Context: an optimization exercise on an open-source flow, tuned for small area, a short achievable clock period and few clock cycles. The choices shown serve that exercise and are no tape-out recipe. Where RTL was checked, it was by simulation tests only, not by an equivalence proof against the original. Not every run is shown, and edits may drop behaviour that the tests do not exercise. For runs 2 to 4 and 9 to 11, only the layout was checked, not whether the RTL still works. Power and IR drop assume default switching activity.

**Run 1: full-chip view from the flow's report step**

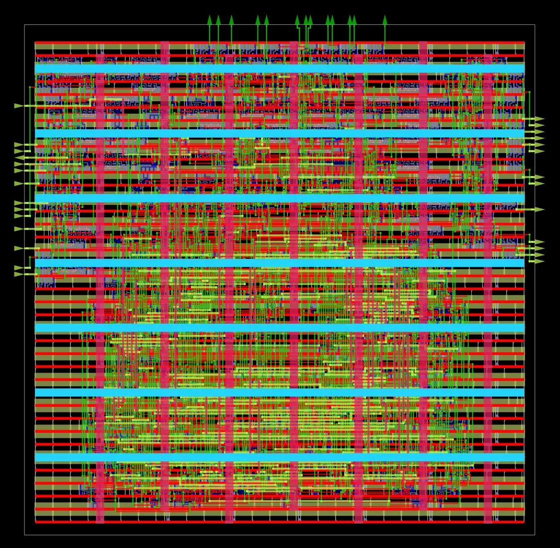
**Run 1: wire density map**

Scale bar: 20 µm. 21 x 21 tiles, from white (low) to dark blue (high), scaled to the fullest tile. Values are wire area over tile area, all layers added.
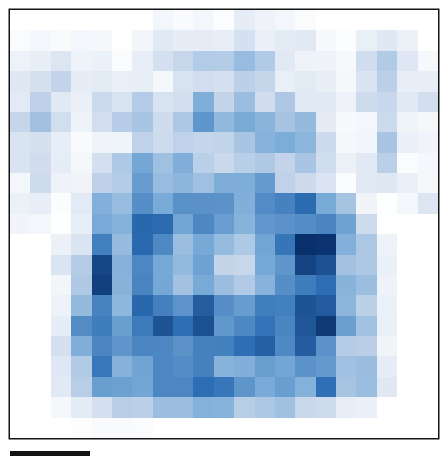
**Run 1: close-up of the layout**

Scale bar: 20 µm. Region (29, 7) to (79, 57) µm. Cells in gray, sequential cells in the stronger gray; small squares are vias.
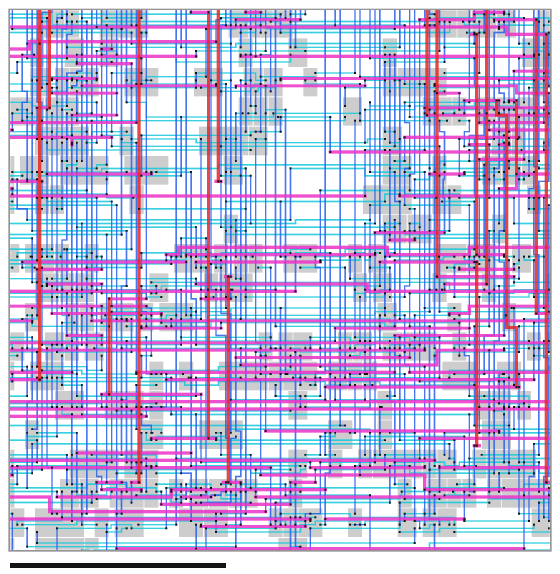
<file path="config.mk">
export PLATFORM = sky130hd
export DESIGN_NAME = Top
export DESIGN_NICKNAME = Top
export VERILOG_FILES = /design/flow/design.v
export SDC_FILE = /design/flow/constraint.sdc
export NUM_CORES = 4
export LEC_CHECK = 0
export ABC_AREA = 1
export CAP_MARGIN = 20
export CORE_MARGIN = 2
export CORE_UTILIZATION = 40
export SLEW_MARGIN = 20
export SYNTH_MEMORY_MAX_BITS = 32768
</file>
<file path="constraint.sdc">
create_clock -name core_clock -period 10.0 [get_ports {sys_clk}]
set_input_delay 2.0000 -clock core_clock [delete_from_list [all_inputs] [get_ports {sys_clk}]]
set_output_delay 2.0000 -clock core_clock [all_outputs]
set_load 0.01 [all_outputs]
</file>
<file path="design.v">
module Top(
    input                           sys_clk     ,
    input                           sys_rst_n   ,
    input                           trig        ,
    output  reg                     vld         ,
    input                   [9:0]   data_in     ,
    output  wire    signed  [12:0]  sin_out     ,
    output  wire    signed  [12:0]  cos_out
);
wire [7:0] r = data_in[7:0];
reg  [7:0] w;        
reg        sw;       
reg        s_neg;
reg        c_neg;
reg        busy;
always @(posedge sys_clk) begin
    w     <= r[7] ? (8'd0 - r) : r;
    sw    <= data_in[8] ^ data_in[7];
    s_neg <= data_in[9];
    c_neg <= data_in[9] ^ data_in[8];
end
always @(posedge sys_clk or negedge sys_rst_n) begin
    if (~sys_rst_n) begin
        busy <= 1'b0;
        vld  <= 1'b0;
    end
    else begin
        busy <= trig;
        vld  <= busy;
    end
end
wire [10:0] s_t;
wire [11:0] c_t;
sc_tab tab (.a(w[6:0]), .s(s_t), .c(c_t));
wire [10:0] s_w = w[7] ? 11'd1448 : s_t;
wire [11:0] c_w = w[7] ? 12'd1448 : c_t;
wire        fix = sw && (w == 8'd108);
wire [11:0] s_mag = sw ? c_w : {1'b0, s_w};
wire [11:0] c_mag = sw ? (fix ? 12'd1259 : {1'b0, s_w}) : c_w;
reg [11:0] s_r, c_r;
reg        sn_r, cn_r;
always @(posedge sys_clk) begin
    s_r  <= s_mag;
    c_r  <= c_mag;
    sn_r <= s_neg;
    cn_r <= c_neg;
end
assign sin_out = sn_r ? -{1'b0, s_r} : {1'b0, s_r};
assign cos_out = cn_r ? -{1'b0, c_r} : {1'b0, c_r};
endmodule
module sc_tab(
    input  [6:0] a,
    output [10:0] s,
    output [11:0] c
);
wire new_n31;
wire new_n32;
wire new_n33;
wire new_n34;
wire new_n35;
wire new_n37;
wire new_n38;
wire new_n39;
wire new_n40;
wire new_n41;
wire new_n42;
wire new_n43;
wire new_n45;
wire new_n46;
wire new_n47;
wire new_n48;
wire new_n49;
wire new_n50;
wire new_n51;
wire new_n52;
wire new_n53;
wire new_n54;
wire new_n55;
wire new_n56;
wire new_n57;
wire new_n58;
wire new_n59;
wire new_n60;
wire new_n61;
wire new_n62;
wire new_n63;
wire new_n64;
wire new_n65;
wire new_n66;
wire new_n67;
wire new_n68;
wire new_n69;
wire new_n70;
wire new_n71;
wire new_n72;
wire new_n73;
wire new_n74;
wire new_n75;
wire new_n76;
wire new_n77;
wire new_n78;
wire new_n79;
wire new_n80;
wire new_n81;
wire new_n82;
wire new_n83;
wire new_n84;
wire new_n85;
wire new_n86;
wire new_n87;
wire new_n88;
wire new_n89;
wire new_n90;
wire new_n91;
wire new_n92;
wire new_n93;
wire new_n94;
wire new_n95;
wire new_n96;
wire new_n97;
wire new_n98;
wire new_n100;
wire new_n101;
wire new_n102;
wire new_n103;
wire new_n104;
wire new_n105;
wire new_n106;
wire new_n107;
wire new_n108;
wire new_n109;
wire new_n110;
wire new_n111;
wire new_n112;
wire new_n113;
wire new_n114;
wire new_n116;
wire new_n117;
wire new_n118;
wire new_n119;
wire new_n120;
wire new_n121;
wire new_n122;
wire new_n123;
wire new_n124;
wire new_n125;
wire new_n126;
wire new_n127;
wire new_n128;
wire new_n129;
wire new_n130;
wire new_n131;
wire new_n132;
wire new_n133;
wire new_n134;
wire new_n135;
wire new_n136;
wire new_n137;
wire new_n138;
wire new_n139;
wire new_n140;
wire new_n141;
wire new_n142;
wire new_n143;
wire new_n144;
wire new_n145;
wire new_n146;
wire new_n147;
wire new_n148;
wire new_n149;
wire new_n150;
wire new_n151;
wire new_n152;
wire new_n153;
wire new_n154;
wire new_n155;
wire new_n156;
wire new_n157;
wire new_n158;
wire new_n159;
wire new_n160;
wire new_n161;
wire new_n162;
wire new_n163;
wire new_n164;
wire new_n165;
wire new_n166;
wire new_n167;
wire new_n168;
wire new_n169;
wire new_n170;
wire new_n171;
wire new_n172;
wire new_n173;
wire new_n174;
wire new_n175;
wire new_n176;
wire new_n177;
wire new_n178;
wire new_n179;
wire new_n180;
wire new_n181;
wire new_n182;
wire new_n183;
wire new_n185;
wire new_n187;
wire new_n188;
wire new_n189;
wire new_n190;
wire new_n191;
wire new_n192;
wire new_n193;
wire new_n194;
wire new_n195;
wire new_n196;
wire new_n197;
wire new_n198;
wire new_n199;
wire new_n200;
wire new_n201;
wire new_n202;
wire new_n203;
wire new_n204;
wire new_n205;
wire new_n206;
wire new_n207;
wire new_n208;
wire new_n209;
wire new_n210;
wire new_n211;
wire new_n212;
wire new_n213;
wire new_n214;
wire new_n215;
wire new_n216;
wire new_n217;
wire new_n218;
wire new_n219;
wire new_n220;
wire new_n221;
wire new_n222;
wire new_n223;
wire new_n224;
wire new_n225;
wire new_n226;
wire new_n227;
wire new_n228;
wire new_n229;
wire new_n230;
wire new_n231;
wire new_n232;
wire new_n233;
wire new_n234;
wire new_n235;
wire new_n236;
wire new_n237;
wire new_n238;
wire new_n239;
wire new_n240;
wire new_n241;
wire new_n242;
wire new_n243;
wire new_n244;
wire new_n245;
wire new_n247;
wire new_n248;
wire new_n249;
wire new_n250;
wire new_n251;
wire new_n252;
wire new_n253;
wire new_n254;
wire new_n255;
wire new_n256;
wire new_n257;
wire new_n258;
wire new_n259;
wire new_n260;
wire new_n261;
wire new_n262;
wire new_n263;
wire new_n264;
wire new_n265;
wire new_n266;
wire new_n267;
wire new_n268;
wire new_n269;
wire new_n270;
wire new_n271;
wire new_n272;
wire new_n273;
wire new_n274;
wire new_n275;
wire new_n276;
wire new_n277;
wire new_n278;
wire new_n279;
wire new_n280;
wire new_n281;
wire new_n282;
wire new_n283;
wire new_n284;
wire new_n285;
wire new_n287;
wire new_n288;
wire new_n289;
wire new_n290;
wire new_n291;
wire new_n292;
wire new_n293;
wire new_n294;
wire new_n295;
wire new_n296;
wire new_n297;
wire new_n298;
wire new_n299;
wire new_n300;
wire new_n301;
wire new_n302;
wire new_n303;
wire new_n304;
wire new_n305;
wire new_n306;
wire new_n307;
wire new_n308;
wire new_n309;
wire new_n310;
wire new_n311;
wire new_n312;
wire new_n313;
wire new_n314;
wire new_n315;
wire new_n316;
wire new_n317;
wire new_n318;
wire new_n319;
wire new_n320;
wire new_n321;
wire new_n322;
wire new_n323;
wire new_n324;
wire new_n325;
wire new_n327;
wire new_n328;
wire new_n329;
wire new_n330;
wire new_n331;
wire new_n332;
wire new_n333;
wire new_n334;
wire new_n335;
wire new_n336;
wire new_n337;
wire new_n338;
wire new_n339;
wire new_n340;
wire new_n341;
wire new_n342;
wire new_n343;
wire new_n344;
wire new_n345;
wire new_n346;
wire new_n347;
wire new_n348;
wire new_n349;
wire new_n350;
wire new_n351;
wire new_n352;
wire new_n353;
wire new_n354;
wire new_n355;
wire new_n356;
wire new_n357;
wire new_n358;
wire new_n359;
wire new_n360;
wire new_n361;
wire new_n362;
wire new_n363;
wire new_n364;
wire new_n365;
wire new_n366;
wire new_n367;
wire new_n369;
wire new_n370;
wire new_n371;
wire new_n372;
wire new_n373;
wire new_n374;
wire new_n375;
wire new_n376;
wire new_n377;
wire new_n378;
wire new_n379;
wire new_n380;
wire new_n381;
wire new_n382;
wire new_n383;
wire new_n384;
wire new_n385;
wire new_n386;
wire new_n387;
wire new_n388;
wire new_n389;
wire new_n390;
wire new_n391;
wire new_n392;
wire new_n393;
wire new_n394;
wire new_n395;
wire new_n396;
wire new_n397;
wire new_n398;
wire new_n399;
wire new_n400;
wire new_n401;
wire new_n402;
wire new_n403;
wire new_n405;
wire new_n406;
wire new_n408;
wire new_n409;
wire new_n411;
wire new_n412;
wire new_n413;
wire new_n415;
wire new_n416;
wire new_n417;
wire new_n418;
wire new_n419;
wire new_n420;
wire new_n421;
wire new_n422;
wire new_n423;
wire new_n424;
wire new_n425;
wire new_n426;
wire new_n427;
wire new_n429;
wire new_n430;
wire new_n432;
wire new_n433;
wire new_n434;
wire new_n435;
wire new_n436;
wire new_n437;
wire new_n438;
wire new_n439;
wire new_n440;
wire new_n441;
wire new_n442;
wire new_n443;
wire new_n444;
wire new_n445;
wire new_n446;
wire new_n447;
wire new_n448;
wire new_n449;
wire new_n450;
wire new_n452;
wire new_n453;
wire new_n454;
wire new_n455;
wire new_n456;
wire new_n457;
wire new_n458;
wire new_n459;
wire new_n460;
wire new_n461;
wire new_n462;
wire new_n463;
wire new_n464;
wire new_n465;
wire new_n466;
wire new_n467;
wire new_n468;
wire new_n469;
wire new_n470;
wire new_n471;
wire new_n472;
wire new_n473;
wire new_n474;
wire new_n475;
wire new_n476;
wire new_n478;
wire new_n479;
wire new_n480;
wire new_n481;
wire new_n482;
wire new_n483;
wire new_n484;
wire new_n485;
wire new_n486;
wire new_n487;
wire new_n488;
wire new_n489;
wire new_n490;
wire new_n491;
wire new_n492;
wire new_n493;
wire new_n494;
wire new_n495;
wire new_n496;
wire new_n497;
wire new_n498;
wire new_n499;
wire new_n500;
wire new_n501;
wire new_n502;
wire new_n503;
wire new_n504;
wire new_n505;
wire new_n506;
wire new_n508;
wire new_n509;
wire new_n510;
wire new_n511;
wire new_n512;
wire new_n513;
wire new_n514;
wire new_n515;
wire new_n516;
wire new_n517;
wire new_n518;
wire new_n519;
wire new_n520;
wire new_n521;
wire new_n522;
wire new_n523;
wire new_n524;
wire new_n525;
wire new_n526;
wire new_n527;
wire new_n528;
wire new_n529;
wire new_n530;
wire new_n531;
wire new_n532;
wire new_n533;
wire new_n534;
wire new_n535;
wire new_n536;
wire new_n537;
wire new_n538;
wire new_n540;
wire new_n541;
wire new_n542;
wire new_n543;
wire new_n544;
wire new_n545;
wire new_n546;
wire new_n547;
wire new_n548;
wire new_n549;
wire new_n550;
wire new_n551;
wire new_n552;
wire new_n553;
wire new_n554;
wire new_n555;
wire new_n556;
wire new_n557;
wire new_n558;
wire new_n559;
wire new_n560;
wire new_n561;
wire new_n562;
wire new_n563;
wire new_n564;
wire new_n565;
wire new_n566;
wire new_n567;
wire new_n568;
wire new_n569;
wire new_n570;
wire new_n571;
wire new_n573;
wire new_n574;
wire new_n575;
wire new_n576;
wire new_n577;
wire new_n578;
wire new_n579;
wire new_n580;
wire new_n581;
wire new_n582;
wire new_n583;
wire new_n584;
wire new_n585;
wire new_n586;
wire new_n587;
wire new_n588;
wire new_n589;
wire new_n590;
wire new_n591;
wire new_n592;
wire new_n593;
wire new_n594;
wire new_n595;
wire new_n596;
wire new_n597;
wire new_n598;
wire new_n599;
wire new_n600;
wire new_n601;
wire new_n602;
wire new_n603;
wire new_n604;
wire new_n605;
wire new_n606;
wire new_n607;
wire new_n608;
wire new_n609;
wire new_n610;
assign new_n31 = a[6] & a[5];
assign new_n32 = a[6] & a[4];
assign new_n33 = a[2] & a[1];
assign new_n34 = ~a[3] & ~new_n33;
assign new_n35 = new_n32 & ~new_n34;
assign s[10] = ~(~new_n31 & ~new_n35);
assign new_n37 = ~a[2] & ~a[1];
assign new_n38 = ~a[4] & new_n37;
assign new_n39 = a[5] & ~new_n38;
assign new_n40 = ~a[6] & ~new_n39;
assign new_n41 = ~s[10] & ~new_n40;
assign new_n42 = ~a[4] & ~a[3];
assign new_n43 = ~a[6] & new_n42;
assign s[9] = new_n41 & ~new_n43;
assign new_n45 = ~a[4] & a[1];
assign new_n46 = a[6] & new_n45;
assign new_n47 = a[2] & ~a[1];
assign new_n48 = a[4] & ~a[0];
assign new_n49 = new_n47 & new_n48;
assign new_n50 = ~new_n41 & new_n49;
assign new_n51 = ~a[6] & a[1];
assign new_n52 = a[4] & ~a[2];
assign new_n53 = new_n51 & new_n52;
assign new_n54 = a[6] & ~a[5];
assign new_n55 = new_n47 & new_n54;
assign new_n56 = ~new_n53 & ~new_n55;
assign new_n57 = a[1] & a[0];
assign new_n58 = a[6] & a[2];
assign new_n59 = new_n57 & ~new_n58;
assign new_n60 = a[4] & ~a[3];
assign new_n61 = ~a[5] & a[2];
assign new_n62 = ~new_n60 & new_n61;
assign new_n63 = ~new_n59 & ~new_n62;
assign new_n64 = new_n56 & new_n63;
assign new_n65 = ~new_n50 & new_n64;
assign new_n66 = ~new_n46 & new_n65;
assign new_n67 = ~a[5] & new_n66;
assign new_n68 = a[6] & ~a[4];
assign new_n69 = a[3] & ~a[2];
assign new_n70 = new_n68 & new_n69;
assign new_n71 = ~a[5] & a[4];
assign new_n72 = ~a[6] & new_n71;
assign new_n73 = ~new_n60 & ~new_n72;
assign new_n74 = ~a[6] & ~a[2];
assign new_n75 = ~new_n45 & new_n74;
assign new_n76 = new_n73 & new_n75;
assign new_n77 = a[5] & new_n37;
assign new_n78 = ~a[5] & ~a[3];
assign new_n79 = a[5] & a[3];
assign new_n80 = ~new_n78 & ~new_n79;
assign new_n81 = ~a[4] & new_n80;
assign new_n82 = ~new_n77 & new_n81;
assign new_n83 = ~new_n76 & ~new_n82;
assign new_n84 = ~new_n70 & new_n83;
assign new_n85 = ~a[5] & a[0];
assign new_n86 = new_n51 & new_n85;
assign new_n87 = new_n57 & new_n68;
assign new_n88 = new_n31 & ~new_n87;
assign new_n89 = ~new_n86 & ~new_n88;
assign new_n90 = a[3] & ~new_n65;
assign new_n91 = a[4] & ~new_n90;
assign new_n92 = new_n89 & ~new_n91;
assign new_n93 = ~a[3] & ~new_n89;
assign new_n94 = a[2] & ~new_n93;
assign new_n95 = ~new_n92 & new_n94;
assign new_n96 = new_n84 & ~new_n95;
assign new_n97 = ~new_n67 & ~new_n96;
assign new_n98 = new_n52 & new_n78;
assign s[7] = ~(~new_n97 & ~new_n98);
assign new_n100 = ~a[6] & a[4];
assign new_n101 = ~new_n68 & ~new_n100;
assign new_n102 = ~a[5] & a[3];
assign new_n103 = ~new_n101 & ~new_n102;
assign new_n104 = s[7] & new_n103;
assign new_n105 = a[5] & new_n42;
assign new_n106 = a[5] & ~a[3];
assign new_n107 = ~new_n101 & ~new_n106;
assign new_n108 = ~new_n31 & ~new_n107;
assign new_n109 = ~new_n105 & ~new_n108;
assign new_n110 = ~s[7] & ~new_n109;
assign new_n111 = ~a[6] & a[3];
assign new_n112 = ~a[5] & ~a[4];
assign new_n113 = new_n111 & new_n112;
assign new_n114 = ~new_n110 & ~new_n113;
assign s[8] = ~new_n104 & new_n114;
assign new_n116 = a[3] & ~a[0];
assign new_n117 = ~a[6] & new_n116;
assign new_n118 = ~a[6] & ~a[1];
assign new_n119 = ~new_n106 & new_n118;
assign new_n120 = ~a[4] & ~new_n119;
assign new_n121 = ~new_n117 & new_n120;
assign new_n122 = a[3] & ~new_n57;
assign new_n123 = new_n31 & ~new_n122;
assign new_n124 = ~a[1] & ~a[0];
assign new_n125 = ~a[3] & ~new_n124;
assign new_n126 = ~a[5] & ~new_n125;
assign new_n127 = ~new_n123 & ~new_n126;
assign new_n128 = new_n121 & new_n127;
assign new_n129 = a[6] & new_n125;
assign new_n130 = a[5] & ~new_n111;
assign new_n131 = ~new_n129 & new_n130;
assign new_n132 = a[3] & ~a[1];
assign new_n133 = ~a[6] & a[0];
assign new_n134 = ~new_n132 & new_n133;
assign new_n135 = a[1] & new_n78;
assign new_n136 = a[4] & ~new_n135;
assign new_n137 = ~new_n134 & new_n136;
assign new_n138 = ~new_n131 & new_n137;
assign new_n139 = ~new_n128 & ~new_n138;
assign new_n140 = a[5] & ~a[2];
assign new_n141 = a[1] & new_n140;
assign new_n142 = a[2] & ~a[0];
assign new_n143 = a[5] & ~a[4];
assign new_n144 = a[6] & new_n143;
assign new_n145 = ~new_n142 & new_n144;
assign new_n146 = new_n66 & ~new_n145;
assign new_n147 = ~new_n141 & new_n146;
assign new_n148 = new_n139 & ~new_n141;
assign new_n149 = ~new_n61 & ~new_n139;
assign new_n150 = new_n42 & ~new_n149;
assign new_n151 = ~new_n148 & new_n150;
assign new_n152 = ~new_n147 & ~new_n151;
assign new_n153 = ~a[3] & new_n152;
assign new_n154 = ~a[4] & ~new_n152;
assign new_n155 = ~a[4] & a[2];
assign new_n156 = a[4] & ~new_n58;
assign new_n157 = ~new_n57 & ~new_n156;
assign new_n158 = new_n51 & ~new_n142;
assign new_n159 = ~new_n157 & ~new_n158;
assign new_n160 = ~new_n155 & ~new_n159;
assign new_n161 = ~a[6] & a[5];
assign new_n162 = new_n124 & ~new_n161;
assign new_n163 = ~new_n74 & new_n162;
assign new_n164 = ~a[5] & ~a[2];
assign new_n165 = a[5] & a[2];
assign new_n166 = ~new_n164 & ~new_n165;
assign new_n167 = new_n57 & ~new_n71;
assign new_n168 = ~new_n166 & new_n167;
assign new_n169 = ~new_n163 & ~new_n168;
assign new_n170 = ~new_n160 & new_n169;
assign new_n171 = ~new_n154 & ~new_n170;
assign new_n172 = a[3] & ~new_n171;
assign new_n173 = ~new_n153 & ~new_n172;
assign new_n174 = new_n139 & ~new_n173;
assign new_n175 = a[6] & a[3];
assign new_n176 = ~new_n31 & ~new_n175;
assign new_n177 = a[4] & new_n176;
assign new_n178 = new_n173 & new_n177;
assign new_n179 = ~new_n174 & ~new_n178;
assign new_n180 = a[3] & new_n31;
assign new_n181 = new_n179 & ~new_n180;
assign new_n182 = ~a[2] & ~new_n181;
assign new_n183 = a[2] & ~new_n139;
assign s[6] = ~(~new_n182 & ~new_n183);
assign new_n185 = new_n61 & new_n87;
assign s[5] = ~(new_n173 & ~new_n185);
assign new_n187 = ~a[2] & a[0];
assign new_n188 = ~new_n142 & ~new_n187;
assign new_n189 = a[1] & new_n188;
assign new_n190 = new_n152 & new_n189;
assign new_n191 = ~a[0] & new_n140;
assign new_n192 = new_n58 & new_n85;
assign new_n193 = ~a[1] & ~new_n192;
assign new_n194 = ~new_n191 & new_n193;
assign new_n195 = ~a[3] & ~new_n188;
assign new_n196 = a[4] & ~new_n195;
assign new_n197 = ~new_n194 & new_n196;
assign new_n198 = ~new_n190 & new_n197;
assign new_n199 = a[3] & a[0];
assign new_n200 = ~a[3] & ~a[0];
assign new_n201 = ~new_n199 & ~new_n200;
assign new_n202 = a[6] & ~a[2];
assign new_n203 = a[4] & a[3];
assign new_n204 = ~new_n42 & ~new_n203;
assign new_n205 = new_n202 & ~new_n204;
assign new_n206 = new_n201 & new_n205;
assign new_n207 = ~new_n57 & ~new_n124;
assign new_n208 = a[3] & ~new_n37;
assign new_n209 = new_n207 & new_n208;
assign new_n210 = new_n57 & ~new_n199;
assign new_n211 = ~new_n209 & ~new_n210;
assign new_n212 = new_n31 & ~new_n211;
assign new_n213 = ~a[1] & a[0];
assign new_n214 = a[3] & new_n213;
assign new_n215 = ~new_n142 & ~new_n214;
assign new_n216 = a[3] & a[2];
assign new_n217 = new_n54 & ~new_n216;
assign new_n218 = ~new_n215 & new_n217;
assign new_n219 = ~a[6] & new_n79;
assign new_n220 = new_n37 & new_n219;
assign new_n221 = new_n134 & new_n166;
assign new_n222 = ~new_n220 & ~new_n221;
assign new_n223 = ~new_n218 & new_n222;
assign new_n224 = new_n61 & ~new_n201;
assign new_n225 = new_n57 & new_n224;
assign new_n226 = a[1] & new_n166;
assign new_n227 = ~new_n51 & ~new_n61;
assign new_n228 = ~a[0] & ~new_n227;
assign new_n229 = ~new_n226 & new_n228;
assign new_n230 = ~new_n225 & ~new_n229;
assign new_n231 = new_n223 & new_n230;
assign new_n232 = ~new_n212 & new_n231;
assign new_n233 = ~a[4] & ~new_n232;
assign new_n234 = ~new_n206 & ~new_n233;
assign new_n235 = ~new_n198 & new_n234;
assign new_n236 = a[5] & a[0];
assign new_n237 = ~new_n213 & ~new_n236;
assign new_n238 = ~a[2] & ~new_n42;
assign new_n239 = ~new_n237 & new_n238;
assign new_n240 = new_n162 & ~new_n164;
assign new_n241 = ~new_n239 & ~new_n240;
assign new_n242 = ~new_n175 & ~new_n241;
assign new_n243 = a[1] & new_n142;
assign new_n244 = new_n100 & new_n243;
assign new_n245 = ~new_n242 & ~new_n244;
assign s[4] = ~(new_n235 & new_n245);
assign new_n247 = ~a[6] & ~a[0];
assign new_n248 = ~new_n199 & ~new_n247;
assign new_n249 = new_n112 & ~new_n248;
assign new_n250 = ~a[0] & ~new_n61;
assign new_n251 = a[4] & new_n250;
assign new_n252 = ~new_n175 & ~new_n251;
assign new_n253 = new_n175 & new_n251;
assign new_n254 = ~new_n252 & ~new_n253;
assign new_n255 = ~new_n235 & new_n254;
assign new_n256 = new_n155 & ~new_n176;
assign new_n257 = new_n98 & new_n133;
assign new_n258 = a[1] & ~new_n257;
assign new_n259 = ~new_n256 & new_n258;
assign new_n260 = ~new_n255 & new_n259;
assign new_n261 = ~new_n249 & new_n260;
assign new_n262 = a[6] & ~a[0];
assign new_n263 = ~new_n155 & ~new_n206;
assign new_n264 = new_n262 & ~new_n263;
assign new_n265 = a[0] & ~new_n54;
assign new_n266 = new_n43 & new_n140;
assign new_n267 = ~new_n265 & ~new_n266;
assign new_n268 = ~new_n161 & ~new_n203;
assign new_n269 = ~new_n267 & ~new_n268;
assign new_n270 = ~a[3] & ~new_n156;
assign new_n271 = a[0] & ~new_n270;
assign new_n272 = ~a[0] & new_n101;
assign new_n273 = ~a[5] & ~new_n272;
assign new_n274 = ~new_n271 & new_n273;
assign new_n275 = ~a[1] & ~new_n274;
assign new_n276 = ~new_n269 & new_n275;
assign new_n277 = ~new_n264 & new_n276;
assign new_n278 = ~new_n261 & ~new_n277;
assign new_n279 = ~a[2] & new_n213;
assign new_n280 = a[5] & new_n279;
assign new_n281 = a[5] & ~a[0];
assign new_n282 = ~a[3] & new_n58;
assign new_n283 = ~new_n51 & ~new_n282;
assign new_n284 = new_n281 & ~new_n283;
assign new_n285 = ~new_n280 & ~new_n284;
assign s[3] = ~(~new_n278 & new_n285);
assign new_n287 = ~new_n203 & new_n213;
assign new_n288 = new_n152 & new_n287;
assign new_n289 = ~new_n112 & new_n232;
assign new_n290 = a[3] & new_n187;
assign new_n291 = ~new_n289 & new_n290;
assign new_n292 = ~a[3] & a[2];
assign new_n293 = ~a[5] & ~new_n292;
assign new_n294 = ~new_n207 & new_n293;
assign new_n295 = ~a[3] & ~a[1];
assign new_n296 = ~new_n124 & ~new_n165;
assign new_n297 = ~new_n295 & ~new_n296;
assign new_n298 = ~new_n294 & ~new_n297;
assign new_n299 = a[4] & ~new_n298;
assign new_n300 = ~a[3] & new_n280;
assign new_n301 = ~a[4] & ~a[0];
assign new_n302 = a[6] & ~new_n301;
assign new_n303 = new_n176 & ~new_n302;
assign new_n304 = ~new_n69 & new_n281;
assign new_n305 = ~new_n295 & new_n304;
assign new_n306 = ~new_n243 & ~new_n305;
assign new_n307 = ~new_n303 & new_n306;
assign new_n308 = ~new_n300 & new_n307;
assign new_n309 = ~new_n299 & new_n308;
assign new_n310 = ~new_n291 & new_n309;
assign new_n311 = ~new_n288 & new_n310;
assign new_n312 = a[4] & a[1];
assign new_n313 = a[2] & new_n312;
assign new_n314 = new_n85 & ~new_n313;
assign new_n315 = new_n38 & new_n281;
assign new_n316 = ~new_n314 & ~new_n315;
assign new_n317 = ~a[3] & ~new_n316;
assign new_n318 = ~a[3] & ~new_n39;
assign new_n319 = ~new_n85 & ~new_n281;
assign new_n320 = ~a[4] & a[0];
assign new_n321 = new_n33 & new_n320;
assign new_n322 = ~new_n319 & ~new_n321;
assign new_n323 = ~new_n318 & ~new_n322;
assign new_n324 = ~a[6] & ~new_n323;
assign new_n325 = ~new_n317 & new_n324;
assign s[2] = ~new_n311 & ~new_n325;
assign new_n327 = a[6] & new_n204;
assign new_n328 = ~a[1] & ~new_n327;
assign new_n329 = new_n208 & ~new_n328;
assign new_n330 = ~new_n282 & ~new_n312;
assign new_n331 = ~new_n236 & ~new_n330;
assign new_n332 = a[0] & new_n175;
assign new_n333 = ~a[2] & ~new_n68;
assign new_n334 = ~new_n332 & new_n333;
assign new_n335 = ~new_n331 & ~new_n334;
assign new_n336 = ~new_n329 & new_n335;
assign new_n337 = ~new_n188 & new_n302;
assign new_n338 = a[4] & new_n74;
assign new_n339 = ~new_n337 & ~new_n338;
assign new_n340 = a[3] & ~new_n339;
assign new_n341 = ~a[6] & ~new_n216;
assign new_n342 = new_n188 & new_n341;
assign new_n343 = new_n133 & new_n155;
assign new_n344 = a[1] & ~new_n31;
assign new_n345 = ~new_n42 & new_n344;
assign new_n346 = ~new_n343 & new_n345;
assign new_n347 = ~new_n342 & new_n346;
assign new_n348 = ~new_n340 & new_n347;
assign new_n349 = ~new_n336 & ~new_n348;
assign new_n350 = ~new_n143 & ~new_n349;
assign new_n351 = ~new_n52 & ~new_n68;
assign new_n352 = ~a[0] & ~new_n351;
assign new_n353 = new_n39 & new_n352;
assign new_n354 = ~a[6] & new_n77;
assign new_n355 = ~a[3] & ~new_n354;
assign new_n356 = ~new_n353 & new_n355;
assign new_n357 = ~new_n350 & new_n356;
assign new_n358 = a[5] & a[4];
assign new_n359 = ~new_n349 & ~new_n358;
assign new_n360 = ~new_n33 & new_n207;
assign new_n361 = a[6] & ~new_n47;
assign new_n362 = ~new_n321 & new_n361;
assign new_n363 = ~new_n360 & new_n362;
assign new_n364 = ~new_n343 & ~new_n363;
assign new_n365 = a[5] & ~new_n364;
assign new_n366 = a[3] & ~new_n365;
assign new_n367 = ~new_n359 & new_n366;
assign s[1] = ~new_n357 & ~new_n367;
assign new_n369 = ~new_n54 & ~new_n219;
assign new_n370 = new_n124 & ~new_n369;
assign new_n371 = s[6] & new_n370;
assign new_n372 = ~new_n38 & new_n202;
assign new_n373 = ~new_n312 & ~new_n372;
assign new_n374 = a[3] & ~new_n373;
assign new_n375 = new_n100 & new_n295;
assign new_n376 = ~new_n374 & ~new_n375;
assign new_n377 = a[0] & ~new_n376;
assign new_n378 = a[1] & ~a[0];
assign new_n379 = ~new_n179 & new_n378;
assign new_n380 = ~new_n377 & ~new_n379;
assign new_n381 = ~a[5] & ~new_n380;
assign new_n382 = a[5] & ~new_n173;
assign new_n383 = a[1] & ~new_n199;
assign new_n384 = ~a[6] & ~new_n214;
assign new_n385 = ~new_n383 & new_n384;
assign new_n386 = new_n68 & ~new_n295;
assign new_n387 = ~a[4] & ~new_n386;
assign new_n388 = ~new_n385 & new_n387;
assign new_n389 = ~new_n382 & new_n388;
assign new_n390 = a[6] & ~new_n132;
assign new_n391 = ~new_n312 & new_n390;
assign new_n392 = a[1] & new_n42;
assign new_n393 = ~a[2] & ~new_n60;
assign new_n394 = ~new_n332 & ~new_n393;
assign new_n395 = ~new_n392 & new_n394;
assign new_n396 = ~new_n391 & new_n395;
assign new_n397 = new_n202 & new_n213;
assign new_n398 = a[5] & ~new_n397;
assign new_n399 = ~a[2] & new_n45;
assign new_n400 = new_n398 & ~new_n399;
assign new_n401 = ~new_n396 & new_n400;
assign new_n402 = ~new_n389 & ~new_n401;
assign new_n403 = ~new_n381 & new_n402;
assign s[0] = ~(~new_n371 & new_n403);
assign new_n405 = new_n37 & new_n42;
assign new_n406 = ~a[0] & new_n405;
assign c[11] = new_n249 & new_n406;
assign new_n408 = ~new_n34 & new_n358;
assign new_n409 = a[6] & new_n408;
assign c[9] = ~c[11] & ~new_n409;
assign new_n411 = new_n32 & ~new_n65;
assign new_n412 = ~s[10] & ~new_n411;
assign new_n413 = ~new_n408 & ~new_n412;
assign c[8] = ~c[11] & ~new_n413;
assign new_n415 = a[5] & new_n242;
assign new_n416 = ~a[1] & ~new_n85;
assign new_n417 = new_n216 & ~new_n416;
assign new_n418 = ~new_n34 & ~new_n417;
assign new_n419 = a[6] & ~new_n418;
assign new_n420 = ~c[11] & ~new_n419;
assign new_n421 = ~new_n415 & new_n420;
assign new_n422 = ~new_n41 & ~new_n421;
assign new_n423 = new_n41 & ~new_n42;
assign new_n424 = ~new_n413 & new_n423;
assign new_n425 = ~new_n422 & ~new_n424;
assign new_n426 = ~new_n68 & new_n425;
assign new_n427 = new_n100 & new_n208;
assign c[6] = ~(~new_n425 & ~new_n427);
assign new_n429 = ~new_n43 & ~new_n327;
assign new_n430 = ~c[6] & new_n429;
assign c[7] = ~(~new_n426 & ~new_n430);
assign new_n432 = ~a[1] & ~new_n320;
assign new_n433 = ~new_n84 & new_n432;
assign new_n434 = a[6] & ~new_n77;
assign new_n435 = ~new_n57 & new_n238;
assign new_n436 = new_n80 & ~new_n435;
assign new_n437 = ~new_n434 & ~new_n436;
assign new_n438 = ~new_n433 & new_n437;
assign new_n439 = ~a[5] & new_n204;
assign new_n440 = ~new_n72 & ~new_n439;
assign new_n441 = ~a[4] & ~new_n58;
assign new_n442 = ~new_n33 & ~new_n37;
assign new_n443 = ~new_n207 & new_n442;
assign new_n444 = ~new_n441 & ~new_n443;
assign new_n445 = ~new_n440 & ~new_n444;
assign new_n446 = new_n38 & new_n262;
assign new_n447 = new_n58 & ~new_n112;
assign new_n448 = ~new_n416 & new_n447;
assign new_n449 = ~new_n446 & ~new_n448;
assign new_n450 = ~new_n445 & new_n449;
assign c[5] = ~(~new_n438 & new_n450);
assign new_n452 = new_n132 & new_n217;
assign new_n453 = ~new_n224 & ~new_n452;
assign new_n454 = ~new_n260 & ~new_n453;
assign new_n455 = ~a[6] & new_n83;
assign new_n456 = ~a[3] & ~new_n140;
assign new_n457 = ~new_n455 & new_n456;
assign new_n458 = ~new_n57 & ~new_n166;
assign new_n459 = new_n60 & ~new_n458;
assign new_n460 = new_n132 & new_n191;
assign new_n461 = new_n33 & new_n79;
assign new_n462 = new_n52 & new_n132;
assign new_n463 = ~new_n461 & ~new_n462;
assign new_n464 = a[6] & ~new_n378;
assign new_n465 = new_n52 & new_n102;
assign new_n466 = ~new_n464 & ~new_n465;
assign new_n467 = new_n463 & new_n466;
assign new_n468 = ~new_n460 & new_n467;
assign new_n469 = ~new_n459 & new_n468;
assign new_n470 = ~new_n50 & new_n469;
assign new_n471 = ~new_n457 & new_n470;
assign new_n472 = a[1] & new_n31;
assign new_n473 = ~a[2] & new_n125;
assign new_n474 = ~new_n435 & new_n473;
assign new_n475 = ~new_n472 & ~new_n474;
assign new_n476 = ~new_n471 & new_n475;
assign c[4] = ~(~new_n454 & new_n476);
assign new_n478 = new_n165 & new_n295;
assign new_n479 = ~new_n45 & new_n142;
assign new_n480 = new_n126 & new_n479;
assign new_n481 = ~new_n250 & new_n392;
assign new_n482 = a[6] & ~new_n214;
assign new_n483 = ~new_n61 & ~new_n482;
assign new_n484 = ~new_n481 & ~new_n483;
assign new_n485 = ~new_n480 & new_n484;
assign new_n486 = ~new_n478 & ~new_n485;
assign new_n487 = new_n189 & new_n439;
assign new_n488 = ~new_n38 & new_n236;
assign new_n489 = ~new_n406 & ~new_n488;
assign new_n490 = ~new_n487 & new_n489;
assign new_n491 = ~new_n486 & new_n490;
assign new_n492 = a[1] & ~new_n142;
assign new_n493 = new_n105 & new_n492;
assign new_n494 = new_n47 & new_n79;
assign new_n495 = ~a[6] & ~new_n49;
assign new_n496 = ~new_n494 & new_n495;
assign new_n497 = ~new_n493 & new_n496;
assign new_n498 = ~new_n225 & ~new_n300;
assign new_n499 = a[1] & new_n164;
assign new_n500 = ~new_n200 & ~new_n213;
assign new_n501 = ~new_n499 & new_n500;
assign new_n502 = a[4] & ~new_n501;
assign new_n503 = ~c[11] & ~new_n502;
assign new_n504 = new_n498 & new_n503;
assign new_n505 = new_n497 & new_n504;
assign new_n506 = ~new_n371 & new_n505;
assign c[3] = ~(~new_n491 & ~new_n506);
assign new_n508 = new_n165 & new_n173;
assign new_n509 = new_n112 & new_n152;
assign new_n510 = ~new_n32 & new_n61;
assign new_n511 = ~a[3] & ~new_n510;
assign new_n512 = new_n378 & ~new_n511;
assign new_n513 = ~new_n509 & new_n512;
assign new_n514 = ~new_n78 & new_n393;
assign new_n515 = new_n57 & ~new_n72;
assign new_n516 = ~new_n514 & new_n515;
assign new_n517 = new_n152 & new_n516;
assign new_n518 = ~new_n513 & ~new_n517;
assign new_n519 = ~new_n508 & ~new_n518;
assign new_n520 = ~new_n179 & new_n311;
assign new_n521 = ~a[1] & ~new_n520;
assign new_n522 = new_n54 & ~new_n521;
assign new_n523 = a[3] & new_n166;
assign new_n524 = ~new_n405 & ~new_n523;
assign new_n525 = new_n247 & ~new_n524;
assign new_n526 = new_n111 & new_n188;
assign new_n527 = a[2] & ~new_n111;
assign new_n528 = ~a[1] & ~new_n527;
assign new_n529 = ~new_n526 & new_n528;
assign new_n530 = ~new_n73 & new_n213;
assign new_n531 = ~new_n78 & ~new_n124;
assign new_n532 = ~a[6] & ~a[4];
assign new_n533 = ~new_n531 & new_n532;
assign new_n534 = ~new_n327 & ~new_n533;
assign new_n535 = ~new_n530 & new_n534;
assign new_n536 = ~new_n529 & new_n535;
assign new_n537 = ~new_n525 & ~new_n536;
assign new_n538 = ~new_n522 & new_n537;
assign c[2] = ~(~new_n519 & ~new_n538);
assign new_n540 = ~new_n45 & ~new_n48;
assign new_n541 = new_n146 & ~new_n540;
assign new_n542 = ~new_n71 & ~new_n541;
assign new_n543 = ~a[3] & new_n188;
assign new_n544 = ~new_n542 & new_n543;
assign new_n545 = new_n118 & new_n233;
assign new_n546 = ~a[4] & new_n201;
assign new_n547 = a[4] & a[0];
assign new_n548 = ~new_n140 & new_n547;
assign new_n549 = ~new_n191 & ~new_n548;
assign new_n550 = ~new_n546 & new_n549;
assign new_n551 = a[1] & ~new_n550;
assign new_n552 = ~new_n390 & ~new_n434;
assign new_n553 = ~new_n279 & ~new_n295;
assign new_n554 = ~a[5] & ~new_n553;
assign new_n555 = ~a[1] & ~new_n301;
assign new_n556 = new_n61 & ~new_n555;
assign new_n557 = new_n463 & ~new_n556;
assign new_n558 = ~new_n554 & new_n557;
assign new_n559 = ~new_n552 & new_n558;
assign new_n560 = ~new_n551 & new_n559;
assign new_n561 = ~new_n124 & new_n155;
assign new_n562 = ~new_n53 & ~new_n561;
assign new_n563 = ~new_n54 & ~new_n80;
assign new_n564 = ~new_n562 & new_n563;
assign new_n565 = ~new_n85 & ~new_n165;
assign new_n566 = ~a[1] & ~new_n204;
assign new_n567 = ~new_n565 & new_n566;
assign new_n568 = ~new_n86 & ~new_n567;
assign new_n569 = ~new_n564 & new_n568;
assign new_n570 = ~new_n560 & new_n569;
assign new_n571 = ~new_n545 & new_n570;
assign c[1] = ~(~new_n544 & new_n571);
assign new_n573 = ~new_n117 & new_n198;
assign new_n574 = ~new_n117 & ~new_n215;
assign new_n575 = new_n47 & ~new_n574;
assign new_n576 = ~new_n69 & ~new_n292;
assign new_n577 = new_n57 & ~new_n74;
assign new_n578 = new_n576 & new_n577;
assign new_n579 = ~new_n247 & ~new_n464;
assign new_n580 = ~new_n576 & new_n579;
assign new_n581 = ~new_n578 & ~new_n580;
assign new_n582 = ~new_n575 & new_n581;
assign new_n583 = ~a[4] & ~new_n582;
assign new_n584 = new_n48 & ~new_n74;
assign new_n585 = ~new_n118 & new_n584;
assign new_n586 = new_n576 & new_n585;
assign new_n587 = new_n398 & ~new_n586;
assign new_n588 = ~new_n583 & new_n587;
assign new_n589 = ~new_n573 & new_n588;
assign new_n590 = a[0] & ~new_n175;
assign new_n591 = ~new_n204 & new_n378;
assign new_n592 = new_n175 & new_n591;
assign new_n593 = ~new_n590 & ~new_n592;
assign new_n594 = ~s[6] & ~new_n593;
assign new_n595 = s[6] & new_n332;
assign new_n596 = ~a[0] & ~new_n43;
assign new_n597 = new_n47 & ~new_n596;
assign new_n598 = ~new_n293 & ~new_n510;
assign new_n599 = new_n386 & ~new_n492;
assign new_n600 = ~new_n598 & ~new_n599;
assign new_n601 = new_n38 & new_n116;
assign new_n602 = ~a[3] & ~new_n378;
assign new_n603 = new_n100 & ~new_n602;
assign new_n604 = ~new_n601 & ~new_n603;
assign new_n605 = new_n600 & new_n604;
assign new_n606 = ~new_n597 & new_n605;
assign new_n607 = ~new_n595 & new_n606;
assign new_n608 = ~new_n594 & new_n607;
assign new_n609 = ~new_n589 & ~new_n608;
assign new_n610 = new_n74 & new_n591;
assign c[0] = ~(~new_n609 & ~new_n610);
assign c[10] = ~c[11];
endmodule
</file>
<file path="run.sh">
#!/bin/bash
# synth_recipe.tcl (not shown) runs the flow's synth.tcl, then flattens the netlist and writes it again
# the make line also repeats each setting of config.mk as NAME=value (left out here)
make -C /OpenROAD-flow-scripts/flow DESIGN_CONFIG=/design/flow/config.mk WORK_HOME=/design/flow/orfs CLKGATE_MAP_FILE= SYNTH_SCRIPT=/design/flow/synth_recipe.tcl finish
</file>
==> flow_metrics.py, run 1 <==
metrics = {
    "synthesis": {
        "synth.mux.area_fraction_pct": 0,
        "ys_seq_area_share_pct": 18.6,
        "synth_xor_xnor_area_share_pct": 5.76,
        "syn_nets": 727,
        "yosys_register_bits": 39,
        "synth_top_cell_area_share_pct": 17.4,
        "async_reset_ff_share_pct": 5.13,
        "synth.distinct_cells": 50,
    },
    "setup_path": {
        "rr_startpoint": "w[2]$_DFF_P_",
        "r2r-end": "s_r[5]$_DFF_P_",
        "path_cells": "inv_1 > ha_1 > inv_1 > nor3_1 > nor3b_1 > inv_1 > nor2_1 > a21oi_1 > xor2_1 > clkdlybuf4s50_1",
        "path_buf_inv": 4,
        "crit_top_cell": "inv_1",
        "cp-end-kind": "primary output",
        "worst_ep_required_time_ns": 8.00,
        "critical-path-slowest-cell": "clkdlybuf4s50_1",
        "regToRegSetupSlack_ns": 6.09,
        "cp_top_family": "buffers and inverters",
        "crit_arrival_ns": 2.24,
        "rr_worst_depth": 14,
    },
    "sta": {
        "fmax_mhz": 236,
        "min_period_ns": 4.24,
        "relSlewSlack_pct": 42.9,
        "tns_ns": 0,
        "rsz0062_at_grt": "false",
        "fin_crit_sh_pct": 42.4,
        "finalMaxSlewViolations": 0,
        "worst_pin_slew_ns": 0.855,
    },
    "finish": {
        "num_antenna_cells": 0,
        "layout-drive-gt1-share_pct": 5.97,
        "nets": 750,
    },
    "job": {
        "cap_violations": 0,
    },
    "cts": {
        "cts.sinks": 39,
        "ctsHtreeMaxLevel": 2,
        "post_cts_resized": 0,
    },
    "hold_path": {
        "min_from": "c_neg$_DFF_P_",
        "hold_class": "flip-flop to flip-flop",
    },
    "place": {
        "dpl.hpwl_um": 13000,
        "post-place-cells": 831,
        "place_congestion": 1.09,
        "portBuffers": 39,
    },
    "floorplanning": {
        "fp.coreArea_mm2": 0.0103,
        "initial_utilization_pct": 41.2,
    },
    "run_status": {
        "status": "no timing/DRC/antenna violations",
    },
    "grt": {
        "grt-ovfl-total": 0,
        "antenna_found_initial": 0,
    },
    "detailed_routing": {
        "dr.first_iter.drc_count": 638,
    },
    "pwr": {
        "powerDensity_mw_per_mm2": 176,
    },
}
Testbench counts for the RTL of run 1, summed over its fixed seeds: cycles 4,800.
Notes on 'full-chip view from the flow's report step' above:
fin util: 46.7%
die outline width: 107 µm
row count: 37
Die ar.: 0.0115 mm²
I/O pin total: 40

Notes on 'wire density map' above:
mean over tiles	0.26
nearly empty tiles	18%
tiles over half the peak	22%
fullest tile	0.92
densest ninth of the die	south
Overall Global Routing Usage: 30.6%
final WL: 17,300 µm
via count: 4,975

Notes on 'close-up of the layout' above:
color	layer
magenta	metal 3
red	metal 4
cyan	metal 1
blue	metal 2
cells with their middle in the window	189
most frequent	nand2_1 (46), nor2_1 (23), inv_1 (23)
sequential cells in the window	0

run 1: Yosys cell counts, types with 9 or more instances:
library cell,number
clkbuf_1,14
nor2_1,75
o21ai_0,57
ha_1,35
nand4_1,9
nand3_1,42
inv_1,91
xor2_1,23
o22ai_1,10
a21oi_1,28
dfxtp_1,37
nor3_1,15
nand2_1,133
run 1: power by group:
group          switching [µW]  total [µW]  internal [µW]
Combinational             311         500            190
Sequential               30.4         219            188
Clock                    54.9         129           74.2
run 1: cells by family after synthesis:
group / Yosys count
AOI/OAI and AO/OA: 149
buffers and inverters: 129
adders and majority gates: 35
and+or+nand+nor: 299
DFF: 39
xor gates and xnor gates: 28
run 1: routing by layer:
metal | vias to the layer above | wire, µm | GRT usage [%]
met5 | - | 0 | 0
li1 | 2311 | - | -
met3 | 54 | 2200 | 9.30
met1 | 2257 | 7140 | 40.9
met2 | 353 | 7350 | 46.6
met4 | 0 | 614 | 10.0
run 1: state kept, by name, summed over array words and instances, names as in the netlist:
register  flops
busy          1
c_neg         1
c_r          12
cn_r          1
s_neg         1
s_r          12
sn_r          1
sw            1
vld           1
w             8
run 1: layout by cell type (no fill, tap or decap), drive strengths merged, types with 2 or more instances in the layout:
master           n
nand2          144
inv             98
nor2            78
o21ai           62
nand3           45
clkdlybuf4s50   39
dfxtp           37
ha              35
a21oi           28
xor2            23
nor3            15
o22ai           10
nand4           10
a31oi            8
o211ai           8
buf              7
o31ai            6
xnor2            5
clkbuf           5
a22oi            4
o221ai           4
o2111ai          4
o32ai            3
a2111oi          3
nor4             3
clkinv           3
a221oi           2
dfrtp            2
run 1: worst max-delay path by stage:
stage / start / endpoint / slack [ns] / cells after the start
floorplan: c_r[0]$_DFF_P_ / cos_out[10] / 6.62 / 9
global placement: c_r[0]$_DFF_P_ / cos_out[10] / 6.07 / 10
detailed placement: c_r[0]$_DFF_P_ / cos_out[10] / 6.09 / 10
CTS: c_r[0]$_DFF_P_ / cos_out[10] / 5.75 / 10
global route: c_r[1]$_DFF_P_ / cos_out[10] / 5.51 / 10
finish: c_r[0]$_DFF_P_ / cos_out[10] / 5.76 / 10
run 1: layout make-up:
cell class / count / area, µm² / share of cell area, %
clock buffer: 5 / 68.8 / 1.43
inverter: 99 / 374 / 7.75
clock inverter: 3 / 43.8 / 0.907
tap: 136 / 170 / 3.53
multi-input combinational: 511 / 2940 / 60.8
sequential: 39 / 791 / 16.4
timing repair buffer: 46 / 443 / 9.18
run 1: stage by stage:
stage / worst slack (ns) / area [µm²]
after global routing: 5.51 / 4830
after CTS: 5.75 / 4830
after global placement: 6.07 / 4710
after detailed placement: 6.09 / 4710
after floorplan: 6.62 / 4260
final: 5.76 / 4830
**Run 1: clock network drawn from the DEF**

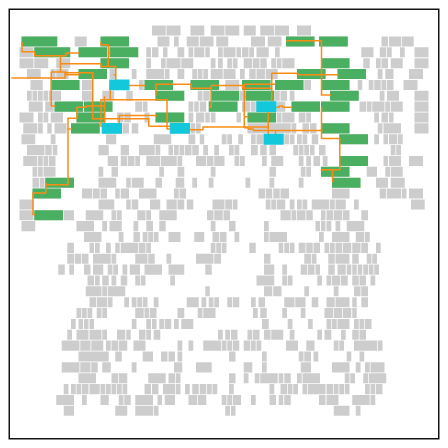

==> run 2, diff against run 1 <==
--- a/design.v
+++ b/design.v
@@ -39,12 +39,9 @@
 wire [11:0] c_mag = sw ? (fix ? 12'd1259 : {1'b0, s_w}) : c_w;
-reg [11:0] s_r, c_r;
-reg        sn_r, cn_r;
+reg [12:0] s_r, c_r;
 always @(posedge sys_clk) begin
-    s_r  <= s_mag;
-    c_r  <= c_mag;
-    sn_r <= s_neg;
-    cn_r <= c_neg;
+    s_r <= s_neg ? -{1'b0, s_mag} : {1'b0, s_mag};
+    c_r <= c_neg ? -{1'b0, c_mag} : {1'b0, c_mag};
 end
-assign sin_out = sn_r ? -{1'b0, s_r} : {1'b0, s_r};
-assign cos_out = cn_r ? -{1'b0, c_r} : {1'b0, c_r};
+assign sin_out = s_r;
+assign cos_out = c_r;
 endmodule
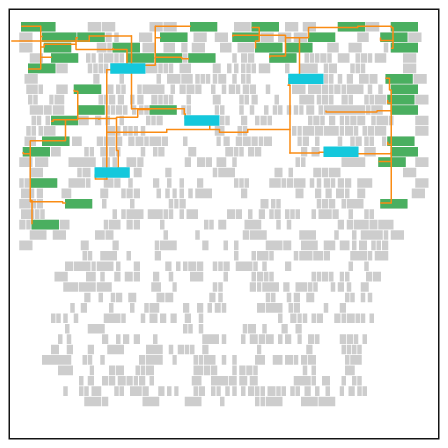
**Above:** run 2 (clock network drawn from the DEF).
[green] flip-flops | count: 39
[orange] clock wires | length: 534 µm
[cyan] clock drivers | count: 5
routed clock nets	6
clock power share: 18.9%
Clock group: 186 µW
Final Skew: 0.00507 ns
worst skew pair latency: 0.29 ns

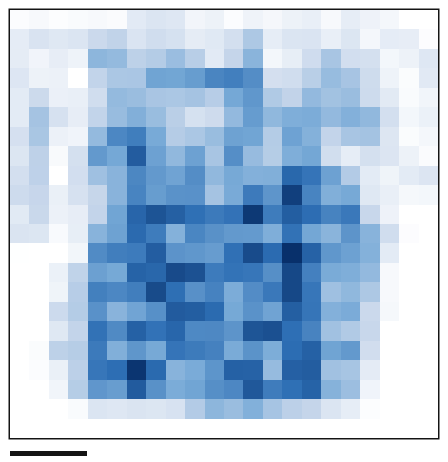
**Above:** run 2 (wire density map).
Scale bar: 20 µm. 22 x 22 tiles, from white (low) to dark blue (high), scaled to the fullest tile. Values are wire area over tile area, all layers added.
nearly empty tiles	16%
fullest tile	0.78
densest ninth of the die	center
emptiest ninth of the die	north-east
tiles over half the peak	32%
final WL: 19,400 µm
via count: 5,463
post-DR wirelength/cell: 21.0 µm

==> flow_metrics.py, run 2 <==
metrics = {
    "run_status": {
        "status": "no timing/DRC/antenna violations",
    },
    "hold_path": {
        "min_from": "busy$_DFF_PN0_",
        "hold_class": "flip-flop to flip-flop",
    },
    "place": {
        "dpl.hpwl_um": 14900,
        "dpl_cell_area_mm2": 0.00509,
        "place_congestion": 1.01,
        "portBuffers": 39,
    },
    "sta": {
        "fin_crit_sh_pct": 44.2,
        "fmax_mhz": 226,
        "tns_ns": 0,
        "relSlewSlack_pct": 44.5,
        "finalMaxSlewViolations": 0,
        "min_period_ns": 4.42,
    },
    "finish": {
        "layout_commonest_cell": "nand2_1",
        "final_area_mm2": 0.00527,
        "nets": 825,
        "layout-drive-gt1-share_pct": 10.5,
        "num_antenna_cells": 0,
        "reg.largest.list": "c_r x13, s_r x13, w x8",
    },
    "floorplanning": {
        "fp.coreArea_mm2": 0.0114,
        "dieArea_mm2": 0.0125,
        "io-pin-count": 40,
        "initial_utilization_pct": 40.9,
    },
    "setup_path": {
        "regToRegSetupSlack_ns": 5.58,
        "r2r-end": "s_r[6]$_DFF_P_",
        "rr_startpoint": "w[0]$_DFF_P_",
        "crit_arrival_ns": 4.60,
        "rr_worst_depth": 25,
        "worst_ep_required_time_ns": 10.18,
    },
    "grt": {
        "grt-ovfl-total": 0,
        "grtUsageTotal_pct": 30.8,
        "antenna_found_initial": 0,
    },
    "synthesis": {
        "syn_nets": 802,
        "synthTopCellsByCount": "191 x nand2_1, 90 x inv_1, 72 x nor2_1, 60 x o21ai_0, 44 x nand3_1",
        "yosysMostFrequentCell": "nand2_1",
        "synth.mux.area_fraction_pct": 0,
        "ys_seq_area_share_pct": 17.0,
        "synth_xor_xnor_area_share_pct": 3.95,
        "synth_top_cell_area_share_pct": 15.9,
    },
    "cts": {
        "ctsHtreeMaxLevel": 2,
        "post_cts_resized": 0,
        "cts.sinks": 39,
    },
    "detailed_routing": {
        "dr.first_iter.drc_count": 555,
    },
    "job": {
        "cap_violations": 0,
    },
}
## run 2: cell types whose count changed after synthesis, moves of 6 or more
cell / delta
nor2_2: +6
nand2_1: +58
nand2_2: +18
a21oi_1: -9
## run 2: cell families (layout without fill, tap and decap cells)
kind of cell / count (synthesis) / count (layout)
fa+ha+maj: 35 / 35
compound gates: 136 / 136
simple gates: 392 / 392
buf+inv: 131 / 155
flops: 39 / 39
xor+xnor: 21 / 21
## run 2: worst max path at each step
| stage | start | endpoint | slack [ns] | cells past startpoint |
|---|---|---|---|---|
| 3_3_place_gp | w[5]$_DFF_P_ | s_r[6]$_DFF_P_ | 5.87 | 27 |
| 6_report | w[0]$_DFF_P_ | s_r[6]$_DFF_P_ | 5.58 | 25 |
| 4_1_cts | w[5]$_DFF_P_ | s_r[10]$_DFF_P_ | 5.77 | 26 |
| 5_1_grt | w[0]$_DFF_P_ | s_r[6]$_DFF_P_ | 5.25 | 25 |
| 2_1_floorplan | w[3]$_DFF_P_ | c_r[10]$_DFF_P_ | 6.47 | 27 |
| 3_5_place_dp | w[5]$_DFF_P_ | s_r[10]$_DFF_P_ | 5.78 | 26 |
## run 2: layer usage
metal	routed length, µm	vias to the layer above	global-route usage, %
li1	-	2519	-
met1	8150	2515	43.3
met2	8350	368	46.5
met3	2100	61	6.26
met4	772	0	11.4
met5	0	-	0
## run 2: where the power goes
| group | switching (µW) | internal, µW |
|---|---|---|
| clock network | 61.8 | 124 |
| logic | 376 | 205 |
| registers | 16.5 | 199 |
## run 2: worst max-delay path, cell delays in order, from the launching register on
cell and delay (ns):
dfxtp_1 0.86, inv_2 0.34, ha_1 0.47, nor2_1 0.20, nor2_1 0.07, nor2_1 0.13, nand2_2 0.08, nand3_1 0.08
nand3_2 0.10, o21ai_4 0.12, nand2_2 0.09, nand2_4 0.10, nand2_4 0.09, nand2_4 0.07, nand3_4 0.08, nand3_2 0.09
nand3_1 0.10, o21ai_2 0.16, nand2_1 0.12, nand2_4 0.13, ha_1 0.21, nand4_2 0.19, nand2_1 0.15, nand2_1 0.08
xor2_1 0.13, inv_1 0.05
## run 2: final cells by class
class	instances	area [µm²]
clock buffers	6	139
clock inverters	2	35.0
fillers	1228	6100
inverters	101	384
multi-input cells	584	3300
flip-flops and latches	39	791
well taps	143	179
repair buffers	46	443
## run 2: metrics by stage
step | utilization (%) | setup slack [ns] | std cells
6_report | 46.3 | 5.58 | 921
5_1_grt | 46.3 | 5.25 | 921
4_1_cts | 46.3 | 5.77 | 921
3_5_place_dp | 44.8 | 5.78 | 913
3_3_place_gp | 44.8 | 5.87 | 913
2_1_floorplan | - | 6.47 | 754
**Run 2: full-chip view from the flow's report step**

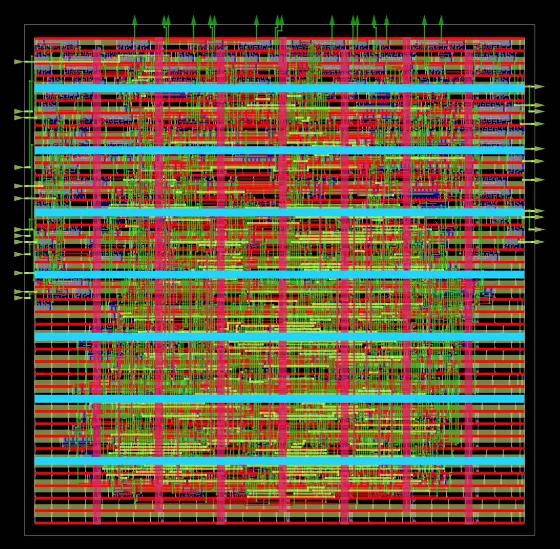

==> run 3, diff against run 2 <==
--- a/config.mk
+++ b/config.mk
@@ -7,3 +7,2 @@
 export LEC_CHECK = 0
-export ABC_AREA = 1
 export CAP_MARGIN = 20
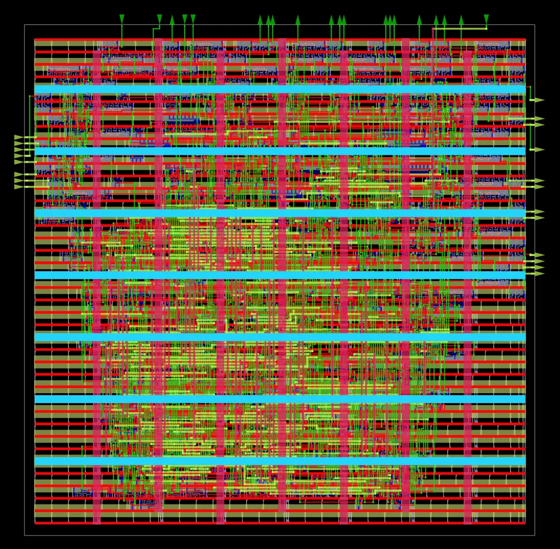
**Above:** run 3 (full-chip view from the flow's report step).
die outline width: 112 µm
fin util: 46.0%
Finished Layout Cells: 788
row count: 39

==> flow_metrics.py, run 3 <==
metrics = {
    "cts": {
        "ctsHtreeMaxLevel": 2,
        "cts.sinks": 39,
        "worstSkewPairLatency_ns": 0.28,
        "post_cts_resized": 0,
    },
    "floorplanning": {
        "initial_utilization_pct": 40.9,
        "fp.coreArea_mm2": 0.0114,
    },
    "synthesis": {
        "synthTopCellsByCount": "55 x nor2_1, 53 x nand2_1, 38 x a21oi_1, 37 x dfxtp_1, 37 x o21ai_0",
        "synth_top_cell_area_share_pct": 15.9,
        "ys_seq_area_share_pct": 16.9,
        "syn_nets": 683,
        "synth.distinct_cells": 88,
        "yosysMostFrequentCell": "nor2_1",
        "async_reset_ff_share_pct": 5.13,
    },
    "finish": {
        "num_antenna_cells": 0,
        "nets": 692,
        "reg.largest.list": "c_r x13, s_r x13, w x8",
        "fillCellCount": 1165,
        "layout-drive-gt1-share_pct": 6.82,
        "final_cell_mix": "55 x nor2_1, 53 x nand2_1, 39 x clkdlybuf4s50_1",
        "final_area_mm2": 0.00526,
    },
    "sta": {
        "relSlewSlack_pct": 37.0,
        "min_period_ns": 5.08,
        "worst_pin_slew_ns": 0.922,
        "tns_ns": 0,
        "fmax_mhz": 197,
        "rsz0062_at_grt": "false",
    },
    "job": {
        "cap_violations": 0,
    },
    "setup_path": {
        "crit_arrival_ns": 5.30,
        "cp-end-kind": "flip-flop",
        "worst_ep_required_time_ns": 10.21,
    },
    "detailed_routing": {
        "dr.first_iter.drc_count": 964,
    },
    "place": {
        "place_congestion": 1.08,
        "portBuffers": 39,
        "dpl_cell_area_mm2": 0.00509,
    },
    "grt": {
        "grtUsageMet2_pct": 43.2,
        "grtUsageMet3_pct": 6.26,
        "grt-ovfl-total": 0,
    },
    "run_status": {
        "status": "no timing/DRC/antenna violations",
    },
}
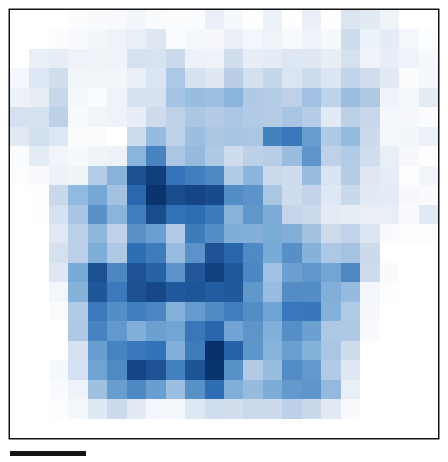
**Above:** run 3 (wire density map).
Scale bar: 20 µm. 22 x 22 tiles, from white (low) to dark blue (high), scaled to the fullest tile. Values are wire area over tile area, all layers added.
densest ninth of the die	center
nearly empty tiles	21%
emptiest ninth of the die	north-west
fullest tile	0.96
tiles over half the peak	23%
final WL: 18,600 µm
Overall Global Routing Usage: 28.8%
via count: 5,413
post-DR wirelength/cell: 23.6 µm

==> run 3: metal layers <==
metal / vias to the layer above / wire length, µm / part of all wire, %
met4: 0 / 1150 / 6.2
li1: 2390 / - / -
met1: 2483 / 7330 / 39
met5: - / 0 / 0
met3: 104 / 2270 / 12
met2: 436 / 7860 / 42
==> run 3: cell type report <==
| type | count | area, µm² | area share [%] |
|---|---|---|---|
| inverter | 22 | 82.6 | 1.57 |
| tap | 143 | 179 | 3.40 |
| multi-input combinational | 529 | 3590 | 68.2 |
| timing repair buffer | 47 | 450 | 8.57 |
| clock buffer | 5 | 125 | 2.38 |
| clock inverter | 3 | 43.8 | 0.833 |
| sequential | 39 | 791 | 15.0 |
==> run 3: cells by family (layout without fill, tap and decap cells) <==
family / Yosys count / after routing / share of synthesized area (%)
compound gates: 217 / 217 / 34.1
xor+xnor: 26 / 26 / 4.87
fa+ha+maj: 35 / 35 / 9.37
buf+inv: 67 / 77 / 6.32
flops: 39 / 39 / 16.9
mux: 8 / 8 / 1.77
simple gates: 243 / 243 / 26.7
==> run 3: per-stage QoR <==
stage | utilization [%] | worst slack (ns) | power [µW] | cells | hold slack (ns)
2_1_floorplan | - | 6.00 | 577 | 635 | 0.331
3_3_place_gp | 44.6 | 5.04 | 779 | 780 | 0.340
3_5_place_dp | 44.6 | 5.06 | 773 | 780 | 0.344
4_1_cts | 46.0 | 5.08 | 954 | 788 | 0.357
5_1_grt | 46.0 | 4.69 | 1020 | 788 | 0.368
6_report | 46.0 | 4.92 | 967 | 788 | 0.354
==> run 3: report_power, final <==
part,internal [µW],total (µW),switching (µW)
combinational,231,576,345
sequential,199,213,13.6
clock,117,179,61.1
==> run 3: path summary, 6_finish.rpt <==
check | slack [ns] | to | cells past startpoint | startpoint
worst min-delay path | 0.35 | vld$_DFF_PN0_ | 0 | busy$_DFF_PN0_
max in group asynchronous | 8.01 | vld$_DFF_PN0_ | 1 | sys_rst_n
worst min register to register | 0.35 | vld$_DFF_PN0_ | 0 | busy$_DFF_PN0_
worst max register to register | 4.92 | c_r[10]$_DFF_P_ | 17 | w[1]$_DFF_P_
worst max-delay path | 4.92 | c_r[10]$_DFF_P_ | 17 | w[1]$_DFF_P_
min in group asynchronous | 1.88 | busy$_DFF_PN0_ | 1 | sys_rst_n
==> run 3: worst max-delay path: stages, from the launching register on <==
cell       delay (ns)
dfxtp_1          0.30
buf_4            0.37
clkinv_1         0.54
ha_1             0.59
nor2b_1          0.29
a221o_1          0.35
a2111oi_0        0.74
o311ai_0         0.29
o22ai_1          0.24
a211o_1          0.20
a22o_1           0.16
nor2_1           0.04
inv_1            0.09
ha_1             0.13
inv_1            0.04
or2_1            0.28
o21ai_1          0.19
xor2_1           0.16
**Run 3: close-up of the layout**

Scale bar: 20 µm. Region (31, 9) to (81, 59) µm. Cells in gray, sequential cells in the stronger gray; small squares are vias.
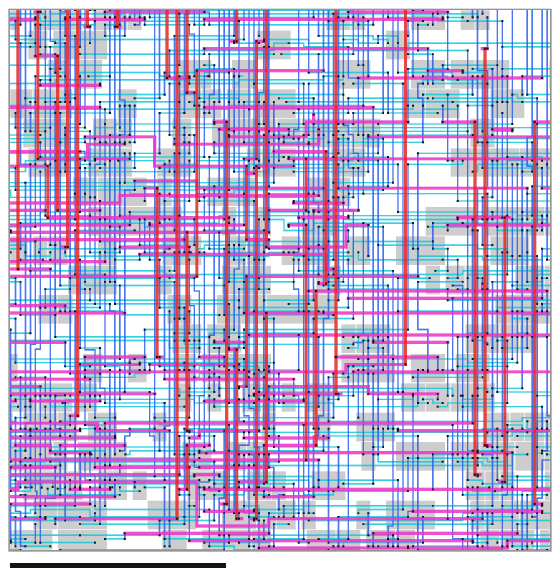

==> run 4, diff against run 3 <==
==> flow/run.sh (new file) <==
#!/bin/bash
# The standard layout, with faster port buffers and timing repair aimed 6.5 ns below the clock period.
set -euo pipefail
bash standard.sh "BUFFER_PORTS_ARGS=-buffer_cell sky130_fd_sc_hd__buf_2" SETUP_SLACK_MARGIN=6.5 finish > standard_flow.log 2>&1
==> standard.sh (new file) <==
#!/bin/bash
# synth_recipe.tcl (not shown) runs the flow's synth.tcl, then flattens the netlist and writes it again
# the make line also repeats each setting of config.mk as NAME=value (left out here)
make -C /OpenROAD-flow-scripts/flow DESIGN_CONFIG=/design/flow/config.mk WORK_HOME=/design/flow/orfs CLKGATE_MAP_FILE= SYNTH_SCRIPT=/design/flow/synth_recipe.tcl "${@:-finish}"
--- a/config.mk
+++ b/config.mk
@@ -7,2 +7,3 @@
 export LEC_CHECK = 0
+export ABC_AREA = 1
 export CAP_MARGIN = 20
removed: run.sh
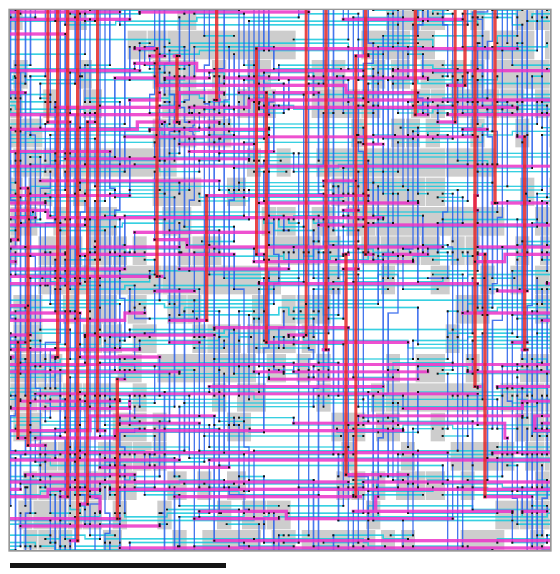
**Above:** run 4 (close-up of the layout).
Scale bar: 20 µm. Region (31, 9) to (81, 59) µm. Cells in gray, sequential cells in the stronger gray; small squares are vias.
color	layer
cyan	metal 1
blue	metal 2
magenta	metal 3
red	metal 4
sequential cells in the window	0
most frequent	nand2_1 (50), nor2_1 (25), inv_1 (25)
cells with their middle in the window	221

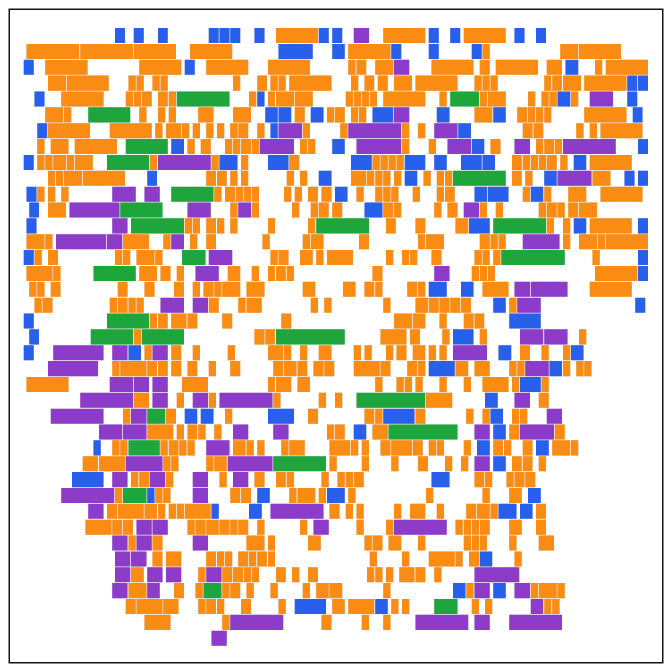
**Above:** run 4 (cells by drive strength).
color	size	cells	most used
purple	_3 and _4 cells	94	buf_4
orange	_0 and _1 cells	597	nand2_1
green	_6 and larger	26	buf_12
blue	_2 cells	112	buf_2
Non-clock buffers: 97
Final Cell Area: 0.00607 mm²
synthesis-to-finish area growth: 30.5%
final worst slack: 6.58 ns

==> flow_metrics.py, run 4 <==
metrics = {
    "run_status": {
        "status": "no timing/DRC/antenna violations",
    },
    "setup_path": {
        "cp_top_family": "simple AND/OR/NAND/NOR gates",
        "critical-path-slowest-cell": "dfxtp_4",
        "worst_ep_required_time_ns": 10.18,
        "rr_startpoint": "w[5]$_DFF_P_",
        "crit_top_cell": "nand2_1",
        "r2r-end": "s_r[10]$_DFF_P_",
        "rr_worst_depth": 24,
        "regToRegSetupSlack_ns": 6.58,
        "path_cells": "buf_12 > clkinvlp_4 > ha_4 > buf_4 > o21ai_0 > nand2_1 > nor2_1 > a21oi_1 > nor2_1 > nand2_1 > nand2_1 > nand2_1 > nand2_1 > nand2_1 > nand2_1 > nand2_1 > nand2_1 > inv_1 > nor3_2 > inv_2 > o21ai_4 > nand2_1 > nand2_1 > nand2_1",
        "startpoint_type": "flip-flop",
        "cp-end-kind": "flip-flop",
        "slowest_delay_ns": 0.35,
        "path_buf_inv": 5,
        "crit_arrival_ns": 3.60,
    },
    "finish": {
        "reg.largest.list": "c_r x13, s_r x13, w x8",
        "layout-drive-gt1-share_pct": 28.0,
        "layout_commonest_cell": "nand2_1",
        "final_cell_mix": "176 x nand2_1, 83 x inv_1, 65 x nor2_1",
        "num_antenna_cells": 0,
        "fillCellCount": 1153,
    },
    "place": {
        "portBuffers": 39,
        "place_congestion": 1.05,
        "dpl_cell_area_mm2": 0.00490,
        "dpl.hpwl_um": 14900,
    },
    "job": {
        "cap_violations": 0,
    },
    "cts": {
        "ctsHtreeMaxLevel": 2,
        "cts.sinks": 39,
        "worstSkewPairLatency_ns": 0.28,
    },
    "sta": {
        "tns_ns": 0,
        "fmax_mhz": 293,
        "finClkSkew_ns": 0.00464,
        "fin_crit_sh_pct": 34.2,
        "worst_pin_slew_ns": 0.737,
        "rsz0062_at_grt": "true",
        "finalMaxSlewViolations": 0,
    },
    "floorplanning": {
        "io-pin-count": 40,
        "dieArea_mm2": 0.0125,
        "rows": 39,
        "dieWidth_um": 112,
        "initial_utilization_pct": 40.9,
    },
    "grt": {
        "grt-ovfl-total": 0,
        "antenna_found_initial": 0,
    },
    "hold_path": {
        "min_to": "vld$_DFF_PN0_",
        "hold_depth": 0,
        "min_from": "busy$_DFF_PN0_",
        "hold_class": "flip-flop to flip-flop",
    },
    "detailed_routing": {
        "vias": 5833,
        "drt-total-wl_um": 20900,
        "dr.first_iter.drc_count": 841,
    },
    "synthesis": {
        "syn_nets": 802,
        "synthTopCellsByCount": "191 x nand2_1, 90 x inv_1, 72 x nor2_1, 60 x o21ai_0, 44 x nand3_1",
        "synthesis.area_mm2": 0.00465,
        "yosysMostFrequentCell": "nand2_1",
        "ys_seq_area_share_pct": 17.0,
        "async_reset_ff_share_pct": 5.13,
        "yosys_register_bits": 39,
        "synth_top_cell_area_share_pct": 15.9,
        "synth.distinct_cells": 53,
    },
    "pwr": {
        "powerDensity_mw_per_mm2": 176,
    },
}
-- run 4: cell count changes in the layout (fill, tap and decap cells not counted), moves of 16 or more --
cell,delta
nand2_1,+123
nand2_2,+33
ha_1,-16
nor2b_1,-29
buf_4,+35
a21oi_1,-20
nand3_1,+28
nand2b_1,-22
o21ai_0,+19
inv_1,+63
buf_2,+39
clkdlybuf4s50_1,-39
-- run 4: final cells by class --
type | count | area (µm²) | area share, %
inverters | 101 | 414 | 6.82
flip-flops and latches | 39 | 806 | 13.3
well taps | 143 | 179 | 2.95
repair buffers | 97 | 830 | 13.7
clock buffers | 6 | 139 | 2.29
clock inverters | 2 | 35.0 | 0.577
multi-input cells | 584 | 3670 | 60.4
-- run 4: what timing repair did --
action / in CTS / in global routing
endpoints found under the hold margin: 0 / 0
resized for setup: 46 / 82
endpoints found under the setup margin: 24 / 22
cloned: 3 / 1
buffers inserted: 14 / 33
pin swaps: 3 / 25
-- run 4: how the worst max path moves through the flow --
stage / from / to / cells past startpoint
floorplan: w[5]$_DFF_P_ / c_r[10]$_DFF_P_ / 27
global placement: w[3]$_DFF_P_ / s_r[4]$_DFF_P_ / 26
detailed placement: w[3]$_DFF_P_ / s_r[4]$_DFF_P_ / 24
CTS: w[3]$_DFF_P_ / c_r[10]$_DFF_P_ / 27
global route: w[5]$_DFF_P_ / s_r[10]$_DFF_P_ / 30
finish: w[5]$_DFF_P_ / s_r[10]$_DFF_P_ / 24
-- run 4: logic make-up after synthesis --
group | share of synthesized area [%]
compound gates | 18.1
xor+xnor | 3.95
fa+ha+maj | 9.42
buf+inv | 12.1
flops | 17.0
simple gates | 39.4
-- run 4: metal layers --
metal	part of all wire (%)	global-route usage [%]	wire, µm	vias up
li1	-	-	-	2615
met3	13	9.47	2780	95
met5	0	0	0	-
met1	39	43.6	8260	2685
met2	41	47.6	8680	438
met4	5.8	14.2	1220	0
-- run 4: power by group --
part           switching (µW)  internal [µW]
Combinational             426            241
Sequential               16.1            199
Clock                    63.1            124
-- run 4: through the flow --
step	worst slack [ns]	utilization (%)	std cells	total power (µW)	hold slack [ns]
after global placement	5.95	43.1	913	751	0.337
final	6.58	53.4	972	1070	0.347
after floorplan	6.57	-	754	576	0.331
after detailed placement	5.90	43.1	913	741	0.335
after CTS	6.49	47.9	938	972	0.348
after global routing	6.39	53.4	972	1130	0.361
**Run 4: wire density map**

Scale bar: 20 µm. 22 x 22 tiles, from white (low) to dark blue (high), scaled to the fullest tile. Values are wire area over tile area, all layers added.
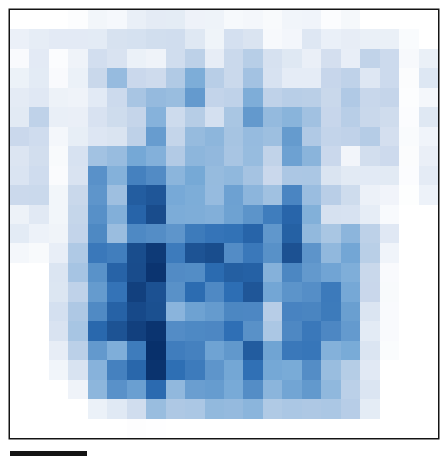

==> run 5, diff against run 4 <==
--- a/design.v
+++ b/design.v
@@ -39,9 +39,12 @@
 wire [11:0] c_mag = sw ? (fix ? 12'd1259 : {1'b0, s_w}) : c_w;
-reg [12:0] s_r, c_r;
+reg [11:0] s_r, c_r;
+reg        sn_r, cn_r;
 always @(posedge sys_clk) begin
-    s_r <= s_neg ? -{1'b0, s_mag} : {1'b0, s_mag};
-    c_r <= c_neg ? -{1'b0, c_mag} : {1'b0, c_mag};
+    s_r  <= s_mag;
+    c_r  <= c_mag;
+    sn_r <= s_neg;
+    cn_r <= c_neg;
 end
-assign sin_out = s_r;
-assign cos_out = c_r;
+assign sin_out = sn_r ? -{1'b0, s_r} : {1'b0, s_r};
+assign cos_out = cn_r ? -{1'b0, c_r} : {1'b0, c_r};
 endmodule
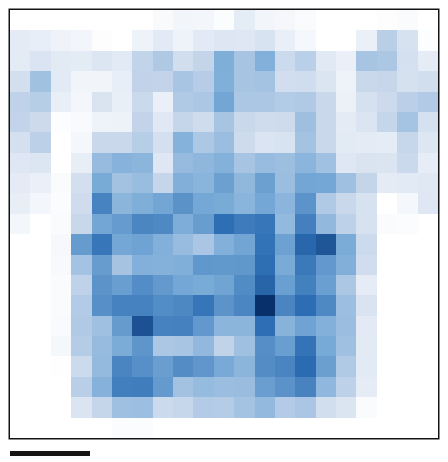
**Above:** run 5 (wire density map).
Scale bar: 20 µm. 21 x 21 tiles, from white (low) to dark blue (high), scaled to the fullest tile. Values are wire area over tile area, all layers added.
densest ninth of the die	center
mean over tiles	0.28
emptiest ninth of the die	north-west
final WL: 18,600 µm
post-DR wirelength/cell: 22.0 µm
Overall Global Routing Usage: 32.8%
via count: 5,115

==> flow_metrics.py, run 5 <==
metrics = {
    "run_status": {
        "status": "no timing/DRC/antenna violations",
    },
    "place": {
        "dpl_cell_area_mm2": 0.00452,
        "place_congestion": 1.07,
        "dpl.hpwl_um": 14000,
        "pre_cts_slack_ns": 6.44,
        "portBuffers": 39,
    },
    "synthesis": {
        "yosysMostFrequentCell": "nand2_1",
        "synth.distinct_cells": 50,
        "yosys_register_bits": 39,
        "async_reset_ff_share_pct": 5.13,
        "synthesis.area_mm2": 0.00426,
        "synth_top_cell_area_share_pct": 17.4,
        "syn_nets": 727,
        "synthTopCellsByCount": "133 x nand2_1, 91 x inv_1, 75 x nor2_1, 57 x o21ai_0, 42 x nand3_1",
        "ys_seq_area_share_pct": 18.6,
    },
    "setup_path": {
        "cp.depth": 10,
        "regToRegSetupSlack_ns": 6.71,
        "critical-path-slowest-cell": "dfxtp_4",
        "path_cells": "inv_4 > ha_4 > inv_2 > nor3_2 > nor3b_2 > inv_2 > nor2_4 > a21oi_2 > xor2_1 > buf_2",
        "cp_top_family": "simple AND/OR/NAND/NOR gates",
        "cp-end-kind": "primary output",
        "worst_ep_required_time_ns": 8.00,
        "crit_arrival_ns": 1.73,
        "rr_worst_depth": 15,
        "startpoint_type": "flip-flop",
        "rr_startpoint": "w[5]$_DFF_P_",
        "slowest_delay_ns": 0.37,
    },
    "floorplanning": {
        "dieArea_mm2": 0.0115,
        "initial_utilization_pct": 41.2,
        "rows": 37,
        "io-pin-count": 40,
        "fp.coreArea_mm2": 0.0103,
    },
    "finish": {
        "layout_commonest_cell": "nand2_1",
        "area.growth.synth_to_final_pct": 12.8,
        "layout-drive-gt1-share_pct": 17.0,
        "reg.largest.list": "c_r x12, s_r x12, w x8",
        "final_area_mm2": 0.00480,
    },
    "cts": {
        "worstSkewPairLatency_ns": 0.30,
        "cts.sinks": 39,
        "ctsHtreeMaxLevel": 2,
    },
    "sta": {
        "min_period_ns": 3.73,
        "finalMaxSlewViolations": 0,
        "relSlewSlack_pct": 52.6,
        "fin_crit_sh_pct": 37.3,
        "rsz0062_at_grt": "true",
        "fmax_mhz": 268,
        "tns_ns": 0,
        "hold_ws_ns": 0.328,
        "finClkSkew_ns": 0.00924,
    },
    "hold_path": {
        "min_from": "s_neg$_DFF_P_",
        "hold_depth": 0,
        "hold_class": "flip-flop to flip-flop",
    },
    "job": {
        "cap_violations": 0,
    },
    "pwr": {
        "powerDensity_mw_per_mm2": 172,
        "total_power_uw": 827,
        "peakVddDrop_uv": 102,
    },
    "detailed_routing": {
        "dr.first_iter.drc_count": 739,
    },
    "grt": {
        "grt-ovfl-total": 0,
        "antenna_found_initial": 0,
    },
}
Testbench counts for the RTL of run 5, summed over its fixed seeds: cycles 4,800.
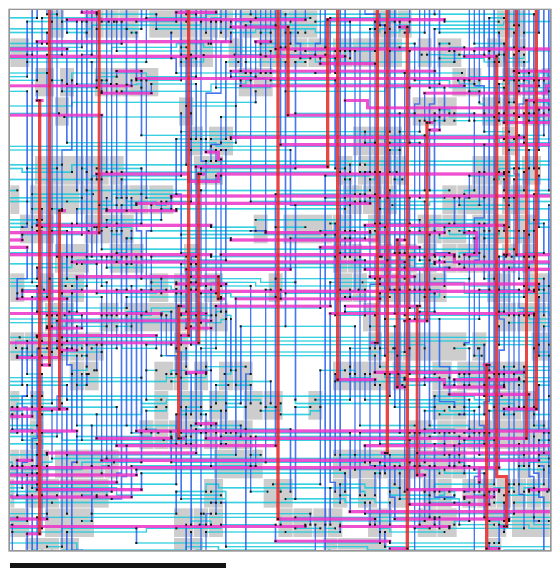
**Above:** run 5 (close-up of the layout).
Scale bar: 20 µm. Region (29, 7) to (79, 57) µm. Cells in gray, sequential cells in the stronger gray; small squares are vias.
color	layer
red	metal 4
cyan	metal 1
magenta	metal 3
blue	metal 2
sequential cells in the window	0
most frequent	nand2_1 (49), inv_1 (25), nand3_1 (23)
cells with their middle in the window	204

run 5: kinds of logic (layout without fill, tap and decap cells):
kind of cell	after synthesis	after routing	synth area share [%]
buf+inv	129	160	12.5
simple gates	299	299	31.5
flops	39	39	18.6
xor+xnor	28	28	5.76
fa+ha+maj	35	35	10.3
compound gates	149	149	21.4
run 5: cell type report:
cell class | count | area [µm²]
clock buffer | 7 | 76.3
clock inverter | 1 | 5.00
fill | 1070 | 5520
inverter | 99 | 377
multi-input combinational | 511 | 3060
sequential | 39 | 805
tap | 136 | 170
timing repair buffer | 53 | 304
run 5: repair_timing:
| action | CTS | global route |
|---|---|---|
| endpoints found under the setup margin | 13 | 18 |
| resized for setup | 29 | 20 |
| pin swaps | 3 | 9 |
| endpoints found under the hold margin | 0 | 0 |
| buffers inserted | 4 | 3 |
run 5: power breakdown:
part	internal, µW	switching, µW	total (µW)
logic	166	327	493
registers	191	40.6	232
clock network	48.9	53.7	103
total	406	421	827
run 5: routing by layer:
| layer | track usage [%] | routed length [µm] | share of wire [%] | vias to the layer above |
|---|---|---|---|---|
| met1 | 42.6 | 7480 | 40 | 2333 |
| met2 | 49.0 | 7860 | 42 | 379 |
| li1 | - | - | - | 2324 |
| met3 | 9.91 | 2210 | 12 | 79 |
| met5 | 0 | 0 | 0 | - |
| met4 | 16.0 | 1080 | 5.8 | 0 |
run 5: worst max path at each step:
| stage | startpoint | to | slack, ns |
|---|---|---|---|
| 6_report | c_r[0]$_DFF_P_ | cos_out[10] | 6.27 |
| 5_1_grt | c_r[0]$_DFF_P_ | cos_out[10] | 6.17 |
| 4_1_cts | c_r[0]$_DFF_P_ | cos_out[8] | 6.27 |
| 3_5_place_dp | c_r[0]$_DFF_P_ | cos_out[10] | 6.44 |
| 3_3_place_gp | c_r[0]$_DFF_P_ | cos_out[10] | 6.43 |
| 2_1_floorplan | c_r[0]$_DFF_P_ | cos_out[10] | 6.62 |
run 5: worst register-to-register path, delay by kind of cell (launching register included):
| kind | cells | cell delay [ns] |
|---|---|---|
| adder cells (fa/ha/maj) | 1 | 0.44 |
| flip-flops | 1 | 0.31 |
| buffers and inverters | 3 | 0.85 |
| AND/OR/NAND/NOR | 8 | 0.85 |
| AO/OA/AOI/OAI | 3 | 0.72 |
run 5: through the flow:
| step | utilization [%] | instances |
|---|---|---|
| after floorplan | - | 679 |
| after global placement | 43.8 | 831 |
| after detailed placement | 43.8 | 831 |
| after CTS | 45.6 | 843 |
| after global routing | 46.5 | 846 |
| final | 46.5 | 846 |
**Run 5: cells by drive strength**

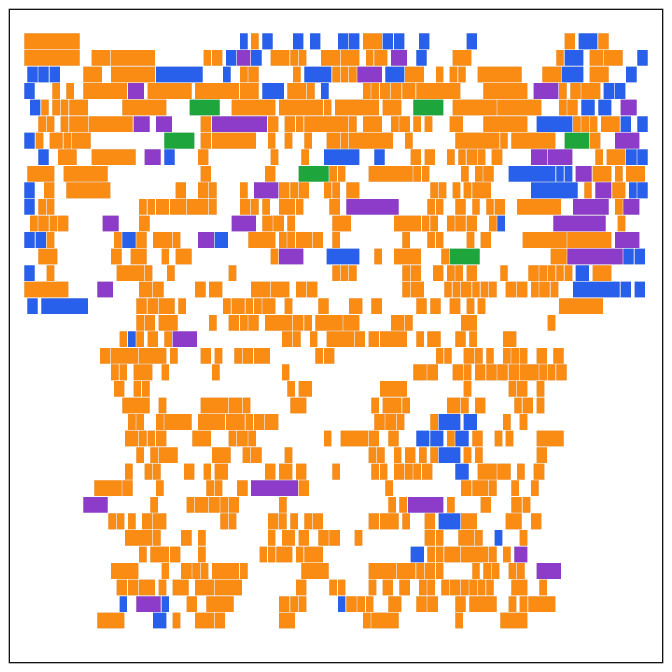

==> run 6, diff against run 5 <==
==> flow/run.sh (replaced) <==
#!/bin/bash
# The standard layout, without adder cells in synthesis, with faster port buffers,
# and with timing repair aimed 6.5 ns below the clock period.
set -euo pipefail
bash standard.sh ADDER_MAP_FILE= "BUFFER_PORTS_ARGS=-buffer_cell sky130_fd_sc_hd__buf_2" SETUP_SLACK_MARGIN=6.5  finish > standard_flow.log 2>&1
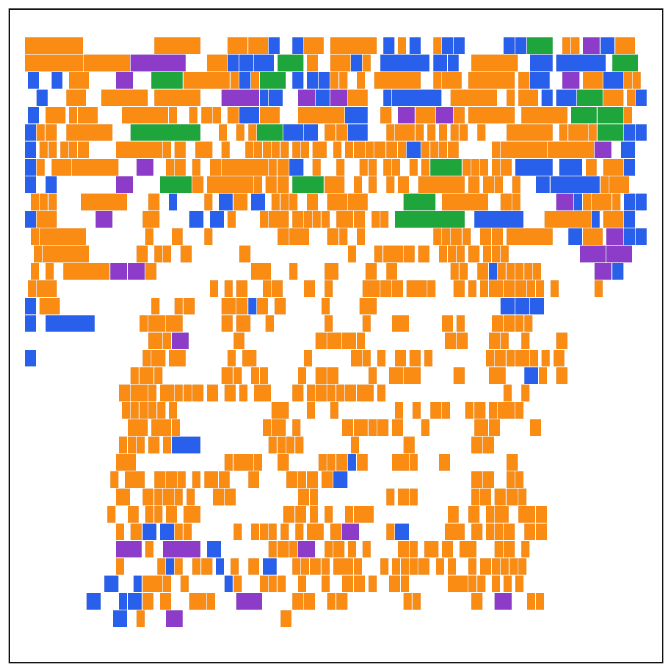
**Above:** run 6 (cells by drive strength).
color	size	cells	most used
purple	_3 and _4 cells	28	buf_4
green	_6 and larger	16	buf_6
blue	_2 cells	99	buf_2
orange	_0 and _1 cells	569	nand2_1
Final Cell Area: 0.00455 mm²
final worst slack: 5.90 ns
synthesis-to-finish area growth: 18.1%

==> flow_metrics.py, run 6 <==
metrics = {
    "run_status": {
        "status": "no timing/DRC/antenna violations",
    },
    "grt": {
        "busiest_layer": "met2",
        "globalRouteMet1Util_pct": 43.4,
        "grt-ovfl-total": 0,
        "antenna_found_initial": 0,
        "grtUsageMet2_pct": 49.5,
    },
    "setup_path": {
        "path_cells": "nor2_2 > inv_1 > nor2_2 > inv_2 > nor3_2 > inv_1 > nor2_2 > inv_2 > nor3_4 > nand2_2 > o21ai_2 > xor2_1 > buf_2",
        "regToRegSetupSlack_ns": 6.70,
        "worst_ep_required_time_ns": 8.00,
        "startpoint_type": "flip-flop",
        "critical-path-slowest-cell": "dfxtp_2",
        "crit_arrival_ns": 2.10,
    },
    "sta": {
        "hold_ws_ns": 0.327,
        "worst_pin_slew_ns": 0.834,
    },
    "synthesis": {
        "async_reset_ff_share_pct": 5.13,
        "synth_top_cell_area_share_pct": 19.2,
        "synthesis.area_mm2": 0.00385,
        "synth.distinct_cells": 40,
        "synth_xor_xnor_area_share_pct": 6.36,
    },
    "cts": {
        "worstSkewPairLatency_ns": 0.29,
    },
    "floorplanning": {
        "initial_utilization_pct": 41.5,
        "io-pin-count": 40,
        "fp.coreArea_mm2": 0.00928,
        "dieWidth_um": 102,
    },
    "finish": {
        "nets": 724,
        "postLayoutCoreUtil_pct": 49.0,
        "stdcell_count": 841,
        "num_antenna_cells": 0,
    },
    "detailed_routing": {
        "vias": 5201,
        "drt-total-wl_um": 18000,
    },
}
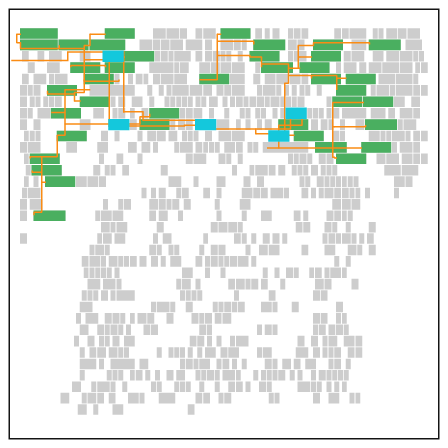
**Above:** run 6 (clock network drawn from the DEF).
[orange] clock wires | length: 474 µm
[green] flip-flops | count: 39
[cyan] clock drivers | count: 5
routed clock nets	6
Final Skew: 0.0122 ns
clock power share: 18.5%
Clock group: 155 µW

==> run 6: logic make-up after synthesis <==
kind of cell           Yosys count
AND/OR/NAND/NOR                335
AO/OA/AOI/OAI                  153
buffers and inverters          112
flip-flops                      39
XOR/XNOR                        28
==> run 6: layout make-up <==
type	instances	area (µm²)
Clock buffer	6	72.6
Tap cell	129	161
Timing Repair Buffer	68	447
Sequential cell	39	802
Clock inverter	2	60.1
Fill cell	976	4730
Inverter	81	308
Multi-Input combinational cell	516	2700
==> run 6: worst max-delay path, delay by kind of cell, from the launching register on <==
family / cells / cell delay, ns
AOI/OAI and AO/OA: 1 / 0.16
xor gates and xnor gates: 1 / 0.17
buffers and inverters: 5 / 0.42
DFF: 1 / 0.34
and+or+nand+nor: 6 / 0.72
==> run 6: worst min path at each step <==
stage / from / end / slack (ns) / cells past startpoint
after floorplan: c_neg$_DFF_P_ / cn_r$_DFF_P_ / 0.31 / 0
after global placement: c_neg$_DFF_P_ / cn_r$_DFF_P_ / 0.31 / 0
after detailed placement: c_neg$_DFF_P_ / cn_r$_DFF_P_ / 0.31 / 0
after CTS: c_neg$_DFF_P_ / cn_r$_DFF_P_ / 0.33 / 0
after global routing: c_neg$_DFF_P_ / cn_r$_DFF_P_ / 0.33 / 0
final: c_neg$_DFF_P_ / cn_r$_DFF_P_ / 0.33 / 0
==> run 6: through the flow <==
stage / total power (µW) / instance area [µm²] / setup slack [ns]
2_1_floorplan: 485 / 3870 / 6.42
3_3_place_gp: 628 / 4120 / 6.29
3_5_place_dp: 623 / 4120 / 6.17
4_1_cts: 797 / 4420 / 5.89
5_1_grt: 875 / 4550 / 5.76
6_report: 836 / 4550 / 5.90
==> run 6: power breakdown <==
part           internal [µW]  total [µW]  switching [µW]
registers                189         227            38.2
clock network           99.8         155            55.0
logic                    153         454             301
total                    442         836             394
==> run 6: repair_timing <==
| action | CTS | global route |
|---|---|---|
| hold buffers | 0 | 0 |
| setup buffers | 12 | 10 |
| pin swaps | 13 | 20 |
| endpoints found under the setup margin | 18 | 36 |
| gates resized for setup | 25 | 25 |
==> run 6: per-layer routing <==
layer / vias up / wire length (µm) / part of all wire (%)
met1: 2338 / 6700 / 37
met3: 97 / 2650 / 15
li1: 2313 / - / -
met5: - / 35 / 0.19
met4: 2 / 1100 / 6.1
met2: 451 / 7550 / 42
**Run 6: close-up of the layout**

Scale bar: 20 µm. Region (26, 6) to (76, 56) µm. Cells in gray, sequential cells in the stronger gray; small squares are vias.
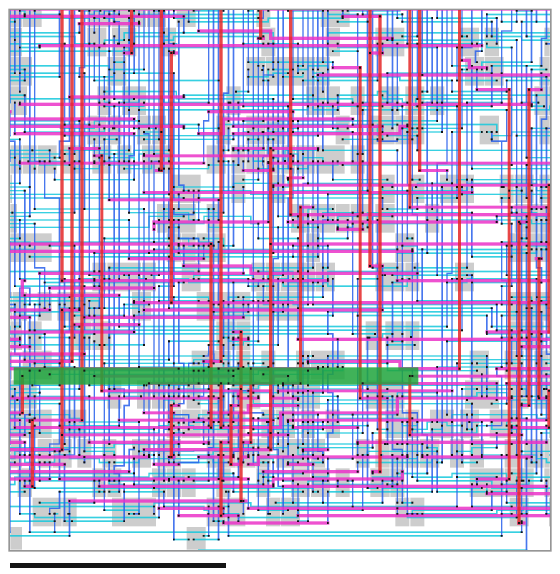

==> run 7, diff against run 6 <==
==> flow/run.sh (replaced) <==
#!/bin/bash
# The standard layout, without adder cells in synthesis, with faster port buffers,
# and with timing repair aimed 6.0 ns below the clock period.
set -euo pipefail
bash standard.sh ADDER_MAP_FILE= "BUFFER_PORTS_ARGS=-buffer_cell sky130_fd_sc_hd__buf_2" SETUP_SLACK_MARGIN=6.0  finish > standard_flow.log 2>&1
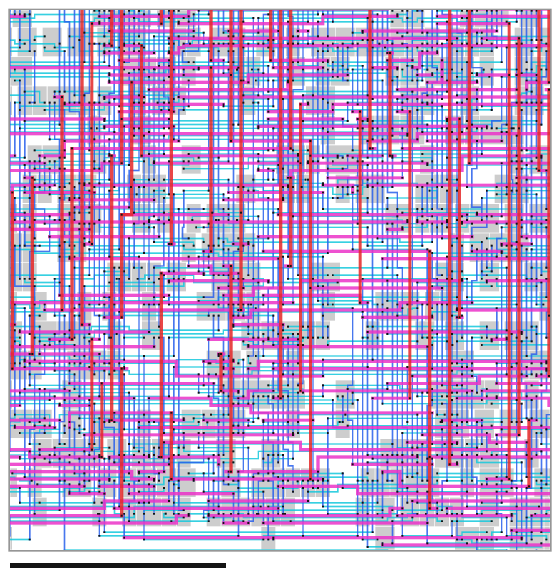
**Above:** run 7 (close-up of the layout).
Scale bar: 20 µm. Region (26, 6) to (76, 56) µm. Cells in gray, sequential cells in the stronger gray; small squares are vias.
color	layer
red	metal 4
blue	metal 2
magenta	metal 3
cyan	metal 1
sequential cells in the window	0
most frequent	nand2_1 (61), nor2_1 (36), o21ai_0 (32)
cells with their middle in the window	266

==> flow_metrics.py, run 7 <==
metrics = {
    "sta": {
        "min_period_ns": 4.05,
        "finClkSkew_ns": 0.00627,
        "worst_pin_slew_ns": 0.779,
        "finalMaxSlewViolations": 0,
        "rsz0062_at_grt": "true",
        "fmax_mhz": 247,
    },
    "finish": {
        "num_antenna_cells": 0,
        "reg.largest.list": "c_r x12, s_r x12, w x8",
        "layout-drive-gt1-share_pct": 16.3,
    },
    "cts": {
        "worstSkewPairLatency_ns": 0.28,
        "cts.sinks": 39,
    },
    "setup_path": {
        "critical-path-slowest-cell": "dfxtp_4",
        "crit_arrival_ns": 2.05,
        "cp-end-kind": "primary output",
        "regToRegSetupSlack_ns": 6.45,
        "worst_ep_required_time_ns": 8.00,
    },
    "place": {
        "dpl.hpwl_um": 12200,
    },
    "pwr": {
        "peakVddDrop_uv": 84.9,
        "power.internal_uw": 426,
        "total_power_uw": 802,
    },
    "synthesis": {
        "syn_nets": 680,
        "yosysMostFrequentCell": "nand2_1",
    },
    "hold_path": {
        "hold_class": "flip-flop to flip-flop",
    },
    "floorplanning": {
        "initial_utilization_pct": 41.5,
        "rows": 35,
    },
    "grt": {
        "antenna_found_initial": 0,
    },
    "run_status": {
        "status": "no timing/DRC/antenna violations",
    },
    "detailed_routing": {
        "wl_per_cell_um": 20.3,
    },
}
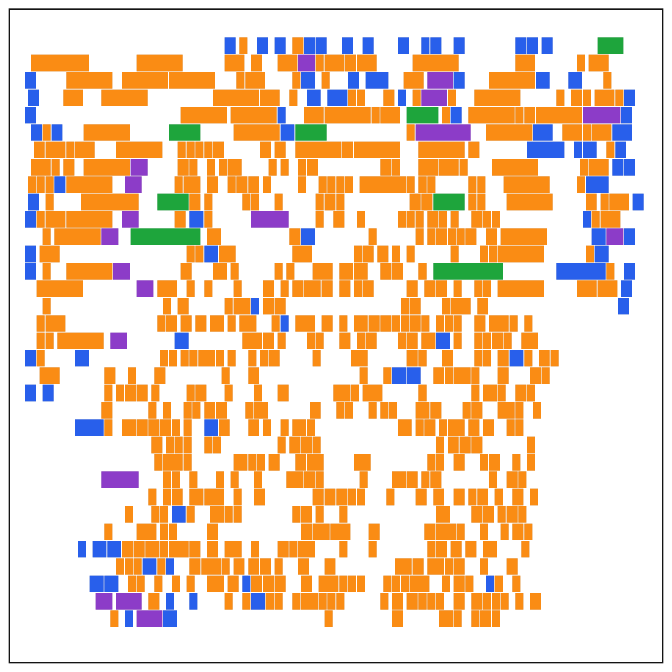
**Above:** run 7 (cells by drive strength).
color	size	cells	most used
purple	_3 and _4 cells	18	buf_4
blue	_2 cells	87	buf_2
orange	_0 and _1 cells	581	nand2_1
green	_6 and larger	8	clkbuf_8
final worst slack: 5.95 ns
synthesis-to-finish area growth: 13.1%
Final Cell Area: 0.00436 mm²
Non-clock buffers: 50

[run 7: cell counts after synthesis]
Identical to the previous run, type by type.
[run 7: worst paths after layout]
path,endpoint
worst min-delay path,cn_r$_DFF_P_
worst max-delay path,cos_out[11]
min in group asynchronous,busy$_DFF_PN0_
worst min register to register,cn_r$_DFF_P_
max in group asynchronous,vld$_DFF_PN0_
worst max register to register,s_r[4]$_DFF_P_
[run 7: kinds of logic (layout without fill, tap and decap cells)]
logic type	after synthesis	count (layout)	share of synthesized area, %
compound gates	153	153	23.9
simple gates	335	335	37.1
xor+xnor	28	28	6.36
flops	39	39	20.5
buf+inv	112	139	12.1
[run 7: area by class of cell]
| type | count | area, µm² | area share (%) |
|---|---|---|---|
| Tap cell | 129 | 161 | 3.70 |
| Multi-Input combinational cell | 516 | 2680 | 61.6 |
| Clock buffer | 6 | 72.6 | 1.67 |
| Inverter | 81 | 304 | 6.98 |
| Sequential cell | 39 | 796 | 18.3 |
| Clock inverter | 2 | 60.1 | 1.38 |
| Timing Repair Buffer | 50 | 282 | 6.46 |
[run 7: power groups by stage]
stage | clock network, µW | registers (µW) | logic, µW
finish | 150 | 221 | 431
CTS | 154 | 213 | 401
global route | 162 | 226 | 460
floorplan | 0 | 211 | 273
global placement | 0 | 213 | 409
detailed placement | 0 | 216 | 399
[run 7: per-layer routing]
metal | wire (µm) | vias to the layer above | part of all wire [%]
met3 | 2610 | 120 | 16
met2 | 6790 | 504 | 41
met4 | 1070 | 0 | 6.4
met5 | 0 | - | 0
li1 | - | 2263 | -
met1 | 6230 | 2255 | 37
[run 7: what timing repair did]
| item | 4_1_cts | 5_1_grt |
|---|---|---|
| setup buffers | 1 | 2 |
| hold buffers | 0 | 0 |
| endpoints found under the setup margin | 8 | 13 |
| gates resized for setup | 6 | 27 |
| pin swaps | 0 | 9 |
[run 7: per-stage QoR]
stage	std cells	area, µm²	utilization, %	hold slack [ns]	setup WS [ns]
final	823	4360	46.9	0.331	5.95
after global routing	823	4360	46.9	0.342	5.72
after CTS	821	4270	45.9	0.332	5.93
after detailed placement	812	4110	44.2	0.314	6.03
after global placement	812	4110	44.2	0.312	6.08
after floorplan	667	3850	-	0.310	6.25
[run 7: worst max-delay path, delay by kind of cell, from the launching register on]
kind	cells	cell delay, ns
compound gates	1	0.17
xor+xnor	1	0.15
buf+inv	5	0.38
flops	1	0.36
simple gates	6	0.70
**Run 7: clock network drawn from the DEF**

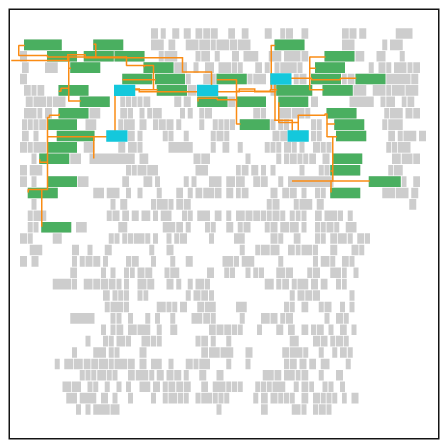

--- run 8 (changed files replaced; the others as in run 7) ---
==> design.v <==
module Top(
    input                           sys_clk     ,
    input                           sys_rst_n   ,
    input                           trig        ,
    output  reg                     vld         ,
    input                   [9:0]   data_in     ,
    output  wire    signed  [12:0]  sin_out     ,
    output  wire    signed  [12:0]  cos_out
);
wire [7:0] r = data_in[7:0];
reg  [7:0] w;        
reg        sw;       
reg        s_neg;
reg        c_neg;
reg        busy;
always @(posedge sys_clk) begin
    w     <= r[7] ? (8'd0 - r) : r;
    sw    <= data_in[8] ^ data_in[7];
    s_neg <= data_in[9];
    c_neg <= data_in[9] ^ data_in[8];
end
always @(posedge sys_clk or negedge sys_rst_n) begin
    if (~sys_rst_n) begin
        busy <= 1'b0;
        vld  <= 1'b0;
    end
    else begin
        busy <= trig;
        vld  <= busy;
    end
end
wire [10:0] s_t;
wire [11:0] c_t;
sc_tab tab (.a(w), .s(s_t), .c(c_t));
wire        fix = sw && (w == 8'd108);
wire        w0  = (w == 8'd0);
wire [11:0] s_mag = sw ? c_t : {1'b0, s_t};
wire [11:0] c_mag = sw ? (fix ? 12'd1259 : {1'b0, s_t}) : c_t;
wire        s_n = s_neg & ~(w0 & ~sw);
wire        c_n = c_neg & ~(w0 & sw);
function [11:0] lowzero;
    input [11:0] m;
    reg   [11:0] n;
    reg          a01, a23, a45, a67, a89, p4, p8;
    begin
        n   = ~m;
        a01 = n[0] & n[1];
        a23 = n[2] & n[3];
        a45 = n[4] & n[5];
        a67 = n[6] & n[7];
        a89 = n[8] & n[9];
        p4  = a01 & a23;
        p8  = p4 & (a45 & a67);
        lowzero[0]  = 1'b1;
        lowzero[1]  = n[0];
        lowzero[2]  = a01;
        lowzero[3]  = a01 & n[2];
        lowzero[4]  = p4;
        lowzero[5]  = p4 & n[4];
        lowzero[6]  = p4 & a45;
        lowzero[7]  = p4 & (a45 & n[6]);
        lowzero[8]  = p8;
        lowzero[9]  = p8 & n[8];
        lowzero[10] = p8 & a89;
        lowzero[11] = p8 & (a89 & n[10]);
    end
endfunction
wire [11:0] s_z = lowzero(s_mag);
wire [11:0] c_z = lowzero(c_mag);
reg  [12:0] s_r, c_r;
always @(posedge sys_clk) begin
    s_r <= {s_n, s_mag ^ ({12{s_n}} & ~s_z)};
    c_r <= {c_n, c_mag ^ ({12{c_n}} & ~c_z)};
end
assign sin_out = s_r;
assign cos_out = c_r;
endmodule
module sc_tab(
    input  [7:0] a,
    output [10:0] s,
    output [11:0] c
);
wire new_n32;
wire new_n33;
wire new_n34;
wire new_n35;
wire new_n36;
wire new_n37;
wire new_n38;
wire new_n40;
wire new_n41;
wire new_n42;
wire new_n43;
wire new_n44;
wire new_n45;
wire new_n47;
wire new_n48;
wire new_n49;
wire new_n50;
wire new_n51;
wire new_n52;
wire new_n53;
wire new_n54;
wire new_n55;
wire new_n56;
wire new_n57;
wire new_n58;
wire new_n59;
wire new_n60;
wire new_n61;
wire new_n62;
wire new_n63;
wire new_n64;
wire new_n65;
wire new_n66;
wire new_n67;
wire new_n68;
wire new_n69;
wire new_n70;
wire new_n71;
wire new_n72;
wire new_n73;
wire new_n74;
wire new_n75;
wire new_n76;
wire new_n77;
wire new_n78;
wire new_n79;
wire new_n80;
wire new_n81;
wire new_n82;
wire new_n83;
wire new_n84;
wire new_n85;
wire new_n86;
wire new_n87;
wire new_n88;
wire new_n89;
wire new_n90;
wire new_n91;
wire new_n92;
wire new_n93;
wire new_n94;
wire new_n95;
wire new_n96;
wire new_n97;
wire new_n98;
wire new_n99;
wire new_n100;
wire new_n101;
wire new_n102;
wire new_n103;
wire new_n104;
wire new_n105;
wire new_n106;
wire new_n107;
wire new_n108;
wire new_n109;
wire new_n110;
wire new_n111;
wire new_n112;
wire new_n113;
wire new_n114;
wire new_n115;
wire new_n116;
wire new_n117;
wire new_n118;
wire new_n119;
wire new_n120;
wire new_n121;
wire new_n122;
wire new_n123;
wire new_n124;
wire new_n125;
wire new_n126;
wire new_n127;
wire new_n128;
wire new_n129;
wire new_n130;
wire new_n131;
wire new_n132;
wire new_n133;
wire new_n134;
wire new_n135;
wire new_n136;
wire new_n137;
wire new_n138;
wire new_n139;
wire new_n140;
wire new_n141;
wire new_n142;
wire new_n143;
wire new_n144;
wire new_n145;
wire new_n146;
wire new_n147;
wire new_n148;
wire new_n149;
wire new_n150;
wire new_n151;
wire new_n152;
wire new_n153;
wire new_n154;
wire new_n155;
wire new_n156;
wire new_n157;
wire new_n158;
wire new_n159;
wire new_n160;
wire new_n161;
wire new_n162;
wire new_n163;
wire new_n164;
wire new_n165;
wire new_n166;
wire new_n167;
wire new_n168;
wire new_n169;
wire new_n170;
wire new_n171;
wire new_n172;
wire new_n173;
wire new_n174;
wire new_n175;
wire new_n176;
wire new_n177;
wire new_n178;
wire new_n179;
wire new_n180;
wire new_n181;
wire new_n182;
wire new_n183;
wire new_n184;
wire new_n185;
wire new_n186;
wire new_n187;
wire new_n188;
wire new_n189;
wire new_n190;
wire new_n191;
wire new_n192;
wire new_n193;
wire new_n194;
wire new_n195;
wire new_n196;
wire new_n197;
wire new_n198;
wire new_n199;
wire new_n200;
wire new_n201;
wire new_n202;
wire new_n203;
wire new_n205;
wire new_n206;
wire new_n207;
wire new_n208;
wire new_n210;
wire new_n211;
wire new_n212;
wire new_n213;
wire new_n214;
wire new_n215;
wire new_n218;
wire new_n219;
wire new_n221;
wire new_n222;
wire new_n223;
wire new_n225;
wire new_n226;
wire new_n227;
wire new_n228;
wire new_n229;
wire new_n230;
wire new_n232;
wire new_n233;
wire new_n234;
wire new_n235;
wire new_n236;
wire new_n237;
wire new_n238;
wire new_n239;
wire new_n240;
wire new_n241;
wire new_n243;
wire new_n244;
wire new_n245;
wire new_n246;
wire new_n247;
wire new_n248;
wire new_n249;
wire new_n250;
wire new_n251;
wire new_n252;
wire new_n253;
wire new_n254;
wire new_n255;
wire new_n256;
wire new_n257;
wire new_n258;
wire new_n259;
wire new_n260;
wire new_n261;
wire new_n262;
wire new_n263;
wire new_n264;
wire new_n265;
wire new_n266;
wire new_n267;
wire new_n268;
wire new_n269;
wire new_n270;
wire new_n271;
wire new_n272;
wire new_n274;
wire new_n275;
wire new_n276;
wire new_n277;
wire new_n278;
wire new_n279;
wire new_n280;
wire new_n281;
wire new_n282;
wire new_n283;
wire new_n284;
wire new_n285;
wire new_n286;
wire new_n287;
wire new_n288;
wire new_n289;
wire new_n290;
wire new_n291;
wire new_n292;
wire new_n293;
wire new_n294;
wire new_n295;
wire new_n296;
wire new_n297;
wire new_n298;
wire new_n299;
wire new_n300;
wire new_n301;
wire new_n302;
wire new_n303;
wire new_n304;
wire new_n305;
wire new_n306;
wire new_n307;
wire new_n309;
wire new_n310;
wire new_n311;
wire new_n312;
wire new_n313;
wire new_n314;
wire new_n315;
wire new_n316;
wire new_n317;
wire new_n318;
wire new_n319;
wire new_n320;
wire new_n321;
wire new_n322;
wire new_n323;
wire new_n324;
wire new_n325;
wire new_n326;
wire new_n327;
wire new_n328;
wire new_n329;
wire new_n330;
wire new_n331;
wire new_n332;
wire new_n333;
wire new_n334;
wire new_n335;
wire new_n336;
wire new_n337;
wire new_n338;
wire new_n339;
wire new_n340;
wire new_n341;
wire new_n342;
wire new_n344;
wire new_n345;
wire new_n346;
wire new_n347;
wire new_n348;
wire new_n349;
wire new_n350;
wire new_n351;
wire new_n352;
wire new_n353;
wire new_n354;
wire new_n355;
wire new_n356;
wire new_n357;
wire new_n358;
wire new_n359;
wire new_n360;
wire new_n361;
wire new_n362;
wire new_n363;
wire new_n364;
wire new_n365;
wire new_n366;
wire new_n367;
wire new_n368;
wire new_n369;
wire new_n370;
wire new_n371;
wire new_n372;
wire new_n374;
wire new_n375;
wire new_n376;
wire new_n377;
wire new_n378;
wire new_n379;
wire new_n380;
wire new_n381;
wire new_n382;
wire new_n383;
wire new_n384;
wire new_n385;
wire new_n386;
wire new_n387;
wire new_n388;
wire new_n390;
wire new_n391;
wire new_n392;
wire new_n393;
wire new_n394;
wire new_n395;
wire new_n396;
wire new_n397;
wire new_n398;
wire new_n399;
wire new_n400;
wire new_n401;
wire new_n402;
wire new_n403;
wire new_n404;
wire new_n406;
wire new_n407;
wire new_n408;
wire new_n409;
wire new_n410;
wire new_n411;
wire new_n412;
wire new_n413;
wire new_n414;
wire new_n415;
wire new_n416;
wire new_n417;
wire new_n418;
wire new_n419;
wire new_n420;
wire new_n421;
wire new_n422;
wire new_n423;
wire new_n424;
wire new_n425;
wire new_n426;
wire new_n427;
wire new_n428;
wire new_n430;
wire new_n431;
wire new_n432;
wire new_n433;
wire new_n434;
wire new_n435;
wire new_n436;
wire new_n437;
wire new_n438;
wire new_n439;
wire new_n440;
wire new_n441;
wire new_n442;
wire new_n443;
wire new_n444;
wire new_n445;
wire new_n446;
wire new_n447;
wire new_n448;
wire new_n449;
wire new_n450;
wire new_n451;
wire new_n452;
wire new_n453;
wire new_n454;
wire new_n455;
wire new_n456;
wire new_n458;
wire new_n459;
wire new_n460;
wire new_n461;
wire new_n462;
wire new_n463;
wire new_n464;
wire new_n465;
wire new_n466;
wire new_n467;
wire new_n468;
wire new_n469;
wire new_n470;
wire new_n471;
wire new_n472;
wire new_n473;
wire new_n474;
wire new_n475;
wire new_n476;
wire new_n477;
wire new_n478;
wire new_n479;
wire new_n480;
wire new_n481;
wire new_n482;
wire new_n483;
wire new_n484;
wire new_n485;
wire new_n486;
wire new_n487;
wire new_n488;
wire new_n490;
wire new_n491;
wire new_n492;
wire new_n493;
wire new_n494;
wire new_n495;
wire new_n496;
wire new_n497;
wire new_n498;
wire new_n499;
wire new_n500;
wire new_n501;
wire new_n502;
wire new_n503;
wire new_n504;
wire new_n505;
wire new_n506;
wire new_n507;
wire new_n508;
wire new_n509;
wire new_n510;
wire new_n511;
wire new_n512;
wire new_n513;
wire new_n514;
wire new_n515;
wire new_n516;
wire new_n517;
wire new_n518;
wire new_n519;
wire new_n520;
wire new_n521;
wire new_n522;
wire new_n523;
wire new_n525;
wire new_n526;
wire new_n527;
wire new_n528;
wire new_n529;
wire new_n530;
wire new_n531;
wire new_n532;
wire new_n533;
wire new_n534;
wire new_n535;
wire new_n536;
wire new_n537;
wire new_n538;
wire new_n539;
wire new_n540;
wire new_n541;
wire new_n542;
wire new_n543;
wire new_n544;
wire new_n545;
wire new_n546;
wire new_n547;
wire new_n548;
wire new_n549;
wire new_n550;
wire new_n551;
wire new_n552;
wire new_n553;
wire new_n554;
wire new_n555;
wire new_n556;
wire new_n557;
wire new_n558;
wire new_n559;
wire new_n561;
wire new_n562;
wire new_n563;
wire new_n564;
wire new_n565;
wire new_n566;
wire new_n567;
wire new_n568;
wire new_n569;
wire new_n570;
wire new_n571;
wire new_n572;
wire new_n573;
wire new_n574;
wire new_n575;
wire new_n576;
wire new_n577;
wire new_n578;
wire new_n579;
wire new_n580;
wire new_n581;
wire new_n582;
wire new_n583;
wire new_n584;
wire new_n585;
wire new_n586;
wire new_n587;
wire new_n588;
wire new_n589;
wire new_n590;
wire new_n591;
assign new_n32 = ~a[3] & ~a[1];
assign new_n33 = a[6] & ~new_n32;
assign new_n34 = ~a[3] & ~a[2];
assign new_n35 = a[4] & ~new_n34;
assign new_n36 = new_n33 & new_n35;
assign new_n37 = a[6] & a[5];
assign new_n38 = ~a[7] & ~new_n37;
assign s[10] = ~(~new_n36 & new_n38);
assign new_n40 = ~a[4] & ~a[2];
assign new_n41 = ~a[1] & new_n40;
assign new_n42 = ~a[4] & ~a[3];
assign new_n43 = a[5] & ~new_n42;
assign new_n44 = ~new_n41 & new_n43;
assign new_n45 = ~a[6] & ~new_n44;
assign s[9] = ~s[10] & ~new_n45;
assign new_n47 = a[5] & ~a[3];
assign new_n48 = ~a[5] & a[3];
assign new_n49 = ~new_n47 & ~new_n48;
assign new_n50 = a[1] & a[0];
assign new_n51 = a[3] & ~new_n50;
assign new_n52 = ~new_n49 & ~new_n51;
assign new_n53 = ~a[6] & new_n52;
assign new_n54 = ~a[4] & new_n48;
assign new_n55 = a[4] & ~a[3];
assign new_n56 = ~a[4] & a[3];
assign new_n57 = ~new_n55 & ~new_n56;
assign new_n58 = new_n37 & new_n57;
assign new_n59 = ~new_n54 & ~new_n58;
assign new_n60 = ~new_n53 & new_n59;
assign new_n61 = a[4] & a[3];
assign new_n62 = ~a[3] & ~a[0];
assign new_n63 = a[6] & ~new_n62;
assign new_n64 = ~new_n61 & ~new_n63;
assign new_n65 = ~new_n50 & ~new_n64;
assign new_n66 = new_n60 & new_n65;
assign new_n67 = ~a[5] & a[4];
assign new_n68 = ~a[3] & new_n67;
assign new_n69 = ~a[2] & ~new_n68;
assign new_n70 = a[3] & ~a[1];
assign new_n71 = a[4] & ~new_n70;
assign new_n72 = ~a[4] & ~a[0];
assign new_n73 = new_n48 & new_n72;
assign new_n74 = ~new_n71 & ~new_n73;
assign new_n75 = ~a[6] & ~new_n74;
assign new_n76 = new_n69 & ~new_n75;
assign new_n77 = ~a[3] & ~new_n37;
assign new_n78 = ~a[4] & ~a[1];
assign new_n79 = a[3] & new_n37;
assign new_n80 = ~new_n78 & ~new_n79;
assign new_n81 = ~new_n77 & ~new_n80;
assign new_n82 = new_n76 & ~new_n81;
assign new_n83 = a[6] & a[4];
assign new_n84 = ~new_n49 & new_n83;
assign new_n85 = a[2] & ~new_n84;
assign new_n86 = new_n65 & ~new_n85;
assign new_n87 = ~new_n82 & new_n86;
assign new_n88 = ~new_n66 & ~new_n87;
assign new_n89 = ~a[5] & a[1];
assign new_n90 = new_n42 & new_n89;
assign new_n91 = a[1] & ~new_n42;
assign new_n92 = ~a[0] & ~new_n91;
assign new_n93 = new_n67 & new_n92;
assign new_n94 = ~new_n90 & ~new_n93;
assign new_n95 = a[2] & new_n94;
assign new_n96 = ~new_n47 & new_n95;
assign new_n97 = new_n88 & new_n96;
assign new_n98 = a[5] & a[3];
assign new_n99 = ~a[6] & ~a[4];
assign new_n100 = a[6] & ~new_n56;
assign new_n101 = ~new_n99 & ~new_n100;
assign new_n102 = a[5] & new_n78;
assign new_n103 = ~new_n101 & ~new_n102;
assign new_n104 = new_n98 & ~new_n103;
assign new_n105 = ~new_n68 & ~new_n104;
assign new_n106 = ~new_n47 & new_n105;
assign new_n107 = ~new_n97 & ~new_n106;
assign new_n108 = a[4] & new_n107;
assign new_n109 = ~a[4] & ~new_n107;
assign new_n110 = ~new_n108 & ~new_n109;
assign new_n111 = ~a[6] & a[4];
assign new_n112 = new_n107 & new_n111;
assign new_n113 = new_n99 & ~new_n107;
assign new_n114 = ~new_n112 & ~new_n113;
assign new_n115 = ~a[2] & a[0];
assign new_n116 = ~new_n33 & new_n115;
assign new_n117 = new_n114 & new_n116;
assign new_n118 = ~a[5] & ~a[3];
assign new_n119 = new_n99 & new_n118;
assign new_n120 = ~new_n83 & ~new_n119;
assign new_n121 = a[5] & ~a[1];
assign new_n122 = a[2] & ~a[0];
assign new_n123 = ~new_n115 & ~new_n122;
assign new_n124 = ~new_n37 & ~new_n89;
assign new_n125 = ~new_n123 & new_n124;
assign new_n126 = ~new_n121 & new_n125;
assign new_n127 = ~a[2] & ~a[1];
assign new_n128 = ~new_n67 & ~new_n127;
assign new_n129 = ~a[6] & new_n43;
assign new_n130 = ~new_n128 & new_n129;
assign new_n131 = ~new_n126 & ~new_n130;
assign new_n132 = new_n120 & ~new_n131;
assign new_n133 = ~new_n82 & ~new_n85;
assign new_n134 = ~a[1] & ~a[0];
assign new_n135 = ~new_n50 & ~new_n134;
assign new_n136 = new_n67 & ~new_n135;
assign new_n137 = a[6] & ~new_n136;
assign new_n138 = new_n133 & ~new_n137;
assign new_n139 = a[4] & ~new_n89;
assign new_n140 = ~new_n135 & new_n139;
assign new_n141 = ~a[5] & ~new_n115;
assign new_n142 = ~new_n40 & new_n141;
assign new_n143 = ~new_n140 & ~new_n142;
assign new_n144 = a[1] & ~a[0];
assign new_n145 = a[6] & ~new_n42;
assign new_n146 = ~new_n99 & ~new_n145;
assign new_n147 = ~new_n144 & ~new_n146;
assign new_n148 = a[6] & a[2];
assign new_n149 = new_n55 & new_n148;
assign new_n150 = ~new_n99 & new_n144;
assign new_n151 = ~new_n149 & new_n150;
assign new_n152 = ~new_n147 & ~new_n151;
assign new_n153 = ~new_n143 & ~new_n152;
assign new_n154 = ~new_n138 & new_n153;
assign new_n155 = ~new_n60 & ~new_n133;
assign new_n156 = ~new_n50 & new_n155;
assign new_n157 = new_n154 & ~new_n156;
assign new_n158 = ~new_n132 & ~new_n157;
assign new_n159 = ~new_n117 & new_n158;
assign new_n160 = a[6] & ~new_n141;
assign new_n161 = new_n50 & ~new_n57;
assign new_n162 = a[3] & a[1];
assign new_n163 = a[3] & a[2];
assign new_n164 = ~new_n134 & new_n163;
assign new_n165 = ~a[4] & new_n164;
assign new_n166 = ~new_n162 & ~new_n165;
assign new_n167 = ~new_n161 & ~new_n166;
assign new_n168 = new_n42 & ~new_n135;
assign new_n169 = ~new_n167 & ~new_n168;
assign new_n170 = new_n160 & ~new_n169;
assign new_n171 = ~a[2] & new_n50;
assign new_n172 = ~new_n170 & new_n171;
assign new_n173 = new_n159 & new_n172;
assign new_n174 = ~a[5] & ~new_n111;
assign new_n175 = new_n162 & new_n174;
assign new_n176 = ~new_n65 & new_n175;
assign new_n177 = new_n173 & ~new_n176;
assign new_n178 = ~new_n173 & new_n176;
assign new_n179 = ~new_n177 & ~new_n178;
assign new_n180 = ~new_n122 & new_n162;
assign new_n181 = new_n120 & ~new_n180;
assign new_n182 = ~new_n98 & new_n122;
assign new_n183 = ~new_n77 & ~new_n182;
assign new_n184 = ~a[1] & ~new_n183;
assign new_n185 = new_n181 & ~new_n184;
assign new_n186 = ~a[2] & ~new_n32;
assign new_n187 = new_n37 & new_n186;
assign new_n188 = new_n185 & ~new_n187;
assign new_n189 = new_n83 & new_n186;
assign new_n190 = ~new_n188 & ~new_n189;
assign new_n191 = ~new_n162 & new_n186;
assign new_n192 = ~a[3] & a[0];
assign new_n193 = ~new_n191 & ~new_n192;
assign new_n194 = ~new_n50 & ~new_n193;
assign new_n195 = new_n154 & new_n194;
assign new_n196 = ~new_n190 & ~new_n195;
assign new_n197 = ~a[3] & a[2];
assign new_n198 = ~new_n159 & new_n197;
assign new_n199 = new_n196 & ~new_n198;
assign new_n200 = ~a[1] & new_n197;
assign new_n201 = ~new_n159 & new_n200;
assign new_n202 = ~a[7] & ~new_n201;
assign new_n203 = ~new_n199 & new_n202;
assign s[5] = ~(new_n179 & new_n203);
assign new_n205 = ~a[2] & new_n134;
assign new_n206 = new_n119 & new_n205;
assign new_n207 = ~a[7] & ~new_n206;
assign new_n208 = a[5] & new_n36;
assign c[9] = new_n207 & ~new_n208;
assign new_n210 = new_n83 & c[9];
assign new_n211 = s[5] & new_n210;
assign new_n212 = s[10] & c[9];
assign new_n213 = ~new_n211 & ~new_n212;
assign new_n214 = new_n83 & s[5];
assign new_n215 = ~s[10] & ~c[9];
assign c[11] = ~new_n214 & new_n215;
assign c[8] = new_n213 & ~c[11];
assign new_n218 = new_n110 & ~c[8];
assign new_n219 = ~a[7] & ~new_n114;
assign s[8] = ~new_n218 & ~new_n219;
assign new_n221 = new_n88 & new_n95;
assign new_n222 = ~new_n105 & ~new_n221;
assign new_n223 = ~a[7] & ~new_n222;
assign s[7] = ~(~new_n155 & new_n223);
assign new_n225 = a[5] & new_n99;
assign new_n226 = ~new_n51 & new_n225;
assign new_n227 = a[1] & new_n133;
assign new_n228 = ~new_n226 & ~new_n227;
assign new_n229 = new_n221 & new_n228;
assign new_n230 = ~a[7] & ~new_n229;
assign s[6] = ~new_n82 & new_n230;
assign new_n232 = ~a[5] & ~new_n134;
assign new_n233 = a[4] & a[2];
assign new_n234 = ~new_n40 & ~new_n233;
assign new_n235 = new_n232 & ~new_n234;
assign new_n236 = ~a[4] & a[0];
assign new_n237 = ~a[6] & ~a[2];
assign new_n238 = ~new_n236 & new_n237;
assign new_n239 = new_n235 & new_n238;
assign new_n240 = ~new_n170 & ~new_n239;
assign new_n241 = new_n159 & new_n240;
assign s[4] = ~a[7] & ~new_n241;
assign new_n243 = ~a[1] & a[0];
assign new_n244 = ~new_n118 & ~new_n148;
assign new_n245 = ~new_n174 & new_n244;
assign new_n246 = ~a[5] & new_n42;
assign new_n247 = ~new_n245 & ~new_n246;
assign new_n248 = new_n243 & ~new_n247;
assign new_n249 = new_n127 & new_n155;
assign new_n250 = ~a[5] & ~new_n99;
assign new_n251 = ~new_n100 & ~new_n250;
assign new_n252 = new_n48 & new_n148;
assign new_n253 = ~new_n251 & ~new_n252;
assign new_n254 = a[1] & ~new_n253;
assign new_n255 = ~a[1] & ~new_n83;
assign new_n256 = new_n250 & new_n255;
assign new_n257 = ~new_n254 & ~new_n256;
assign new_n258 = ~a[0] & ~new_n257;
assign new_n259 = ~a[7] & ~new_n258;
assign new_n260 = new_n50 & ~new_n118;
assign new_n261 = ~new_n245 & new_n260;
assign new_n262 = ~new_n133 & new_n261;
assign new_n263 = new_n259 & ~new_n262;
assign new_n264 = ~new_n249 & new_n263;
assign new_n265 = ~new_n248 & new_n264;
assign new_n266 = ~new_n195 & new_n265;
assign new_n267 = new_n107 & new_n122;
assign new_n268 = a[0] & ~new_n107;
assign new_n269 = ~new_n267 & ~new_n268;
assign new_n270 = new_n37 & ~new_n269;
assign new_n271 = new_n266 & ~new_n270;
assign new_n272 = new_n111 & new_n173;
assign s[3] = ~(new_n271 & ~new_n272);
assign new_n274 = a[2] & a[1];
assign new_n275 = ~new_n246 & ~new_n274;
assign new_n276 = a[4] & new_n50;
assign new_n277 = ~a[6] & ~new_n276;
assign new_n278 = ~new_n138 & ~new_n277;
assign new_n279 = new_n61 & new_n134;
assign new_n280 = new_n47 & new_n144;
assign new_n281 = a[2] & ~a[1];
assign new_n282 = new_n98 & new_n281;
assign new_n283 = ~new_n280 & ~new_n282;
assign new_n284 = ~new_n279 & new_n283;
assign new_n285 = new_n278 & new_n284;
assign new_n286 = new_n275 & new_n285;
assign new_n287 = ~a[6] & ~new_n48;
assign new_n288 = ~new_n286 & ~new_n287;
assign new_n289 = ~new_n249 & ~new_n288;
assign new_n290 = ~a[0] & ~new_n289;
assign new_n291 = ~new_n34 & ~new_n163;
assign new_n292 = ~a[5] & new_n291;
assign new_n293 = new_n275 & new_n292;
assign new_n294 = ~a[1] & ~new_n118;
assign new_n295 = ~new_n35 & new_n294;
assign new_n296 = a[5] & new_n274;
assign new_n297 = a[4] & new_n296;
assign new_n298 = ~new_n295 & ~new_n297;
assign new_n299 = ~new_n293 & new_n298;
assign new_n300 = new_n285 & new_n299;
assign new_n301 = ~a[6] & ~a[5];
assign new_n302 = ~new_n274 & new_n301;
assign new_n303 = a[3] & new_n302;
assign new_n304 = a[0] & ~new_n303;
assign new_n305 = ~new_n249 & new_n304;
assign new_n306 = ~new_n300 & new_n305;
assign new_n307 = ~new_n290 & ~new_n306;
assign s[2] = ~a[7] & ~new_n307;
assign new_n309 = ~a[0] & new_n67;
assign new_n310 = ~new_n128 & ~new_n309;
assign new_n311 = ~a[1] & ~new_n310;
assign new_n312 = a[4] & ~new_n243;
assign new_n313 = ~new_n40 & ~new_n48;
assign new_n314 = ~new_n312 & new_n313;
assign new_n315 = a[6] & ~new_n314;
assign new_n316 = ~new_n311 & new_n315;
assign new_n317 = ~new_n47 & ~new_n316;
assign new_n318 = a[4] & ~a[0];
assign new_n319 = ~a[4] & ~new_n122;
assign new_n320 = ~new_n318 & ~new_n319;
assign new_n321 = ~new_n238 & ~new_n320;
assign new_n322 = new_n162 & ~new_n321;
assign new_n323 = new_n278 & ~new_n322;
assign new_n324 = a[5] & a[4];
assign new_n325 = ~a[2] & ~new_n161;
assign new_n326 = ~new_n324 & ~new_n325;
assign new_n327 = ~new_n323 & new_n326;
assign new_n328 = new_n317 & ~new_n327;
assign new_n329 = ~new_n111 & ~new_n118;
assign new_n330 = new_n148 & ~new_n318;
assign new_n331 = ~a[2] & ~new_n63;
assign new_n332 = ~new_n330 & ~new_n331;
assign new_n333 = ~new_n185 & ~new_n332;
assign new_n334 = new_n329 & ~new_n333;
assign new_n335 = ~new_n70 & new_n334;
assign new_n336 = a[3] & ~new_n281;
assign new_n337 = ~new_n135 & new_n336;
assign new_n338 = ~new_n228 & new_n337;
assign new_n339 = new_n335 & ~new_n338;
assign new_n340 = new_n144 & new_n228;
assign new_n341 = new_n339 & ~new_n340;
assign new_n342 = ~new_n328 & ~new_n341;
assign s[1] = ~a[7] & new_n342;
assign new_n344 = new_n63 & ~new_n123;
assign new_n345 = ~new_n40 & ~new_n55;
assign new_n346 = a[1] & ~new_n345;
assign new_n347 = ~new_n344 & ~new_n346;
assign new_n348 = a[5] & new_n347;
assign new_n349 = ~new_n322 & ~new_n348;
assign new_n350 = new_n115 & new_n162;
assign new_n351 = a[4] & new_n62;
assign new_n352 = ~new_n350 & ~new_n351;
assign new_n353 = new_n61 & new_n115;
assign new_n354 = new_n352 & ~new_n353;
assign new_n355 = new_n134 & ~new_n234;
assign new_n356 = ~new_n33 & ~new_n83;
assign new_n357 = ~new_n355 & ~new_n356;
assign new_n358 = new_n354 & new_n357;
assign new_n359 = ~new_n57 & new_n135;
assign new_n360 = ~a[6] & ~new_n90;
assign new_n361 = ~new_n359 & new_n360;
assign new_n362 = ~new_n37 & ~new_n361;
assign new_n363 = ~new_n358 & new_n362;
assign new_n364 = new_n349 & ~new_n363;
assign new_n365 = new_n42 & new_n274;
assign new_n366 = ~new_n279 & ~new_n365;
assign new_n367 = a[3] & ~a[2];
assign new_n368 = ~a[6] & a[5];
assign new_n369 = ~new_n40 & new_n368;
assign new_n370 = ~new_n367 & new_n369;
assign new_n371 = new_n366 & new_n370;
assign new_n372 = ~a[7] & ~new_n371;
assign s[0] = ~new_n364 & new_n372;
assign new_n374 = ~s[10] & ~new_n214;
assign new_n375 = ~a[6] & c[9];
assign new_n376 = new_n374 & ~new_n375;
assign new_n377 = a[4] & ~a[1];
assign new_n378 = a[1] & ~new_n99;
assign new_n379 = ~new_n35 & new_n378;
assign new_n380 = ~a[4] & ~new_n291;
assign new_n381 = new_n379 & ~new_n380;
assign new_n382 = ~new_n377 & ~new_n381;
assign new_n383 = new_n33 & ~new_n382;
assign new_n384 = new_n61 & ~new_n127;
assign new_n385 = ~new_n145 & ~new_n384;
assign new_n386 = ~new_n383 & new_n385;
assign new_n387 = a[5] & c[9];
assign new_n388 = ~new_n386 & new_n387;
assign c[7] = ~new_n376 & ~new_n388;
assign new_n390 = a[6] & ~a[5];
assign new_n391 = new_n133 & new_n390;
assign new_n392 = ~new_n129 & ~new_n391;
assign new_n393 = ~new_n47 & ~new_n127;
assign new_n394 = a[4] & new_n393;
assign new_n395 = ~new_n41 & ~new_n394;
assign new_n396 = ~new_n157 & ~new_n395;
assign new_n397 = ~new_n117 & new_n396;
assign new_n398 = ~new_n392 & ~new_n397;
assign new_n399 = new_n47 & ~new_n274;
assign new_n400 = a[2] & new_n162;
assign new_n401 = ~new_n54 & ~new_n400;
assign new_n402 = ~new_n399 & new_n401;
assign new_n403 = a[6] & ~new_n402;
assign new_n404 = new_n207 & ~new_n403;
assign c[6] = ~new_n398 & new_n404;
assign new_n406 = ~a[6] & a[3];
assign new_n407 = new_n127 & ~new_n406;
assign new_n408 = new_n43 & new_n407;
assign new_n409 = ~new_n54 & ~new_n301;
assign new_n410 = ~new_n408 & new_n409;
assign new_n411 = ~new_n164 & ~new_n410;
assign new_n412 = ~a[1] & new_n62;
assign new_n413 = new_n40 & new_n412;
assign new_n414 = new_n411 & ~new_n413;
assign new_n415 = ~new_n128 & ~new_n236;
assign new_n416 = new_n406 & ~new_n415;
assign new_n417 = a[2] & new_n68;
assign new_n418 = ~a[7] & ~new_n417;
assign new_n419 = ~new_n416 & new_n418;
assign new_n420 = ~new_n414 & new_n419;
assign new_n421 = ~a[3] & ~new_n50;
assign new_n422 = new_n232 & ~new_n421;
assign new_n423 = ~new_n280 & ~new_n422;
assign new_n424 = new_n133 & ~new_n423;
assign new_n425 = new_n420 & ~new_n424;
assign new_n426 = ~a[0] & new_n41;
assign new_n427 = ~new_n296 & ~new_n426;
assign new_n428 = a[6] & ~new_n427;
assign c[5] = ~(new_n425 & ~new_n428);
assign new_n430 = a[3] & ~new_n134;
assign new_n431 = a[2] & ~new_n430;
assign new_n432 = new_n250 & ~new_n412;
assign new_n433 = new_n431 & new_n432;
assign new_n434 = new_n207 & ~new_n433;
assign new_n435 = new_n49 & new_n205;
assign new_n436 = ~new_n301 & new_n435;
assign new_n437 = new_n434 & ~new_n436;
assign new_n438 = a[6] & ~new_n159;
assign new_n439 = new_n118 & ~new_n438;
assign new_n440 = new_n47 & new_n91;
assign new_n441 = ~new_n78 & ~new_n440;
assign new_n442 = ~new_n159 & ~new_n441;
assign new_n443 = ~new_n163 & new_n234;
assign new_n444 = ~new_n83 & ~new_n443;
assign new_n445 = ~new_n160 & new_n444;
assign new_n446 = a[3] & ~new_n89;
assign new_n447 = ~new_n301 & new_n446;
assign new_n448 = ~a[5] & new_n122;
assign new_n449 = ~new_n37 & ~new_n448;
assign new_n450 = ~new_n447 & new_n449;
assign new_n451 = ~new_n121 & ~new_n450;
assign new_n452 = ~new_n445 & new_n451;
assign new_n453 = ~new_n296 & new_n445;
assign new_n454 = ~new_n452 & ~new_n453;
assign new_n455 = ~new_n442 & new_n454;
assign new_n456 = ~new_n439 & new_n455;
assign c[4] = new_n437 & ~new_n456;
assign new_n458 = a[6] & new_n57;
assign new_n459 = ~new_n41 & ~new_n448;
assign new_n460 = new_n458 & ~new_n459;
assign new_n461 = new_n43 & new_n50;
assign new_n462 = ~new_n301 & ~new_n421;
assign new_n463 = ~a[4] & ~new_n260;
assign new_n464 = ~new_n462 & new_n463;
assign new_n465 = ~new_n84 & ~new_n160;
assign new_n466 = ~new_n464 & new_n465;
assign new_n467 = ~new_n461 & new_n466;
assign new_n468 = ~new_n76 & new_n467;
assign new_n469 = ~new_n161 & ~new_n312;
assign new_n470 = ~new_n416 & new_n469;
assign new_n471 = new_n76 & new_n470;
assign new_n472 = ~new_n468 & ~new_n471;
assign new_n473 = a[0] & new_n37;
assign new_n474 = new_n472 & ~new_n473;
assign new_n475 = new_n235 & ~new_n315;
assign new_n476 = new_n98 & new_n144;
assign new_n477 = ~new_n475 & ~new_n476;
assign new_n478 = a[2] & new_n135;
assign new_n479 = ~a[2] & new_n92;
assign new_n480 = ~new_n478 & ~new_n479;
assign new_n481 = new_n315 & ~new_n480;
assign new_n482 = new_n477 & ~new_n481;
assign new_n483 = new_n155 & new_n355;
assign new_n484 = new_n482 & ~new_n483;
assign new_n485 = ~new_n474 & new_n484;
assign new_n486 = new_n460 & new_n485;
assign new_n487 = ~a[7] & ~new_n486;
assign new_n488 = ~new_n460 & ~new_n485;
assign c[3] = ~(new_n487 & ~new_n488);
assign new_n490 = ~a[4] & ~new_n274;
assign new_n491 = a[0] & ~new_n490;
assign new_n492 = new_n120 & ~new_n491;
assign new_n493 = ~new_n446 & ~new_n492;
assign new_n494 = new_n334 & new_n412;
assign new_n495 = ~new_n493 & ~new_n494;
assign new_n496 = ~a[5] & ~new_n281;
assign new_n497 = new_n257 & new_n496;
assign new_n498 = ~new_n495 & ~new_n497;
assign new_n499 = ~new_n56 & new_n89;
assign new_n500 = ~new_n447 & ~new_n499;
assign new_n501 = ~new_n83 & ~new_n500;
assign new_n502 = a[0] & ~new_n133;
assign new_n503 = ~a[0] & new_n133;
assign new_n504 = ~new_n502 & ~new_n503;
assign new_n505 = new_n377 & ~new_n504;
assign new_n506 = ~new_n37 & ~new_n122;
assign new_n507 = ~new_n154 & new_n506;
assign new_n508 = new_n505 & new_n507;
assign new_n509 = ~new_n501 & new_n508;
assign new_n510 = ~a[3] & ~new_n236;
assign new_n511 = ~new_n99 & ~new_n135;
assign new_n512 = new_n510 & ~new_n511;
assign new_n513 = ~a[6] & new_n50;
assign new_n514 = ~new_n260 & ~new_n513;
assign new_n515 = ~a[2] & new_n514;
assign new_n516 = ~new_n512 & new_n515;
assign new_n517 = ~a[0] & ~new_n71;
assign new_n518 = ~new_n103 & new_n517;
assign new_n519 = new_n516 & ~new_n518;
assign new_n520 = new_n501 & ~new_n507;
assign new_n521 = ~new_n519 & ~new_n520;
assign new_n522 = ~new_n509 & new_n521;
assign new_n523 = ~new_n498 & new_n522;
assign c[2] = ~a[7] & ~new_n523;
assign new_n525 = a[2] & a[0];
assign new_n526 = ~new_n367 & ~new_n525;
assign new_n527 = ~a[5] & new_n526;
assign new_n528 = a[6] & ~new_n527;
assign new_n529 = ~a[6] & a[2];
assign new_n530 = ~new_n243 & ~new_n529;
assign new_n531 = ~a[4] & ~new_n530;
assign new_n532 = ~new_n185 & new_n531;
assign new_n533 = ~new_n528 & ~new_n532;
assign new_n534 = a[4] & ~new_n62;
assign new_n535 = a[5] & new_n171;
assign new_n536 = new_n534 & ~new_n535;
assign new_n537 = ~new_n52 & ~new_n446;
assign new_n538 = new_n536 & ~new_n537;
assign new_n539 = ~a[5] & new_n134;
assign new_n540 = new_n319 & ~new_n350;
assign new_n541 = ~new_n539 & new_n540;
assign new_n542 = ~new_n538 & ~new_n541;
assign new_n543 = ~a[1] & ~new_n367;
assign new_n544 = ~new_n542 & ~new_n543;
assign new_n545 = ~new_n533 & ~new_n544;
assign new_n546 = new_n34 & new_n144;
assign new_n547 = ~new_n513 & ~new_n546;
assign new_n548 = ~new_n98 & new_n547;
assign new_n549 = ~new_n505 & new_n548;
assign new_n550 = new_n57 & new_n238;
assign new_n551 = a[1] & new_n550;
assign new_n552 = a[5] & ~new_n551;
assign new_n553 = ~new_n78 & ~new_n543;
assign new_n554 = ~new_n61 & ~new_n237;
assign new_n555 = ~new_n553 & ~new_n554;
assign new_n556 = ~new_n165 & ~new_n555;
assign new_n557 = new_n552 & new_n556;
assign new_n558 = ~new_n549 & ~new_n557;
assign new_n559 = ~new_n545 & ~new_n558;
assign c[1] = ~a[7] & ~new_n559;
assign new_n561 = ~a[1] & ~new_n99;
assign new_n562 = ~a[4] & a[1];
assign new_n563 = new_n163 & ~new_n562;
assign new_n564 = ~new_n561 & new_n563;
assign new_n565 = ~new_n383 & ~new_n564;
assign new_n566 = ~a[0] & ~new_n565;
assign new_n567 = ~a[4] & ~new_n34;
assign new_n568 = ~a[6] & ~new_n567;
assign new_n569 = ~new_n42 & new_n281;
assign new_n570 = a[0] & ~new_n569;
assign new_n571 = ~new_n568 & new_n570;
assign new_n572 = ~new_n381 & new_n571;
assign new_n573 = new_n55 & new_n205;
assign new_n574 = ~new_n572 & ~new_n573;
assign new_n575 = new_n552 & new_n574;
assign new_n576 = ~new_n566 & new_n575;
assign new_n577 = ~a[7] & ~new_n576;
assign new_n578 = ~new_n32 & ~new_n196;
assign new_n579 = new_n154 & ~new_n578;
assign new_n580 = ~new_n61 & ~new_n546;
assign new_n581 = ~new_n337 & new_n580;
assign new_n582 = ~a[6] & ~new_n581;
assign new_n583 = new_n42 & new_n115;
assign new_n584 = new_n525 & ~new_n562;
assign new_n585 = ~new_n583 & ~new_n584;
assign new_n586 = ~a[5] & new_n585;
assign new_n587 = ~new_n582 & new_n586;
assign new_n588 = new_n145 & ~new_n162;
assign new_n589 = new_n382 & new_n588;
assign new_n590 = new_n587 & ~new_n589;
assign new_n591 = ~new_n579 & new_n590;
assign c[0] = new_n577 & ~new_n591;
assign c[10] = ~c[11];
endmodule
==> flow/run.sh <==
#!/bin/bash
# The standard layout (standard.sh), with three changes: synthesis maps no adder
# cells (ADDER_MAP_FILE empty, so ABC maps that logic with the rest), port buffers are
# buf_2 instead of the delay buffer buffer_ports picks by default, and timing repair
# aims for 6.8 ns of setup slack. The clock period and constraints are the standard flow's.
set -euo pipefail
bash standard.sh ADDER_MAP_FILE= "BUFFER_PORTS_ARGS=-buffer_cell sky130_fd_sc_hd__buf_2" SETUP_SLACK_MARGIN=6.8  finish > standard_flow.log 2>&1
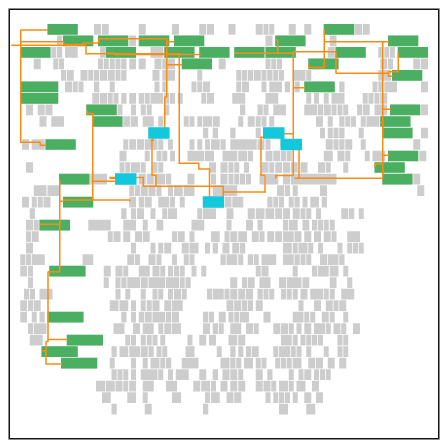
**Above:** run 8 (clock network drawn from the DEF).
[green] flip-flops | count: 39
[cyan] clock drivers | count: 5
[orange] clock wires | length: 592 µm
routed clock nets	6
Final Skew: 0.00753 ns
clock power share: 17.0%
worst skew pair latency: 0.30 ns
Clock group: 134 µW

==> flow_metrics.py, run 8 <==
metrics = {
    "sta": {
        "hold_ws_ns": 0.369,
        "tns_ns": 0,
        "finalMaxSlewViolations": 0,
        "min_period_ns": 3.00,
        "fmax_mhz": 334,
        "rsz0062_at_grt": "false",
        "fin_crit_sh_pct": 30.0,
        "relSlewSlack_pct": 40.7,
    },
    "floorplanning": {
        "dieWidth_um": 101,
        "dieArea_mm2": 0.0102,
        "rows": 35,
        "io-pin-count": 40,
        "initial_utilization_pct": 41.0,
    },
    "synthesis": {
        "async_reset_ff_share_pct": 5.13,
        "synth_top_cell_area_share_pct": 19.9,
        "synth.distinct_cells": 49,
        "syn_nets": 680,
        "yosys_register_bits": 39,
        "yosysMostFrequentCell": "nand2_1",
        "synthesis.area_mm2": 0.00377,
        "synthTopCellsByCount": "200 x nand2_1, 78 x nor2_1, 65 x nand3_1, 64 x inv_1, 37 x dfxtp_1",
    },
    "detailed_routing": {
        "drt-total-wl_um": 15500,
        "wl_per_cell_um": 19.1,
        "dr.first_iter.drc_count": 877,
        "routed-wl-met3_um": 2210,
        "wl_met1_um": 5780,
        "maxUsedRoutingLayer": "met4",
        "vias": 4985,
        "wl_met2_um": 6130,
    },
    "finish": {
        "area.growth.synth_to_final_pct": 11.4,
        "nets": 710,
        "layout-drive-gt1-share_pct": 15.8,
        "fillCellCount": 977,
        "reg.largest.list": "c_r x13, s_r x13, w x8",
        "stdcell_count": 809,
        "num_antenna_cells": 0,
    },
    "cts": {
        "cts.sinks": 39,
        "ctsHtreeMaxLevel": 2,
        "cts_hold_buffers": 0,
    },
    "run_status": {
        "status": "no timing/DRC/antenna violations",
    },
    "place": {
        "place_congestion": 1.19,
        "portBuffers": 39,
        "post-place-cells": 793,
        "dpl.hpwl_um": 11700,
    },
    "grt": {
        "antenna_found_initial": 0,
        "grt-ovfl-total": 0,
        "grtUsageTotal_pct": 30.7,
    },
    "hold_path": {
        "hold_depth": 0,
        "hold_class": "flip-flop to flip-flop",
    },
    "setup_path": {
        "worst_ep_required_time_ns": 10.19,
        "cp-end-kind": "flip-flop",
        "startpoint_type": "flip-flop",
        "crit_arrival_ns": 3.19,
        "rr_worst_depth": 21,
        "regToRegSetupSlack_ns": 7.00,
    },
    "pwr": {
        "powerDensity_mw_per_mm2": 187,
    },
}
Testbench counts for the RTL of run 8, summed over its fixed seeds: cycles 4,800.
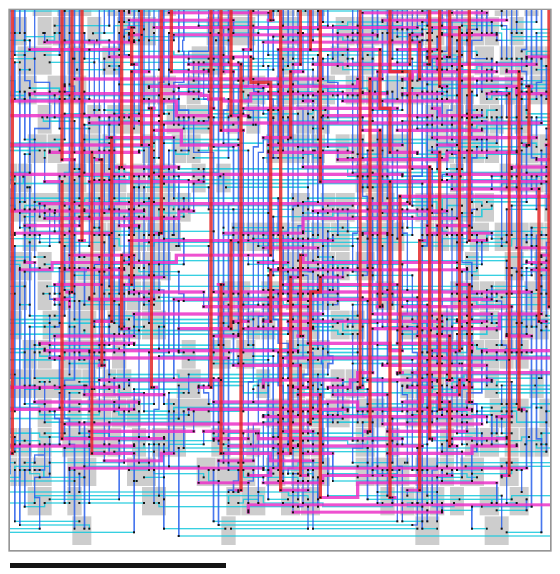
**Above:** run 8 (close-up of the layout).
Scale bar: 20 µm. Region (26, 5) to (76, 55) µm. Cells in gray, sequential cells in the stronger gray; small squares are vias.
color	layer
blue	metal 2
magenta	metal 3
red	metal 4
cyan	metal 1
cells with their middle in the window	293
sequential cells in the window	0
most frequent	nand2_1 (84), nor2_1 (37), nand3_1 (35)

-- run 8: changes by cell type in the layout (fill, tap and decap cells not counted), moves of 7 or more --
cell,before,now
a211oi_1,9,1
a21oi_1,33,24
o21ai_1,5,12
o21ai_0,56,35
nor2_1,85,77
nand2_1,144,197
nand3_1,52,65
-- run 8: through the flow --
stage	power, µW	util, %	worst slack (ns)	area (µm²)
after CTS	764	44.5	6.88	4090
after global routing	840	45.7	6.80	4210
after global placement	638	43.2	6.45	3970
after detailed placement	628	43.2	6.53	3970
final	788	45.7	7.00	4210
after floorplan	504	-	7.15	3770
-- run 8: worst paths after layout --
check / start / end
worst max-delay path: w[3]$_DFF_P_ / c_r[5]$_DFF_P_
worst min-delay path: busy$_DFF_PN0_ / vld$_DFF_PN0_
worst max register to register: w[3]$_DFF_P_ / c_r[5]$_DFF_P_
worst min register to register: busy$_DFF_PN0_ / vld$_DFF_PN0_
max in group asynchronous: sys_rst_n / busy$_DFF_PN0_
min in group asynchronous: sys_rst_n / vld$_DFF_PN0_
-- run 8: what timing repair did --
action,in CTS,in global routing
gates cloned,0,1
buffers inserted,0,7
gates resized for setup,6,21
setup endpoints to repair,14,12
-- run 8: cell type report --
cell class / instances / area [µm²] / share of cell area, %
Tap cell: 111 / 139 / 3.30
Multi-Input combinational cell: 522 / 2550 / 60.7
Clock buffer: 5 / 68.8 / 1.64
Sequential cell: 39 / 810 / 19.2
Clock inverter: 3 / 43.8 / 1.04
Timing Repair Buffer: 48 / 274 / 6.51
Inverter: 80 / 314 / 7.47
Timing Repair inverter: 1 / 5.00 / 0.119
-- run 8: worst max-delay path, cell delays in order, from the launching register on --
cell	delay (ns)
dfxtp_4	0.38
buf_4	0.19
nor2_1	0.37
nand2_1	0.14
nand2_1	0.19
a21oi_1	0.06
nand2_1	0.11
nand2_1	0.08
nand3_1	0.08
nand2_1	0.04
o21ai_0	0.12
nand2_1	0.10
nor2_1	0.12
nand2_1	0.13
nand3_1	0.10
nand2_1	0.09
nor2_1	0.16
nand2_1	0.10
nor2_1	0.13
nor2_1	0.06
nand2_1	0.07
nand2_1	0.05
-- run 8: per-layer routing --
layer | vias to the layer above | GRT usage (%)
li1 | 2223 | -
met1 | 2133 | 39.2
met2 | 486 | 45.4
met3 | 143 | 8.90
met4 | 0 | 19.5
met5 | - | 0
-- run 8: power by group --
group / leakage (µW) / switching, µW / internal (µW)
combinational: 0.00174 / 297 / 137
clock: 0.0000581 / 59.2 / 74.3
sequential: 0.000337 / 21.7 / 198
total: 0.00214 / 378 / 409
-- run 8: cell families after synthesis --
family                    synth area share (%)
DFF                                       20.9
AOI/OAI and AO/OA                         16.9
and+or+nand+nor                           45.0
buffers and inverters                     12.1
xor gates and xnor gates                  5.10
**Run 8: wire density map**

Scale bar: 20 µm. 20 x 20 tiles, from white (low) to dark blue (high), scaled to the fullest tile. Values are wire area over tile area, all layers added.
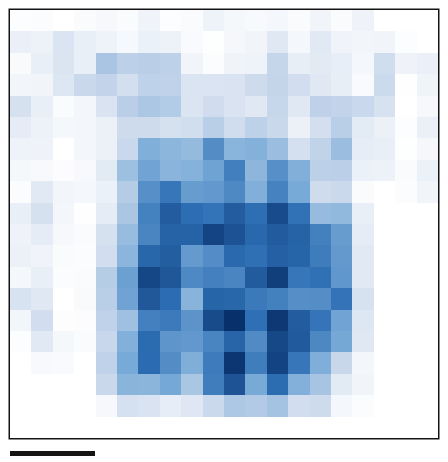

## Run 9: files that changed since run 8, shown whole
==> design.v <==
module Top(
    input                           sys_clk     ,
    input                           sys_rst_n   ,
    input                           trig        ,
    output  reg                     vld         ,
    input                   [9:0]   data_in     ,
    output  wire    signed  [12:0]  sin_out     ,
    output  wire    signed  [12:0]  cos_out
);
wire [7:0] r = data_in[7:0];
reg  [7:0] w;        
reg        sw;       
reg        s_neg;
reg        c_neg;
reg        busy;
always @(posedge sys_clk) begin
    w     <= r[7] ? (8'd0 - r) : r;
    sw    <= data_in[8] ^ data_in[7];
    s_neg <= data_in[9];
    c_neg <= data_in[9] ^ data_in[8];
end
always @(posedge sys_clk or negedge sys_rst_n) begin
    if (~sys_rst_n) begin
        busy <= 1'b0;
        vld  <= 1'b0;
    end
    else begin
        busy <= trig;
        vld  <= busy;
    end
end
wire [10:0] s_t;
wire [11:0] c_t;
sc_tab tab (.a(w), .s(s_t), .c(c_t));
wire        fix = sw && (w == 8'd108);
wire        w0  = (w == 8'd0);
wire [11:0] s_mag = sw ? c_t : {1'b0, s_t};
wire [11:0] c_mag = sw ? (fix ? 12'd1259 : {1'b0, s_t}) : c_t;
wire        s_n = s_neg & ~(w0 & ~sw);
wire        c_n = c_neg & ~(w0 & sw);
function [11:0] lowzero;
    input [11:0] m;
    reg   [11:0] n;
    reg          a01, a23, a45, a67, a89, p4, p8;
    begin
        n   = ~m;
        a01 = n[0] & n[1];
        a23 = n[2] & n[3];
        a45 = n[4] & n[5];
        a67 = n[6] & n[7];
        a89 = n[8] & n[9];
        p4  = a01 & a23;
        p8  = p4 & (a45 & a67);
        lowzero[0]  = 1'b1;
        lowzero[1]  = n[0];
        lowzero[2]  = a01;
        lowzero[3]  = a01 & n[2];
        lowzero[4]  = p4;
        lowzero[5]  = p4 & n[4];
        lowzero[6]  = p4 & a45;
        lowzero[7]  = p4 & (a45 & n[6]);
        lowzero[8]  = p8;
        lowzero[9]  = p8 & n[8];
        lowzero[10] = p8 & a89;
        lowzero[11] = p8 & (a89 & n[10]);
    end
endfunction
wire [11:0] s_z = lowzero(s_mag);
wire [11:0] c_z = lowzero(c_mag);
reg  [11:0] s_r, c_r;
reg         sn_r, cn_r;
always @(posedge sys_clk) begin
    s_r  <= s_mag ^ ({12{s_n}} & s_z);
    c_r  <= c_mag ^ ({12{c_n}} & c_z);
    sn_r <= s_n;
    cn_r <= c_n;
end
assign sin_out = {sn_r, s_r ^ {12{sn_r}}};
assign cos_out = {cn_r, c_r ^ {12{cn_r}}};
endmodule
module sc_tab(
    input  [7:0] a,
    output [10:0] s,
    output [11:0] c
);
wire new_n32;
wire new_n33;
wire new_n34;
wire new_n35;
wire new_n36;
wire new_n37;
wire new_n38;
wire new_n40;
wire new_n41;
wire new_n42;
wire new_n43;
wire new_n44;
wire new_n45;
wire new_n46;
wire new_n48;
wire new_n49;
wire new_n50;
wire new_n51;
wire new_n52;
wire new_n53;
wire new_n54;
wire new_n55;
wire new_n56;
wire new_n57;
wire new_n58;
wire new_n59;
wire new_n60;
wire new_n61;
wire new_n62;
wire new_n63;
wire new_n64;
wire new_n65;
wire new_n66;
wire new_n67;
wire new_n68;
wire new_n69;
wire new_n70;
wire new_n71;
wire new_n72;
wire new_n73;
wire new_n74;
wire new_n75;
wire new_n76;
wire new_n77;
wire new_n78;
wire new_n79;
wire new_n80;
wire new_n81;
wire new_n82;
wire new_n83;
wire new_n84;
wire new_n85;
wire new_n86;
wire new_n87;
wire new_n88;
wire new_n89;
wire new_n90;
wire new_n91;
wire new_n92;
wire new_n93;
wire new_n94;
wire new_n95;
wire new_n96;
wire new_n97;
wire new_n98;
wire new_n99;
wire new_n100;
wire new_n101;
wire new_n102;
wire new_n103;
wire new_n104;
wire new_n105;
wire new_n106;
wire new_n107;
wire new_n108;
wire new_n109;
wire new_n110;
wire new_n111;
wire new_n112;
wire new_n113;
wire new_n114;
wire new_n115;
wire new_n116;
wire new_n117;
wire new_n118;
wire new_n119;
wire new_n120;
wire new_n121;
wire new_n122;
wire new_n123;
wire new_n124;
wire new_n125;
wire new_n126;
wire new_n127;
wire new_n128;
wire new_n129;
wire new_n130;
wire new_n131;
wire new_n132;
wire new_n133;
wire new_n134;
wire new_n135;
wire new_n136;
wire new_n137;
wire new_n138;
wire new_n139;
wire new_n140;
wire new_n141;
wire new_n142;
wire new_n143;
wire new_n144;
wire new_n145;
wire new_n146;
wire new_n147;
wire new_n148;
wire new_n149;
wire new_n150;
wire new_n151;
wire new_n152;
wire new_n153;
wire new_n154;
wire new_n155;
wire new_n156;
wire new_n157;
wire new_n158;
wire new_n159;
wire new_n160;
wire new_n161;
wire new_n162;
wire new_n163;
wire new_n164;
wire new_n165;
wire new_n166;
wire new_n167;
wire new_n168;
wire new_n169;
wire new_n170;
wire new_n171;
wire new_n172;
wire new_n173;
wire new_n174;
wire new_n175;
wire new_n176;
wire new_n177;
wire new_n178;
wire new_n179;
wire new_n180;
wire new_n181;
wire new_n182;
wire new_n183;
wire new_n184;
wire new_n185;
wire new_n186;
wire new_n187;
wire new_n188;
wire new_n189;
wire new_n190;
wire new_n191;
wire new_n192;
wire new_n193;
wire new_n194;
wire new_n195;
wire new_n196;
wire new_n197;
wire new_n198;
wire new_n200;
wire new_n201;
wire new_n202;
wire new_n203;
wire new_n204;
wire new_n205;
wire new_n207;
wire new_n210;
wire new_n211;
wire new_n213;
wire new_n215;
wire new_n216;
wire new_n217;
wire new_n218;
wire new_n219;
wire new_n220;
wire new_n222;
wire new_n223;
wire new_n224;
wire new_n225;
wire new_n226;
wire new_n227;
wire new_n228;
wire new_n229;
wire new_n230;
wire new_n232;
wire new_n233;
wire new_n234;
wire new_n235;
wire new_n236;
wire new_n237;
wire new_n238;
wire new_n239;
wire new_n240;
wire new_n241;
wire new_n242;
wire new_n243;
wire new_n244;
wire new_n245;
wire new_n246;
wire new_n247;
wire new_n248;
wire new_n249;
wire new_n250;
wire new_n251;
wire new_n252;
wire new_n253;
wire new_n254;
wire new_n255;
wire new_n256;
wire new_n257;
wire new_n258;
wire new_n259;
wire new_n260;
wire new_n261;
wire new_n262;
wire new_n263;
wire new_n265;
wire new_n266;
wire new_n267;
wire new_n268;
wire new_n269;
wire new_n270;
wire new_n271;
wire new_n272;
wire new_n273;
wire new_n274;
wire new_n275;
wire new_n276;
wire new_n277;
wire new_n278;
wire new_n279;
wire new_n280;
wire new_n281;
wire new_n282;
wire new_n283;
wire new_n284;
wire new_n285;
wire new_n286;
wire new_n287;
wire new_n288;
wire new_n289;
wire new_n290;
wire new_n291;
wire new_n292;
wire new_n293;
wire new_n294;
wire new_n295;
wire new_n296;
wire new_n297;
wire new_n299;
wire new_n300;
wire new_n301;
wire new_n302;
wire new_n303;
wire new_n304;
wire new_n305;
wire new_n306;
wire new_n307;
wire new_n308;
wire new_n309;
wire new_n310;
wire new_n311;
wire new_n312;
wire new_n313;
wire new_n314;
wire new_n315;
wire new_n316;
wire new_n317;
wire new_n318;
wire new_n319;
wire new_n320;
wire new_n321;
wire new_n322;
wire new_n323;
wire new_n324;
wire new_n325;
wire new_n326;
wire new_n327;
wire new_n328;
wire new_n329;
wire new_n330;
wire new_n332;
wire new_n333;
wire new_n334;
wire new_n335;
wire new_n336;
wire new_n337;
wire new_n338;
wire new_n339;
wire new_n340;
wire new_n341;
wire new_n342;
wire new_n343;
wire new_n344;
wire new_n345;
wire new_n346;
wire new_n347;
wire new_n348;
wire new_n349;
wire new_n350;
wire new_n351;
wire new_n352;
wire new_n353;
wire new_n354;
wire new_n355;
wire new_n356;
wire new_n357;
wire new_n358;
wire new_n359;
wire new_n360;
wire new_n362;
wire new_n363;
wire new_n364;
wire new_n365;
wire new_n366;
wire new_n367;
wire new_n368;
wire new_n369;
wire new_n370;
wire new_n371;
wire new_n372;
wire new_n373;
wire new_n374;
wire new_n376;
wire new_n377;
wire new_n378;
wire new_n379;
wire new_n380;
wire new_n381;
wire new_n382;
wire new_n383;
wire new_n384;
wire new_n385;
wire new_n386;
wire new_n387;
wire new_n388;
wire new_n389;
wire new_n391;
wire new_n392;
wire new_n393;
wire new_n394;
wire new_n395;
wire new_n396;
wire new_n397;
wire new_n398;
wire new_n399;
wire new_n400;
wire new_n401;
wire new_n402;
wire new_n403;
wire new_n404;
wire new_n405;
wire new_n406;
wire new_n407;
wire new_n408;
wire new_n409;
wire new_n410;
wire new_n411;
wire new_n412;
wire new_n414;
wire new_n415;
wire new_n416;
wire new_n417;
wire new_n418;
wire new_n419;
wire new_n420;
wire new_n421;
wire new_n422;
wire new_n423;
wire new_n424;
wire new_n425;
wire new_n426;
wire new_n427;
wire new_n428;
wire new_n429;
wire new_n430;
wire new_n431;
wire new_n432;
wire new_n433;
wire new_n434;
wire new_n435;
wire new_n436;
wire new_n437;
wire new_n438;
wire new_n439;
wire new_n440;
wire new_n441;
wire new_n443;
wire new_n444;
wire new_n445;
wire new_n446;
wire new_n447;
wire new_n448;
wire new_n449;
wire new_n450;
wire new_n451;
wire new_n452;
wire new_n453;
wire new_n454;
wire new_n455;
wire new_n456;
wire new_n457;
wire new_n458;
wire new_n459;
wire new_n460;
wire new_n461;
wire new_n462;
wire new_n463;
wire new_n464;
wire new_n465;
wire new_n466;
wire new_n467;
wire new_n468;
wire new_n469;
wire new_n470;
wire new_n471;
wire new_n472;
wire new_n473;
wire new_n475;
wire new_n476;
wire new_n477;
wire new_n478;
wire new_n479;
wire new_n480;
wire new_n481;
wire new_n482;
wire new_n483;
wire new_n484;
wire new_n485;
wire new_n486;
wire new_n487;
wire new_n488;
wire new_n489;
wire new_n490;
wire new_n491;
wire new_n492;
wire new_n493;
wire new_n494;
wire new_n495;
wire new_n496;
wire new_n497;
wire new_n498;
wire new_n499;
wire new_n500;
wire new_n501;
wire new_n502;
wire new_n503;
wire new_n504;
wire new_n505;
wire new_n506;
wire new_n507;
wire new_n508;
wire new_n510;
wire new_n511;
wire new_n512;
wire new_n513;
wire new_n514;
wire new_n515;
wire new_n516;
wire new_n517;
wire new_n518;
wire new_n519;
wire new_n520;
wire new_n521;
wire new_n522;
wire new_n523;
wire new_n524;
wire new_n525;
wire new_n526;
wire new_n527;
wire new_n528;
wire new_n529;
wire new_n530;
wire new_n531;
wire new_n532;
wire new_n533;
wire new_n534;
wire new_n535;
wire new_n536;
wire new_n537;
wire new_n538;
wire new_n539;
wire new_n540;
wire new_n541;
wire new_n542;
wire new_n543;
wire new_n544;
wire new_n546;
wire new_n547;
wire new_n548;
wire new_n549;
wire new_n550;
wire new_n551;
wire new_n552;
wire new_n553;
wire new_n554;
wire new_n555;
wire new_n556;
wire new_n557;
wire new_n558;
wire new_n559;
wire new_n560;
wire new_n561;
wire new_n562;
wire new_n563;
wire new_n564;
wire new_n565;
wire new_n566;
wire new_n567;
wire new_n568;
wire new_n569;
wire new_n570;
wire new_n571;
wire new_n572;
wire new_n573;
wire new_n574;
wire new_n575;
assign new_n32 = ~a[3] & ~a[1];
assign new_n33 = a[6] & ~new_n32;
assign new_n34 = ~a[3] & ~a[2];
assign new_n35 = a[4] & ~new_n34;
assign new_n36 = new_n33 & new_n35;
assign new_n37 = a[6] & a[5];
assign new_n38 = ~a[7] & ~new_n37;
assign s[10] = ~(~new_n36 & new_n38);
assign new_n40 = a[5] & a[3];
assign new_n41 = a[5] & a[4];
assign new_n42 = ~new_n40 & ~new_n41;
assign new_n43 = ~a[4] & ~a[1];
assign new_n44 = ~a[2] & new_n43;
assign new_n45 = ~new_n42 & ~new_n44;
assign new_n46 = ~a[6] & ~new_n45;
assign s[9] = ~s[10] & ~new_n46;
assign new_n48 = a[5] & ~a[3];
assign new_n49 = ~a[5] & a[4];
assign new_n50 = ~a[3] & new_n49;
assign new_n51 = ~a[6] & ~a[4];
assign new_n52 = ~a[4] & a[3];
assign new_n53 = a[6] & ~new_n52;
assign new_n54 = ~new_n51 & ~new_n53;
assign new_n55 = a[5] & new_n43;
assign new_n56 = ~new_n54 & ~new_n55;
assign new_n57 = new_n40 & ~new_n56;
assign new_n58 = ~new_n50 & ~new_n57;
assign new_n59 = a[1] & a[0];
assign new_n60 = a[4] & a[3];
assign new_n61 = ~a[3] & ~a[0];
assign new_n62 = a[6] & ~new_n61;
assign new_n63 = ~new_n60 & ~new_n62;
assign new_n64 = ~new_n59 & ~new_n63;
assign new_n65 = a[6] & a[4];
assign new_n66 = ~a[5] & a[3];
assign new_n67 = ~new_n48 & ~new_n66;
assign new_n68 = new_n65 & ~new_n67;
assign new_n69 = a[2] & ~new_n68;
assign new_n70 = a[3] & ~a[1];
assign new_n71 = a[4] & ~new_n70;
assign new_n72 = ~a[4] & new_n66;
assign new_n73 = ~a[0] & new_n72;
assign new_n74 = ~new_n71 & ~new_n73;
assign new_n75 = ~a[6] & ~new_n74;
assign new_n76 = ~a[2] & ~new_n50;
assign new_n77 = ~new_n75 & new_n76;
assign new_n78 = ~a[3] & ~new_n37;
assign new_n79 = new_n43 & ~new_n78;
assign new_n80 = a[3] & new_n37;
assign new_n81 = ~new_n79 & ~new_n80;
assign new_n82 = new_n77 & new_n81;
assign new_n83 = ~new_n69 & ~new_n82;
assign new_n84 = a[3] & ~new_n59;
assign new_n85 = ~new_n67 & ~new_n84;
assign new_n86 = ~a[6] & new_n85;
assign new_n87 = a[4] & ~a[3];
assign new_n88 = ~new_n52 & ~new_n87;
assign new_n89 = new_n37 & new_n88;
assign new_n90 = ~new_n72 & ~new_n89;
assign new_n91 = ~new_n86 & new_n90;
assign new_n92 = ~new_n83 & ~new_n91;
assign new_n93 = new_n64 & ~new_n92;
assign new_n94 = ~a[4] & ~a[3];
assign new_n95 = a[1] & ~new_n94;
assign new_n96 = ~a[0] & ~new_n95;
assign new_n97 = new_n49 & new_n96;
assign new_n98 = ~a[5] & a[1];
assign new_n99 = new_n94 & new_n98;
assign new_n100 = a[2] & ~new_n99;
assign new_n101 = ~new_n97 & new_n100;
assign new_n102 = ~new_n93 & new_n101;
assign new_n103 = ~new_n58 & ~new_n102;
assign new_n104 = ~new_n48 & ~new_n103;
assign new_n105 = a[4] & ~new_n104;
assign new_n106 = ~a[4] & new_n104;
assign new_n107 = ~new_n105 & ~new_n106;
assign new_n108 = ~a[3] & a[2];
assign new_n109 = ~a[6] & ~a[5];
assign new_n110 = new_n94 & new_n109;
assign new_n111 = ~new_n65 & ~new_n110;
assign new_n112 = ~a[2] & ~a[1];
assign new_n113 = ~new_n49 & ~new_n112;
assign new_n114 = ~a[6] & a[5];
assign new_n115 = ~new_n94 & new_n114;
assign new_n116 = ~new_n113 & new_n115;
assign new_n117 = ~a[2] & a[0];
assign new_n118 = a[2] & ~a[0];
assign new_n119 = ~new_n117 & ~new_n118;
assign new_n120 = a[5] & ~a[1];
assign new_n121 = ~new_n37 & ~new_n98;
assign new_n122 = ~new_n120 & new_n121;
assign new_n123 = ~new_n119 & new_n122;
assign new_n124 = ~new_n116 & ~new_n123;
assign new_n125 = new_n111 & ~new_n124;
assign new_n126 = ~a[1] & ~a[0];
assign new_n127 = ~new_n59 & ~new_n126;
assign new_n128 = new_n49 & ~new_n127;
assign new_n129 = a[6] & ~new_n128;
assign new_n130 = new_n83 & ~new_n129;
assign new_n131 = a[1] & ~a[0];
assign new_n132 = a[6] & ~new_n94;
assign new_n133 = ~new_n51 & ~new_n132;
assign new_n134 = ~new_n131 & ~new_n133;
assign new_n135 = new_n65 & new_n108;
assign new_n136 = a[1] & ~new_n51;
assign new_n137 = ~a[0] & new_n136;
assign new_n138 = ~new_n135 & new_n137;
assign new_n139 = ~new_n134 & ~new_n138;
assign new_n140 = ~a[4] & ~a[2];
assign new_n141 = ~a[5] & ~new_n117;
assign new_n142 = ~new_n140 & new_n141;
assign new_n143 = a[4] & ~new_n98;
assign new_n144 = ~new_n127 & new_n143;
assign new_n145 = ~new_n142 & ~new_n144;
assign new_n146 = ~new_n139 & ~new_n145;
assign new_n147 = ~new_n130 & new_n146;
assign new_n148 = ~new_n59 & new_n92;
assign new_n149 = new_n147 & ~new_n148;
assign new_n150 = ~a[6] & ~new_n107;
assign new_n151 = ~new_n33 & new_n117;
assign new_n152 = ~new_n150 & new_n151;
assign new_n153 = ~new_n149 & ~new_n152;
assign new_n154 = ~new_n125 & new_n153;
assign new_n155 = new_n108 & ~new_n154;
assign new_n156 = ~a[2] & ~new_n32;
assign new_n157 = new_n65 & new_n156;
assign new_n158 = new_n37 & new_n156;
assign new_n159 = ~new_n78 & ~new_n118;
assign new_n160 = ~a[1] & ~new_n40;
assign new_n161 = ~new_n159 & new_n160;
assign new_n162 = a[3] & a[1];
assign new_n163 = ~new_n118 & new_n162;
assign new_n164 = new_n111 & ~new_n163;
assign new_n165 = ~new_n161 & new_n164;
assign new_n166 = ~new_n158 & new_n165;
assign new_n167 = ~new_n157 & ~new_n166;
assign new_n168 = ~a[3] & a[0];
assign new_n169 = ~new_n156 & ~new_n168;
assign new_n170 = ~new_n59 & ~new_n162;
assign new_n171 = ~new_n169 & new_n170;
assign new_n172 = new_n147 & new_n171;
assign new_n173 = ~new_n167 & ~new_n172;
assign new_n174 = ~new_n155 & new_n173;
assign new_n175 = ~a[1] & new_n155;
assign new_n176 = ~a[7] & ~new_n175;
assign new_n177 = ~new_n174 & new_n176;
assign new_n178 = a[6] & ~new_n141;
assign new_n179 = new_n59 & ~new_n88;
assign new_n180 = a[3] & a[2];
assign new_n181 = ~new_n126 & new_n180;
assign new_n182 = ~a[4] & new_n181;
assign new_n183 = ~new_n162 & ~new_n182;
assign new_n184 = ~new_n179 & ~new_n183;
assign new_n185 = new_n94 & ~new_n127;
assign new_n186 = ~new_n184 & ~new_n185;
assign new_n187 = new_n178 & ~new_n186;
assign new_n188 = new_n154 & ~new_n187;
assign new_n189 = a[1] & new_n117;
assign new_n190 = new_n188 & new_n189;
assign new_n191 = ~a[5] & ~a[3];
assign new_n192 = ~a[6] & a[4];
assign new_n193 = ~new_n191 & ~new_n192;
assign new_n194 = new_n98 & new_n193;
assign new_n195 = ~new_n64 & new_n194;
assign new_n196 = ~new_n190 & new_n195;
assign new_n197 = new_n190 & ~new_n195;
assign new_n198 = ~new_n196 & ~new_n197;
assign s[5] = ~(new_n177 & new_n198);
assign new_n200 = new_n65 & s[5];
assign new_n201 = ~s[10] & ~new_n200;
assign new_n202 = ~a[2] & new_n126;
assign new_n203 = new_n110 & new_n202;
assign new_n204 = ~a[7] & ~new_n203;
assign new_n205 = a[5] & new_n36;
assign c[9] = new_n204 & ~new_n205;
assign new_n207 = ~new_n201 & c[9];
assign c[11] = new_n201 & ~c[9];
assign c[8] = ~new_n207 & ~c[11];
assign new_n210 = new_n107 & ~c[8];
assign new_n211 = ~a[7] & new_n150;
assign s[8] = ~new_n210 & ~new_n211;
assign new_n213 = ~a[7] & ~new_n92;
assign s[7] = ~(~new_n103 & new_n213);
assign new_n215 = a[1] & new_n83;
assign new_n216 = a[5] & new_n51;
assign new_n217 = ~new_n84 & new_n216;
assign new_n218 = ~new_n215 & ~new_n217;
assign new_n219 = new_n102 & new_n218;
assign new_n220 = ~a[7] & ~new_n82;
assign s[6] = ~new_n219 & new_n220;
assign new_n222 = ~a[5] & ~new_n126;
assign new_n223 = a[4] & a[2];
assign new_n224 = ~new_n140 & ~new_n223;
assign new_n225 = new_n222 & ~new_n224;
assign new_n226 = ~a[4] & a[0];
assign new_n227 = ~a[6] & ~a[2];
assign new_n228 = ~new_n226 & new_n227;
assign new_n229 = new_n225 & new_n228;
assign new_n230 = new_n188 & ~new_n229;
assign s[4] = ~a[7] & ~new_n230;
assign new_n232 = new_n190 & new_n192;
assign new_n233 = ~a[0] & new_n104;
assign new_n234 = ~new_n104 & ~new_n118;
assign new_n235 = new_n37 & ~new_n234;
assign new_n236 = ~new_n233 & new_n235;
assign new_n237 = new_n92 & new_n112;
assign new_n238 = a[6] & a[2];
assign new_n239 = ~a[6] & new_n60;
assign new_n240 = ~a[5] & ~new_n239;
assign new_n241 = ~new_n238 & ~new_n240;
assign new_n242 = new_n59 & ~new_n191;
assign new_n243 = ~new_n241 & new_n242;
assign new_n244 = ~new_n83 & new_n243;
assign new_n245 = ~a[5] & ~new_n51;
assign new_n246 = ~new_n53 & ~new_n245;
assign new_n247 = new_n66 & new_n238;
assign new_n248 = ~new_n246 & ~new_n247;
assign new_n249 = a[1] & ~new_n248;
assign new_n250 = ~a[1] & ~new_n65;
assign new_n251 = new_n245 & new_n250;
assign new_n252 = ~new_n249 & ~new_n251;
assign new_n253 = ~a[0] & ~new_n252;
assign new_n254 = ~a[1] & a[0];
assign new_n255 = ~a[4] & new_n191;
assign new_n256 = ~new_n241 & ~new_n255;
assign new_n257 = new_n254 & ~new_n256;
assign new_n258 = ~a[7] & ~new_n257;
assign new_n259 = ~new_n253 & new_n258;
assign new_n260 = ~new_n244 & new_n259;
assign new_n261 = ~new_n237 & new_n260;
assign new_n262 = ~new_n172 & new_n261;
assign new_n263 = ~new_n236 & new_n262;
assign s[3] = ~(~new_n232 & new_n263);
assign new_n265 = a[2] & a[1];
assign new_n266 = ~new_n255 & ~new_n265;
assign new_n267 = a[4] & new_n59;
assign new_n268 = ~a[6] & ~new_n267;
assign new_n269 = ~new_n130 & ~new_n268;
assign new_n270 = a[2] & ~a[1];
assign new_n271 = new_n40 & new_n270;
assign new_n272 = new_n48 & new_n131;
assign new_n273 = new_n60 & new_n126;
assign new_n274 = ~new_n272 & ~new_n273;
assign new_n275 = ~new_n271 & new_n274;
assign new_n276 = new_n269 & new_n275;
assign new_n277 = new_n266 & new_n276;
assign new_n278 = ~a[6] & ~new_n66;
assign new_n279 = ~new_n277 & ~new_n278;
assign new_n280 = ~new_n237 & ~new_n279;
assign new_n281 = ~a[0] & ~new_n280;
assign new_n282 = ~new_n34 & ~new_n180;
assign new_n283 = ~a[5] & new_n282;
assign new_n284 = new_n266 & new_n283;
assign new_n285 = a[5] & new_n265;
assign new_n286 = a[4] & new_n285;
assign new_n287 = ~a[1] & ~new_n191;
assign new_n288 = ~new_n35 & new_n287;
assign new_n289 = ~new_n286 & ~new_n288;
assign new_n290 = ~new_n284 & new_n289;
assign new_n291 = new_n276 & new_n290;
assign new_n292 = a[3] & new_n109;
assign new_n293 = ~new_n265 & new_n292;
assign new_n294 = a[0] & ~new_n293;
assign new_n295 = ~new_n237 & new_n294;
assign new_n296 = ~new_n291 & new_n295;
assign new_n297 = ~new_n281 & ~new_n296;
assign s[2] = ~a[7] & ~new_n297;
assign new_n299 = a[3] & ~new_n270;
assign new_n300 = ~new_n127 & new_n299;
assign new_n301 = ~new_n218 & new_n300;
assign new_n302 = new_n131 & new_n218;
assign new_n303 = a[4] & ~a[0];
assign new_n304 = new_n238 & ~new_n303;
assign new_n305 = ~a[2] & ~new_n62;
assign new_n306 = ~new_n304 & ~new_n305;
assign new_n307 = ~new_n165 & ~new_n306;
assign new_n308 = new_n193 & ~new_n307;
assign new_n309 = ~new_n70 & new_n308;
assign new_n310 = ~new_n302 & new_n309;
assign new_n311 = ~new_n301 & new_n310;
assign new_n312 = ~new_n140 & ~new_n226;
assign new_n313 = ~new_n303 & new_n312;
assign new_n314 = ~new_n228 & ~new_n313;
assign new_n315 = new_n162 & ~new_n314;
assign new_n316 = new_n269 & ~new_n315;
assign new_n317 = ~a[2] & ~new_n179;
assign new_n318 = ~new_n41 & ~new_n317;
assign new_n319 = ~new_n316 & new_n318;
assign new_n320 = ~a[0] & new_n49;
assign new_n321 = ~new_n113 & ~new_n320;
assign new_n322 = ~a[1] & ~new_n321;
assign new_n323 = a[4] & ~new_n254;
assign new_n324 = ~new_n66 & ~new_n140;
assign new_n325 = ~new_n323 & new_n324;
assign new_n326 = a[6] & ~new_n325;
assign new_n327 = ~new_n322 & new_n326;
assign new_n328 = ~new_n48 & ~new_n327;
assign new_n329 = ~new_n319 & new_n328;
assign new_n330 = ~a[7] & ~new_n329;
assign s[1] = ~new_n311 & new_n330;
assign new_n332 = ~new_n33 & ~new_n65;
assign new_n333 = new_n117 & new_n162;
assign new_n334 = ~new_n332 & ~new_n333;
assign new_n335 = new_n126 & ~new_n224;
assign new_n336 = a[3] & ~new_n117;
assign new_n337 = a[4] & ~new_n168;
assign new_n338 = ~new_n336 & new_n337;
assign new_n339 = ~new_n335 & ~new_n338;
assign new_n340 = new_n334 & new_n339;
assign new_n341 = ~new_n88 & new_n127;
assign new_n342 = ~a[6] & ~new_n99;
assign new_n343 = ~new_n341 & new_n342;
assign new_n344 = ~new_n37 & ~new_n343;
assign new_n345 = ~new_n340 & new_n344;
assign new_n346 = new_n62 & ~new_n119;
assign new_n347 = ~new_n87 & ~new_n140;
assign new_n348 = a[1] & ~new_n347;
assign new_n349 = a[5] & ~new_n348;
assign new_n350 = ~new_n346 & new_n349;
assign new_n351 = ~new_n315 & ~new_n350;
assign new_n352 = ~new_n345 & new_n351;
assign new_n353 = a[3] & ~a[2];
assign new_n354 = new_n114 & ~new_n140;
assign new_n355 = ~new_n353 & new_n354;
assign new_n356 = ~a[4] & a[1];
assign new_n357 = new_n108 & new_n356;
assign new_n358 = ~new_n273 & ~new_n357;
assign new_n359 = new_n355 & new_n358;
assign new_n360 = ~a[7] & ~new_n359;
assign s[0] = ~new_n352 & new_n360;
assign new_n362 = ~a[6] & c[9];
assign new_n363 = new_n201 & ~new_n362;
assign new_n364 = a[4] & ~a[1];
assign new_n365 = ~a[4] & ~new_n282;
assign new_n366 = ~new_n35 & new_n136;
assign new_n367 = ~new_n365 & new_n366;
assign new_n368 = ~new_n364 & ~new_n367;
assign new_n369 = new_n33 & ~new_n368;
assign new_n370 = new_n60 & ~new_n112;
assign new_n371 = ~new_n132 & ~new_n370;
assign new_n372 = ~new_n369 & new_n371;
assign new_n373 = a[5] & c[9];
assign new_n374 = ~new_n372 & new_n373;
assign c[7] = ~new_n363 & ~new_n374;
assign new_n376 = a[4] & ~new_n48;
assign new_n377 = ~new_n112 & new_n376;
assign new_n378 = ~new_n44 & ~new_n377;
assign new_n379 = new_n153 & ~new_n378;
assign new_n380 = a[6] & ~a[5];
assign new_n381 = new_n83 & new_n380;
assign new_n382 = ~new_n115 & ~new_n381;
assign new_n383 = ~new_n379 & ~new_n382;
assign new_n384 = a[1] & new_n180;
assign new_n385 = new_n48 & ~new_n265;
assign new_n386 = ~new_n72 & ~new_n385;
assign new_n387 = ~new_n384 & new_n386;
assign new_n388 = a[6] & ~new_n387;
assign new_n389 = new_n204 & ~new_n388;
assign c[6] = ~new_n383 & new_n389;
assign new_n391 = ~a[3] & ~new_n59;
assign new_n392 = new_n222 & ~new_n391;
assign new_n393 = ~new_n272 & ~new_n392;
assign new_n394 = new_n83 & ~new_n393;
assign new_n395 = ~a[4] & new_n202;
assign new_n396 = ~new_n285 & ~new_n395;
assign new_n397 = a[6] & ~new_n396;
assign new_n398 = ~a[5] & ~new_n53;
assign new_n399 = ~a[6] & a[3];
assign new_n400 = new_n112 & ~new_n399;
assign new_n401 = ~new_n42 & new_n400;
assign new_n402 = ~new_n398 & ~new_n401;
assign new_n403 = new_n44 & new_n61;
assign new_n404 = ~new_n181 & ~new_n403;
assign new_n405 = ~new_n402 & new_n404;
assign new_n406 = ~new_n113 & ~new_n226;
assign new_n407 = new_n399 & ~new_n406;
assign new_n408 = a[2] & new_n50;
assign new_n409 = ~a[7] & ~new_n408;
assign new_n410 = ~new_n407 & new_n409;
assign new_n411 = ~new_n405 & new_n410;
assign new_n412 = ~new_n397 & new_n411;
assign c[5] = ~(~new_n394 & new_n412);
assign new_n414 = a[6] & ~new_n154;
assign new_n415 = new_n191 & ~new_n414;
assign new_n416 = new_n48 & new_n95;
assign new_n417 = ~new_n43 & ~new_n416;
assign new_n418 = ~new_n154 & ~new_n417;
assign new_n419 = ~new_n180 & new_n224;
assign new_n420 = ~new_n65 & ~new_n178;
assign new_n421 = ~new_n419 & new_n420;
assign new_n422 = ~new_n285 & new_n421;
assign new_n423 = a[3] & ~new_n98;
assign new_n424 = ~new_n109 & new_n423;
assign new_n425 = ~a[5] & new_n118;
assign new_n426 = ~new_n37 & ~new_n425;
assign new_n427 = ~new_n424 & new_n426;
assign new_n428 = ~new_n120 & ~new_n427;
assign new_n429 = ~new_n421 & new_n428;
assign new_n430 = ~new_n422 & ~new_n429;
assign new_n431 = ~new_n418 & new_n430;
assign new_n432 = ~new_n415 & new_n431;
assign new_n433 = new_n67 & ~new_n109;
assign new_n434 = new_n202 & new_n433;
assign new_n435 = a[2] & new_n245;
assign new_n436 = a[3] & ~new_n126;
assign new_n437 = ~a[0] & new_n32;
assign new_n438 = ~new_n436 & ~new_n437;
assign new_n439 = new_n435 & new_n438;
assign new_n440 = new_n204 & ~new_n439;
assign new_n441 = ~new_n434 & new_n440;
assign c[4] = ~new_n432 & new_n441;
assign new_n443 = ~new_n44 & ~new_n425;
assign new_n444 = a[6] & new_n88;
assign new_n445 = ~new_n443 & new_n444;
assign new_n446 = new_n92 & new_n335;
assign new_n447 = a[0] & new_n37;
assign new_n448 = ~new_n109 & ~new_n391;
assign new_n449 = ~a[4] & ~new_n242;
assign new_n450 = ~new_n448 & new_n449;
assign new_n451 = ~new_n42 & new_n59;
assign new_n452 = ~new_n68 & ~new_n178;
assign new_n453 = ~new_n451 & new_n452;
assign new_n454 = ~new_n450 & new_n453;
assign new_n455 = ~new_n77 & ~new_n454;
assign new_n456 = ~new_n179 & ~new_n323;
assign new_n457 = ~new_n407 & new_n456;
assign new_n458 = new_n77 & ~new_n457;
assign new_n459 = ~new_n455 & ~new_n458;
assign new_n460 = ~new_n447 & ~new_n459;
assign new_n461 = ~a[2] & new_n96;
assign new_n462 = a[2] & new_n127;
assign new_n463 = ~new_n461 & ~new_n462;
assign new_n464 = new_n326 & ~new_n463;
assign new_n465 = new_n225 & ~new_n326;
assign new_n466 = new_n40 & new_n131;
assign new_n467 = ~new_n465 & ~new_n466;
assign new_n468 = ~new_n464 & new_n467;
assign new_n469 = ~new_n460 & new_n468;
assign new_n470 = ~new_n446 & new_n469;
assign new_n471 = new_n445 & new_n470;
assign new_n472 = ~new_n445 & ~new_n470;
assign new_n473 = ~a[7] & ~new_n472;
assign c[3] = ~(~new_n471 & new_n473);
assign new_n475 = ~a[0] & ~new_n83;
assign new_n476 = a[0] & new_n83;
assign new_n477 = new_n364 & ~new_n476;
assign new_n478 = ~new_n475 & new_n477;
assign new_n479 = ~new_n52 & new_n98;
assign new_n480 = ~new_n424 & ~new_n479;
assign new_n481 = ~new_n65 & ~new_n480;
assign new_n482 = ~new_n37 & ~new_n118;
assign new_n483 = ~new_n147 & new_n482;
assign new_n484 = ~new_n481 & new_n483;
assign new_n485 = new_n478 & new_n484;
assign new_n486 = new_n481 & ~new_n483;
assign new_n487 = new_n308 & new_n437;
assign new_n488 = ~a[4] & ~new_n265;
assign new_n489 = a[0] & ~new_n488;
assign new_n490 = new_n111 & ~new_n489;
assign new_n491 = ~new_n423 & ~new_n490;
assign new_n492 = ~new_n487 & ~new_n491;
assign new_n493 = ~a[5] & ~new_n270;
assign new_n494 = new_n252 & new_n493;
assign new_n495 = ~new_n492 & ~new_n494;
assign new_n496 = ~a[0] & ~new_n71;
assign new_n497 = ~new_n56 & new_n496;
assign new_n498 = ~new_n51 & ~new_n127;
assign new_n499 = ~a[3] & ~new_n226;
assign new_n500 = ~new_n498 & new_n499;
assign new_n501 = ~a[6] & new_n59;
assign new_n502 = ~a[2] & ~new_n242;
assign new_n503 = ~new_n501 & new_n502;
assign new_n504 = ~new_n500 & new_n503;
assign new_n505 = ~new_n497 & new_n504;
assign new_n506 = ~new_n495 & ~new_n505;
assign new_n507 = ~new_n486 & new_n506;
assign new_n508 = ~new_n485 & new_n507;
assign c[2] = ~a[7] & ~new_n508;
assign new_n510 = ~new_n32 & ~new_n270;
assign new_n511 = ~new_n85 & ~new_n423;
assign new_n512 = a[5] & new_n189;
assign new_n513 = a[4] & ~new_n61;
assign new_n514 = ~new_n512 & new_n513;
assign new_n515 = ~new_n511 & new_n514;
assign new_n516 = ~a[5] & new_n126;
assign new_n517 = ~new_n312 & ~new_n333;
assign new_n518 = ~new_n516 & new_n517;
assign new_n519 = ~new_n515 & ~new_n518;
assign new_n520 = new_n510 & ~new_n519;
assign new_n521 = a[2] & a[0];
assign new_n522 = ~a[5] & ~new_n353;
assign new_n523 = ~new_n521 & new_n522;
assign new_n524 = a[6] & ~new_n523;
assign new_n525 = ~a[6] & a[2];
assign new_n526 = ~new_n254 & ~new_n525;
assign new_n527 = ~a[4] & ~new_n526;
assign new_n528 = ~new_n165 & new_n527;
assign new_n529 = ~new_n524 & ~new_n528;
assign new_n530 = ~new_n520 & ~new_n529;
assign new_n531 = new_n34 & new_n131;
assign new_n532 = ~new_n40 & ~new_n501;
assign new_n533 = ~new_n531 & new_n532;
assign new_n534 = ~new_n478 & new_n533;
assign new_n535 = a[1] & new_n88;
assign new_n536 = new_n228 & new_n535;
assign new_n537 = a[5] & ~new_n536;
assign new_n538 = ~new_n60 & ~new_n227;
assign new_n539 = ~new_n43 & new_n510;
assign new_n540 = ~new_n538 & ~new_n539;
assign new_n541 = ~new_n182 & ~new_n540;
assign new_n542 = new_n537 & new_n541;
assign new_n543 = ~new_n534 & ~new_n542;
assign new_n544 = ~new_n530 & ~new_n543;
assign c[1] = ~a[7] & ~new_n544;
assign new_n546 = ~new_n32 & ~new_n173;
assign new_n547 = new_n147 & ~new_n546;
assign new_n548 = new_n132 & ~new_n162;
assign new_n549 = new_n368 & new_n548;
assign new_n550 = ~new_n60 & ~new_n531;
assign new_n551 = ~new_n300 & new_n550;
assign new_n552 = ~a[6] & ~new_n551;
assign new_n553 = new_n94 & new_n117;
assign new_n554 = ~new_n356 & new_n521;
assign new_n555 = ~a[5] & ~new_n554;
assign new_n556 = ~new_n553 & new_n555;
assign new_n557 = ~new_n552 & new_n556;
assign new_n558 = ~new_n549 & new_n557;
assign new_n559 = ~new_n547 & new_n558;
assign new_n560 = ~a[1] & ~new_n51;
assign new_n561 = new_n180 & ~new_n356;
assign new_n562 = ~new_n560 & new_n561;
assign new_n563 = ~new_n369 & ~new_n562;
assign new_n564 = ~a[0] & ~new_n563;
assign new_n565 = ~a[4] & ~new_n34;
assign new_n566 = ~a[6] & ~new_n565;
assign new_n567 = ~new_n94 & new_n270;
assign new_n568 = a[0] & ~new_n567;
assign new_n569 = ~new_n566 & new_n568;
assign new_n570 = ~new_n367 & new_n569;
assign new_n571 = new_n87 & new_n202;
assign new_n572 = new_n537 & ~new_n571;
assign new_n573 = ~new_n570 & new_n572;
assign new_n574 = ~new_n564 & new_n573;
assign new_n575 = ~a[7] & ~new_n574;
assign c[0] = ~new_n559 & new_n575;
assign c[10] = ~c[11];
endmodule
==> flow/run.sh <==
#!/bin/bash
# The standard layout (standard.sh), with three changes: synthesis maps no adder
# cells (ADDER_MAP_FILE empty, so ABC maps that logic with the rest), port buffers are
# buf_2 instead of the delay buffer buffer_ports picks by default, and timing repair
# aims for 6.0 ns of setup slack. The clock period and constraints are the standard flow's.
set -euo pipefail
bash standard.sh ADDER_MAP_FILE= "BUFFER_PORTS_ARGS=-buffer_cell sky130_fd_sc_hd__buf_2" SETUP_SLACK_MARGIN=6.0  finish > standard_flow.log 2>&1
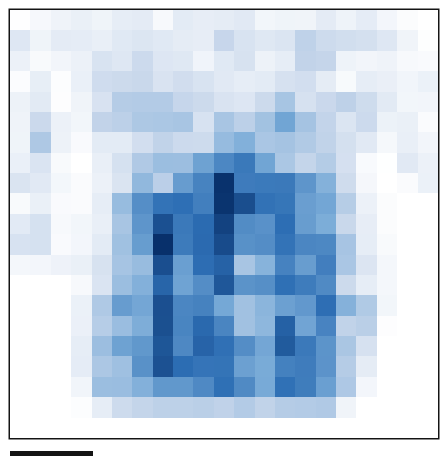
**Above:** run 9 (wire density map).
Scale bar: 20 µm. 21 x 21 tiles, from white (low) to dark blue (high), scaled to the fullest tile. Values are wire area over tile area, all layers added.
fullest tile	1.0
tiles over half the peak	23%
densest ninth of the die	center
mean over tiles	0.27
nearly empty tiles	19%
via count: 4,725
final WL: 15,800 µm
Overall Global Routing Usage: 30.2%
post-DR wirelength/cell: 20.2 µm

==> flow_metrics.py, run 9 <==
metrics = {
    "synthesis": {
        "yosys_register_bits": 39,
        "synth_top_cell_area_share_pct": 19.0,
        "async_reset_ff_share_pct": 5.13,
        "synth-simple-area-share_pct": 38.5,
        "synthTopCellsByCount": "125 x nand2_1, 71 x nor2_1, 53 x inv_1, 53 x nand3_1, 37 x dfxtp_1",
    },
    "setup_path": {
        "cp_top_family": "simple AND/OR/NAND/NOR gates",
        "startpoint_type": "flip-flop",
        "cp-end-kind": "flip-flop",
        "endpoint": "s_r[6]$_DFF_P_",
        "crit_top_cell": "nand2_1",
        "regToRegSetupSlack_ns": 6.28,
    },
    "sta": {
        "fin_crit_sh_pct": 37.2,
        "rsz0062_at_grt": "false",
        "relSlewSlack_pct": 31.4,
        "worst_pin_slew_ns": 1.02,
    },
    "grt": {
        "antenna_found_initial": 0,
        "grt-ovfl-total": 0,
    },
    "run_status": {
        "status": "no timing/DRC/antenna violations",
    },
    "pwr": {
        "seqPwrFrac_pct": 27.0,
        "pwr-share-comb_pct": 55.8,
        "switching_power_uw": 381,
        "powerDensity_mw_per_mm2": 187,
    },
    "place": {
        "place_congestion": 1.03,
    },
    "detailed_routing": {
        "dr.first_iter.drc_count": 735,
    },
    "finish": {
        "final_cell_mix": "125 x nand2_1, 71 x nor2_1, 53 x inv_1, 53 x nand3_1, 39 x buf_2",
        "layout-drive-gt1-share_pct": 18.9,
    },
    "floorplanning": {
        "initial_utilization_pct": 40.5,
    },
    "hold_path": {
        "hold_class": "flip-flop to flip-flop",
        "min_from": "busy$_DFF_PN0_",
    },
}
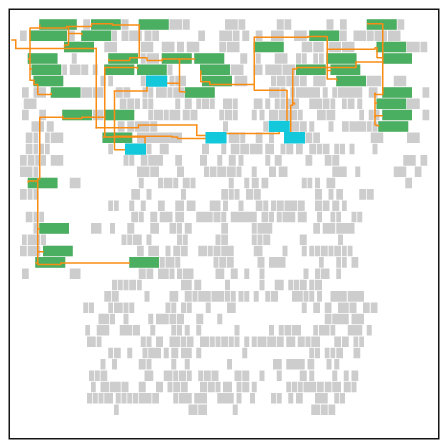
**Above:** run 9 (clock network drawn from the DEF).
[green] flip-flops | count: 39
[cyan] clock drivers | count: 5
[orange] clock wires | length: 537 µm
routed clock nets	6
clock power share: 17.3%
Final Skew: 0.00978 ns
Clock group: 136 µW

==> run 9: routing by layer <==
| metal | wire length (µm) | track usage (%) |
|---|---|---|
| met4 | 1050 | 15.5 |
| met1 | 6070 | 40.6 |
| met3 | 2110 | 6.58 |
| met5 | 0 | 0 |
| met2 | 6540 | 45.3 |
==> run 9: cell families after synthesis <==
family,count (synthesis)
AO/OA/AOI/OAI,122
XOR/XNOR,38
buffers and inverters,104
flip-flops,39
AND/OR/NAND/NOR,322
==> run 9: worst reg2reg max path, delay by kind of cell, from the launching register on <==
kind	cells	cell delay, ns
AO/OA/AOI/OAI	3	0.55
buffers and inverters	2	0.37
flip-flops	1	0.88
AND/OR/NAND/NOR	14	1.83
==> run 9: layout make-up <==
cell class | instances | area, µm² | share of cell area, %
Clock buffer | 5 | 68.8 | 1.63
Tap cell | 133 | 166 | 3.94
Clock inverter | 3 | 46.3 | 1.10
Multi-Input combinational cell | 482 | 2640 | 62.4
Timing Repair Buffer | 45 | 240 | 5.69
Inverter | 72 | 275 | 6.52
Sequential cell | 39 | 791 | 18.7
==> run 9: stage by stage <==
step | instance area [µm²] | hold slack (ns) | worst slack, ns | cells
2_1_floorplan | 3900 | 0.331 | 6.92 | 625
3_3_place_gp | 4110 | 0.341 | 6.42 | 771
3_5_place_dp | 4110 | 0.344 | 6.55 | 771
4_1_cts | 4220 | 0.364 | 6.47 | 779
5_1_grt | 4220 | 0.376 | 6.09 | 779
6_report | 4220 | 0.359 | 6.28 | 779
==> run 9: worst min path at each step <==
stage / to / slack [ns] / cells after the start
floorplan: vld$_DFF_PN0_ / 0.33 / 0
global placement: vld$_DFF_PN0_ / 0.34 / 0
detailed placement: vld$_DFF_PN0_ / 0.34 / 0
CTS: vld$_DFF_PN0_ / 0.36 / 0
global route: vld$_DFF_PN0_ / 0.38 / 0
finish: vld$_DFF_PN0_ / 0.36 / 0
==> run 9: power by group through the flow <==
stage | registers [µW] | logic [µW] | clock network (µW)
2_1_floorplan | 209 | 306 | 0
3_3_place_gp | 216 | 441 | 0
3_5_place_dp | 217 | 426 | 0
4_1_cts | 214 | 428 | 139
5_1_grt | 217 | 480 | 146
6_report | 213 | 441 | 136
**Run 9: full-chip view from the flow's report step**

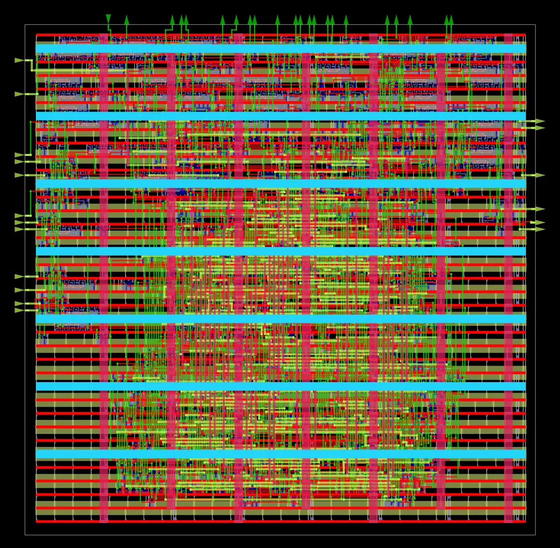

==> run 10, diff against run 9 <==
==> flow/run.sh (replaced) <==
#!/bin/bash
# The standard layout (standard.sh), with three changes: synthesis maps no adder
# cells (ADDER_MAP_FILE empty, so ABC maps that logic with the rest), port buffers are
# buf_2 instead of the delay buffer buffer_ports picks by default, and timing repair
# aims for 6.6 ns of setup slack. The clock period and constraints are the standard flow's.
set -euo pipefail
bash standard.sh ADDER_MAP_FILE= "BUFFER_PORTS_ARGS=-buffer_cell sky130_fd_sc_hd__buf_2" SETUP_SLACK_MARGIN=6.6  finish > standard_flow.log 2>&1
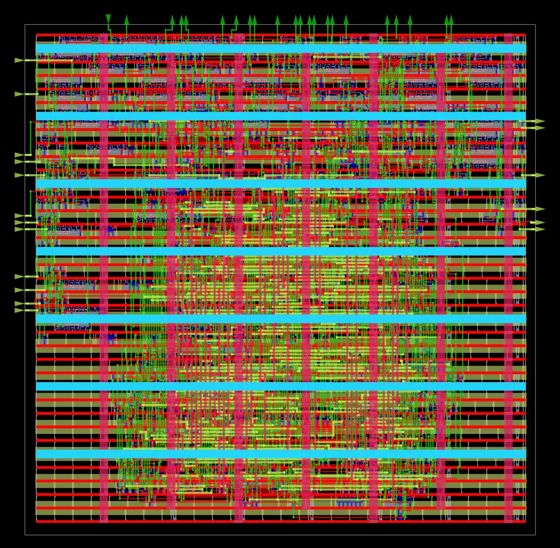
**Above:** run 10 (full-chip view from the flow's report step).
fin util: 45.2%
Final Cell Area: 0.00436 mm²

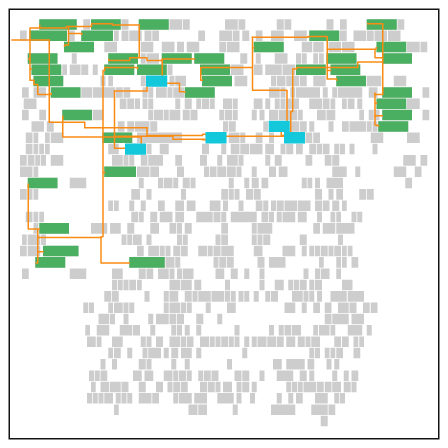
**Above:** run 10 (clock network drawn from the DEF).
[green] flip-flops | count: 39
[cyan] clock drivers | count: 5
[orange] clock wires | length: 553 µm
routed clock nets	6
Clock group: 137 µW
Final Skew: 0.0102 ns
clock power share: 17.0%

==> flow_metrics.py, run 10 <==
metrics = {
    "cts": {
        "cts_hold_buffers": 0,
        "cts.sinks": 39,
        "ctsHtreeMaxLevel": 2,
        "worstSkewPairLatency_ns": 0.30,
    },
    "setup_path": {
        "slowest_delay_ns": 0.59,
        "path_buf_inv": 1,
        "critical-path-slowest-cell": "dfxtp_2",
        "path_cells": "xor2_1 > buf_2",
    },
    "finish": {
        "register_area_um2": 801,
        "layout-drive-gt1-share_pct": 21.3,
        "multi_input_area_mm2": 0.00266,
        "nets": 666,
        "area.growth.synth_to_final_pct": 11.8,
        "final_cell_mix": "125 x nand2_1, 69 x nor2_1, 53 x nand3_1",
        "fillCellCount": 1083,
    },
    "floorplanning": {
        "initial_utilization_pct": 40.5,
        "dieWidth_um": 103,
        "rows": 36,
    },
    "pwr": {
        "power.internal_uw": 419,
        "switching_share_pct": 48.0,
        "peakVddDrop_uv": 87.1,
        "powerDensity_mw_per_mm2": 185,
    },
    "grt": {
        "antenna_found_initial": 0,
    },
    "detailed_routing": {
        "vias": 4814,
        "wl_per_cell_um": 20.2,
    },
    "sta": {
        "min_period_ns": 3.26,
        "rsz0062_at_grt": "true",
        "tns_ns": 0,
        "worst_pin_slew_ns": 1.03,
        "finalMaxSlewViolations": 0,
        "fmax_mhz": 307,
        "relSlewSlack_pct": 30.5,
    },
    "synthesis": {
        "yosys_register_bits": 39,
        "ys_seq_area_share_pct": 20.3,
        "syn_nets": 638,
        "synth.distinct_cells": 52,
        "synth_top_cell_area_share_pct": 19.0,
        "synthTopCellsByCount": "125 x nand2_1, 71 x nor2_1, 53 x inv_1, 53 x nand3_1, 37 x dfxtp_1",
        "async_reset_ff_share_pct": 5.13,
    },
    "place": {
        "dpl_cell_area_mm2": 0.00411,
        "dpl.hpwl_um": 12100,
        "portBuffers": 39,
    },
    "hold_path": {
        "hold_class": "flip-flop to flip-flop",
    },
    "run_status": {
        "status": "no timing/DRC/antenna violations",
    },
}
==> run 10: cell counts after synthesis <==
No cell type changed its count.
==> run 10: routing by layer <==
layer,vias to the layer above,GRT usage [%],wire (µm)
met5,-,0,0
met4,0,15.7,1070
met3,105,6.71,2130
met2,418,45.3,6600
met1,2143,40.9,6120
li1,2148,-,-
==> run 10: per-stage QoR <==
stage | std cells | hold WS [ns] | setup slack [ns] | utilization (%) | power, µW
floorplan | 625 | 0.331 | 6.92 | - | 515
global placement | 771 | 0.341 | 6.42 | 42.6 | 657
detailed placement | 771 | 0.344 | 6.55 | 42.6 | 643
CTS | 779 | 0.364 | 6.68 | 43.9 | 781
global route | 787 | 0.376 | 6.56 | 45.2 | 857
finish | 787 | 0.359 | 6.74 | 45.2 | 805
==> run 10: area by class of cell <==
cell class / count / area share (%)
repair buffers: 53 / 7.32
multi-input cells: 482 / 61.0
clock buffers: 5 / 1.58
inverters: 72 / 6.89
well taps: 133 / 3.82
flip-flops and latches: 39 / 18.4
clock inverters: 3 / 1.06
==> run 10: what timing repair did <==
item                                    4_1_cts  5_1_grt
endpoints found under the setup margin       27       12
buffers inserted                              0        8
resized for setup                             5       22
hold endpoints to repair                      0        0
pin swaps                                     0        1
==> run 10: path summary, 6_finish.rpt <==
path / end / slack (ns) / cells after the start / start
setup / recovery: cos_out[11] / 6.74 / 2 / cn_r$_DFF_P_
hold / removal: vld$_DFF_PN0_ / 0.36 / 0 / busy$_DFF_PN0_
setup reg to reg: s_r[6]$_DFF_P_ / 6.75 / 21 / w[2]$_DFF_P_
hold reg to reg: vld$_DFF_PN0_ / 0.36 / 0 / busy$_DFF_PN0_
max in group asynchronous: vld$_DFF_PN0_ / 8.44 / 1 / sys_rst_n
min in group asynchronous: busy$_DFF_PN0_ / 1.47 / 1 / sys_rst_n
==> run 10: power groups by stage <==
stage,Sequential [µW],Combinational [µW],Clock [µW]
global placement,216,441,0
global route,218,493,146
detailed placement,217,426,0
finish,214,454,137
CTS,214,428,139
floorplan,209,306,0
==> run 10: kinds of logic (layout without fill, tap and decap cells) <==
family	after synthesis	in the layout	synth area share, %
AOI/OAI and AO/OA	122	122	20.5
DFF	39	39	20.3
buffers and inverters	104	133	12.2
and+or+nand+nor	322	322	38.5
xor gates and xnor gates	38	38	8.53
**Run 10: close-up of the layout**

Scale bar: 20 µm. Region (26, 6) to (76, 56) µm. Cells in gray, sequential cells in the stronger gray; small squares are vias.
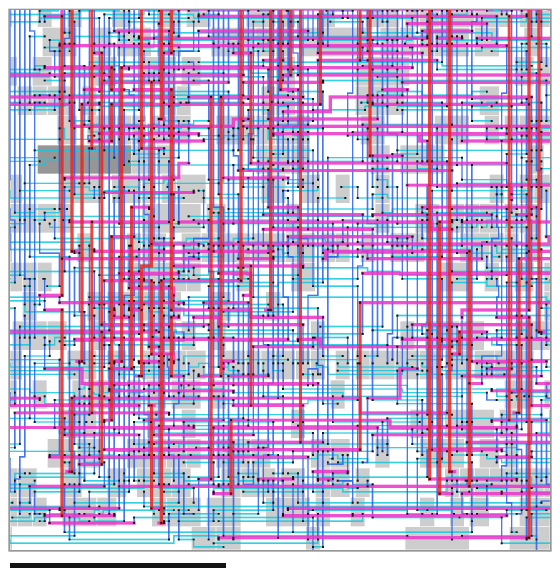

==> run 11, diff against run 10 <==
==> flow/run.sh (replaced) <==
#!/bin/bash
# The standard layout (standard.sh), with three changes: synthesis maps no adder
# cells (ADDER_MAP_FILE empty, so ABC maps that logic with the rest), port buffers are
# buf_2 instead of the delay buffer buffer_ports picks by default, and timing repair
# aims for 7.4 ns of setup slack. The clock period and constraints are the standard flow's.
set -euo pipefail
bash standard.sh ADDER_MAP_FILE= "BUFFER_PORTS_ARGS=-buffer_cell sky130_fd_sc_hd__buf_2" SETUP_SLACK_MARGIN=7.4  finish > standard_flow.log 2>&1
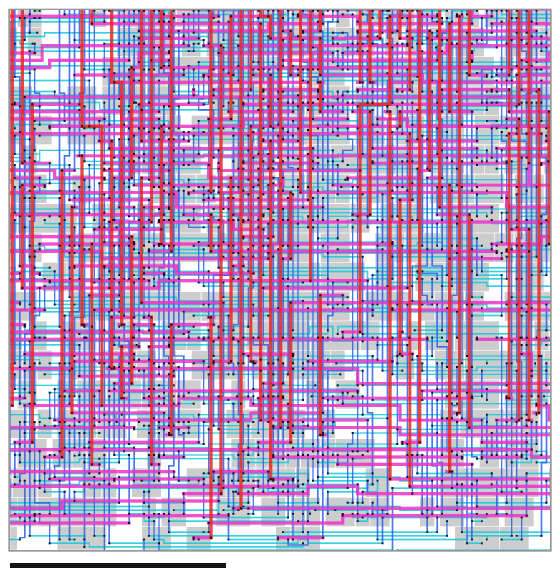
**Above:** run 11 (close-up of the layout).
Scale bar: 20 µm. Region (26, 6) to (76, 56) µm. Cells in gray, sequential cells in the stronger gray; small squares are vias.
color	layer
red	metal 4
magenta	metal 3
cyan	metal 1
blue	metal 2
cells with their middle in the window	278
most frequent	buf_4 (42), nand2_1 (36), nor2_1 (27)
sequential cells in the window	0

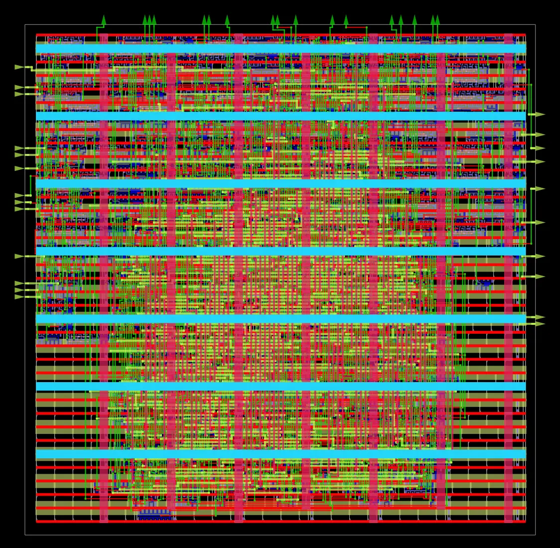
**Above:** run 11 (full-chip view from the flow's report step).
die height: 103 µm
fin util: 67.8%
row count: 36
Die ar.: 0.0106 mm²
Final Cell Area: 0.00653 mm²

==> flow_metrics.py, run 11 <==
metrics = {
    "synthesis": {
        "ys_seq_area_share_pct": 20.3,
        "async_reset_ff_share_pct": 5.13,
        "yosysMostFrequentCell": "nand2_1",
        "yosys_register_bits": 39,
        "synthTopCellsByCount": "125 x nand2_1, 71 x nor2_1, 53 x inv_1, 53 x nand3_1, 37 x dfxtp_1",
        "synthesis.area_mm2": 0.00390,
    },
    "cts": {
        "cts.sinks": 39,
        "worstSkewPairLatency_ns": 0.29,
    },
    "sta": {
        "tns_ns": 0,
        "min_period_ns": 3.16,
        "fin_ws_ns": 6.84,
        "finalMaxSlewViolations": 0,
        "worst_pin_slew_ns": 0.735,
        "relSlewSlack_pct": 50.9,
        "rsz0062_at_grt": "true",
        "fin_crit_sh_pct": 31.6,
    },
    "finish": {
        "area.growth.synth_to_final_pct": 67.5,
        "layout_commonest_cell": "nand2_1",
        "nets": 773,
        "final_cell_mix": "94 x nand2_1, 85 x buf_4, 52 x nor2_1",
        "layout-drive-gt1-share_pct": 48.1,
        "reg.largest.list": "c_r x12, s_r x12, w x8",
    },
    "place": {
        "portBuffers": 39,
        "dpl.hpwl_um": 12400,
        "place_congestion": 1.13,
    },
    "job": {
        "cap_violations": 0,
    },
    "detailed_routing": {
        "drt-total-wl_um": 21300,
        "dr.first_iter.drc_count": 1171,
    },
    "setup_path": {
        "crit_arrival_ns": 1.16,
        "cp_top_family": "flip-flops",
        "slowest_delay_ns": 0.40,
        "critical-path-slowest-cell": "dfxtp_4",
        "startpoint": "cn_r$_DFF_P_",
        "path_cells": "buf_12 > xor2_1 > buf_2",
        "path_buf_inv": 2,
        "startpoint_type": "flip-flop",
        "rr_startpoint": "w[5]$_DFF_P_",
    },
    "floorplanning": {
        "initial_utilization_pct": 40.5,
        "fp.coreArea_mm2": 0.00964,
        "dieWidth_um": 103,
    },
    "grt": {
        "grt-ovfl-total": 0,
        "grtUsageTotal_pct": 37.1,
    },
    "run_status": {
        "status": "no timing/DRC/antenna violations",
    },
    "hold_path": {
        "hold_class": "flip-flop to flip-flop",
        "min_from": "busy$_DFF_PN0_",
    },
}
==> run 11: cell counts after synthesis <==
Identical to the previous run, type by type.
==> run 11: logic make-up after synthesis <==
family	Yosys count	share of synthesized area, %
DFF	39	20.3
and+or+nand+nor	322	38.5
buffers and inverters	104	12.2
AOI/OAI and AO/OA	122	20.5
xor gates and xnor gates	38	8.53
==> run 11: power breakdown <==
group | switching, µW | internal, µW | leakage [µW] | total [µW]
registers | 50.2 | 193 | 0.000336 | 243
clock network | 58.1 | 99.5 | 0.0000644 | 158
logic | 424 | 334 | 0.00256 | 758
==> run 11: final timing paths <==
check | end | depth (start not counted) | slack [ns]
setup / recovery | cos_out[10] | 3 | 6.84
hold / removal | vld$_DFF_PN0_ | 0 | 0.37
setup reg to reg | s_r[6]$_DFF_P_ | 25 | 6.86
hold reg to reg | vld$_DFF_PN0_ | 0 | 0.37
max in group asynchronous | busy$_DFF_PN0_ | 1 | 8.43
min in group asynchronous | vld$_DFF_PN0_ | 1 | 1.48
==> run 11: cell type report <==
| type | count | area [µm²] |
|---|---|---|
| Clock buffer | 5 | 68.8 |
| Tap cell | 133 | 166 |
| Sequential cell | 39 | 816 |
| Multi-Input combinational cell | 482 | 3520 |
| Clock inverter | 3 | 67.6 |
| Fill cell | 740 | 3110 |
| Timing Repair inverter | 1 | 8.76 |
| Timing Repair Buffer | 159 | 1550 |
| Inverter | 72 | 328 |
==> run 11: metrics by stage <==
step / utilization, % / instances / power, µW / cell area, µm² / hold WS [ns]
2_1_floorplan: - / 625 / 574 / 4280 / 0.331
6_report: 67.8 / 894 / 1160 / 6530 / 0.368
4_1_cts: 60.7 / 857 / 1010 / 5850 / 0.373
3_3_place_gp: 46.3 / 772 / 714 / 4460 / 0.343
3_5_place_dp: 46.3 / 772 / 705 / 4460 / 0.354
5_1_grt: 67.8 / 894 / 1200 / 6530 / 0.381
==> run 11: layer usage <==
| layer | vias up | GRT usage (%) | wire length, µm |
|---|---|---|---|
| met1 | 2581 | 44.8 | 7100 |
| met5 | - | 0 | 0 |
| met4 | 0 | 24.3 | 2120 |
| li1 | 2346 | - | - |
| met3 | 246 | 14.7 | 3400 |
| met2 | 614 | 54.6 | 8670 |
==> run 11: repair_timing <==
| item | CTS | global route |
|---|---|---|
| endpoints found under the hold margin | 0 | 0 |
| buffers inserted | 72 | 37 |
| pin swaps | 45 | 56 |
| cloned | 5 | 0 |
| hold buffers | 0 | 0 |
| endpoints found under the setup margin | 55 | 55 |
| resized for setup | 133 | 96 |
**Run 11: wire density map**

Scale bar: 20 µm. 21 x 21 tiles, from white (low) to dark blue (high), scaled to the fullest tile. Values are wire area over tile area, all layers added.
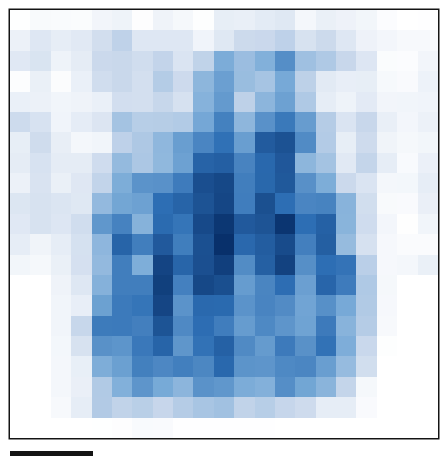

==> run 12: too many edits to list; what changed since run 11 <==
design.v: 1155 -> 1122 lines; modules unchanged: 0
  Top: edited, 80 -> 77 lines
  sc_tab: edited, 1075 -> 1045 lines
==> module Top as of run 12 <==
module Top(
    input                           sys_clk     ,
    input                           sys_rst_n   ,
    input                           trig        ,
    output  reg                     vld         ,
    input                   [9:0]   data_in     ,
    output  wire    signed  [12:0]  sin_out     ,
    output  wire    signed  [12:0]  cos_out
);
wire [7:0] r = data_in[7:0];
reg  [7:0] w;        
reg        sw;       
reg        s_neg;
reg        c_neg;
reg        busy;
always @(posedge sys_clk) begin
    w     <= r[7] ? (8'd0 - r) : r;
    sw    <= data_in[8] ^ data_in[7];
    s_neg <= data_in[9];
    c_neg <= data_in[9] ^ data_in[8];
end
always @(posedge sys_clk or negedge sys_rst_n) begin
    if (~sys_rst_n) begin
        busy <= 1'b0;
        vld  <= 1'b0;
    end
    else begin
        busy <= trig;
        vld  <= busy;
    end
end
wire [10:0] s_t;
wire [11:0] c_t;
sc_tab tab (.a(w), .s(s_t), .c(c_t));
wire        fix = sw && (w == 8'd108);
wire        w0  = (w == 8'd0);
wire [11:0] s_mag = sw ? c_t : {1'b0, s_t};
wire [11:0] c_mag = sw ? (fix ? 12'd1259 : {1'b0, s_t}) : c_t;
wire        s_n = s_neg & ~(w0 & ~sw);
wire        c_n = c_neg & ~(w0 & sw);
function [11:0] lowzero;
    input [11:0] m;
    reg   [11:0] n;
    reg          a01, a23, a45, a67, a89, p4, p8;
    begin
        n   = ~m;
        a01 = n[0] & n[1];
        a23 = n[2] & n[3];
        a45 = n[4] & n[5];
        a67 = n[6] & n[7];
        a89 = n[8] & n[9];
        p4  = a01 & a23;
        p8  = p4 & (a45 & a67);
        lowzero[0]  = 1'b1;
        lowzero[1]  = n[0];
        lowzero[2]  = a01;
        lowzero[3]  = a01 & n[2];
        lowzero[4]  = p4;
        lowzero[5]  = p4 & n[4];
        lowzero[6]  = p4 & a45;
        lowzero[7]  = p4 & (a45 & n[6]);
        lowzero[8]  = p8;
        lowzero[9]  = p8 & n[8];
        lowzero[10] = p8 & a89;
        lowzero[11] = p8 & (a89 & n[10]);
    end
endfunction
wire [11:0] s_z = lowzero(s_mag);
wire [11:0] c_z = lowzero(c_mag);
reg  [12:0] s_r, c_r;
always @(posedge sys_clk) begin
    s_r <= {s_n, s_mag ^ ({12{s_n}} & ~s_z)};
    c_r <= {c_n, c_mag ^ ({12{c_n}} & ~c_z)};
end
assign sin_out = s_r;
assign cos_out = c_r;
endmodule
==> flow/run.sh (replaced) <==
#!/bin/bash
# The standard layout (standard.sh), with three changes: synthesis maps no adder
# cells (ADDER_MAP_FILE empty, so ABC maps that logic with the rest), port buffers are
# buf_2 instead of the delay buffer buffer_ports picks by default, and timing repair
# aims for 7.3 ns of setup slack. The clock period and constraints are the standard flow's.
set -euo pipefail
bash standard.sh ADDER_MAP_FILE= "BUFFER_PORTS_ARGS=-buffer_cell sky130_fd_sc_hd__buf_2" SETUP_SLACK_MARGIN=7.3  finish > standard_flow.log 2>&1
--- a/config.mk
+++ b/config.mk
@@ -10,4 +10,6 @@
 export CORE_MARGIN = 2
 export CORE_UTILIZATION = 40
+export CTS_CLUSTER_DIAMETER = 500
+export CTS_CLUSTER_SIZE = 60
 export SLEW_MARGIN = 20
 export SYNTH_MEMORY_MAX_BITS = 32768
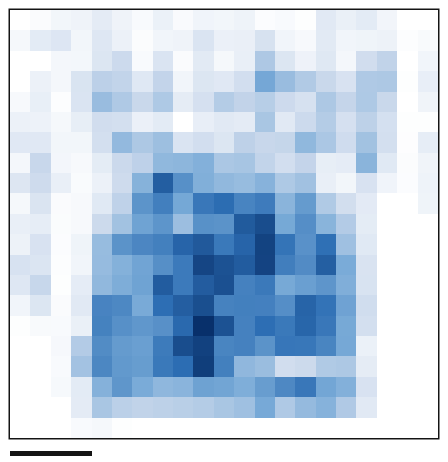
**Above:** run 12 (wire density map).
Scale bar: 20 µm. 21 x 21 tiles, from white (low) to dark blue (high), scaled to the fullest tile. Values are wire area over tile area, all layers added.
fullest tile	0.95
nearly empty tiles	19%
tiles over half the peak	23%
emptiest ninth of the die	north-west
densest ninth of the die	center
Overall Global Routing Usage: 28.6%
post-DR wirelength/cell: 18.7 µm
via count: 4,923
final WL: 15,800 µm

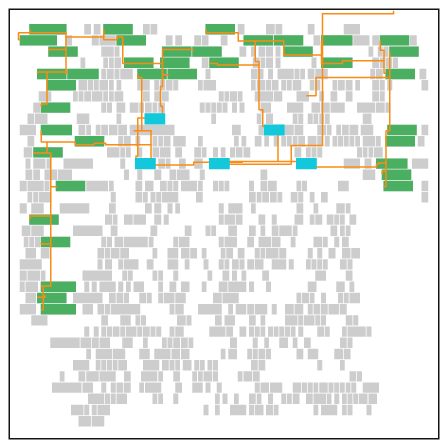
**Above:** run 12 (clock network drawn from the DEF).
[orange] clock wires | length: 558 µm
[green] flip-flops | count: 39
[cyan] clock drivers | count: 5
routed clock nets	6
worst skew pair latency: 0.29 ns
clock power share: 16.3%
Final Skew: 0.00605 ns

==> flow_metrics.py, run 12 <==
metrics = {
    "finish": {
        "reg.largest.list": "c_r x13, s_r x13, w x8",
        "nets": 724,
        "final_cell_mix": "201 x nand2_1, 60 x nand3_1, 59 x inv_1",
        "fillCellCount": 1055,
    },
    "sta": {
        "relSlewSlack_pct": 52.4,
        "min_period_ns": 2.79,
        "fmax_mhz": 359,
        "tns_ns": 0,
        "rsz0062_at_grt": "true",
    },
    "setup_path": {
        "cp-end-kind": "primary output",
        "crit_arrival_ns": 0.79,
        "slowest_delay_ns": 0.36,
        "path_buf_inv": 1,
        "cp_top_family": "flip-flops",
        "startpoint_type": "flip-flop",
    },
    "run_status": {
        "status": "no timing/DRC/antenna violations",
    },
    "detailed_routing": {
        "dr.first_iter.drc_count": 536,
    },
    "place": {
        "dpl.hpwl_um": 12100,
        "post-place-cells": 824,
    },
    "pwr": {
        "powerDensity_mw_per_mm2": 178,
        "switching_share_pct": 47.7,
        "switching_power_uw": 399,
    },
    "floorplanning": {
        "rows": 36,
        "io-pin-count": 40,
    },
    "synthesis": {
        "yosysMostFrequentCell": "nand2_1",
        "synth_top_cell_area_share_pct": 19.4,
    },
}
Testbench counts for the RTL of run 12, summed over its fixed seeds: cycles 4,800.
## run 12: final timing paths
check | start | endpoint | cells after the start
max | vld$_DFF_PN0_ | vld | 1
min | busy$_DFF_PN0_ | vld$_DFF_PN0_ | 0
max reg2reg | w[4]$_DFF_P_ | s_r[6]$_DFF_P_ | 17
min reg2reg | busy$_DFF_PN0_ | vld$_DFF_PN0_ | 0
max in group asynchronous | sys_rst_n | busy$_DFF_PN0_ | 1
min in group asynchronous | sys_rst_n | vld$_DFF_PN0_ | 1
## run 12: layout make-up
cell class | count | area (µm²) | area share [%]
Sequential cell | 39 | 805 | 17.2
Tap cell | 133 | 166 | 3.55
Multi-Input combinational cell | 526 | 2790 | 59.5
Clock inverter | 3 | 46.3 | 0.987
Inverter | 82 | 342 | 7.28
Clock buffer | 5 | 68.8 | 1.47
Timing Repair Buffer | 57 | 473 | 10.1
## run 12: repair_timing
action	4_1_cts	5_1_grt
pin swaps	0	10
gates cloned	0	1
hold endpoints to repair	0	0
gates resized for setup	11	62
buffers inserted	0	12
endpoints found under the setup margin	45	46
## run 12: power groups by stage
stage	Sequential [µW]	Clock [µW]	Combinational, µW
after floorplan	228	0	295
after CTS	208	139	438
final	212	137	488
after global placement	210	0	444
after global routing	216	148	526
after detailed placement	211	0	434
## run 12: stage by stage
stage / setup WS, ns / hold slack (ns) / total power [µW] / util (%)
global placement: 7.00 / 0.340 / 654 / 43.1
finish: 7.21 / 0.364 / 836 / 48.2
floorplan: 7.20 / 0.331 / 522 / -
detailed placement: 6.95 / 0.342 / 645 / 43.1
global route: 7.17 / 0.385 / 890 / 48.2
CTS: 7.20 / 0.364 / 785 / 44.7
## run 12: logic make-up after synthesis
group | count (synthesis) | share of synthesized area (%)
AND/OR/NAND/NOR | 397 | 46.5
buffers and inverters | 110 | 13.3
AO/OA/AOI/OAI | 112 | 16.9
XOR/XNOR | 16 | 3.51
flip-flops | 39 | 19.8
## run 12: layer usage
metal / GRT usage (%) / up-vias / routed length, µm
met5: 0 / - / 0
met4: 14.9 / 0 / 974
met3: 8.40 / 84 / 2050
met2: 43.0 / 386 / 6620
met1: 37.0 / 2174 / 6130
li1: - / 2279 / -
**Run 12: close-up of the layout**

Scale bar: 20 µm. Region (27, 6) to (77, 56) µm. Cells in gray, sequential cells in the stronger gray; small squares are vias.
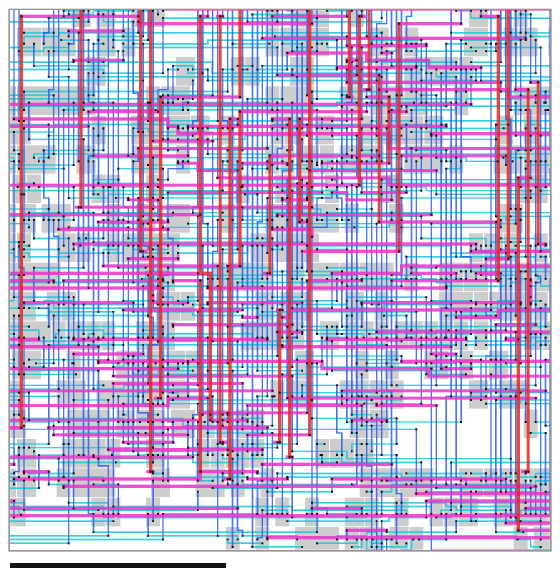

==> run 13, diff against run 12 <==
==> flow/run.sh (replaced) <==
#!/bin/bash
# The standard layout (standard.sh), with three changes: synthesis maps no adder
# cells (ADDER_MAP_FILE empty, so ABC maps that logic with the rest), port buffers are
# buf_2 instead of the delay buffer buffer_ports picks by default, and timing repair
# aims for 7.2 ns of setup slack. The clock period and constraints are the standard flow's.
set -euo pipefail
bash standard.sh ADDER_MAP_FILE= "BUFFER_PORTS_ARGS=-buffer_cell sky130_fd_sc_hd__buf_2" SETUP_SLACK_MARGIN=7.2 "CTS_ARGS=-root_buf sky130_fd_sc_hd__clkbuf_16 -buf_list sky130_fd_sc_hd__clkbuf_16 -repair_clock_nets" finish > standard_flow.log 2>&1
--- a/config.mk
+++ b/config.mk
@@ -11,4 +11,2 @@
 export CORE_UTILIZATION = 40
-export CTS_CLUSTER_DIAMETER = 500
-export CTS_CLUSTER_SIZE = 60
 export SLEW_MARGIN = 20
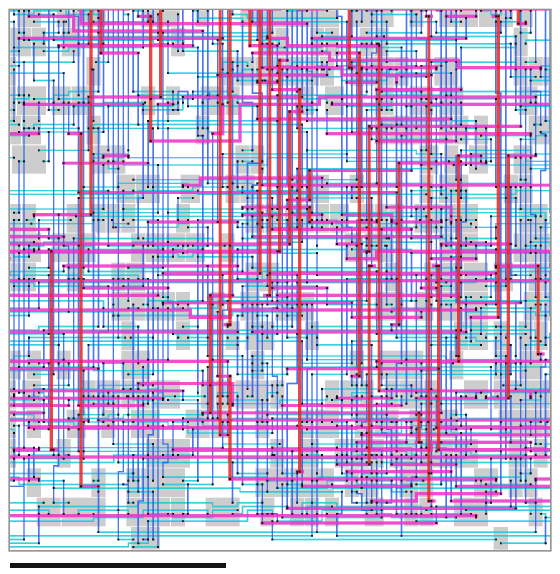
**Above:** run 13 (close-up of the layout).
Scale bar: 20 µm. Region (27, 6) to (77, 56) µm. Cells in gray, sequential cells in the stronger gray; small squares are vias.
color	layer
cyan	metal 1
blue	metal 2
red	metal 4
magenta	metal 3
most frequent	nand2_1 (83), nor2_1 (23)
cells with their middle in the window	238
sequential cells in the window	0

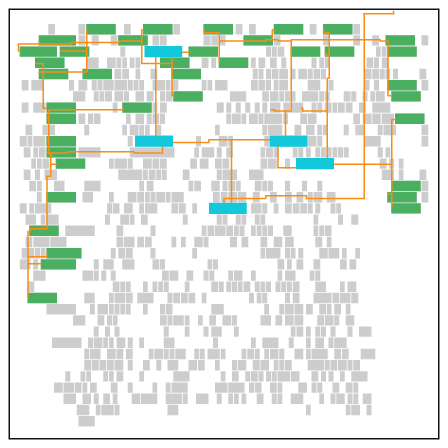
**Above:** run 13 (clock network drawn from the DEF).
[orange] clock wires | length: 590 µm
[green] flip-flops | count: 39
[cyan] clock drivers | count: 5
routed clock nets	6
Final Skew: 0.00364 ns
worst skew pair latency: 0.28 ns

==> flow_metrics.py, run 13 <==
metrics = {
    "run_status": {
        "status": "no timing/DRC/antenna violations",
    },
    "synthesis": {
        "ys_seq_area_share_pct": 19.8,
        "synth_top_cell_area_share_pct": 19.4,
        "yosysMostFrequentCell": "nand2_1",
        "async_reset_ff_share_pct": 5.13,
    },
    "setup_path": {
        "crit_arrival_ns": 0.77,
        "path_buf_inv": 1,
        "cp-end-kind": "primary output",
    },
    "sta": {
        "hold_ws_ns": 0.352,
        "fmax_mhz": 361,
        "relSlewSlack_pct": 50.4,
        "tns_ns": 0,
        "worst_pin_slew_ns": 0.744,
        "rsz0062_at_grt": "true",
    },
    "detailed_routing": {
        "wl_per_cell_um": 18.7,
        "vias": 4838,
        "drt-total-wl_um": 15600,
    },
    "finish": {
        "final_area_mm2": 0.00451,
        "nets": 714,
        "layout-drive-gt1-share_pct": 22.1,
        "num_antenna_cells": 0,
        "layout_commonest_cell": "nand2_1",
        "reg.largest.list": "c_r x13, s_r x13, w x8",
        "final_cell_mix": "202 x nand2_1, 60 x nand3_1, 58 x inv_1",
    },
    "floorplanning": {
        "fp.coreArea_mm2": 0.00973,
        "initial_utilization_pct": 41.1,
        "io-pin-count": 40,
        "rows": 36,
    },
    "pwr": {
        "seqPwrFrac_pct": 24.6,
        "pwr-share-comb_pct": 53.7,
        "switching_share_pct": 46.3,
        "power.internal_uw": 457,
        "total_power_uw": 851,
        "peakVddDrop_uv": 103,
    },
    "hold_path": {
        "hold_class": "flip-flop to flip-flop",
    },
    "place": {
        "place_congestion": 1.11,
    },
    "cts": {
        "ctsHtreeMaxLevel": 2,
    },
    "grt": {
        "grtUsageTotal_pct": 29.0,
    },
    "job": {
        "cap_violations": 0,
    },
}
[run 13: changes by cell type in the layout (fill, tap and decap cells not counted), moves of 4 or more]
| cell | before | now |
|---|---|---|
| buf_6 | 6 | 1 |
| buf_2 | 32 | 38 |
| buf_4 | 10 | 6 |
| clkbuf_8 | 5 | 0 |
| clkbuf_16 | 0 | 5 |
| buf_12 | 7 | 2 |
| dfxtp_1 | 30 | 35 |
| dfxtp_2 | 5 | 0 |
[run 13: area by class of cell]
cell class | count | area share [%]
well taps | 133 | 3.69
multi-input cells | 525 | 60.5
repair buffers | 48 | 6.69
clock inverters | 3 | 1.03
flip-flops and latches | 39 | 17.7
clock buffers | 5 | 2.77
inverters | 82 | 7.63
[run 13: power groups by stage]
stage	logic, µW	registers [µW]	clock network (µW)
2_1_floorplan	295	228	0
3_3_place_gp	441	212	0
3_5_place_dp	431	212	0
4_1_cts	434	209	189
5_1_grt	498	213	196
6_report	457	209	185
[run 13: cells by family (layout without fill, tap and decap cells)]
| family | Yosys count | count (layout) | synth area share (%) |
|---|---|---|---|
| XOR/XNOR | 16 | 16 | 3.51 |
| buffers and inverters | 110 | 138 | 13.3 |
| flip-flops | 39 | 39 | 19.8 |
| AND/OR/NAND/NOR | 397 | 397 | 46.5 |
| AO/OA/AOI/OAI | 112 | 112 | 16.9 |
[run 13: final timing paths]
path,startpoint,end,slack (ns),cells after the start
max reg2reg,w[1]$_DFF_P_,c_r[3]$_DFF_P_,7.33,22
min,busy$_DFF_PN0_,vld$_DFF_PN0_,0.35,0
max,vld$_DFF_PN0_,vld,7.23,1
max in group asynchronous,sys_rst_n,busy$_DFF_PN0_,8.42,1
min in group asynchronous,sys_rst_n,vld$_DFF_PN0_,1.49,1
min reg2reg,busy$_DFF_PN0_,vld$_DFF_PN0_,0.35,0
[run 13: routing by layer]
metal | wire length (µm) | part of all wire, %
met1 | 6040 | 39
met5 | 0 | 0
met2 | 6670 | 43
met4 | 791 | 5.1
met3 | 2080 | 13
[run 13: worst register-to-register path: cells and delay by family, from the launching register on]
family | cells | cell delay [ns]
AND/OR/NAND/NOR | 19 | 1.85
flip-flops | 1 | 0.35
buffers and inverters | 2 | 0.30
AO/OA/AOI/OAI | 1 | 0.07
[run 13: what timing repair did]
| item | 4_1_cts | 5_1_grt |
|---|---|---|
| gates cloned | 0 | 0 |
| resized for setup | 6 | 35 |
| endpoints found under the setup margin | 14 | 17 |
| pin swaps | 0 | 6 |
| setup buffers | 0 | 4 |
[run 13: stage by stage]
step                utilization [%]  instances  setup slack, ns
floorplan                         -        674             7.20
global placement               43.1        823             6.78
detailed placement             43.1        823             6.90
CTS                            44.9        831             7.20
global route                   46.3        835             7.17
finish                         46.3        835             7.23
**Run 13: full-chip view from the flow's report step**

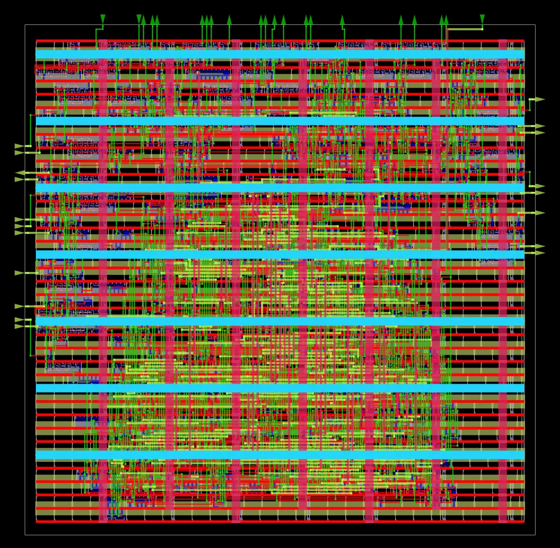

==> run 14, diff against run 13 <==
--- a/flow/run.sh
+++ b/flow/run.sh
@@ -6,2 +6,2 @@
 set -euo pipefail
-bash standard.sh ADDER_MAP_FILE= "BUFFER_PORTS_ARGS=-buffer_cell sky130_fd_sc_hd__buf_2" SETUP_SLACK_MARGIN=7.2 "CTS_ARGS=-root_buf sky130_fd_sc_hd__clkbuf_16 -buf_list sky130_fd_sc_hd__clkbuf_16 -repair_clock_nets" finish > standard_flow.log 2>&1
+bash standard.sh ADDER_MAP_FILE= "BUFFER_PORTS_ARGS=-buffer_cell sky130_fd_sc_hd__buf_2" SETUP_SLACK_MARGIN=7.2  finish > standard_flow.log 2>&1
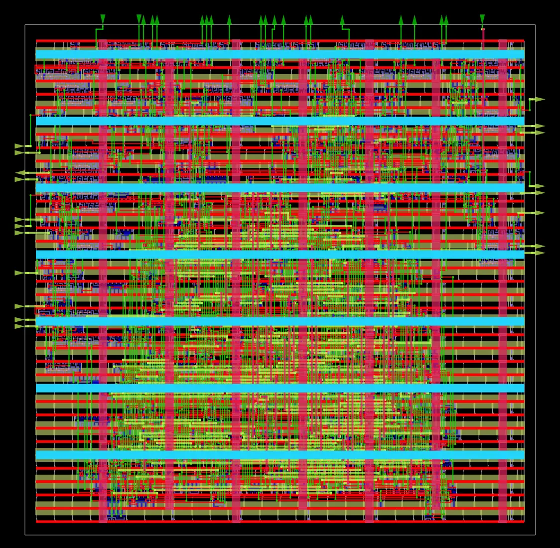
**Above:** run 14 (full-chip view from the flow's report step).
Die ar.: 0.0108 mm²
die height: 104 µm

==> flow_metrics.py, run 14 <==
metrics = {
    "sta": {
        "finClkSkew_ns": 0.00493,
        "finalMaxSlewViolations": 0,
        "fin_crit_sh_pct": 28.0,
        "relSlewSlack_pct": 51.3,
        "min_period_ns": 2.80,
        "worst_pin_slew_ns": 0.730,
    },
    "synthesis": {
        "yosys_register_bits": 39,
        "synth.distinct_cells": 46,
        "async_reset_ff_share_pct": 5.13,
        "syn_nets": 687,
        "synth.mux.area_fraction_pct": 0,
        "synth_top_cell_area_share_pct": 19.4,
        "synth_xor_xnor_area_share_pct": 3.51,
    },
    "grt": {
        "grt-ovfl-total": 0,
        "antenna_found_initial": 0,
    },
    "finish": {
        "fillCellCount": 1091,
        "postLayoutCoreUtil_pct": 46.1,
        "layout-drive-gt1-share_pct": 22.6,
        "multi_input_area_mm2": 0.00272,
    },
    "setup_path": {
        "cp-end-kind": "primary output",
        "startpoint_type": "flip-flop",
        "slowest_delay_ns": 0.36,
        "critical-path-slowest-cell": "dfrtp_1",
    },
    "place": {
        "portBuffers": 39,
        "place_congestion": 1.11,
    },
    "pwr": {
        "peakVddDrop_uv": 84.7,
        "switching_power_uw": 390,
        "power.internal_uw": 416,
    },
    "floorplanning": {
        "dieWidth_um": 104,
        "fp.coreArea_mm2": 0.00973,
    },
    "detailed_routing": {
        "dr.first_iter.drc_count": 558,
        "drt-total-wl_um": 15600,
    },
    "run_status": {
        "status": "no timing/DRC/antenna violations",
    },
}
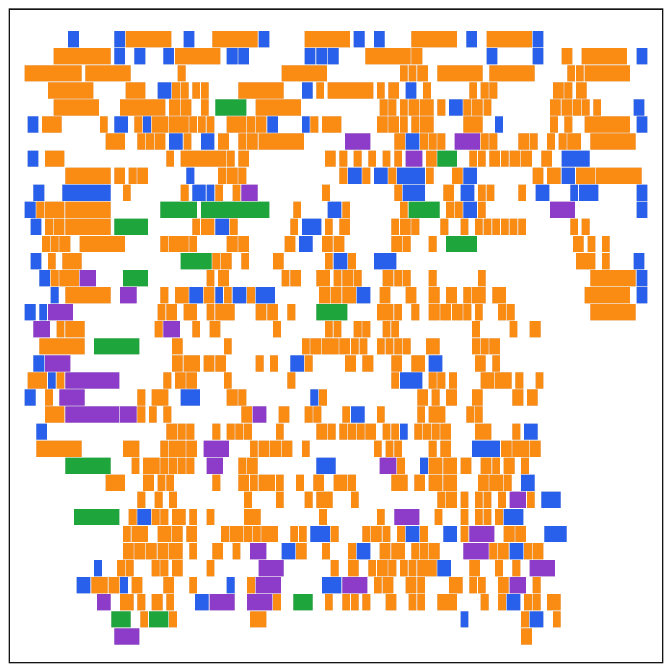
**Above:** run 14 (cells by drive strength).
color	size	cells	most used
orange	_0 and _1 cells	548	nand2_1
purple	_3 and _4 cells	33	buf_4
green	_6 and larger	16	clkbuf_8
blue	_2 cells	111	buf_2
synthesis-to-finish area growth: 12.4%
final worst slack: 7.20 ns

run 14: cell counts after synthesis:
Identical to the previous run, type by type.
run 14: per-layer routing:
layer  up-vias  GRT usage, %  wire length (µm)
li1       2269             -                 -
met1      2194          36.5              6020
met2       341          44.6              6800
met3        75          9.90              2050
met4         0          13.2               758
met5         -             0                 0
run 14: through the flow:
| step | setup WS [ns] | std cells | hold WS [ns] | cell area [µm²] | power, µW |
|---|---|---|---|---|---|
| after floorplan | 7.20 | 674 | 0.331 | 4000 | 522 |
| after global placement | 6.78 | 823 | 0.337 | 4190 | 653 |
| after detailed placement | 6.90 | 823 | 0.346 | 4190 | 643 |
| after CTS | 7.19 | 831 | 0.361 | 4320 | 784 |
| after global routing | 7.17 | 841 | 0.364 | 4490 | 863 |
| final | 7.20 | 841 | 0.357 | 4490 | 806 |
run 14: path summary, 6_finish.rpt:
check                               startpoint        endpoint  slack, ns
worst max-delay path             vld$_DFF_PN0_             vld       7.20
worst min-delay path            busy$_DFF_PN0_   vld$_DFF_PN0_       0.36
worst max register to register    w[1]$_DFF_P_  s_r[3]$_DFF_P_       7.33
worst min register to register  busy$_DFF_PN0_   vld$_DFF_PN0_       0.36
max in group asynchronous            sys_rst_n  busy$_DFF_PN0_       8.45
min in group asynchronous            sys_rst_n   vld$_DFF_PN0_       1.46
run 14: final cells by class:
| class | count | area share (%) |
|---|---|---|
| tap | 133 | 3.71 |
| inverter | 82 | 7.66 |
| timing repair buffer | 53 | 7.50 |
| multi-input combinational | 525 | 60.6 |
| timing repair inverter | 1 | 0.111 |
| clock buffer | 5 | 1.53 |
| clock inverter | 3 | 1.03 |
| sequential | 39 | 17.8 |
run 14: cell families (layout without fill, tap and decap cells):
kind of cell | count (synthesis) | after routing
DFF | 39 | 39
xor gates and xnor gates | 16 | 16
AOI/OAI and AO/OA | 112 | 112
buffers and inverters | 110 | 144
and+or+nand+nor | 397 | 397
run 14: what timing repair did:
item                       4_1_cts  5_1_grt
hold endpoints to repair         0        0
setup endpoints to repair       15       20
setup buffers                    0        9
gates cloned                     0        1
resized for setup                6       32
pin swaps                        0        6
hold buffers                     0        0
run 14: power groups by stage:
stage / combinational, µW / sequential [µW] / clock [µW]
floorplan: 295 / 228 / 0
global placement: 441 / 212 / 0
detailed placement: 431 / 212 / 0
CTS: 434 / 209 / 141
global route: 501 / 213 / 148
finish: 460 / 209 / 137
**Run 14: clock network drawn from the DEF**

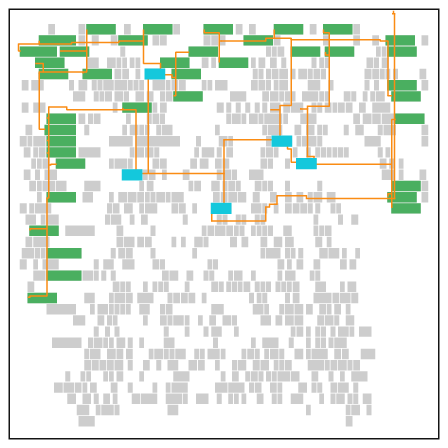

==> run 15, diff against run 14 <==
==> flow/run.sh (replaced) <==
#!/bin/bash
# The standard layout (standard.sh), with three changes: synthesis maps no adder
# cells (ADDER_MAP_FILE empty, so ABC maps that logic with the rest), port buffers are
# buf_2 instead of the delay buffer buffer_ports picks by default, and timing repair
# aims for 7.1 ns of setup slack. The clock period and constraints are the standard flow's.
set -euo pipefail
bash standard.sh ADDER_MAP_FILE= "BUFFER_PORTS_ARGS=-buffer_cell sky130_fd_sc_hd__buf_2" SETUP_SLACK_MARGIN=7.1  finish > standard_flow.log 2>&1
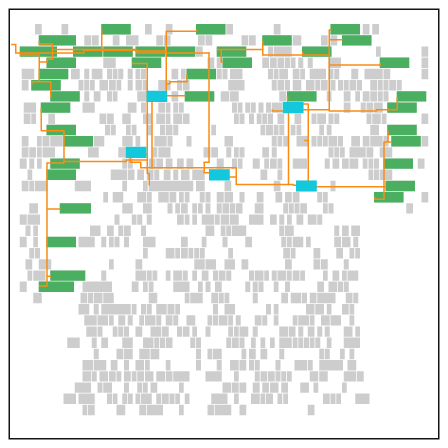
**Above:** run 15 (clock network drawn from the DEF).
[orange] clock wires | length: 562 µm
[cyan] clock drivers | count: 5
[green] flip-flops | count: 39
routed clock nets	6
worst skew pair latency: 0.30 ns
Final Skew: 0.00867 ns
clock power share: 17.0%

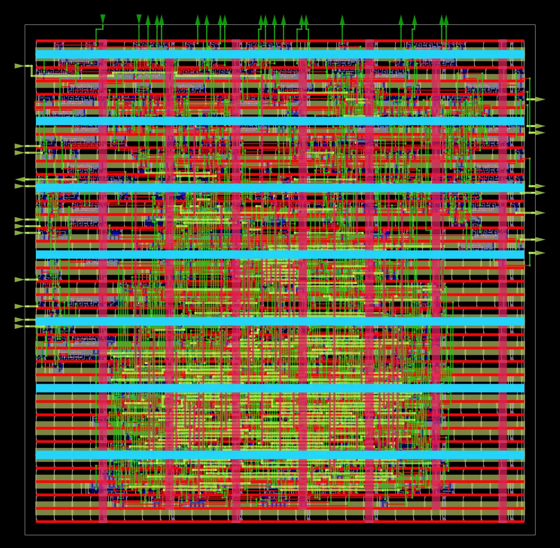
**Above:** run 15 (full-chip view from the flow's report step).
die outline width: 104 µm
fin util: 45.4%
Final Cell Area: 0.00442 mm²

==> flow_metrics.py, run 15 <==
metrics = {
    "run_status": {
        "status": "no timing/DRC/antenna violations",
    },
    "sta": {
        "fin_crit_sh_pct": 27.9,
        "rsz0062_at_grt": "true",
        "worst_pin_slew_ns": 0.797,
        "finalMaxSlewViolations": 0,
        "min_period_ns": 2.79,
        "fin_ws_ns": 7.21,
        "fmax_mhz": 358,
        "tns_ns": 0,
    },
    "hold_path": {
        "hold_depth": 0,
        "hold_class": "flip-flop to flip-flop",
    },
    "cts": {
        "cts_hold_buffers": 0,
    },
    "place": {
        "pre_cts_slack_ns": 6.81,
        "dpl_cell_area_mm2": 0.00418,
        "place_congestion": 1.09,
        "portBuffers": 39,
    },
    "grt": {
        "antenna_found_initial": 0,
        "grtUsageTotal_pct": 28.4,
        "grt-ovfl-total": 0,
    },
    "floorplanning": {
        "rows": 36,
        "initial_utilization_pct": 41.1,
        "fp.coreArea_mm2": 0.00973,
        "io-pin-count": 40,
    },
    "pwr": {
        "peakVddDrop_uv": 79.3,
        "total_power_uw": 801,
    },
    "finish": {
        "final_cell_mix": "205 x nand2_1, 61 x inv_1, 60 x nand3_1",
        "layout_commonest_cell": "nand2_1",
        "reg.largest.list": "c_r x13, s_r x13, w x8",
        "multi_input_area_mm2": 0.00270,
        "area.growth.synth_to_final_pct": 10.6,
        "register_area_um2": 800,
        "layout-drive-gt1-share_pct": 21.4,
        "num_antenna_cells": 0,
        "nets": 718,
    },
    "synthesis": {
        "yosys_register_bits": 39,
        "synthesis.area_mm2": 0.00400,
        "synthTopCellsByCount": "206 x nand2_1, 61 x inv_1, 60 x nand3_1, 51 x nor2_1, 37 x dfxtp_1",
        "ys_seq_area_share_pct": 19.8,
    },
    "detailed_routing": {
        "wl_per_cell_um": 18.7,
        "vias": 4875,
    },
    "setup_path": {
        "worst_ep_required_time_ns": 8.00,
        "path_cells": "buf_2",
        "cp-end-kind": "primary output",
        "rr_worst_depth": 17,
        "crit_arrival_ns": 0.79,
        "slowest_delay_ns": 0.36,
    },
}
-- run 15: power breakdown --
part	total (µW)	internal, µW	switching, µW	leakage [µW]
Sequential	210	195	15.2	0.000336
Clock	137	75.2	61.5	0.0000548
Combinational	455	143	312	0.00187
-- run 15: worst paths after layout --
path	startpoint	to	slack, ns
worst max-delay path	vld$_DFF_PN0_	vld	7.21
worst min-delay path	busy$_DFF_PN0_	vld$_DFF_PN0_	0.36
worst max register to register	w[6]$_DFF_P_	c_r[5]$_DFF_P_	7.25
worst min register to register	busy$_DFF_PN0_	vld$_DFF_PN0_	0.36
max in group asynchronous	sys_rst_n	vld$_DFF_PN0_	8.45
min in group asynchronous	sys_rst_n	busy$_DFF_PN0_	1.46
-- run 15: logic make-up after synthesis --
kind of cell | after synthesis | share of synthesized area [%]
flops | 39 | 19.8
compound gates | 112 | 16.9
simple gates | 397 | 46.5
xor+xnor | 16 | 3.51
buf+inv | 110 | 13.3
-- run 15: final cells by class --
cell class / count / area share, %
clock buffers: 5 / 1.56
repair inverters: 1 / 0.113
clock inverters: 3 / 1.05
multi-input cells: 525 / 61.0
well taps: 133 / 3.76
repair buffers: 51 / 6.91
flip-flops and latches: 39 / 18.1
inverters: 82 / 7.56
-- run 15: timing repair --
action / CTS / global route
setup endpoints to repair: 14 / 15
pin swaps: 0 / 0
cloned: 0 / 1
setup buffers: 0 / 7
resized for setup: 3 / 16
-- run 15: routing by layer --
metal / vias to the layer above / part of all wire (%) / track usage, %
li1: 2264 / - / -
met1: 2188 / 39 / 35.8
met2: 331 / 43 / 43.1
met3: 92 / 13 / 9.02
met4: 0 / 5.6 / 14.9
met5: - / 0 / 0
-- run 15: metrics by stage --
stage / instances / hold slack, ns
after floorplan: 674 / 0.331
after global placement: 823 / 0.339
after detailed placement: 823 / 0.340
after CTS: 831 / 0.360
after global routing: 839 / 0.364
final: 839 / 0.358
**Run 15: wire density map**

Scale bar: 20 µm. 21 x 21 tiles, from white (low) to dark blue (high), scaled to the fullest tile. Values are wire area over tile area, all layers added.
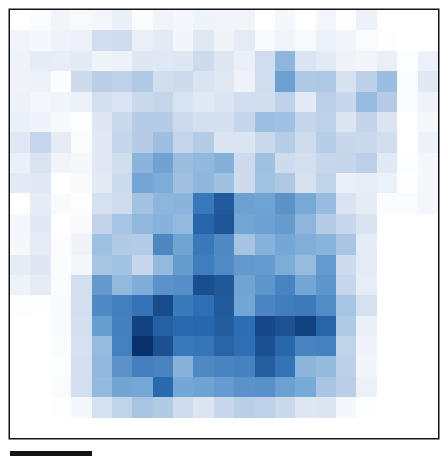

==> run 16, diff against run 15 <==
==> flow/run.sh (replaced) <==
#!/bin/bash
# The standard layout (standard.sh) with one added step and three settings:
#  - after the standard synthesis, the combinational logic between the standard
#    synthesis's flip-flops is mapped again by ABC for area (remap.script); the
#    flip-flops, their names and cell types are left as they are;
#  - synthesis maps no adder cells (ADDER_MAP_FILE empty);
#  - port buffers are buf_2 instead of the delay buffer buffer_ports picks;
#  - timing repair aims for SETUP_SLACK_MARGIN ns of setup slack.
# The clock period and constraints are the standard flow's. Each tool's output goes to a log here.
set -euo pipefail
W=$(pwd)
R=$W/orfs/results/$FLOW_PLATFORM/Top/base
P=$FLOW_HOME/platforms/$FLOW_PLATFORM
LIB=$P/lib/sky130_fd_sc_hd__tt_025C_1v80.lib
VARS=(ADDER_MAP_FILE= "BUFFER_PORTS_ARGS=-buffer_cell sky130_fd_sc_hd__buf_2" SETUP_SLACK_MARGIN=7.2)

bash standard.sh "${VARS[@]}" synth > synth.log 2>&1

cp "$R/1_2_yosys.v" "$W/standard_1_2_yosys.v"
python3 flow/split_lib.py "$LIB" "$P/config.mk" remap_comb.lib remap_seq.lib remap_dont_use.txt > split_lib.log 2>&1
cat > remap.ys <<EOT
read_liberty -lib remap_seq.lib
read_liberty -ignore_miss_func remap_comb.lib
read_verilog -defer $W/standard_1_2_yosys.v
hierarchy -top $FLOW_TOP
flatten
rename -hide w:*.*
opt_clean -purge
abc -liberty $LIB $(cat remap_dont_use.txt) -script $W/flow/remap.script
opt_clean -purge
hilomap -singleton -hicell sky130_fd_sc_hd__conb_1 HI -locell sky130_fd_sc_hd__conb_1 LO
splitnets
opt_clean -purge
insbuf -buf sky130_fd_sc_hd__buf_4 A X
stat -liberty $LIB
write_verilog -noattr -nohex -nodec $R/1_2_yosys.v
EOT
yosys -l remap.log -q remap.ys > /dev/null 2>&1
rm -f "$R/1_synth.odb" "$R/1_synth.sdc"

bash standard.sh "${VARS[@]}" finish > layout.log 2>&1
rm -f remap_comb.lib remap_seq.lib
==> flow/remap.script (new file) <==
strash
dch
map -B 0.9
topo
stime -c
buffer -c
upsize -c -D 1800
dnsize -c -D 1800
==> flow/split_lib.py (new file) <==
# split_lib.py LIB PLATFORM_CONFIG COMB_OUT SEQ_OUT DONTUSE_OUT
# Splits a Liberty file into its combinational cells (with functions) and the rest
# (flip-flops, latches, cells without a function), and writes the platform's
# DONT_USE_CELLS as yosys abc -dont_use arguments.
import re, sys
lib, cfg, comb_out, seq_out, du_out = sys.argv[1:6]
src = open(lib).read()
starts = [(m.start(), m.group(1)) for m in
          re.finditer(r'\n\s*cell\s*\(\s*"?([A-Za-z0-9_]+)"?\s*\)\s*\{', src)]
def block_end(pos):
    j = src.index('{', pos); depth = 0
    while True:
        c = src[j]
        if c == '{': depth += 1
        elif c == '}':
            depth -= 1
            if depth == 0: return j + 1
        j += 1
header = src[:starts[0][0]]
comb, seq = [], []
for pos, name in starts:
    body = src[pos:block_end(pos)]
    is_seq = re.search(r'\n\s*(ff|latch|statetable)\s*\(', body) is not None
    (seq if (is_seq or 'function' not in body) else comb).append(body)
open(comb_out, 'w').write(header + ''.join(comb) + '\n}\n')
open(seq_out, 'w').write(header + ''.join(seq) + '\n}\n')
# DONT_USE_CELLS += \ name name \ ... up to the first line not ending in a backslash
lines = open(cfg).read().split('\n')
du = []
for i, l in enumerate(lines):
    if re.match(r'\s*export\s+DONT_USE_CELLS\s*\+?=', l):
        j = i
        while True:
            du += re.findall(r'sky130_fd_sc_hd__[A-Za-z0-9_]+', lines[j])
            if not lines[j].rstrip().endswith('\\'): break
            j += 1
open(du_out, 'w').write(' '.join('-dont_use ' + c for c in du) + '\n')
print(len(comb), 'combinational cells,', len(seq), 'others,', len(du), 'dont_use')
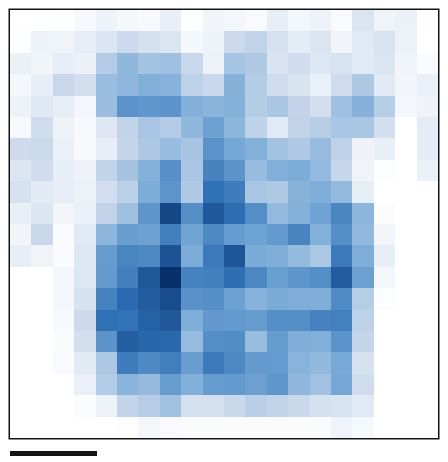
**Above:** run 16 (wire density map).
Scale bar: 20 µm. 20 x 20 tiles, from white (low) to dark blue (high), scaled to the fullest tile. Values are wire area over tile area, all layers added.
densest ninth of the die	center
nearly empty tiles	17%
fullest tile	1.1
mean over tiles	0.31
tiles over half the peak	23%
post-DR wirelength/cell: 19.7 µm
Overall Global Routing Usage: 33.0%
via count: 5,250
final WL: 16,600 µm

==> flow_metrics.py, run 16 <==
metrics = {
    "floorplanning": {
        "fp.dieH_um": 98.4,
        "io-pin-count": 40,
        "fp.coreArea_mm2": 0.00868,
        "dieWidth_um": 98.4,
        "dieArea_mm2": 0.00969,
        "initial_utilization_pct": 41.1,
    },
    "grt": {
        "antenna_found_initial": 0,
        "grt_pass1_wl_um": 25200,
        "grt-ovfl-total": 0,
    },
    "pwr": {
        "peakVddDrop_uv": 94.8,
        "powerDensity_mw_per_mm2": 185,
    },
    "sta": {
        "hold_ws_ns": 0.357,
        "fmax_mhz": 360,
        "relSlewSlack_pct": 57.0,
        "min_period_ns": 2.78,
        "tns_ns": 0,
        "rsz0062_at_grt": "true",
        "finalMaxSlewViolations": 0,
    },
    "finish": {
        "final_cell_mix": "208 x nand2_1, 72 x inv_1, 59 x nor2_1, 59 x nand3_1, 45 x o21ai_0",
        "reg.largest.list": "c_r x13, s_r x13, w x8",
        "nets": 746,
        "num_antenna_cells": 0,
    },
    "job": {
        "cap_violations": 0,
    },
    "setup_path": {
        "cp.depth": 1,
        "startpoint_type": "flip-flop",
        "path_cells": "buf_2",
        "worst_ep_required_time_ns": 8.00,
        "cp_top_family": "flip-flops",
        "path_buf_inv": 1,
        "cp-end-kind": "primary output",
    },
    "run_status": {
        "status": "no timing/DRC/antenna violations",
    },
    "cts": {
        "ctsHtreeMaxLevel": 2,
        "clockRootBuffer": "clkbuf_8",
        "worstSkewPairLatency_ns": 0.29,
        "cts.sinks": 39,
    },
    "hold_path": {
        "hold_depth": 0,
        "hold_class": "flip-flop to flip-flop",
    },
    "place": {
        "place_congestion": 1.11,
        "dpl.hpwl_um": 12200,
        "portBuffers": 39,
        "dpl_cell_area_mm2": 0.00390,
    },
    "synthesis": {
        "syn_nets": 673,
    },
}
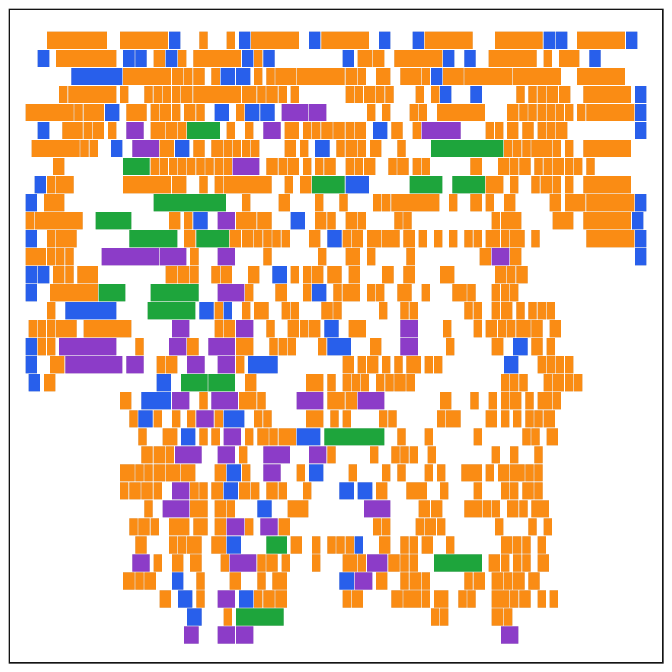
**Above:** run 16 (cells by drive strength).
color	size	cells
blue	_2 cells	82
purple	_3 and _4 cells	49
green	_6 and larger	19
orange	_0 and _1 cells	584
final worst slack: 7.22 ns
Non-clock buffers: 75
synthesis-to-finish area growth: 29.7%
Final Cell Area: 0.00463 mm²

-- run 16: path summary, 6_finish.rpt --
| check | startpoint | end | slack, ns |
|---|---|---|---|
| worst min register to register | busy$_DFF_PN0_ | vld$_DFF_PN0_ | 0.36 |
| worst min-delay path | busy$_DFF_PN0_ | vld$_DFF_PN0_ | 0.36 |
| min in group asynchronous | sys_rst_n | vld$_DFF_PN0_ | 1.48 |
| worst max register to register | w[4]$_DFF_P_ | s_r[6]$_DFF_P_ | 7.26 |
| max in group asynchronous | sys_rst_n | busy$_DFF_PN0_ | 8.43 |
| worst max-delay path | vld$_DFF_PN0_ | vld | 7.22 |
-- run 16: what timing repair did --
item,4_1_cts,5_1_grt
pin swaps,1,13
gates cloned,0,1
gates resized for setup,32,79
setup buffers,9,21
setup endpoints to repair,23,16
hold buffers,0,0
-- run 16: through the flow --
stage	instances	total power [µW]	utilization, %
after floorplan	660	474	-
after global placement	803	619	44.9
after detailed placement	803	613	44.9
after CTS	820	784	48.4
after global routing	842	903	53.3
final	842	855	53.3
-- run 16: layout make-up --
type | count | area [µm²]
clock inverters | 2 | 60.1
multi-input cells | 530 | 2650
inverters | 82 | 340
fillers | 921 | 4050
repair buffers | 75 | 564
well taps | 108 | 135
clock buffers | 6 | 72.6
flip-flops and latches | 39 | 805
-- run 16: per-layer routing --
metal	wire, µm	vias up	part of all wire, %	GRT usage (%)
met5	0	-	0	0
met4	1120	0	6.8	14.9
met3	2190	118	13	7.02
met2	6980	470	42	50.2
met1	6300	2341	38	44.9
li1	-	2321	-	-
-- run 16: power by group --
group | leakage, µW | internal, µW | switching [µW] | total (µW)
sequential | 0.000336 | 194 | 14.8 | 209
combinational | 0.00204 | 164 | 328 | 492
clock | 0.0000654 | 99.8 | 54.3 | 154
total | 0.00244 | 458 | 397 | 855
**Run 16: full-chip view from the flow's report step**

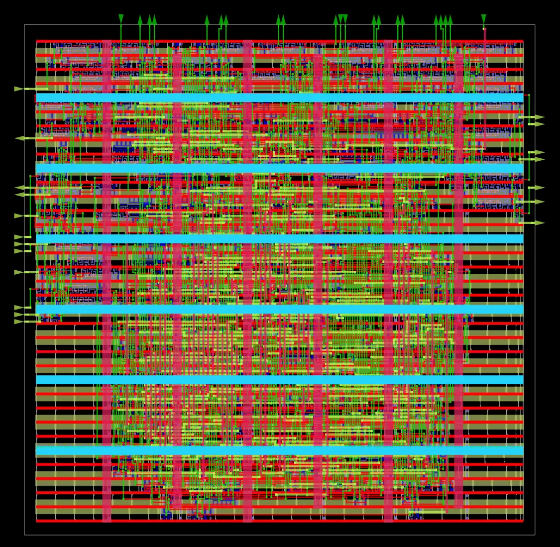

==> run 17, diff against run 16 <==
==> flow/remap.script (replaced) <==
strash
dch
map -B 0.9
topo
stime -c
buffer -c
upsize -c -D 1600
dnsize -c -D 1600
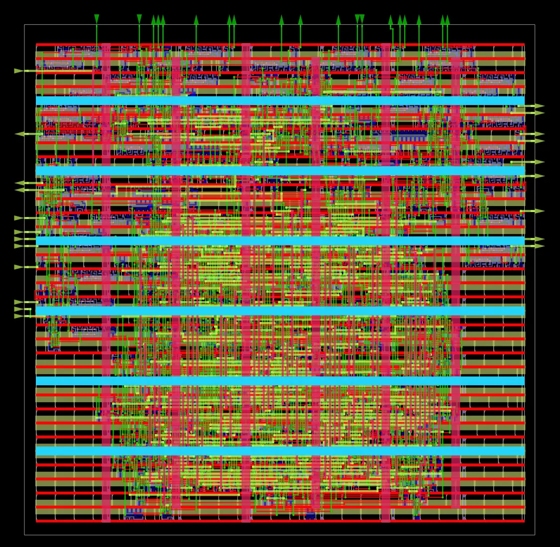
**Above:** run 17 (full-chip view from the flow's report step).
die height: 99.1 µm
Die ar.: 0.00982 mm²
final WL: 16,300 µm
row count: 34
fin util: 50.4%

==> flow_metrics.py, run 17 <==
metrics = {
    "synthesis": {
        "syn_nets": 673,
        "synthesis.area_mm2": 0.00362,
    },
    "setup_path": {
        "rr_startpoint": "w[5]$_DFF_P_",
        "cp.depth": 1,
        "critical-path-slowest-cell": "dfrtp_1",
        "rr_worst_depth": 19,
        "regToRegSetupSlack_ns": 7.29,
        "path_cells": "buf_2",
        "worst_ep_required_time_ns": 8.00,
        "startpoint_type": "flip-flop",
        "cp-end-kind": "primary output",
        "slowest_delay_ns": 0.36,
        "cp_top_family": "flip-flops",
        "r2r-end": "s_r[3]$_DFF_P_",
    },
    "pwr": {
        "switching_power_uw": 388,
        "powerDensity_mw_per_mm2": 187,
        "switching_share_pct": 46.9,
        "power.internal_uw": 439,
        "pwr-share-comb_pct": 55.7,
    },
    "run_status": {
        "status": "no timing/DRC/antenna violations",
    },
    "floorplanning": {
        "fp.coreArea_mm2": 0.00876,
        "io-pin-count": 40,
        "initial_utilization_pct": 41.3,
    },
    "finish": {
        "nets": 735,
        "area.growth.synth_to_final_pct": 22.1,
        "reg.largest.list": "c_r x13, s_r x13, w x8",
        "layout_commonest_cell": "nand2_1",
        "final_area_mm2": 0.00442,
        "num_antenna_cells": 0,
    },
    "grt": {
        "grt_pass1_wl_um": 24100,
        "grtUsageMet3_pct": 11.9,
        "antenna_found_initial": 0,
        "grtUsageTotal_pct": 31.5,
        "grtUsageMet2_pct": 43.9,
        "grt-ovfl-total": 0,
        "globalRouteMet1Util_pct": 40.9,
    },
    "sta": {
        "fmax_mhz": 359,
        "worst_pin_slew_ns": 0.661,
        "relSlewSlack_pct": 55.9,
        "min_period_ns": 2.79,
    },
    "place": {
        "dpl_cell_area_mm2": 0.00392,
        "portBuffers": 39,
        "dpl.hpwl_um": 11800,
        "place_congestion": 1.15,
    },
    "hold_path": {
        "min_to": "vld$_DFF_PN0_",
        "hold_class": "flip-flop to flip-flop",
    },
    "job": {
        "cap_violations": 0,
    },
    "detailed_routing": {
        "dr.first_iter.drc_count": 813,
    },
}
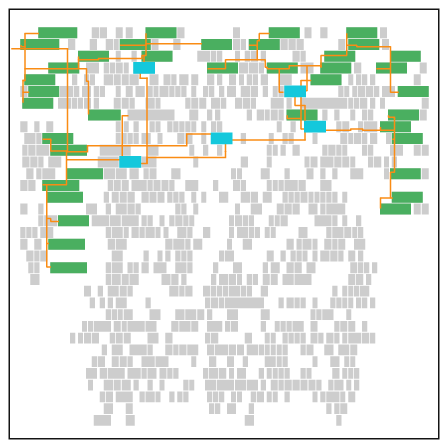
**Above:** run 17 (clock network drawn from the DEF).
[green] flip-flops | count: 39
[cyan] clock drivers | count: 5
[orange] clock wires | length: 498 µm
routed clock nets	6
worst skew pair latency: 0.29 ns
Final Skew: 0.00614 ns
Clock group: 154 µW
clock power share: 18.6%

## run 17: layout make-up
cell class                      count  area [µm²]
Fill cell                         938        4350
Tap cell                          108         135
Sequential cell                    39         815
Multi-Input combinational cell    531        2580
Inverter                           82         334
Clock inverter                      2        60.1
Timing Repair Buffer               63         415
Clock buffer                        6        72.6
## run 17: metrics by stage
stage / power (µW) / setup WS, ns / std cells / hold WS (ns)
finish: 827 / 7.21 / 831 / 0.354
global route: 873 / 7.18 / 831 / 0.361
CTS: 779 / 7.20 / 813 / 0.359
detailed placement: 617 / 6.70 / 801 / 0.345
global placement: 625 / 6.50 / 801 / 0.337
floorplan: 482 / 7.32 / 660 / 0.331
## run 17: per-layer routing
metal	up-vias	share of wire, %
met5	-	0
met4	0	7.9
met3	131	16
met2	472	38
met1	2231	37
li1	2303	-
## run 17: worst max path at each step
stage,endpoint,slack [ns]
detailed placement,c_r[2]$_DFF_P_,6.70
CTS,s_r[3]$_DFF_P_,7.20
floorplan,w[5]$_DFF_P_,7.32
finish,vld,7.21
global placement,c_r[3]$_DFF_P_,6.50
global route,vld,7.18
## run 17: power by group through the flow
stage	clock (µW)	combinational (µW)	sequential, µW
after floorplan	0	244	238
after global placement	0	405	219
after detailed placement	0	398	219
after CTS	157	405	217
after global routing	163	494	217
final	154	460	213
## run 17: repair_timing
item                       4_1_cts  5_1_grt
gates resized for setup         17       43
pin swaps                        0        3
hold buffers                     0        0
gates cloned                     0        2
setup buffers                    4       16
setup endpoints to repair       22       17
**Run 17: cells by drive strength**

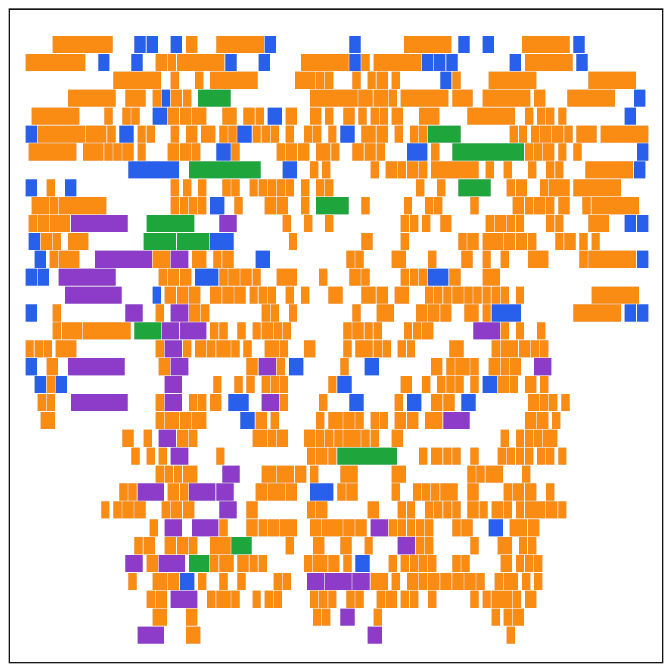

==> run 18, diff against run 17 <==
==> flow/remap.script (replaced) <==
strash
dch
map -B 0.9
topo
stime -c
buffer -c
upsize -c -D 1400
dnsize -c -D 1400
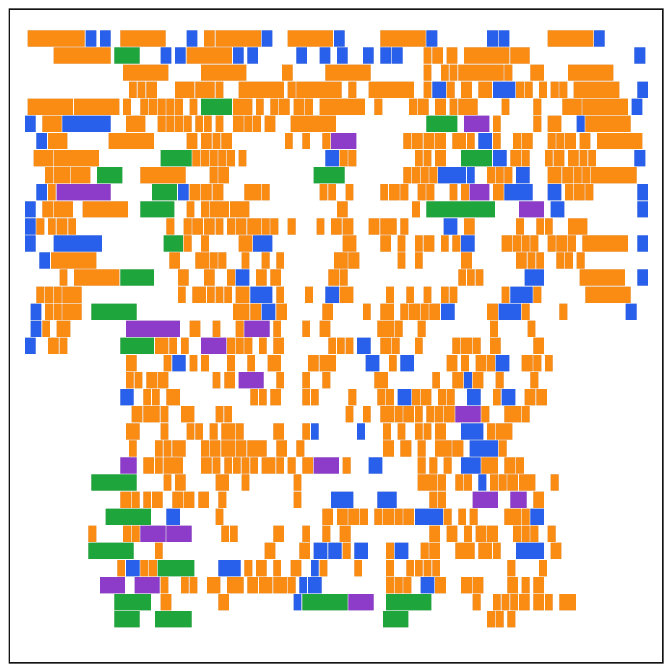
**Above:** run 18 (cells by drive strength).
color	size	cells	most used
green	_6 and larger	24	clkbuf_8
purple	_3 and _4 cells	19	nand2_4
orange	_0 and _1 cells	564	nand2_1
blue	_2 cells	98	buf_2
final worst slack: 7.20 ns
Final Cell Area: 0.00452 mm²

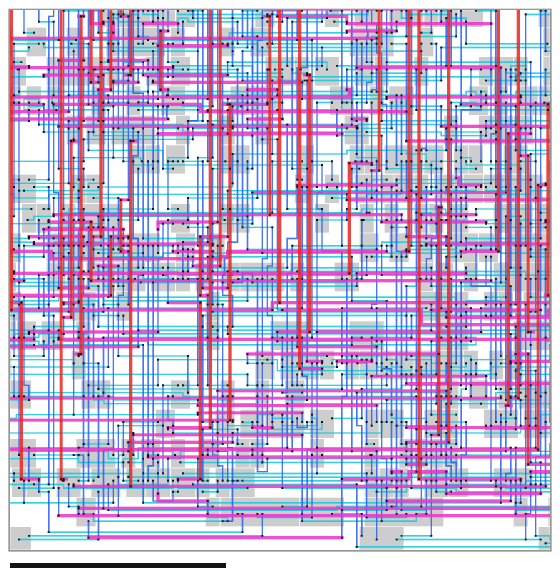
**Above:** run 18 (close-up of the layout).
Scale bar: 20 µm. Region (27, 6) to (77, 56) µm. Cells in gray, sequential cells in the stronger gray; small squares are vias.
color	layer
red	metal 4
blue	metal 2
magenta	metal 3
cyan	metal 1
most frequent	nand2_1 (77), nor2_1 (24), nand3_1 (20)
sequential cells in the window	0
cells with their middle in the window	232

==> flow_metrics.py, run 18 <==
metrics = {
    "run_status": {
        "status": "no timing/DRC/antenna violations",
    },
    "sta": {
        "worst_pin_slew_ns": 0.711,
        "rsz0062_at_grt": "true",
        "min_period_ns": 2.80,
        "fin_crit_sh_pct": 28.0,
        "finalMaxSlewViolations": 0,
        "finClkSkew_ns": 0.00876,
        "fmax_mhz": 358,
        "tns_ns": 0,
    },
    "finish": {
        "layout-drive-gt1-share_pct": 20.0,
        "reg.largest.list": "c_r x13, s_r x13, w x8",
        "area.growth.synth_to_final_pct": 13.3,
        "num_antenna_cells": 0,
        "final_cell_mix": "204 x nand2_1, 65 x inv_1, 58 x nor2_1",
        "layout_commonest_cell": "nand2_1",
        "stdcell_count": 838,
    },
    "setup_path": {
        "cp_top_family": "flip-flops",
        "critical-path-slowest-cell": "dfrtp_1",
        "cp.depth": 1,
        "rr_startpoint": "w[4]$_DFF_P_",
        "r2r-end": "c_r[5]$_DFF_P_",
        "worst_ep_required_time_ns": 8.00,
        "crit_arrival_ns": 0.80,
        "path_buf_inv": 1,
        "rr_worst_depth": 15,
        "slowest_delay_ns": 0.38,
        "endpoint": "vld",
        "startpoint": "vld$_DFF_PN0_",
        "startpoint_type": "flip-flop",
    },
    "floorplanning": {
        "dieArea_mm2": 0.0108,
        "initial_utilization_pct": 41.0,
        "rows": 36,
        "fp.coreArea_mm2": 0.00973,
        "fp.dieH_um": 104,
        "dieWidth_um": 104,
    },
    "detailed_routing": {
        "wl_per_cell_um": 19.1,
        "drt-total-wl_um": 16000,
        "dr.first_iter.drc_count": 572,
        "vias": 4949,
    },
    "synthesis": {
        "synthesis.area_mm2": 0.00399,
        "syn_nets": 673,
    },
    "grt": {
        "grt_pass1_wl_um": 25100,
        "grt-ovfl-total": 0,
        "grtUsageTotal_pct": 29.7,
    },
    "place": {
        "place_congestion": 1.09,
        "post-place-cells": 828,
        "portBuffers": 39,
        "dpl.hpwl_um": 12200,
    },
    "pwr": {
        "peakVddDrop_uv": 101,
        "total_power_uw": 814,
        "powerDensity_mw_per_mm2": 180,
    },
    "hold_path": {
        "hold_class": "flip-flop to flip-flop",
    },
    "cts": {
        "cts_hold_buffers": 0,
        "clockRootBuffer": "clkbuf_8",
        "worstSkewPairLatency_ns": 0.30,
        "cts.sinks": 39,
    },
}
## run 18: metrics by stage
| step | worst slack (ns) | hold WS, ns | util (%) | area (µm²) |
|---|---|---|---|---|
| final | 7.20 | 0.356 | 46.4 | 4520 |
| after global routing | 7.18 | 0.372 | 46.4 | 4520 |
| after CTS | 7.21 | 0.360 | 45.6 | 4440 |
| after detailed placement | 7.00 | 0.345 | 44.4 | 4320 |
| after global placement | 7.01 | 0.340 | 44.4 | 4320 |
| after floorplan | 7.32 | 0.331 | - | 3990 |
## run 18: report_power, final
| group | internal (µW) | leakage [µW] | switching (µW) | total (µW) |
|---|---|---|---|---|
| Sequential | 194 | 0.000336 | 18.5 | 213 |
| Combinational | 146 | 0.00196 | 320 | 466 |
| Clock | 74.4 | 0.0000581 | 60.7 | 135 |
## run 18: metal layers
layer  track usage, %  up-vias  part of all wire [%]
li1                 -     2260                     -
met1             38.5     2238                    40
met2             45.0      360                    42
met3             8.37       91                    12
met4             15.2        0                   6.6
met5                0        -                     0
## run 18: what timing repair did
item | 4_1_cts | 5_1_grt
endpoints found under the setup margin | 15 | 16
endpoints found under the hold margin | 0 | 0
buffers inserted | 0 | 2
pin swaps | 0 | 1
gates resized for setup | 4 | 20
## run 18: final cells by class
class / count / area (µm²)
Fill cell: 1054 / 5210
Sequential cell: 39 / 801
Multi-Input combinational cell: 530 / 2770
Clock inverter: 3 / 43.8
Timing Repair Buffer: 46 / 293
Clock buffer: 5 / 68.8
Inverter: 82 / 373
Tap cell: 133 / 166
## run 18: worst min path at each step
stage | from | endpoint | slack, ns | cells after the start
global route | busy$_DFF_PN0_ | vld$_DFF_PN0_ | 0.37 | 0
finish | busy$_DFF_PN0_ | vld$_DFF_PN0_ | 0.36 | 0
floorplan | busy$_DFF_PN0_ | vld$_DFF_PN0_ | 0.33 | 0
global placement | busy$_DFF_PN0_ | vld$_DFF_PN0_ | 0.34 | 0
CTS | busy$_DFF_PN0_ | vld$_DFF_PN0_ | 0.36 | 0
detailed placement | busy$_DFF_PN0_ | vld$_DFF_PN0_ | 0.34 | 0
**Run 18: full-chip view from the flow's report step**

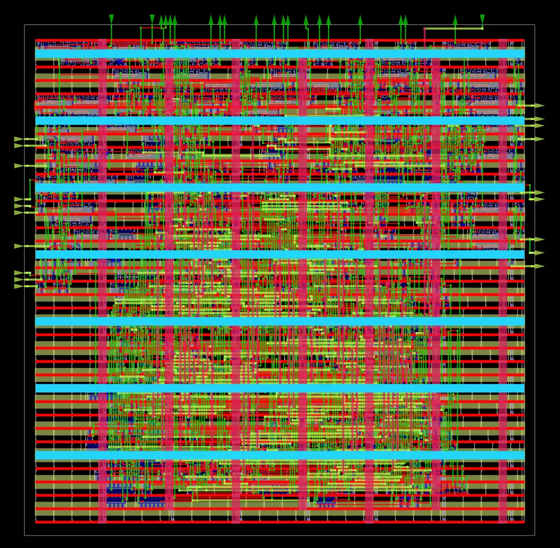

==> run 19, diff against run 18 <==
==> flow/remap.script (replaced) <==
strash
dch
map -B 0.9
topo
stime -c
buffer -c
upsize -c -D 1700
dnsize -c -D 1700
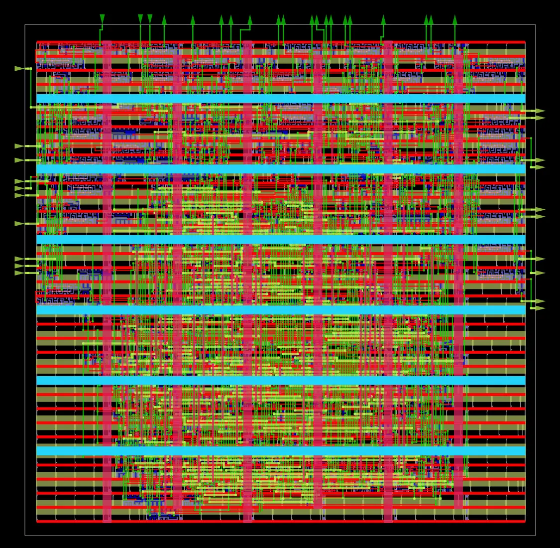
**Above:** run 19 (full-chip view from the flow's report step).
die outline width: 98.6 µm
final WL: 15,500 µm
die height: 98.6 µm
fin util: 49.8%

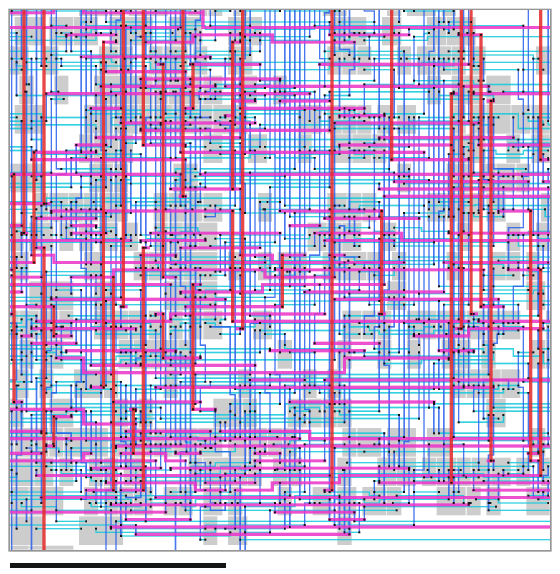
**Above:** run 19 (close-up of the layout).
Scale bar: 20 µm. Region (24, 5) to (74, 55) µm. Cells in gray, sequential cells in the stronger gray; small squares are vias.
color	layer
red	metal 4
cyan	metal 1
magenta	metal 3
blue	metal 2
sequential cells in the window	0
most frequent	nand2_1 (81), nor2_1 (33), inv_1 (31)
cells with their middle in the window	265

==> flow_metrics.py, run 19 <==
metrics = {
    "run_status": {
        "status": "no timing/DRC/antenna violations",
    },
    "cts": {
        "cts_hold_buffers": 0,
        "ctsHtreeMaxLevel": 2,
        "worstSkewPairLatency_ns": 0.29,
    },
    "grt": {
        "grt_pass1_wl_um": 23600,
        "grt-ovfl-total": 0,
        "antenna_found_initial": 0,
        "grtUsageTotal_pct": 30.7,
    },
    "finish": {
        "layout_commonest_cell": "nand2_1",
        "final_cell_mix": "218 x nand2_1, 72 x inv_1, 63 x nor2_1",
        "layout-drive-gt1-share_pct": 15.5,
        "num_antenna_cells": 0,
        "final_area_mm2": 0.00434,
        "register_area_um2": 803,
        "reg.largest.list": "c_r x13, s_r x13, w x8",
        "multi_input_area_mm2": 0.00256,
        "nets": 728,
    },
    "setup_path": {
        "critical-path-slowest-cell": "dfrtp_1",
        "slowest_delay_ns": 0.36,
        "startpoint": "vld$_DFF_PN0_",
        "cp-end-kind": "primary output",
        "crit_arrival_ns": 0.78,
        "worst_ep_required_time_ns": 8.00,
        "path_cells": "buf_2",
        "startpoint_type": "flip-flop",
        "cp_top_family": "flip-flops",
        "path_buf_inv": 1,
    },
    "sta": {
        "rsz0062_at_grt": "true",
        "fmax_mhz": 359,
        "worst_pin_slew_ns": 0.629,
        "relSlewSlack_pct": 58.0,
        "fin_crit_sh_pct": 27.8,
        "hold_ws_ns": 0.355,
        "fin_ws_ns": 7.22,
        "finalMaxSlewViolations": 0,
    },
    "floorplanning": {
        "initial_utilization_pct": 41.0,
        "fp.coreArea_mm2": 0.00872,
        "rows": 34,
    },
    "place": {
        "dpl_cell_area_mm2": 0.00390,
        "portBuffers": 39,
        "place_congestion": 1.13,
    },
    "job": {
        "cap_violations": 0,
    },
    "synthesis": {
        "syn_nets": 673,
        "synthesis.area_mm2": 0.00358,
    },
    "hold_path": {
        "min_from": "busy$_DFF_PN0_",
        "hold_class": "flip-flop to flip-flop",
    },
}
==> run 19: routing by layer <==
metal	vias up	share of wire [%]	track usage [%]
li1	2281	-	-
met1	2212	39	41.8
met2	424	42	45.5
met3	82	14	8.51
met4	0	5.2	13.3
met5	-	0	0
==> run 19: report_power, final <==
part	total, µW	internal [µW]	switching (µW)
sequential	212	194	17.2
clock	156	99.8	55.8
combinational	442	142	300
==> run 19: per-stage QoR <==
step,instances,total power (µW)
after floorplan,660,477
after global routing,824,859
final,824,809
after detailed placement,802,607
after global placement,802,615
after CTS,811,767
==> run 19: timing repair <==
action                                  4_1_cts  5_1_grt
gates resized for setup                      22       51
buffers inserted                              1       13
endpoints found under the setup margin       26       17
pin swaps                                     0        3
hold endpoints to repair                      0        0
==> run 19: cell type report <==
cell class	count	share of cell area (%)
inverters	82	7.81
repair buffers	57	8.64
flip-flops and latches	39	18.5
clock buffers	6	1.67
well taps	108	3.11
clock inverters	2	1.38
multi-input cells	530	58.9
==> run 19: final timing paths <==
path / end / slack (ns) / cells after the start
max: vld / 7.22 / 1
min: vld$_DFF_PN0_ / 0.35 / 0
max reg2reg: s_r[3]$_DFF_P_ / 7.39 / 23
min reg2reg: vld$_DFF_PN0_ / 0.35 / 0
max in group asynchronous: busy$_DFF_PN0_ / 8.43 / 1
min in group asynchronous: vld$_DFF_PN0_ / 1.48 / 1

## afterwards: timing with drivers on the ports
Ports are ideal in the flow. The routed layouts listed here were re-timed in OpenROAD. Step 1 (the two cells are an assumption about what drives the block):
set clk [get_ports {sys_clk}]
set_driving_cell -lib_cell sky130_fd_sc_hd__clkbuf_16 $clk
set_driving_cell -lib_cell sky130_fd_sc_hd__buf_2 [delete_from_list [all_inputs] $clk]
Step 2 adds t to the input delays and takes it off the output delays; t is the mean of the earliest and latest rising clock arrival at the registers after step 1. Input paths then give back, and output paths get back, about the clock's delay inside the block. Three values: ideal, step 1, step 2; two values: the first two.
| run | shift t [ns] | setup WS [ns] | worst register clock-pin slew, ns |
|---|---|---|---|
| run 1 | 0.309 | 5.759 / 5.733 / 6.043 | 0.08 / 0.08 |
| run 2 | 0.317 | 5.584 / 5.584 / 5.584 | 0.06 / 0.06 |
| run 3 | 0.316 | 4.916 / 4.916 / 4.916 | 0.06 / 0.06 |
| run 4 | 0.319 | 6.585 / 6.585 / 6.585 | 0.06 / 0.06 |
| run 5 | 0.321 | 6.269 / 6.241 / 6.562 | 0.08 / 0.08 |
| run 6 | 0.315 | 5.898 / 5.871 / 6.185 | 0.08 / 0.08 |
| run 7 | 0.306 | 5.945 / 5.919 / 6.225 | 0.07 / 0.07 |
| run 8 | 0.327 | 7.004 / 7.004 / 6.918 | 0.08 / 0.08 |
| run 9 | 0.319 | 6.280 / 6.280 / 6.280 | 0.09 / 0.09 |
| run 10 | 0.320 | 6.741 / 6.715 / 6.748 | 0.09 / 0.09 |
| run 11 | 0.318 | 6.837 / 6.807 / 6.860 | 0.08 / 0.08 |
| run 12 | 0.319 | 7.212 / 7.182 / 6.943 | 0.08 / 0.08 |
| run 13 | 0.323 | 7.231 / 7.191 / 6.987 | 0.06 / 0.06 |
| run 14 | 0.338 | 7.202 / 7.166 / 6.996 | 0.08 / 0.08 |
| run 15 | 0.326 | 7.206 / 7.175 / 6.975 | 0.08 / 0.08 |
| run 16 | 0.315 | 7.218 / 7.188 / 7.051 | 0.08 / 0.08 |
| run 17 | 0.320 | 7.214 / 7.185 / 7.084 | 0.08 / 0.08 |
| run 18 | 0.324 | 7.204 / 7.174 / 7.113 | 0.09 / 0.09 |
| run 19 | 0.315 | 7.218 / 7.191 / 7.024 | 0.08 / 0.08 |
After both steps setup and hold are still met in every run listed. The setup slack of run 12, which loses most, moves by -0.030 ns with the drivers and by -0.269 ns with both steps.
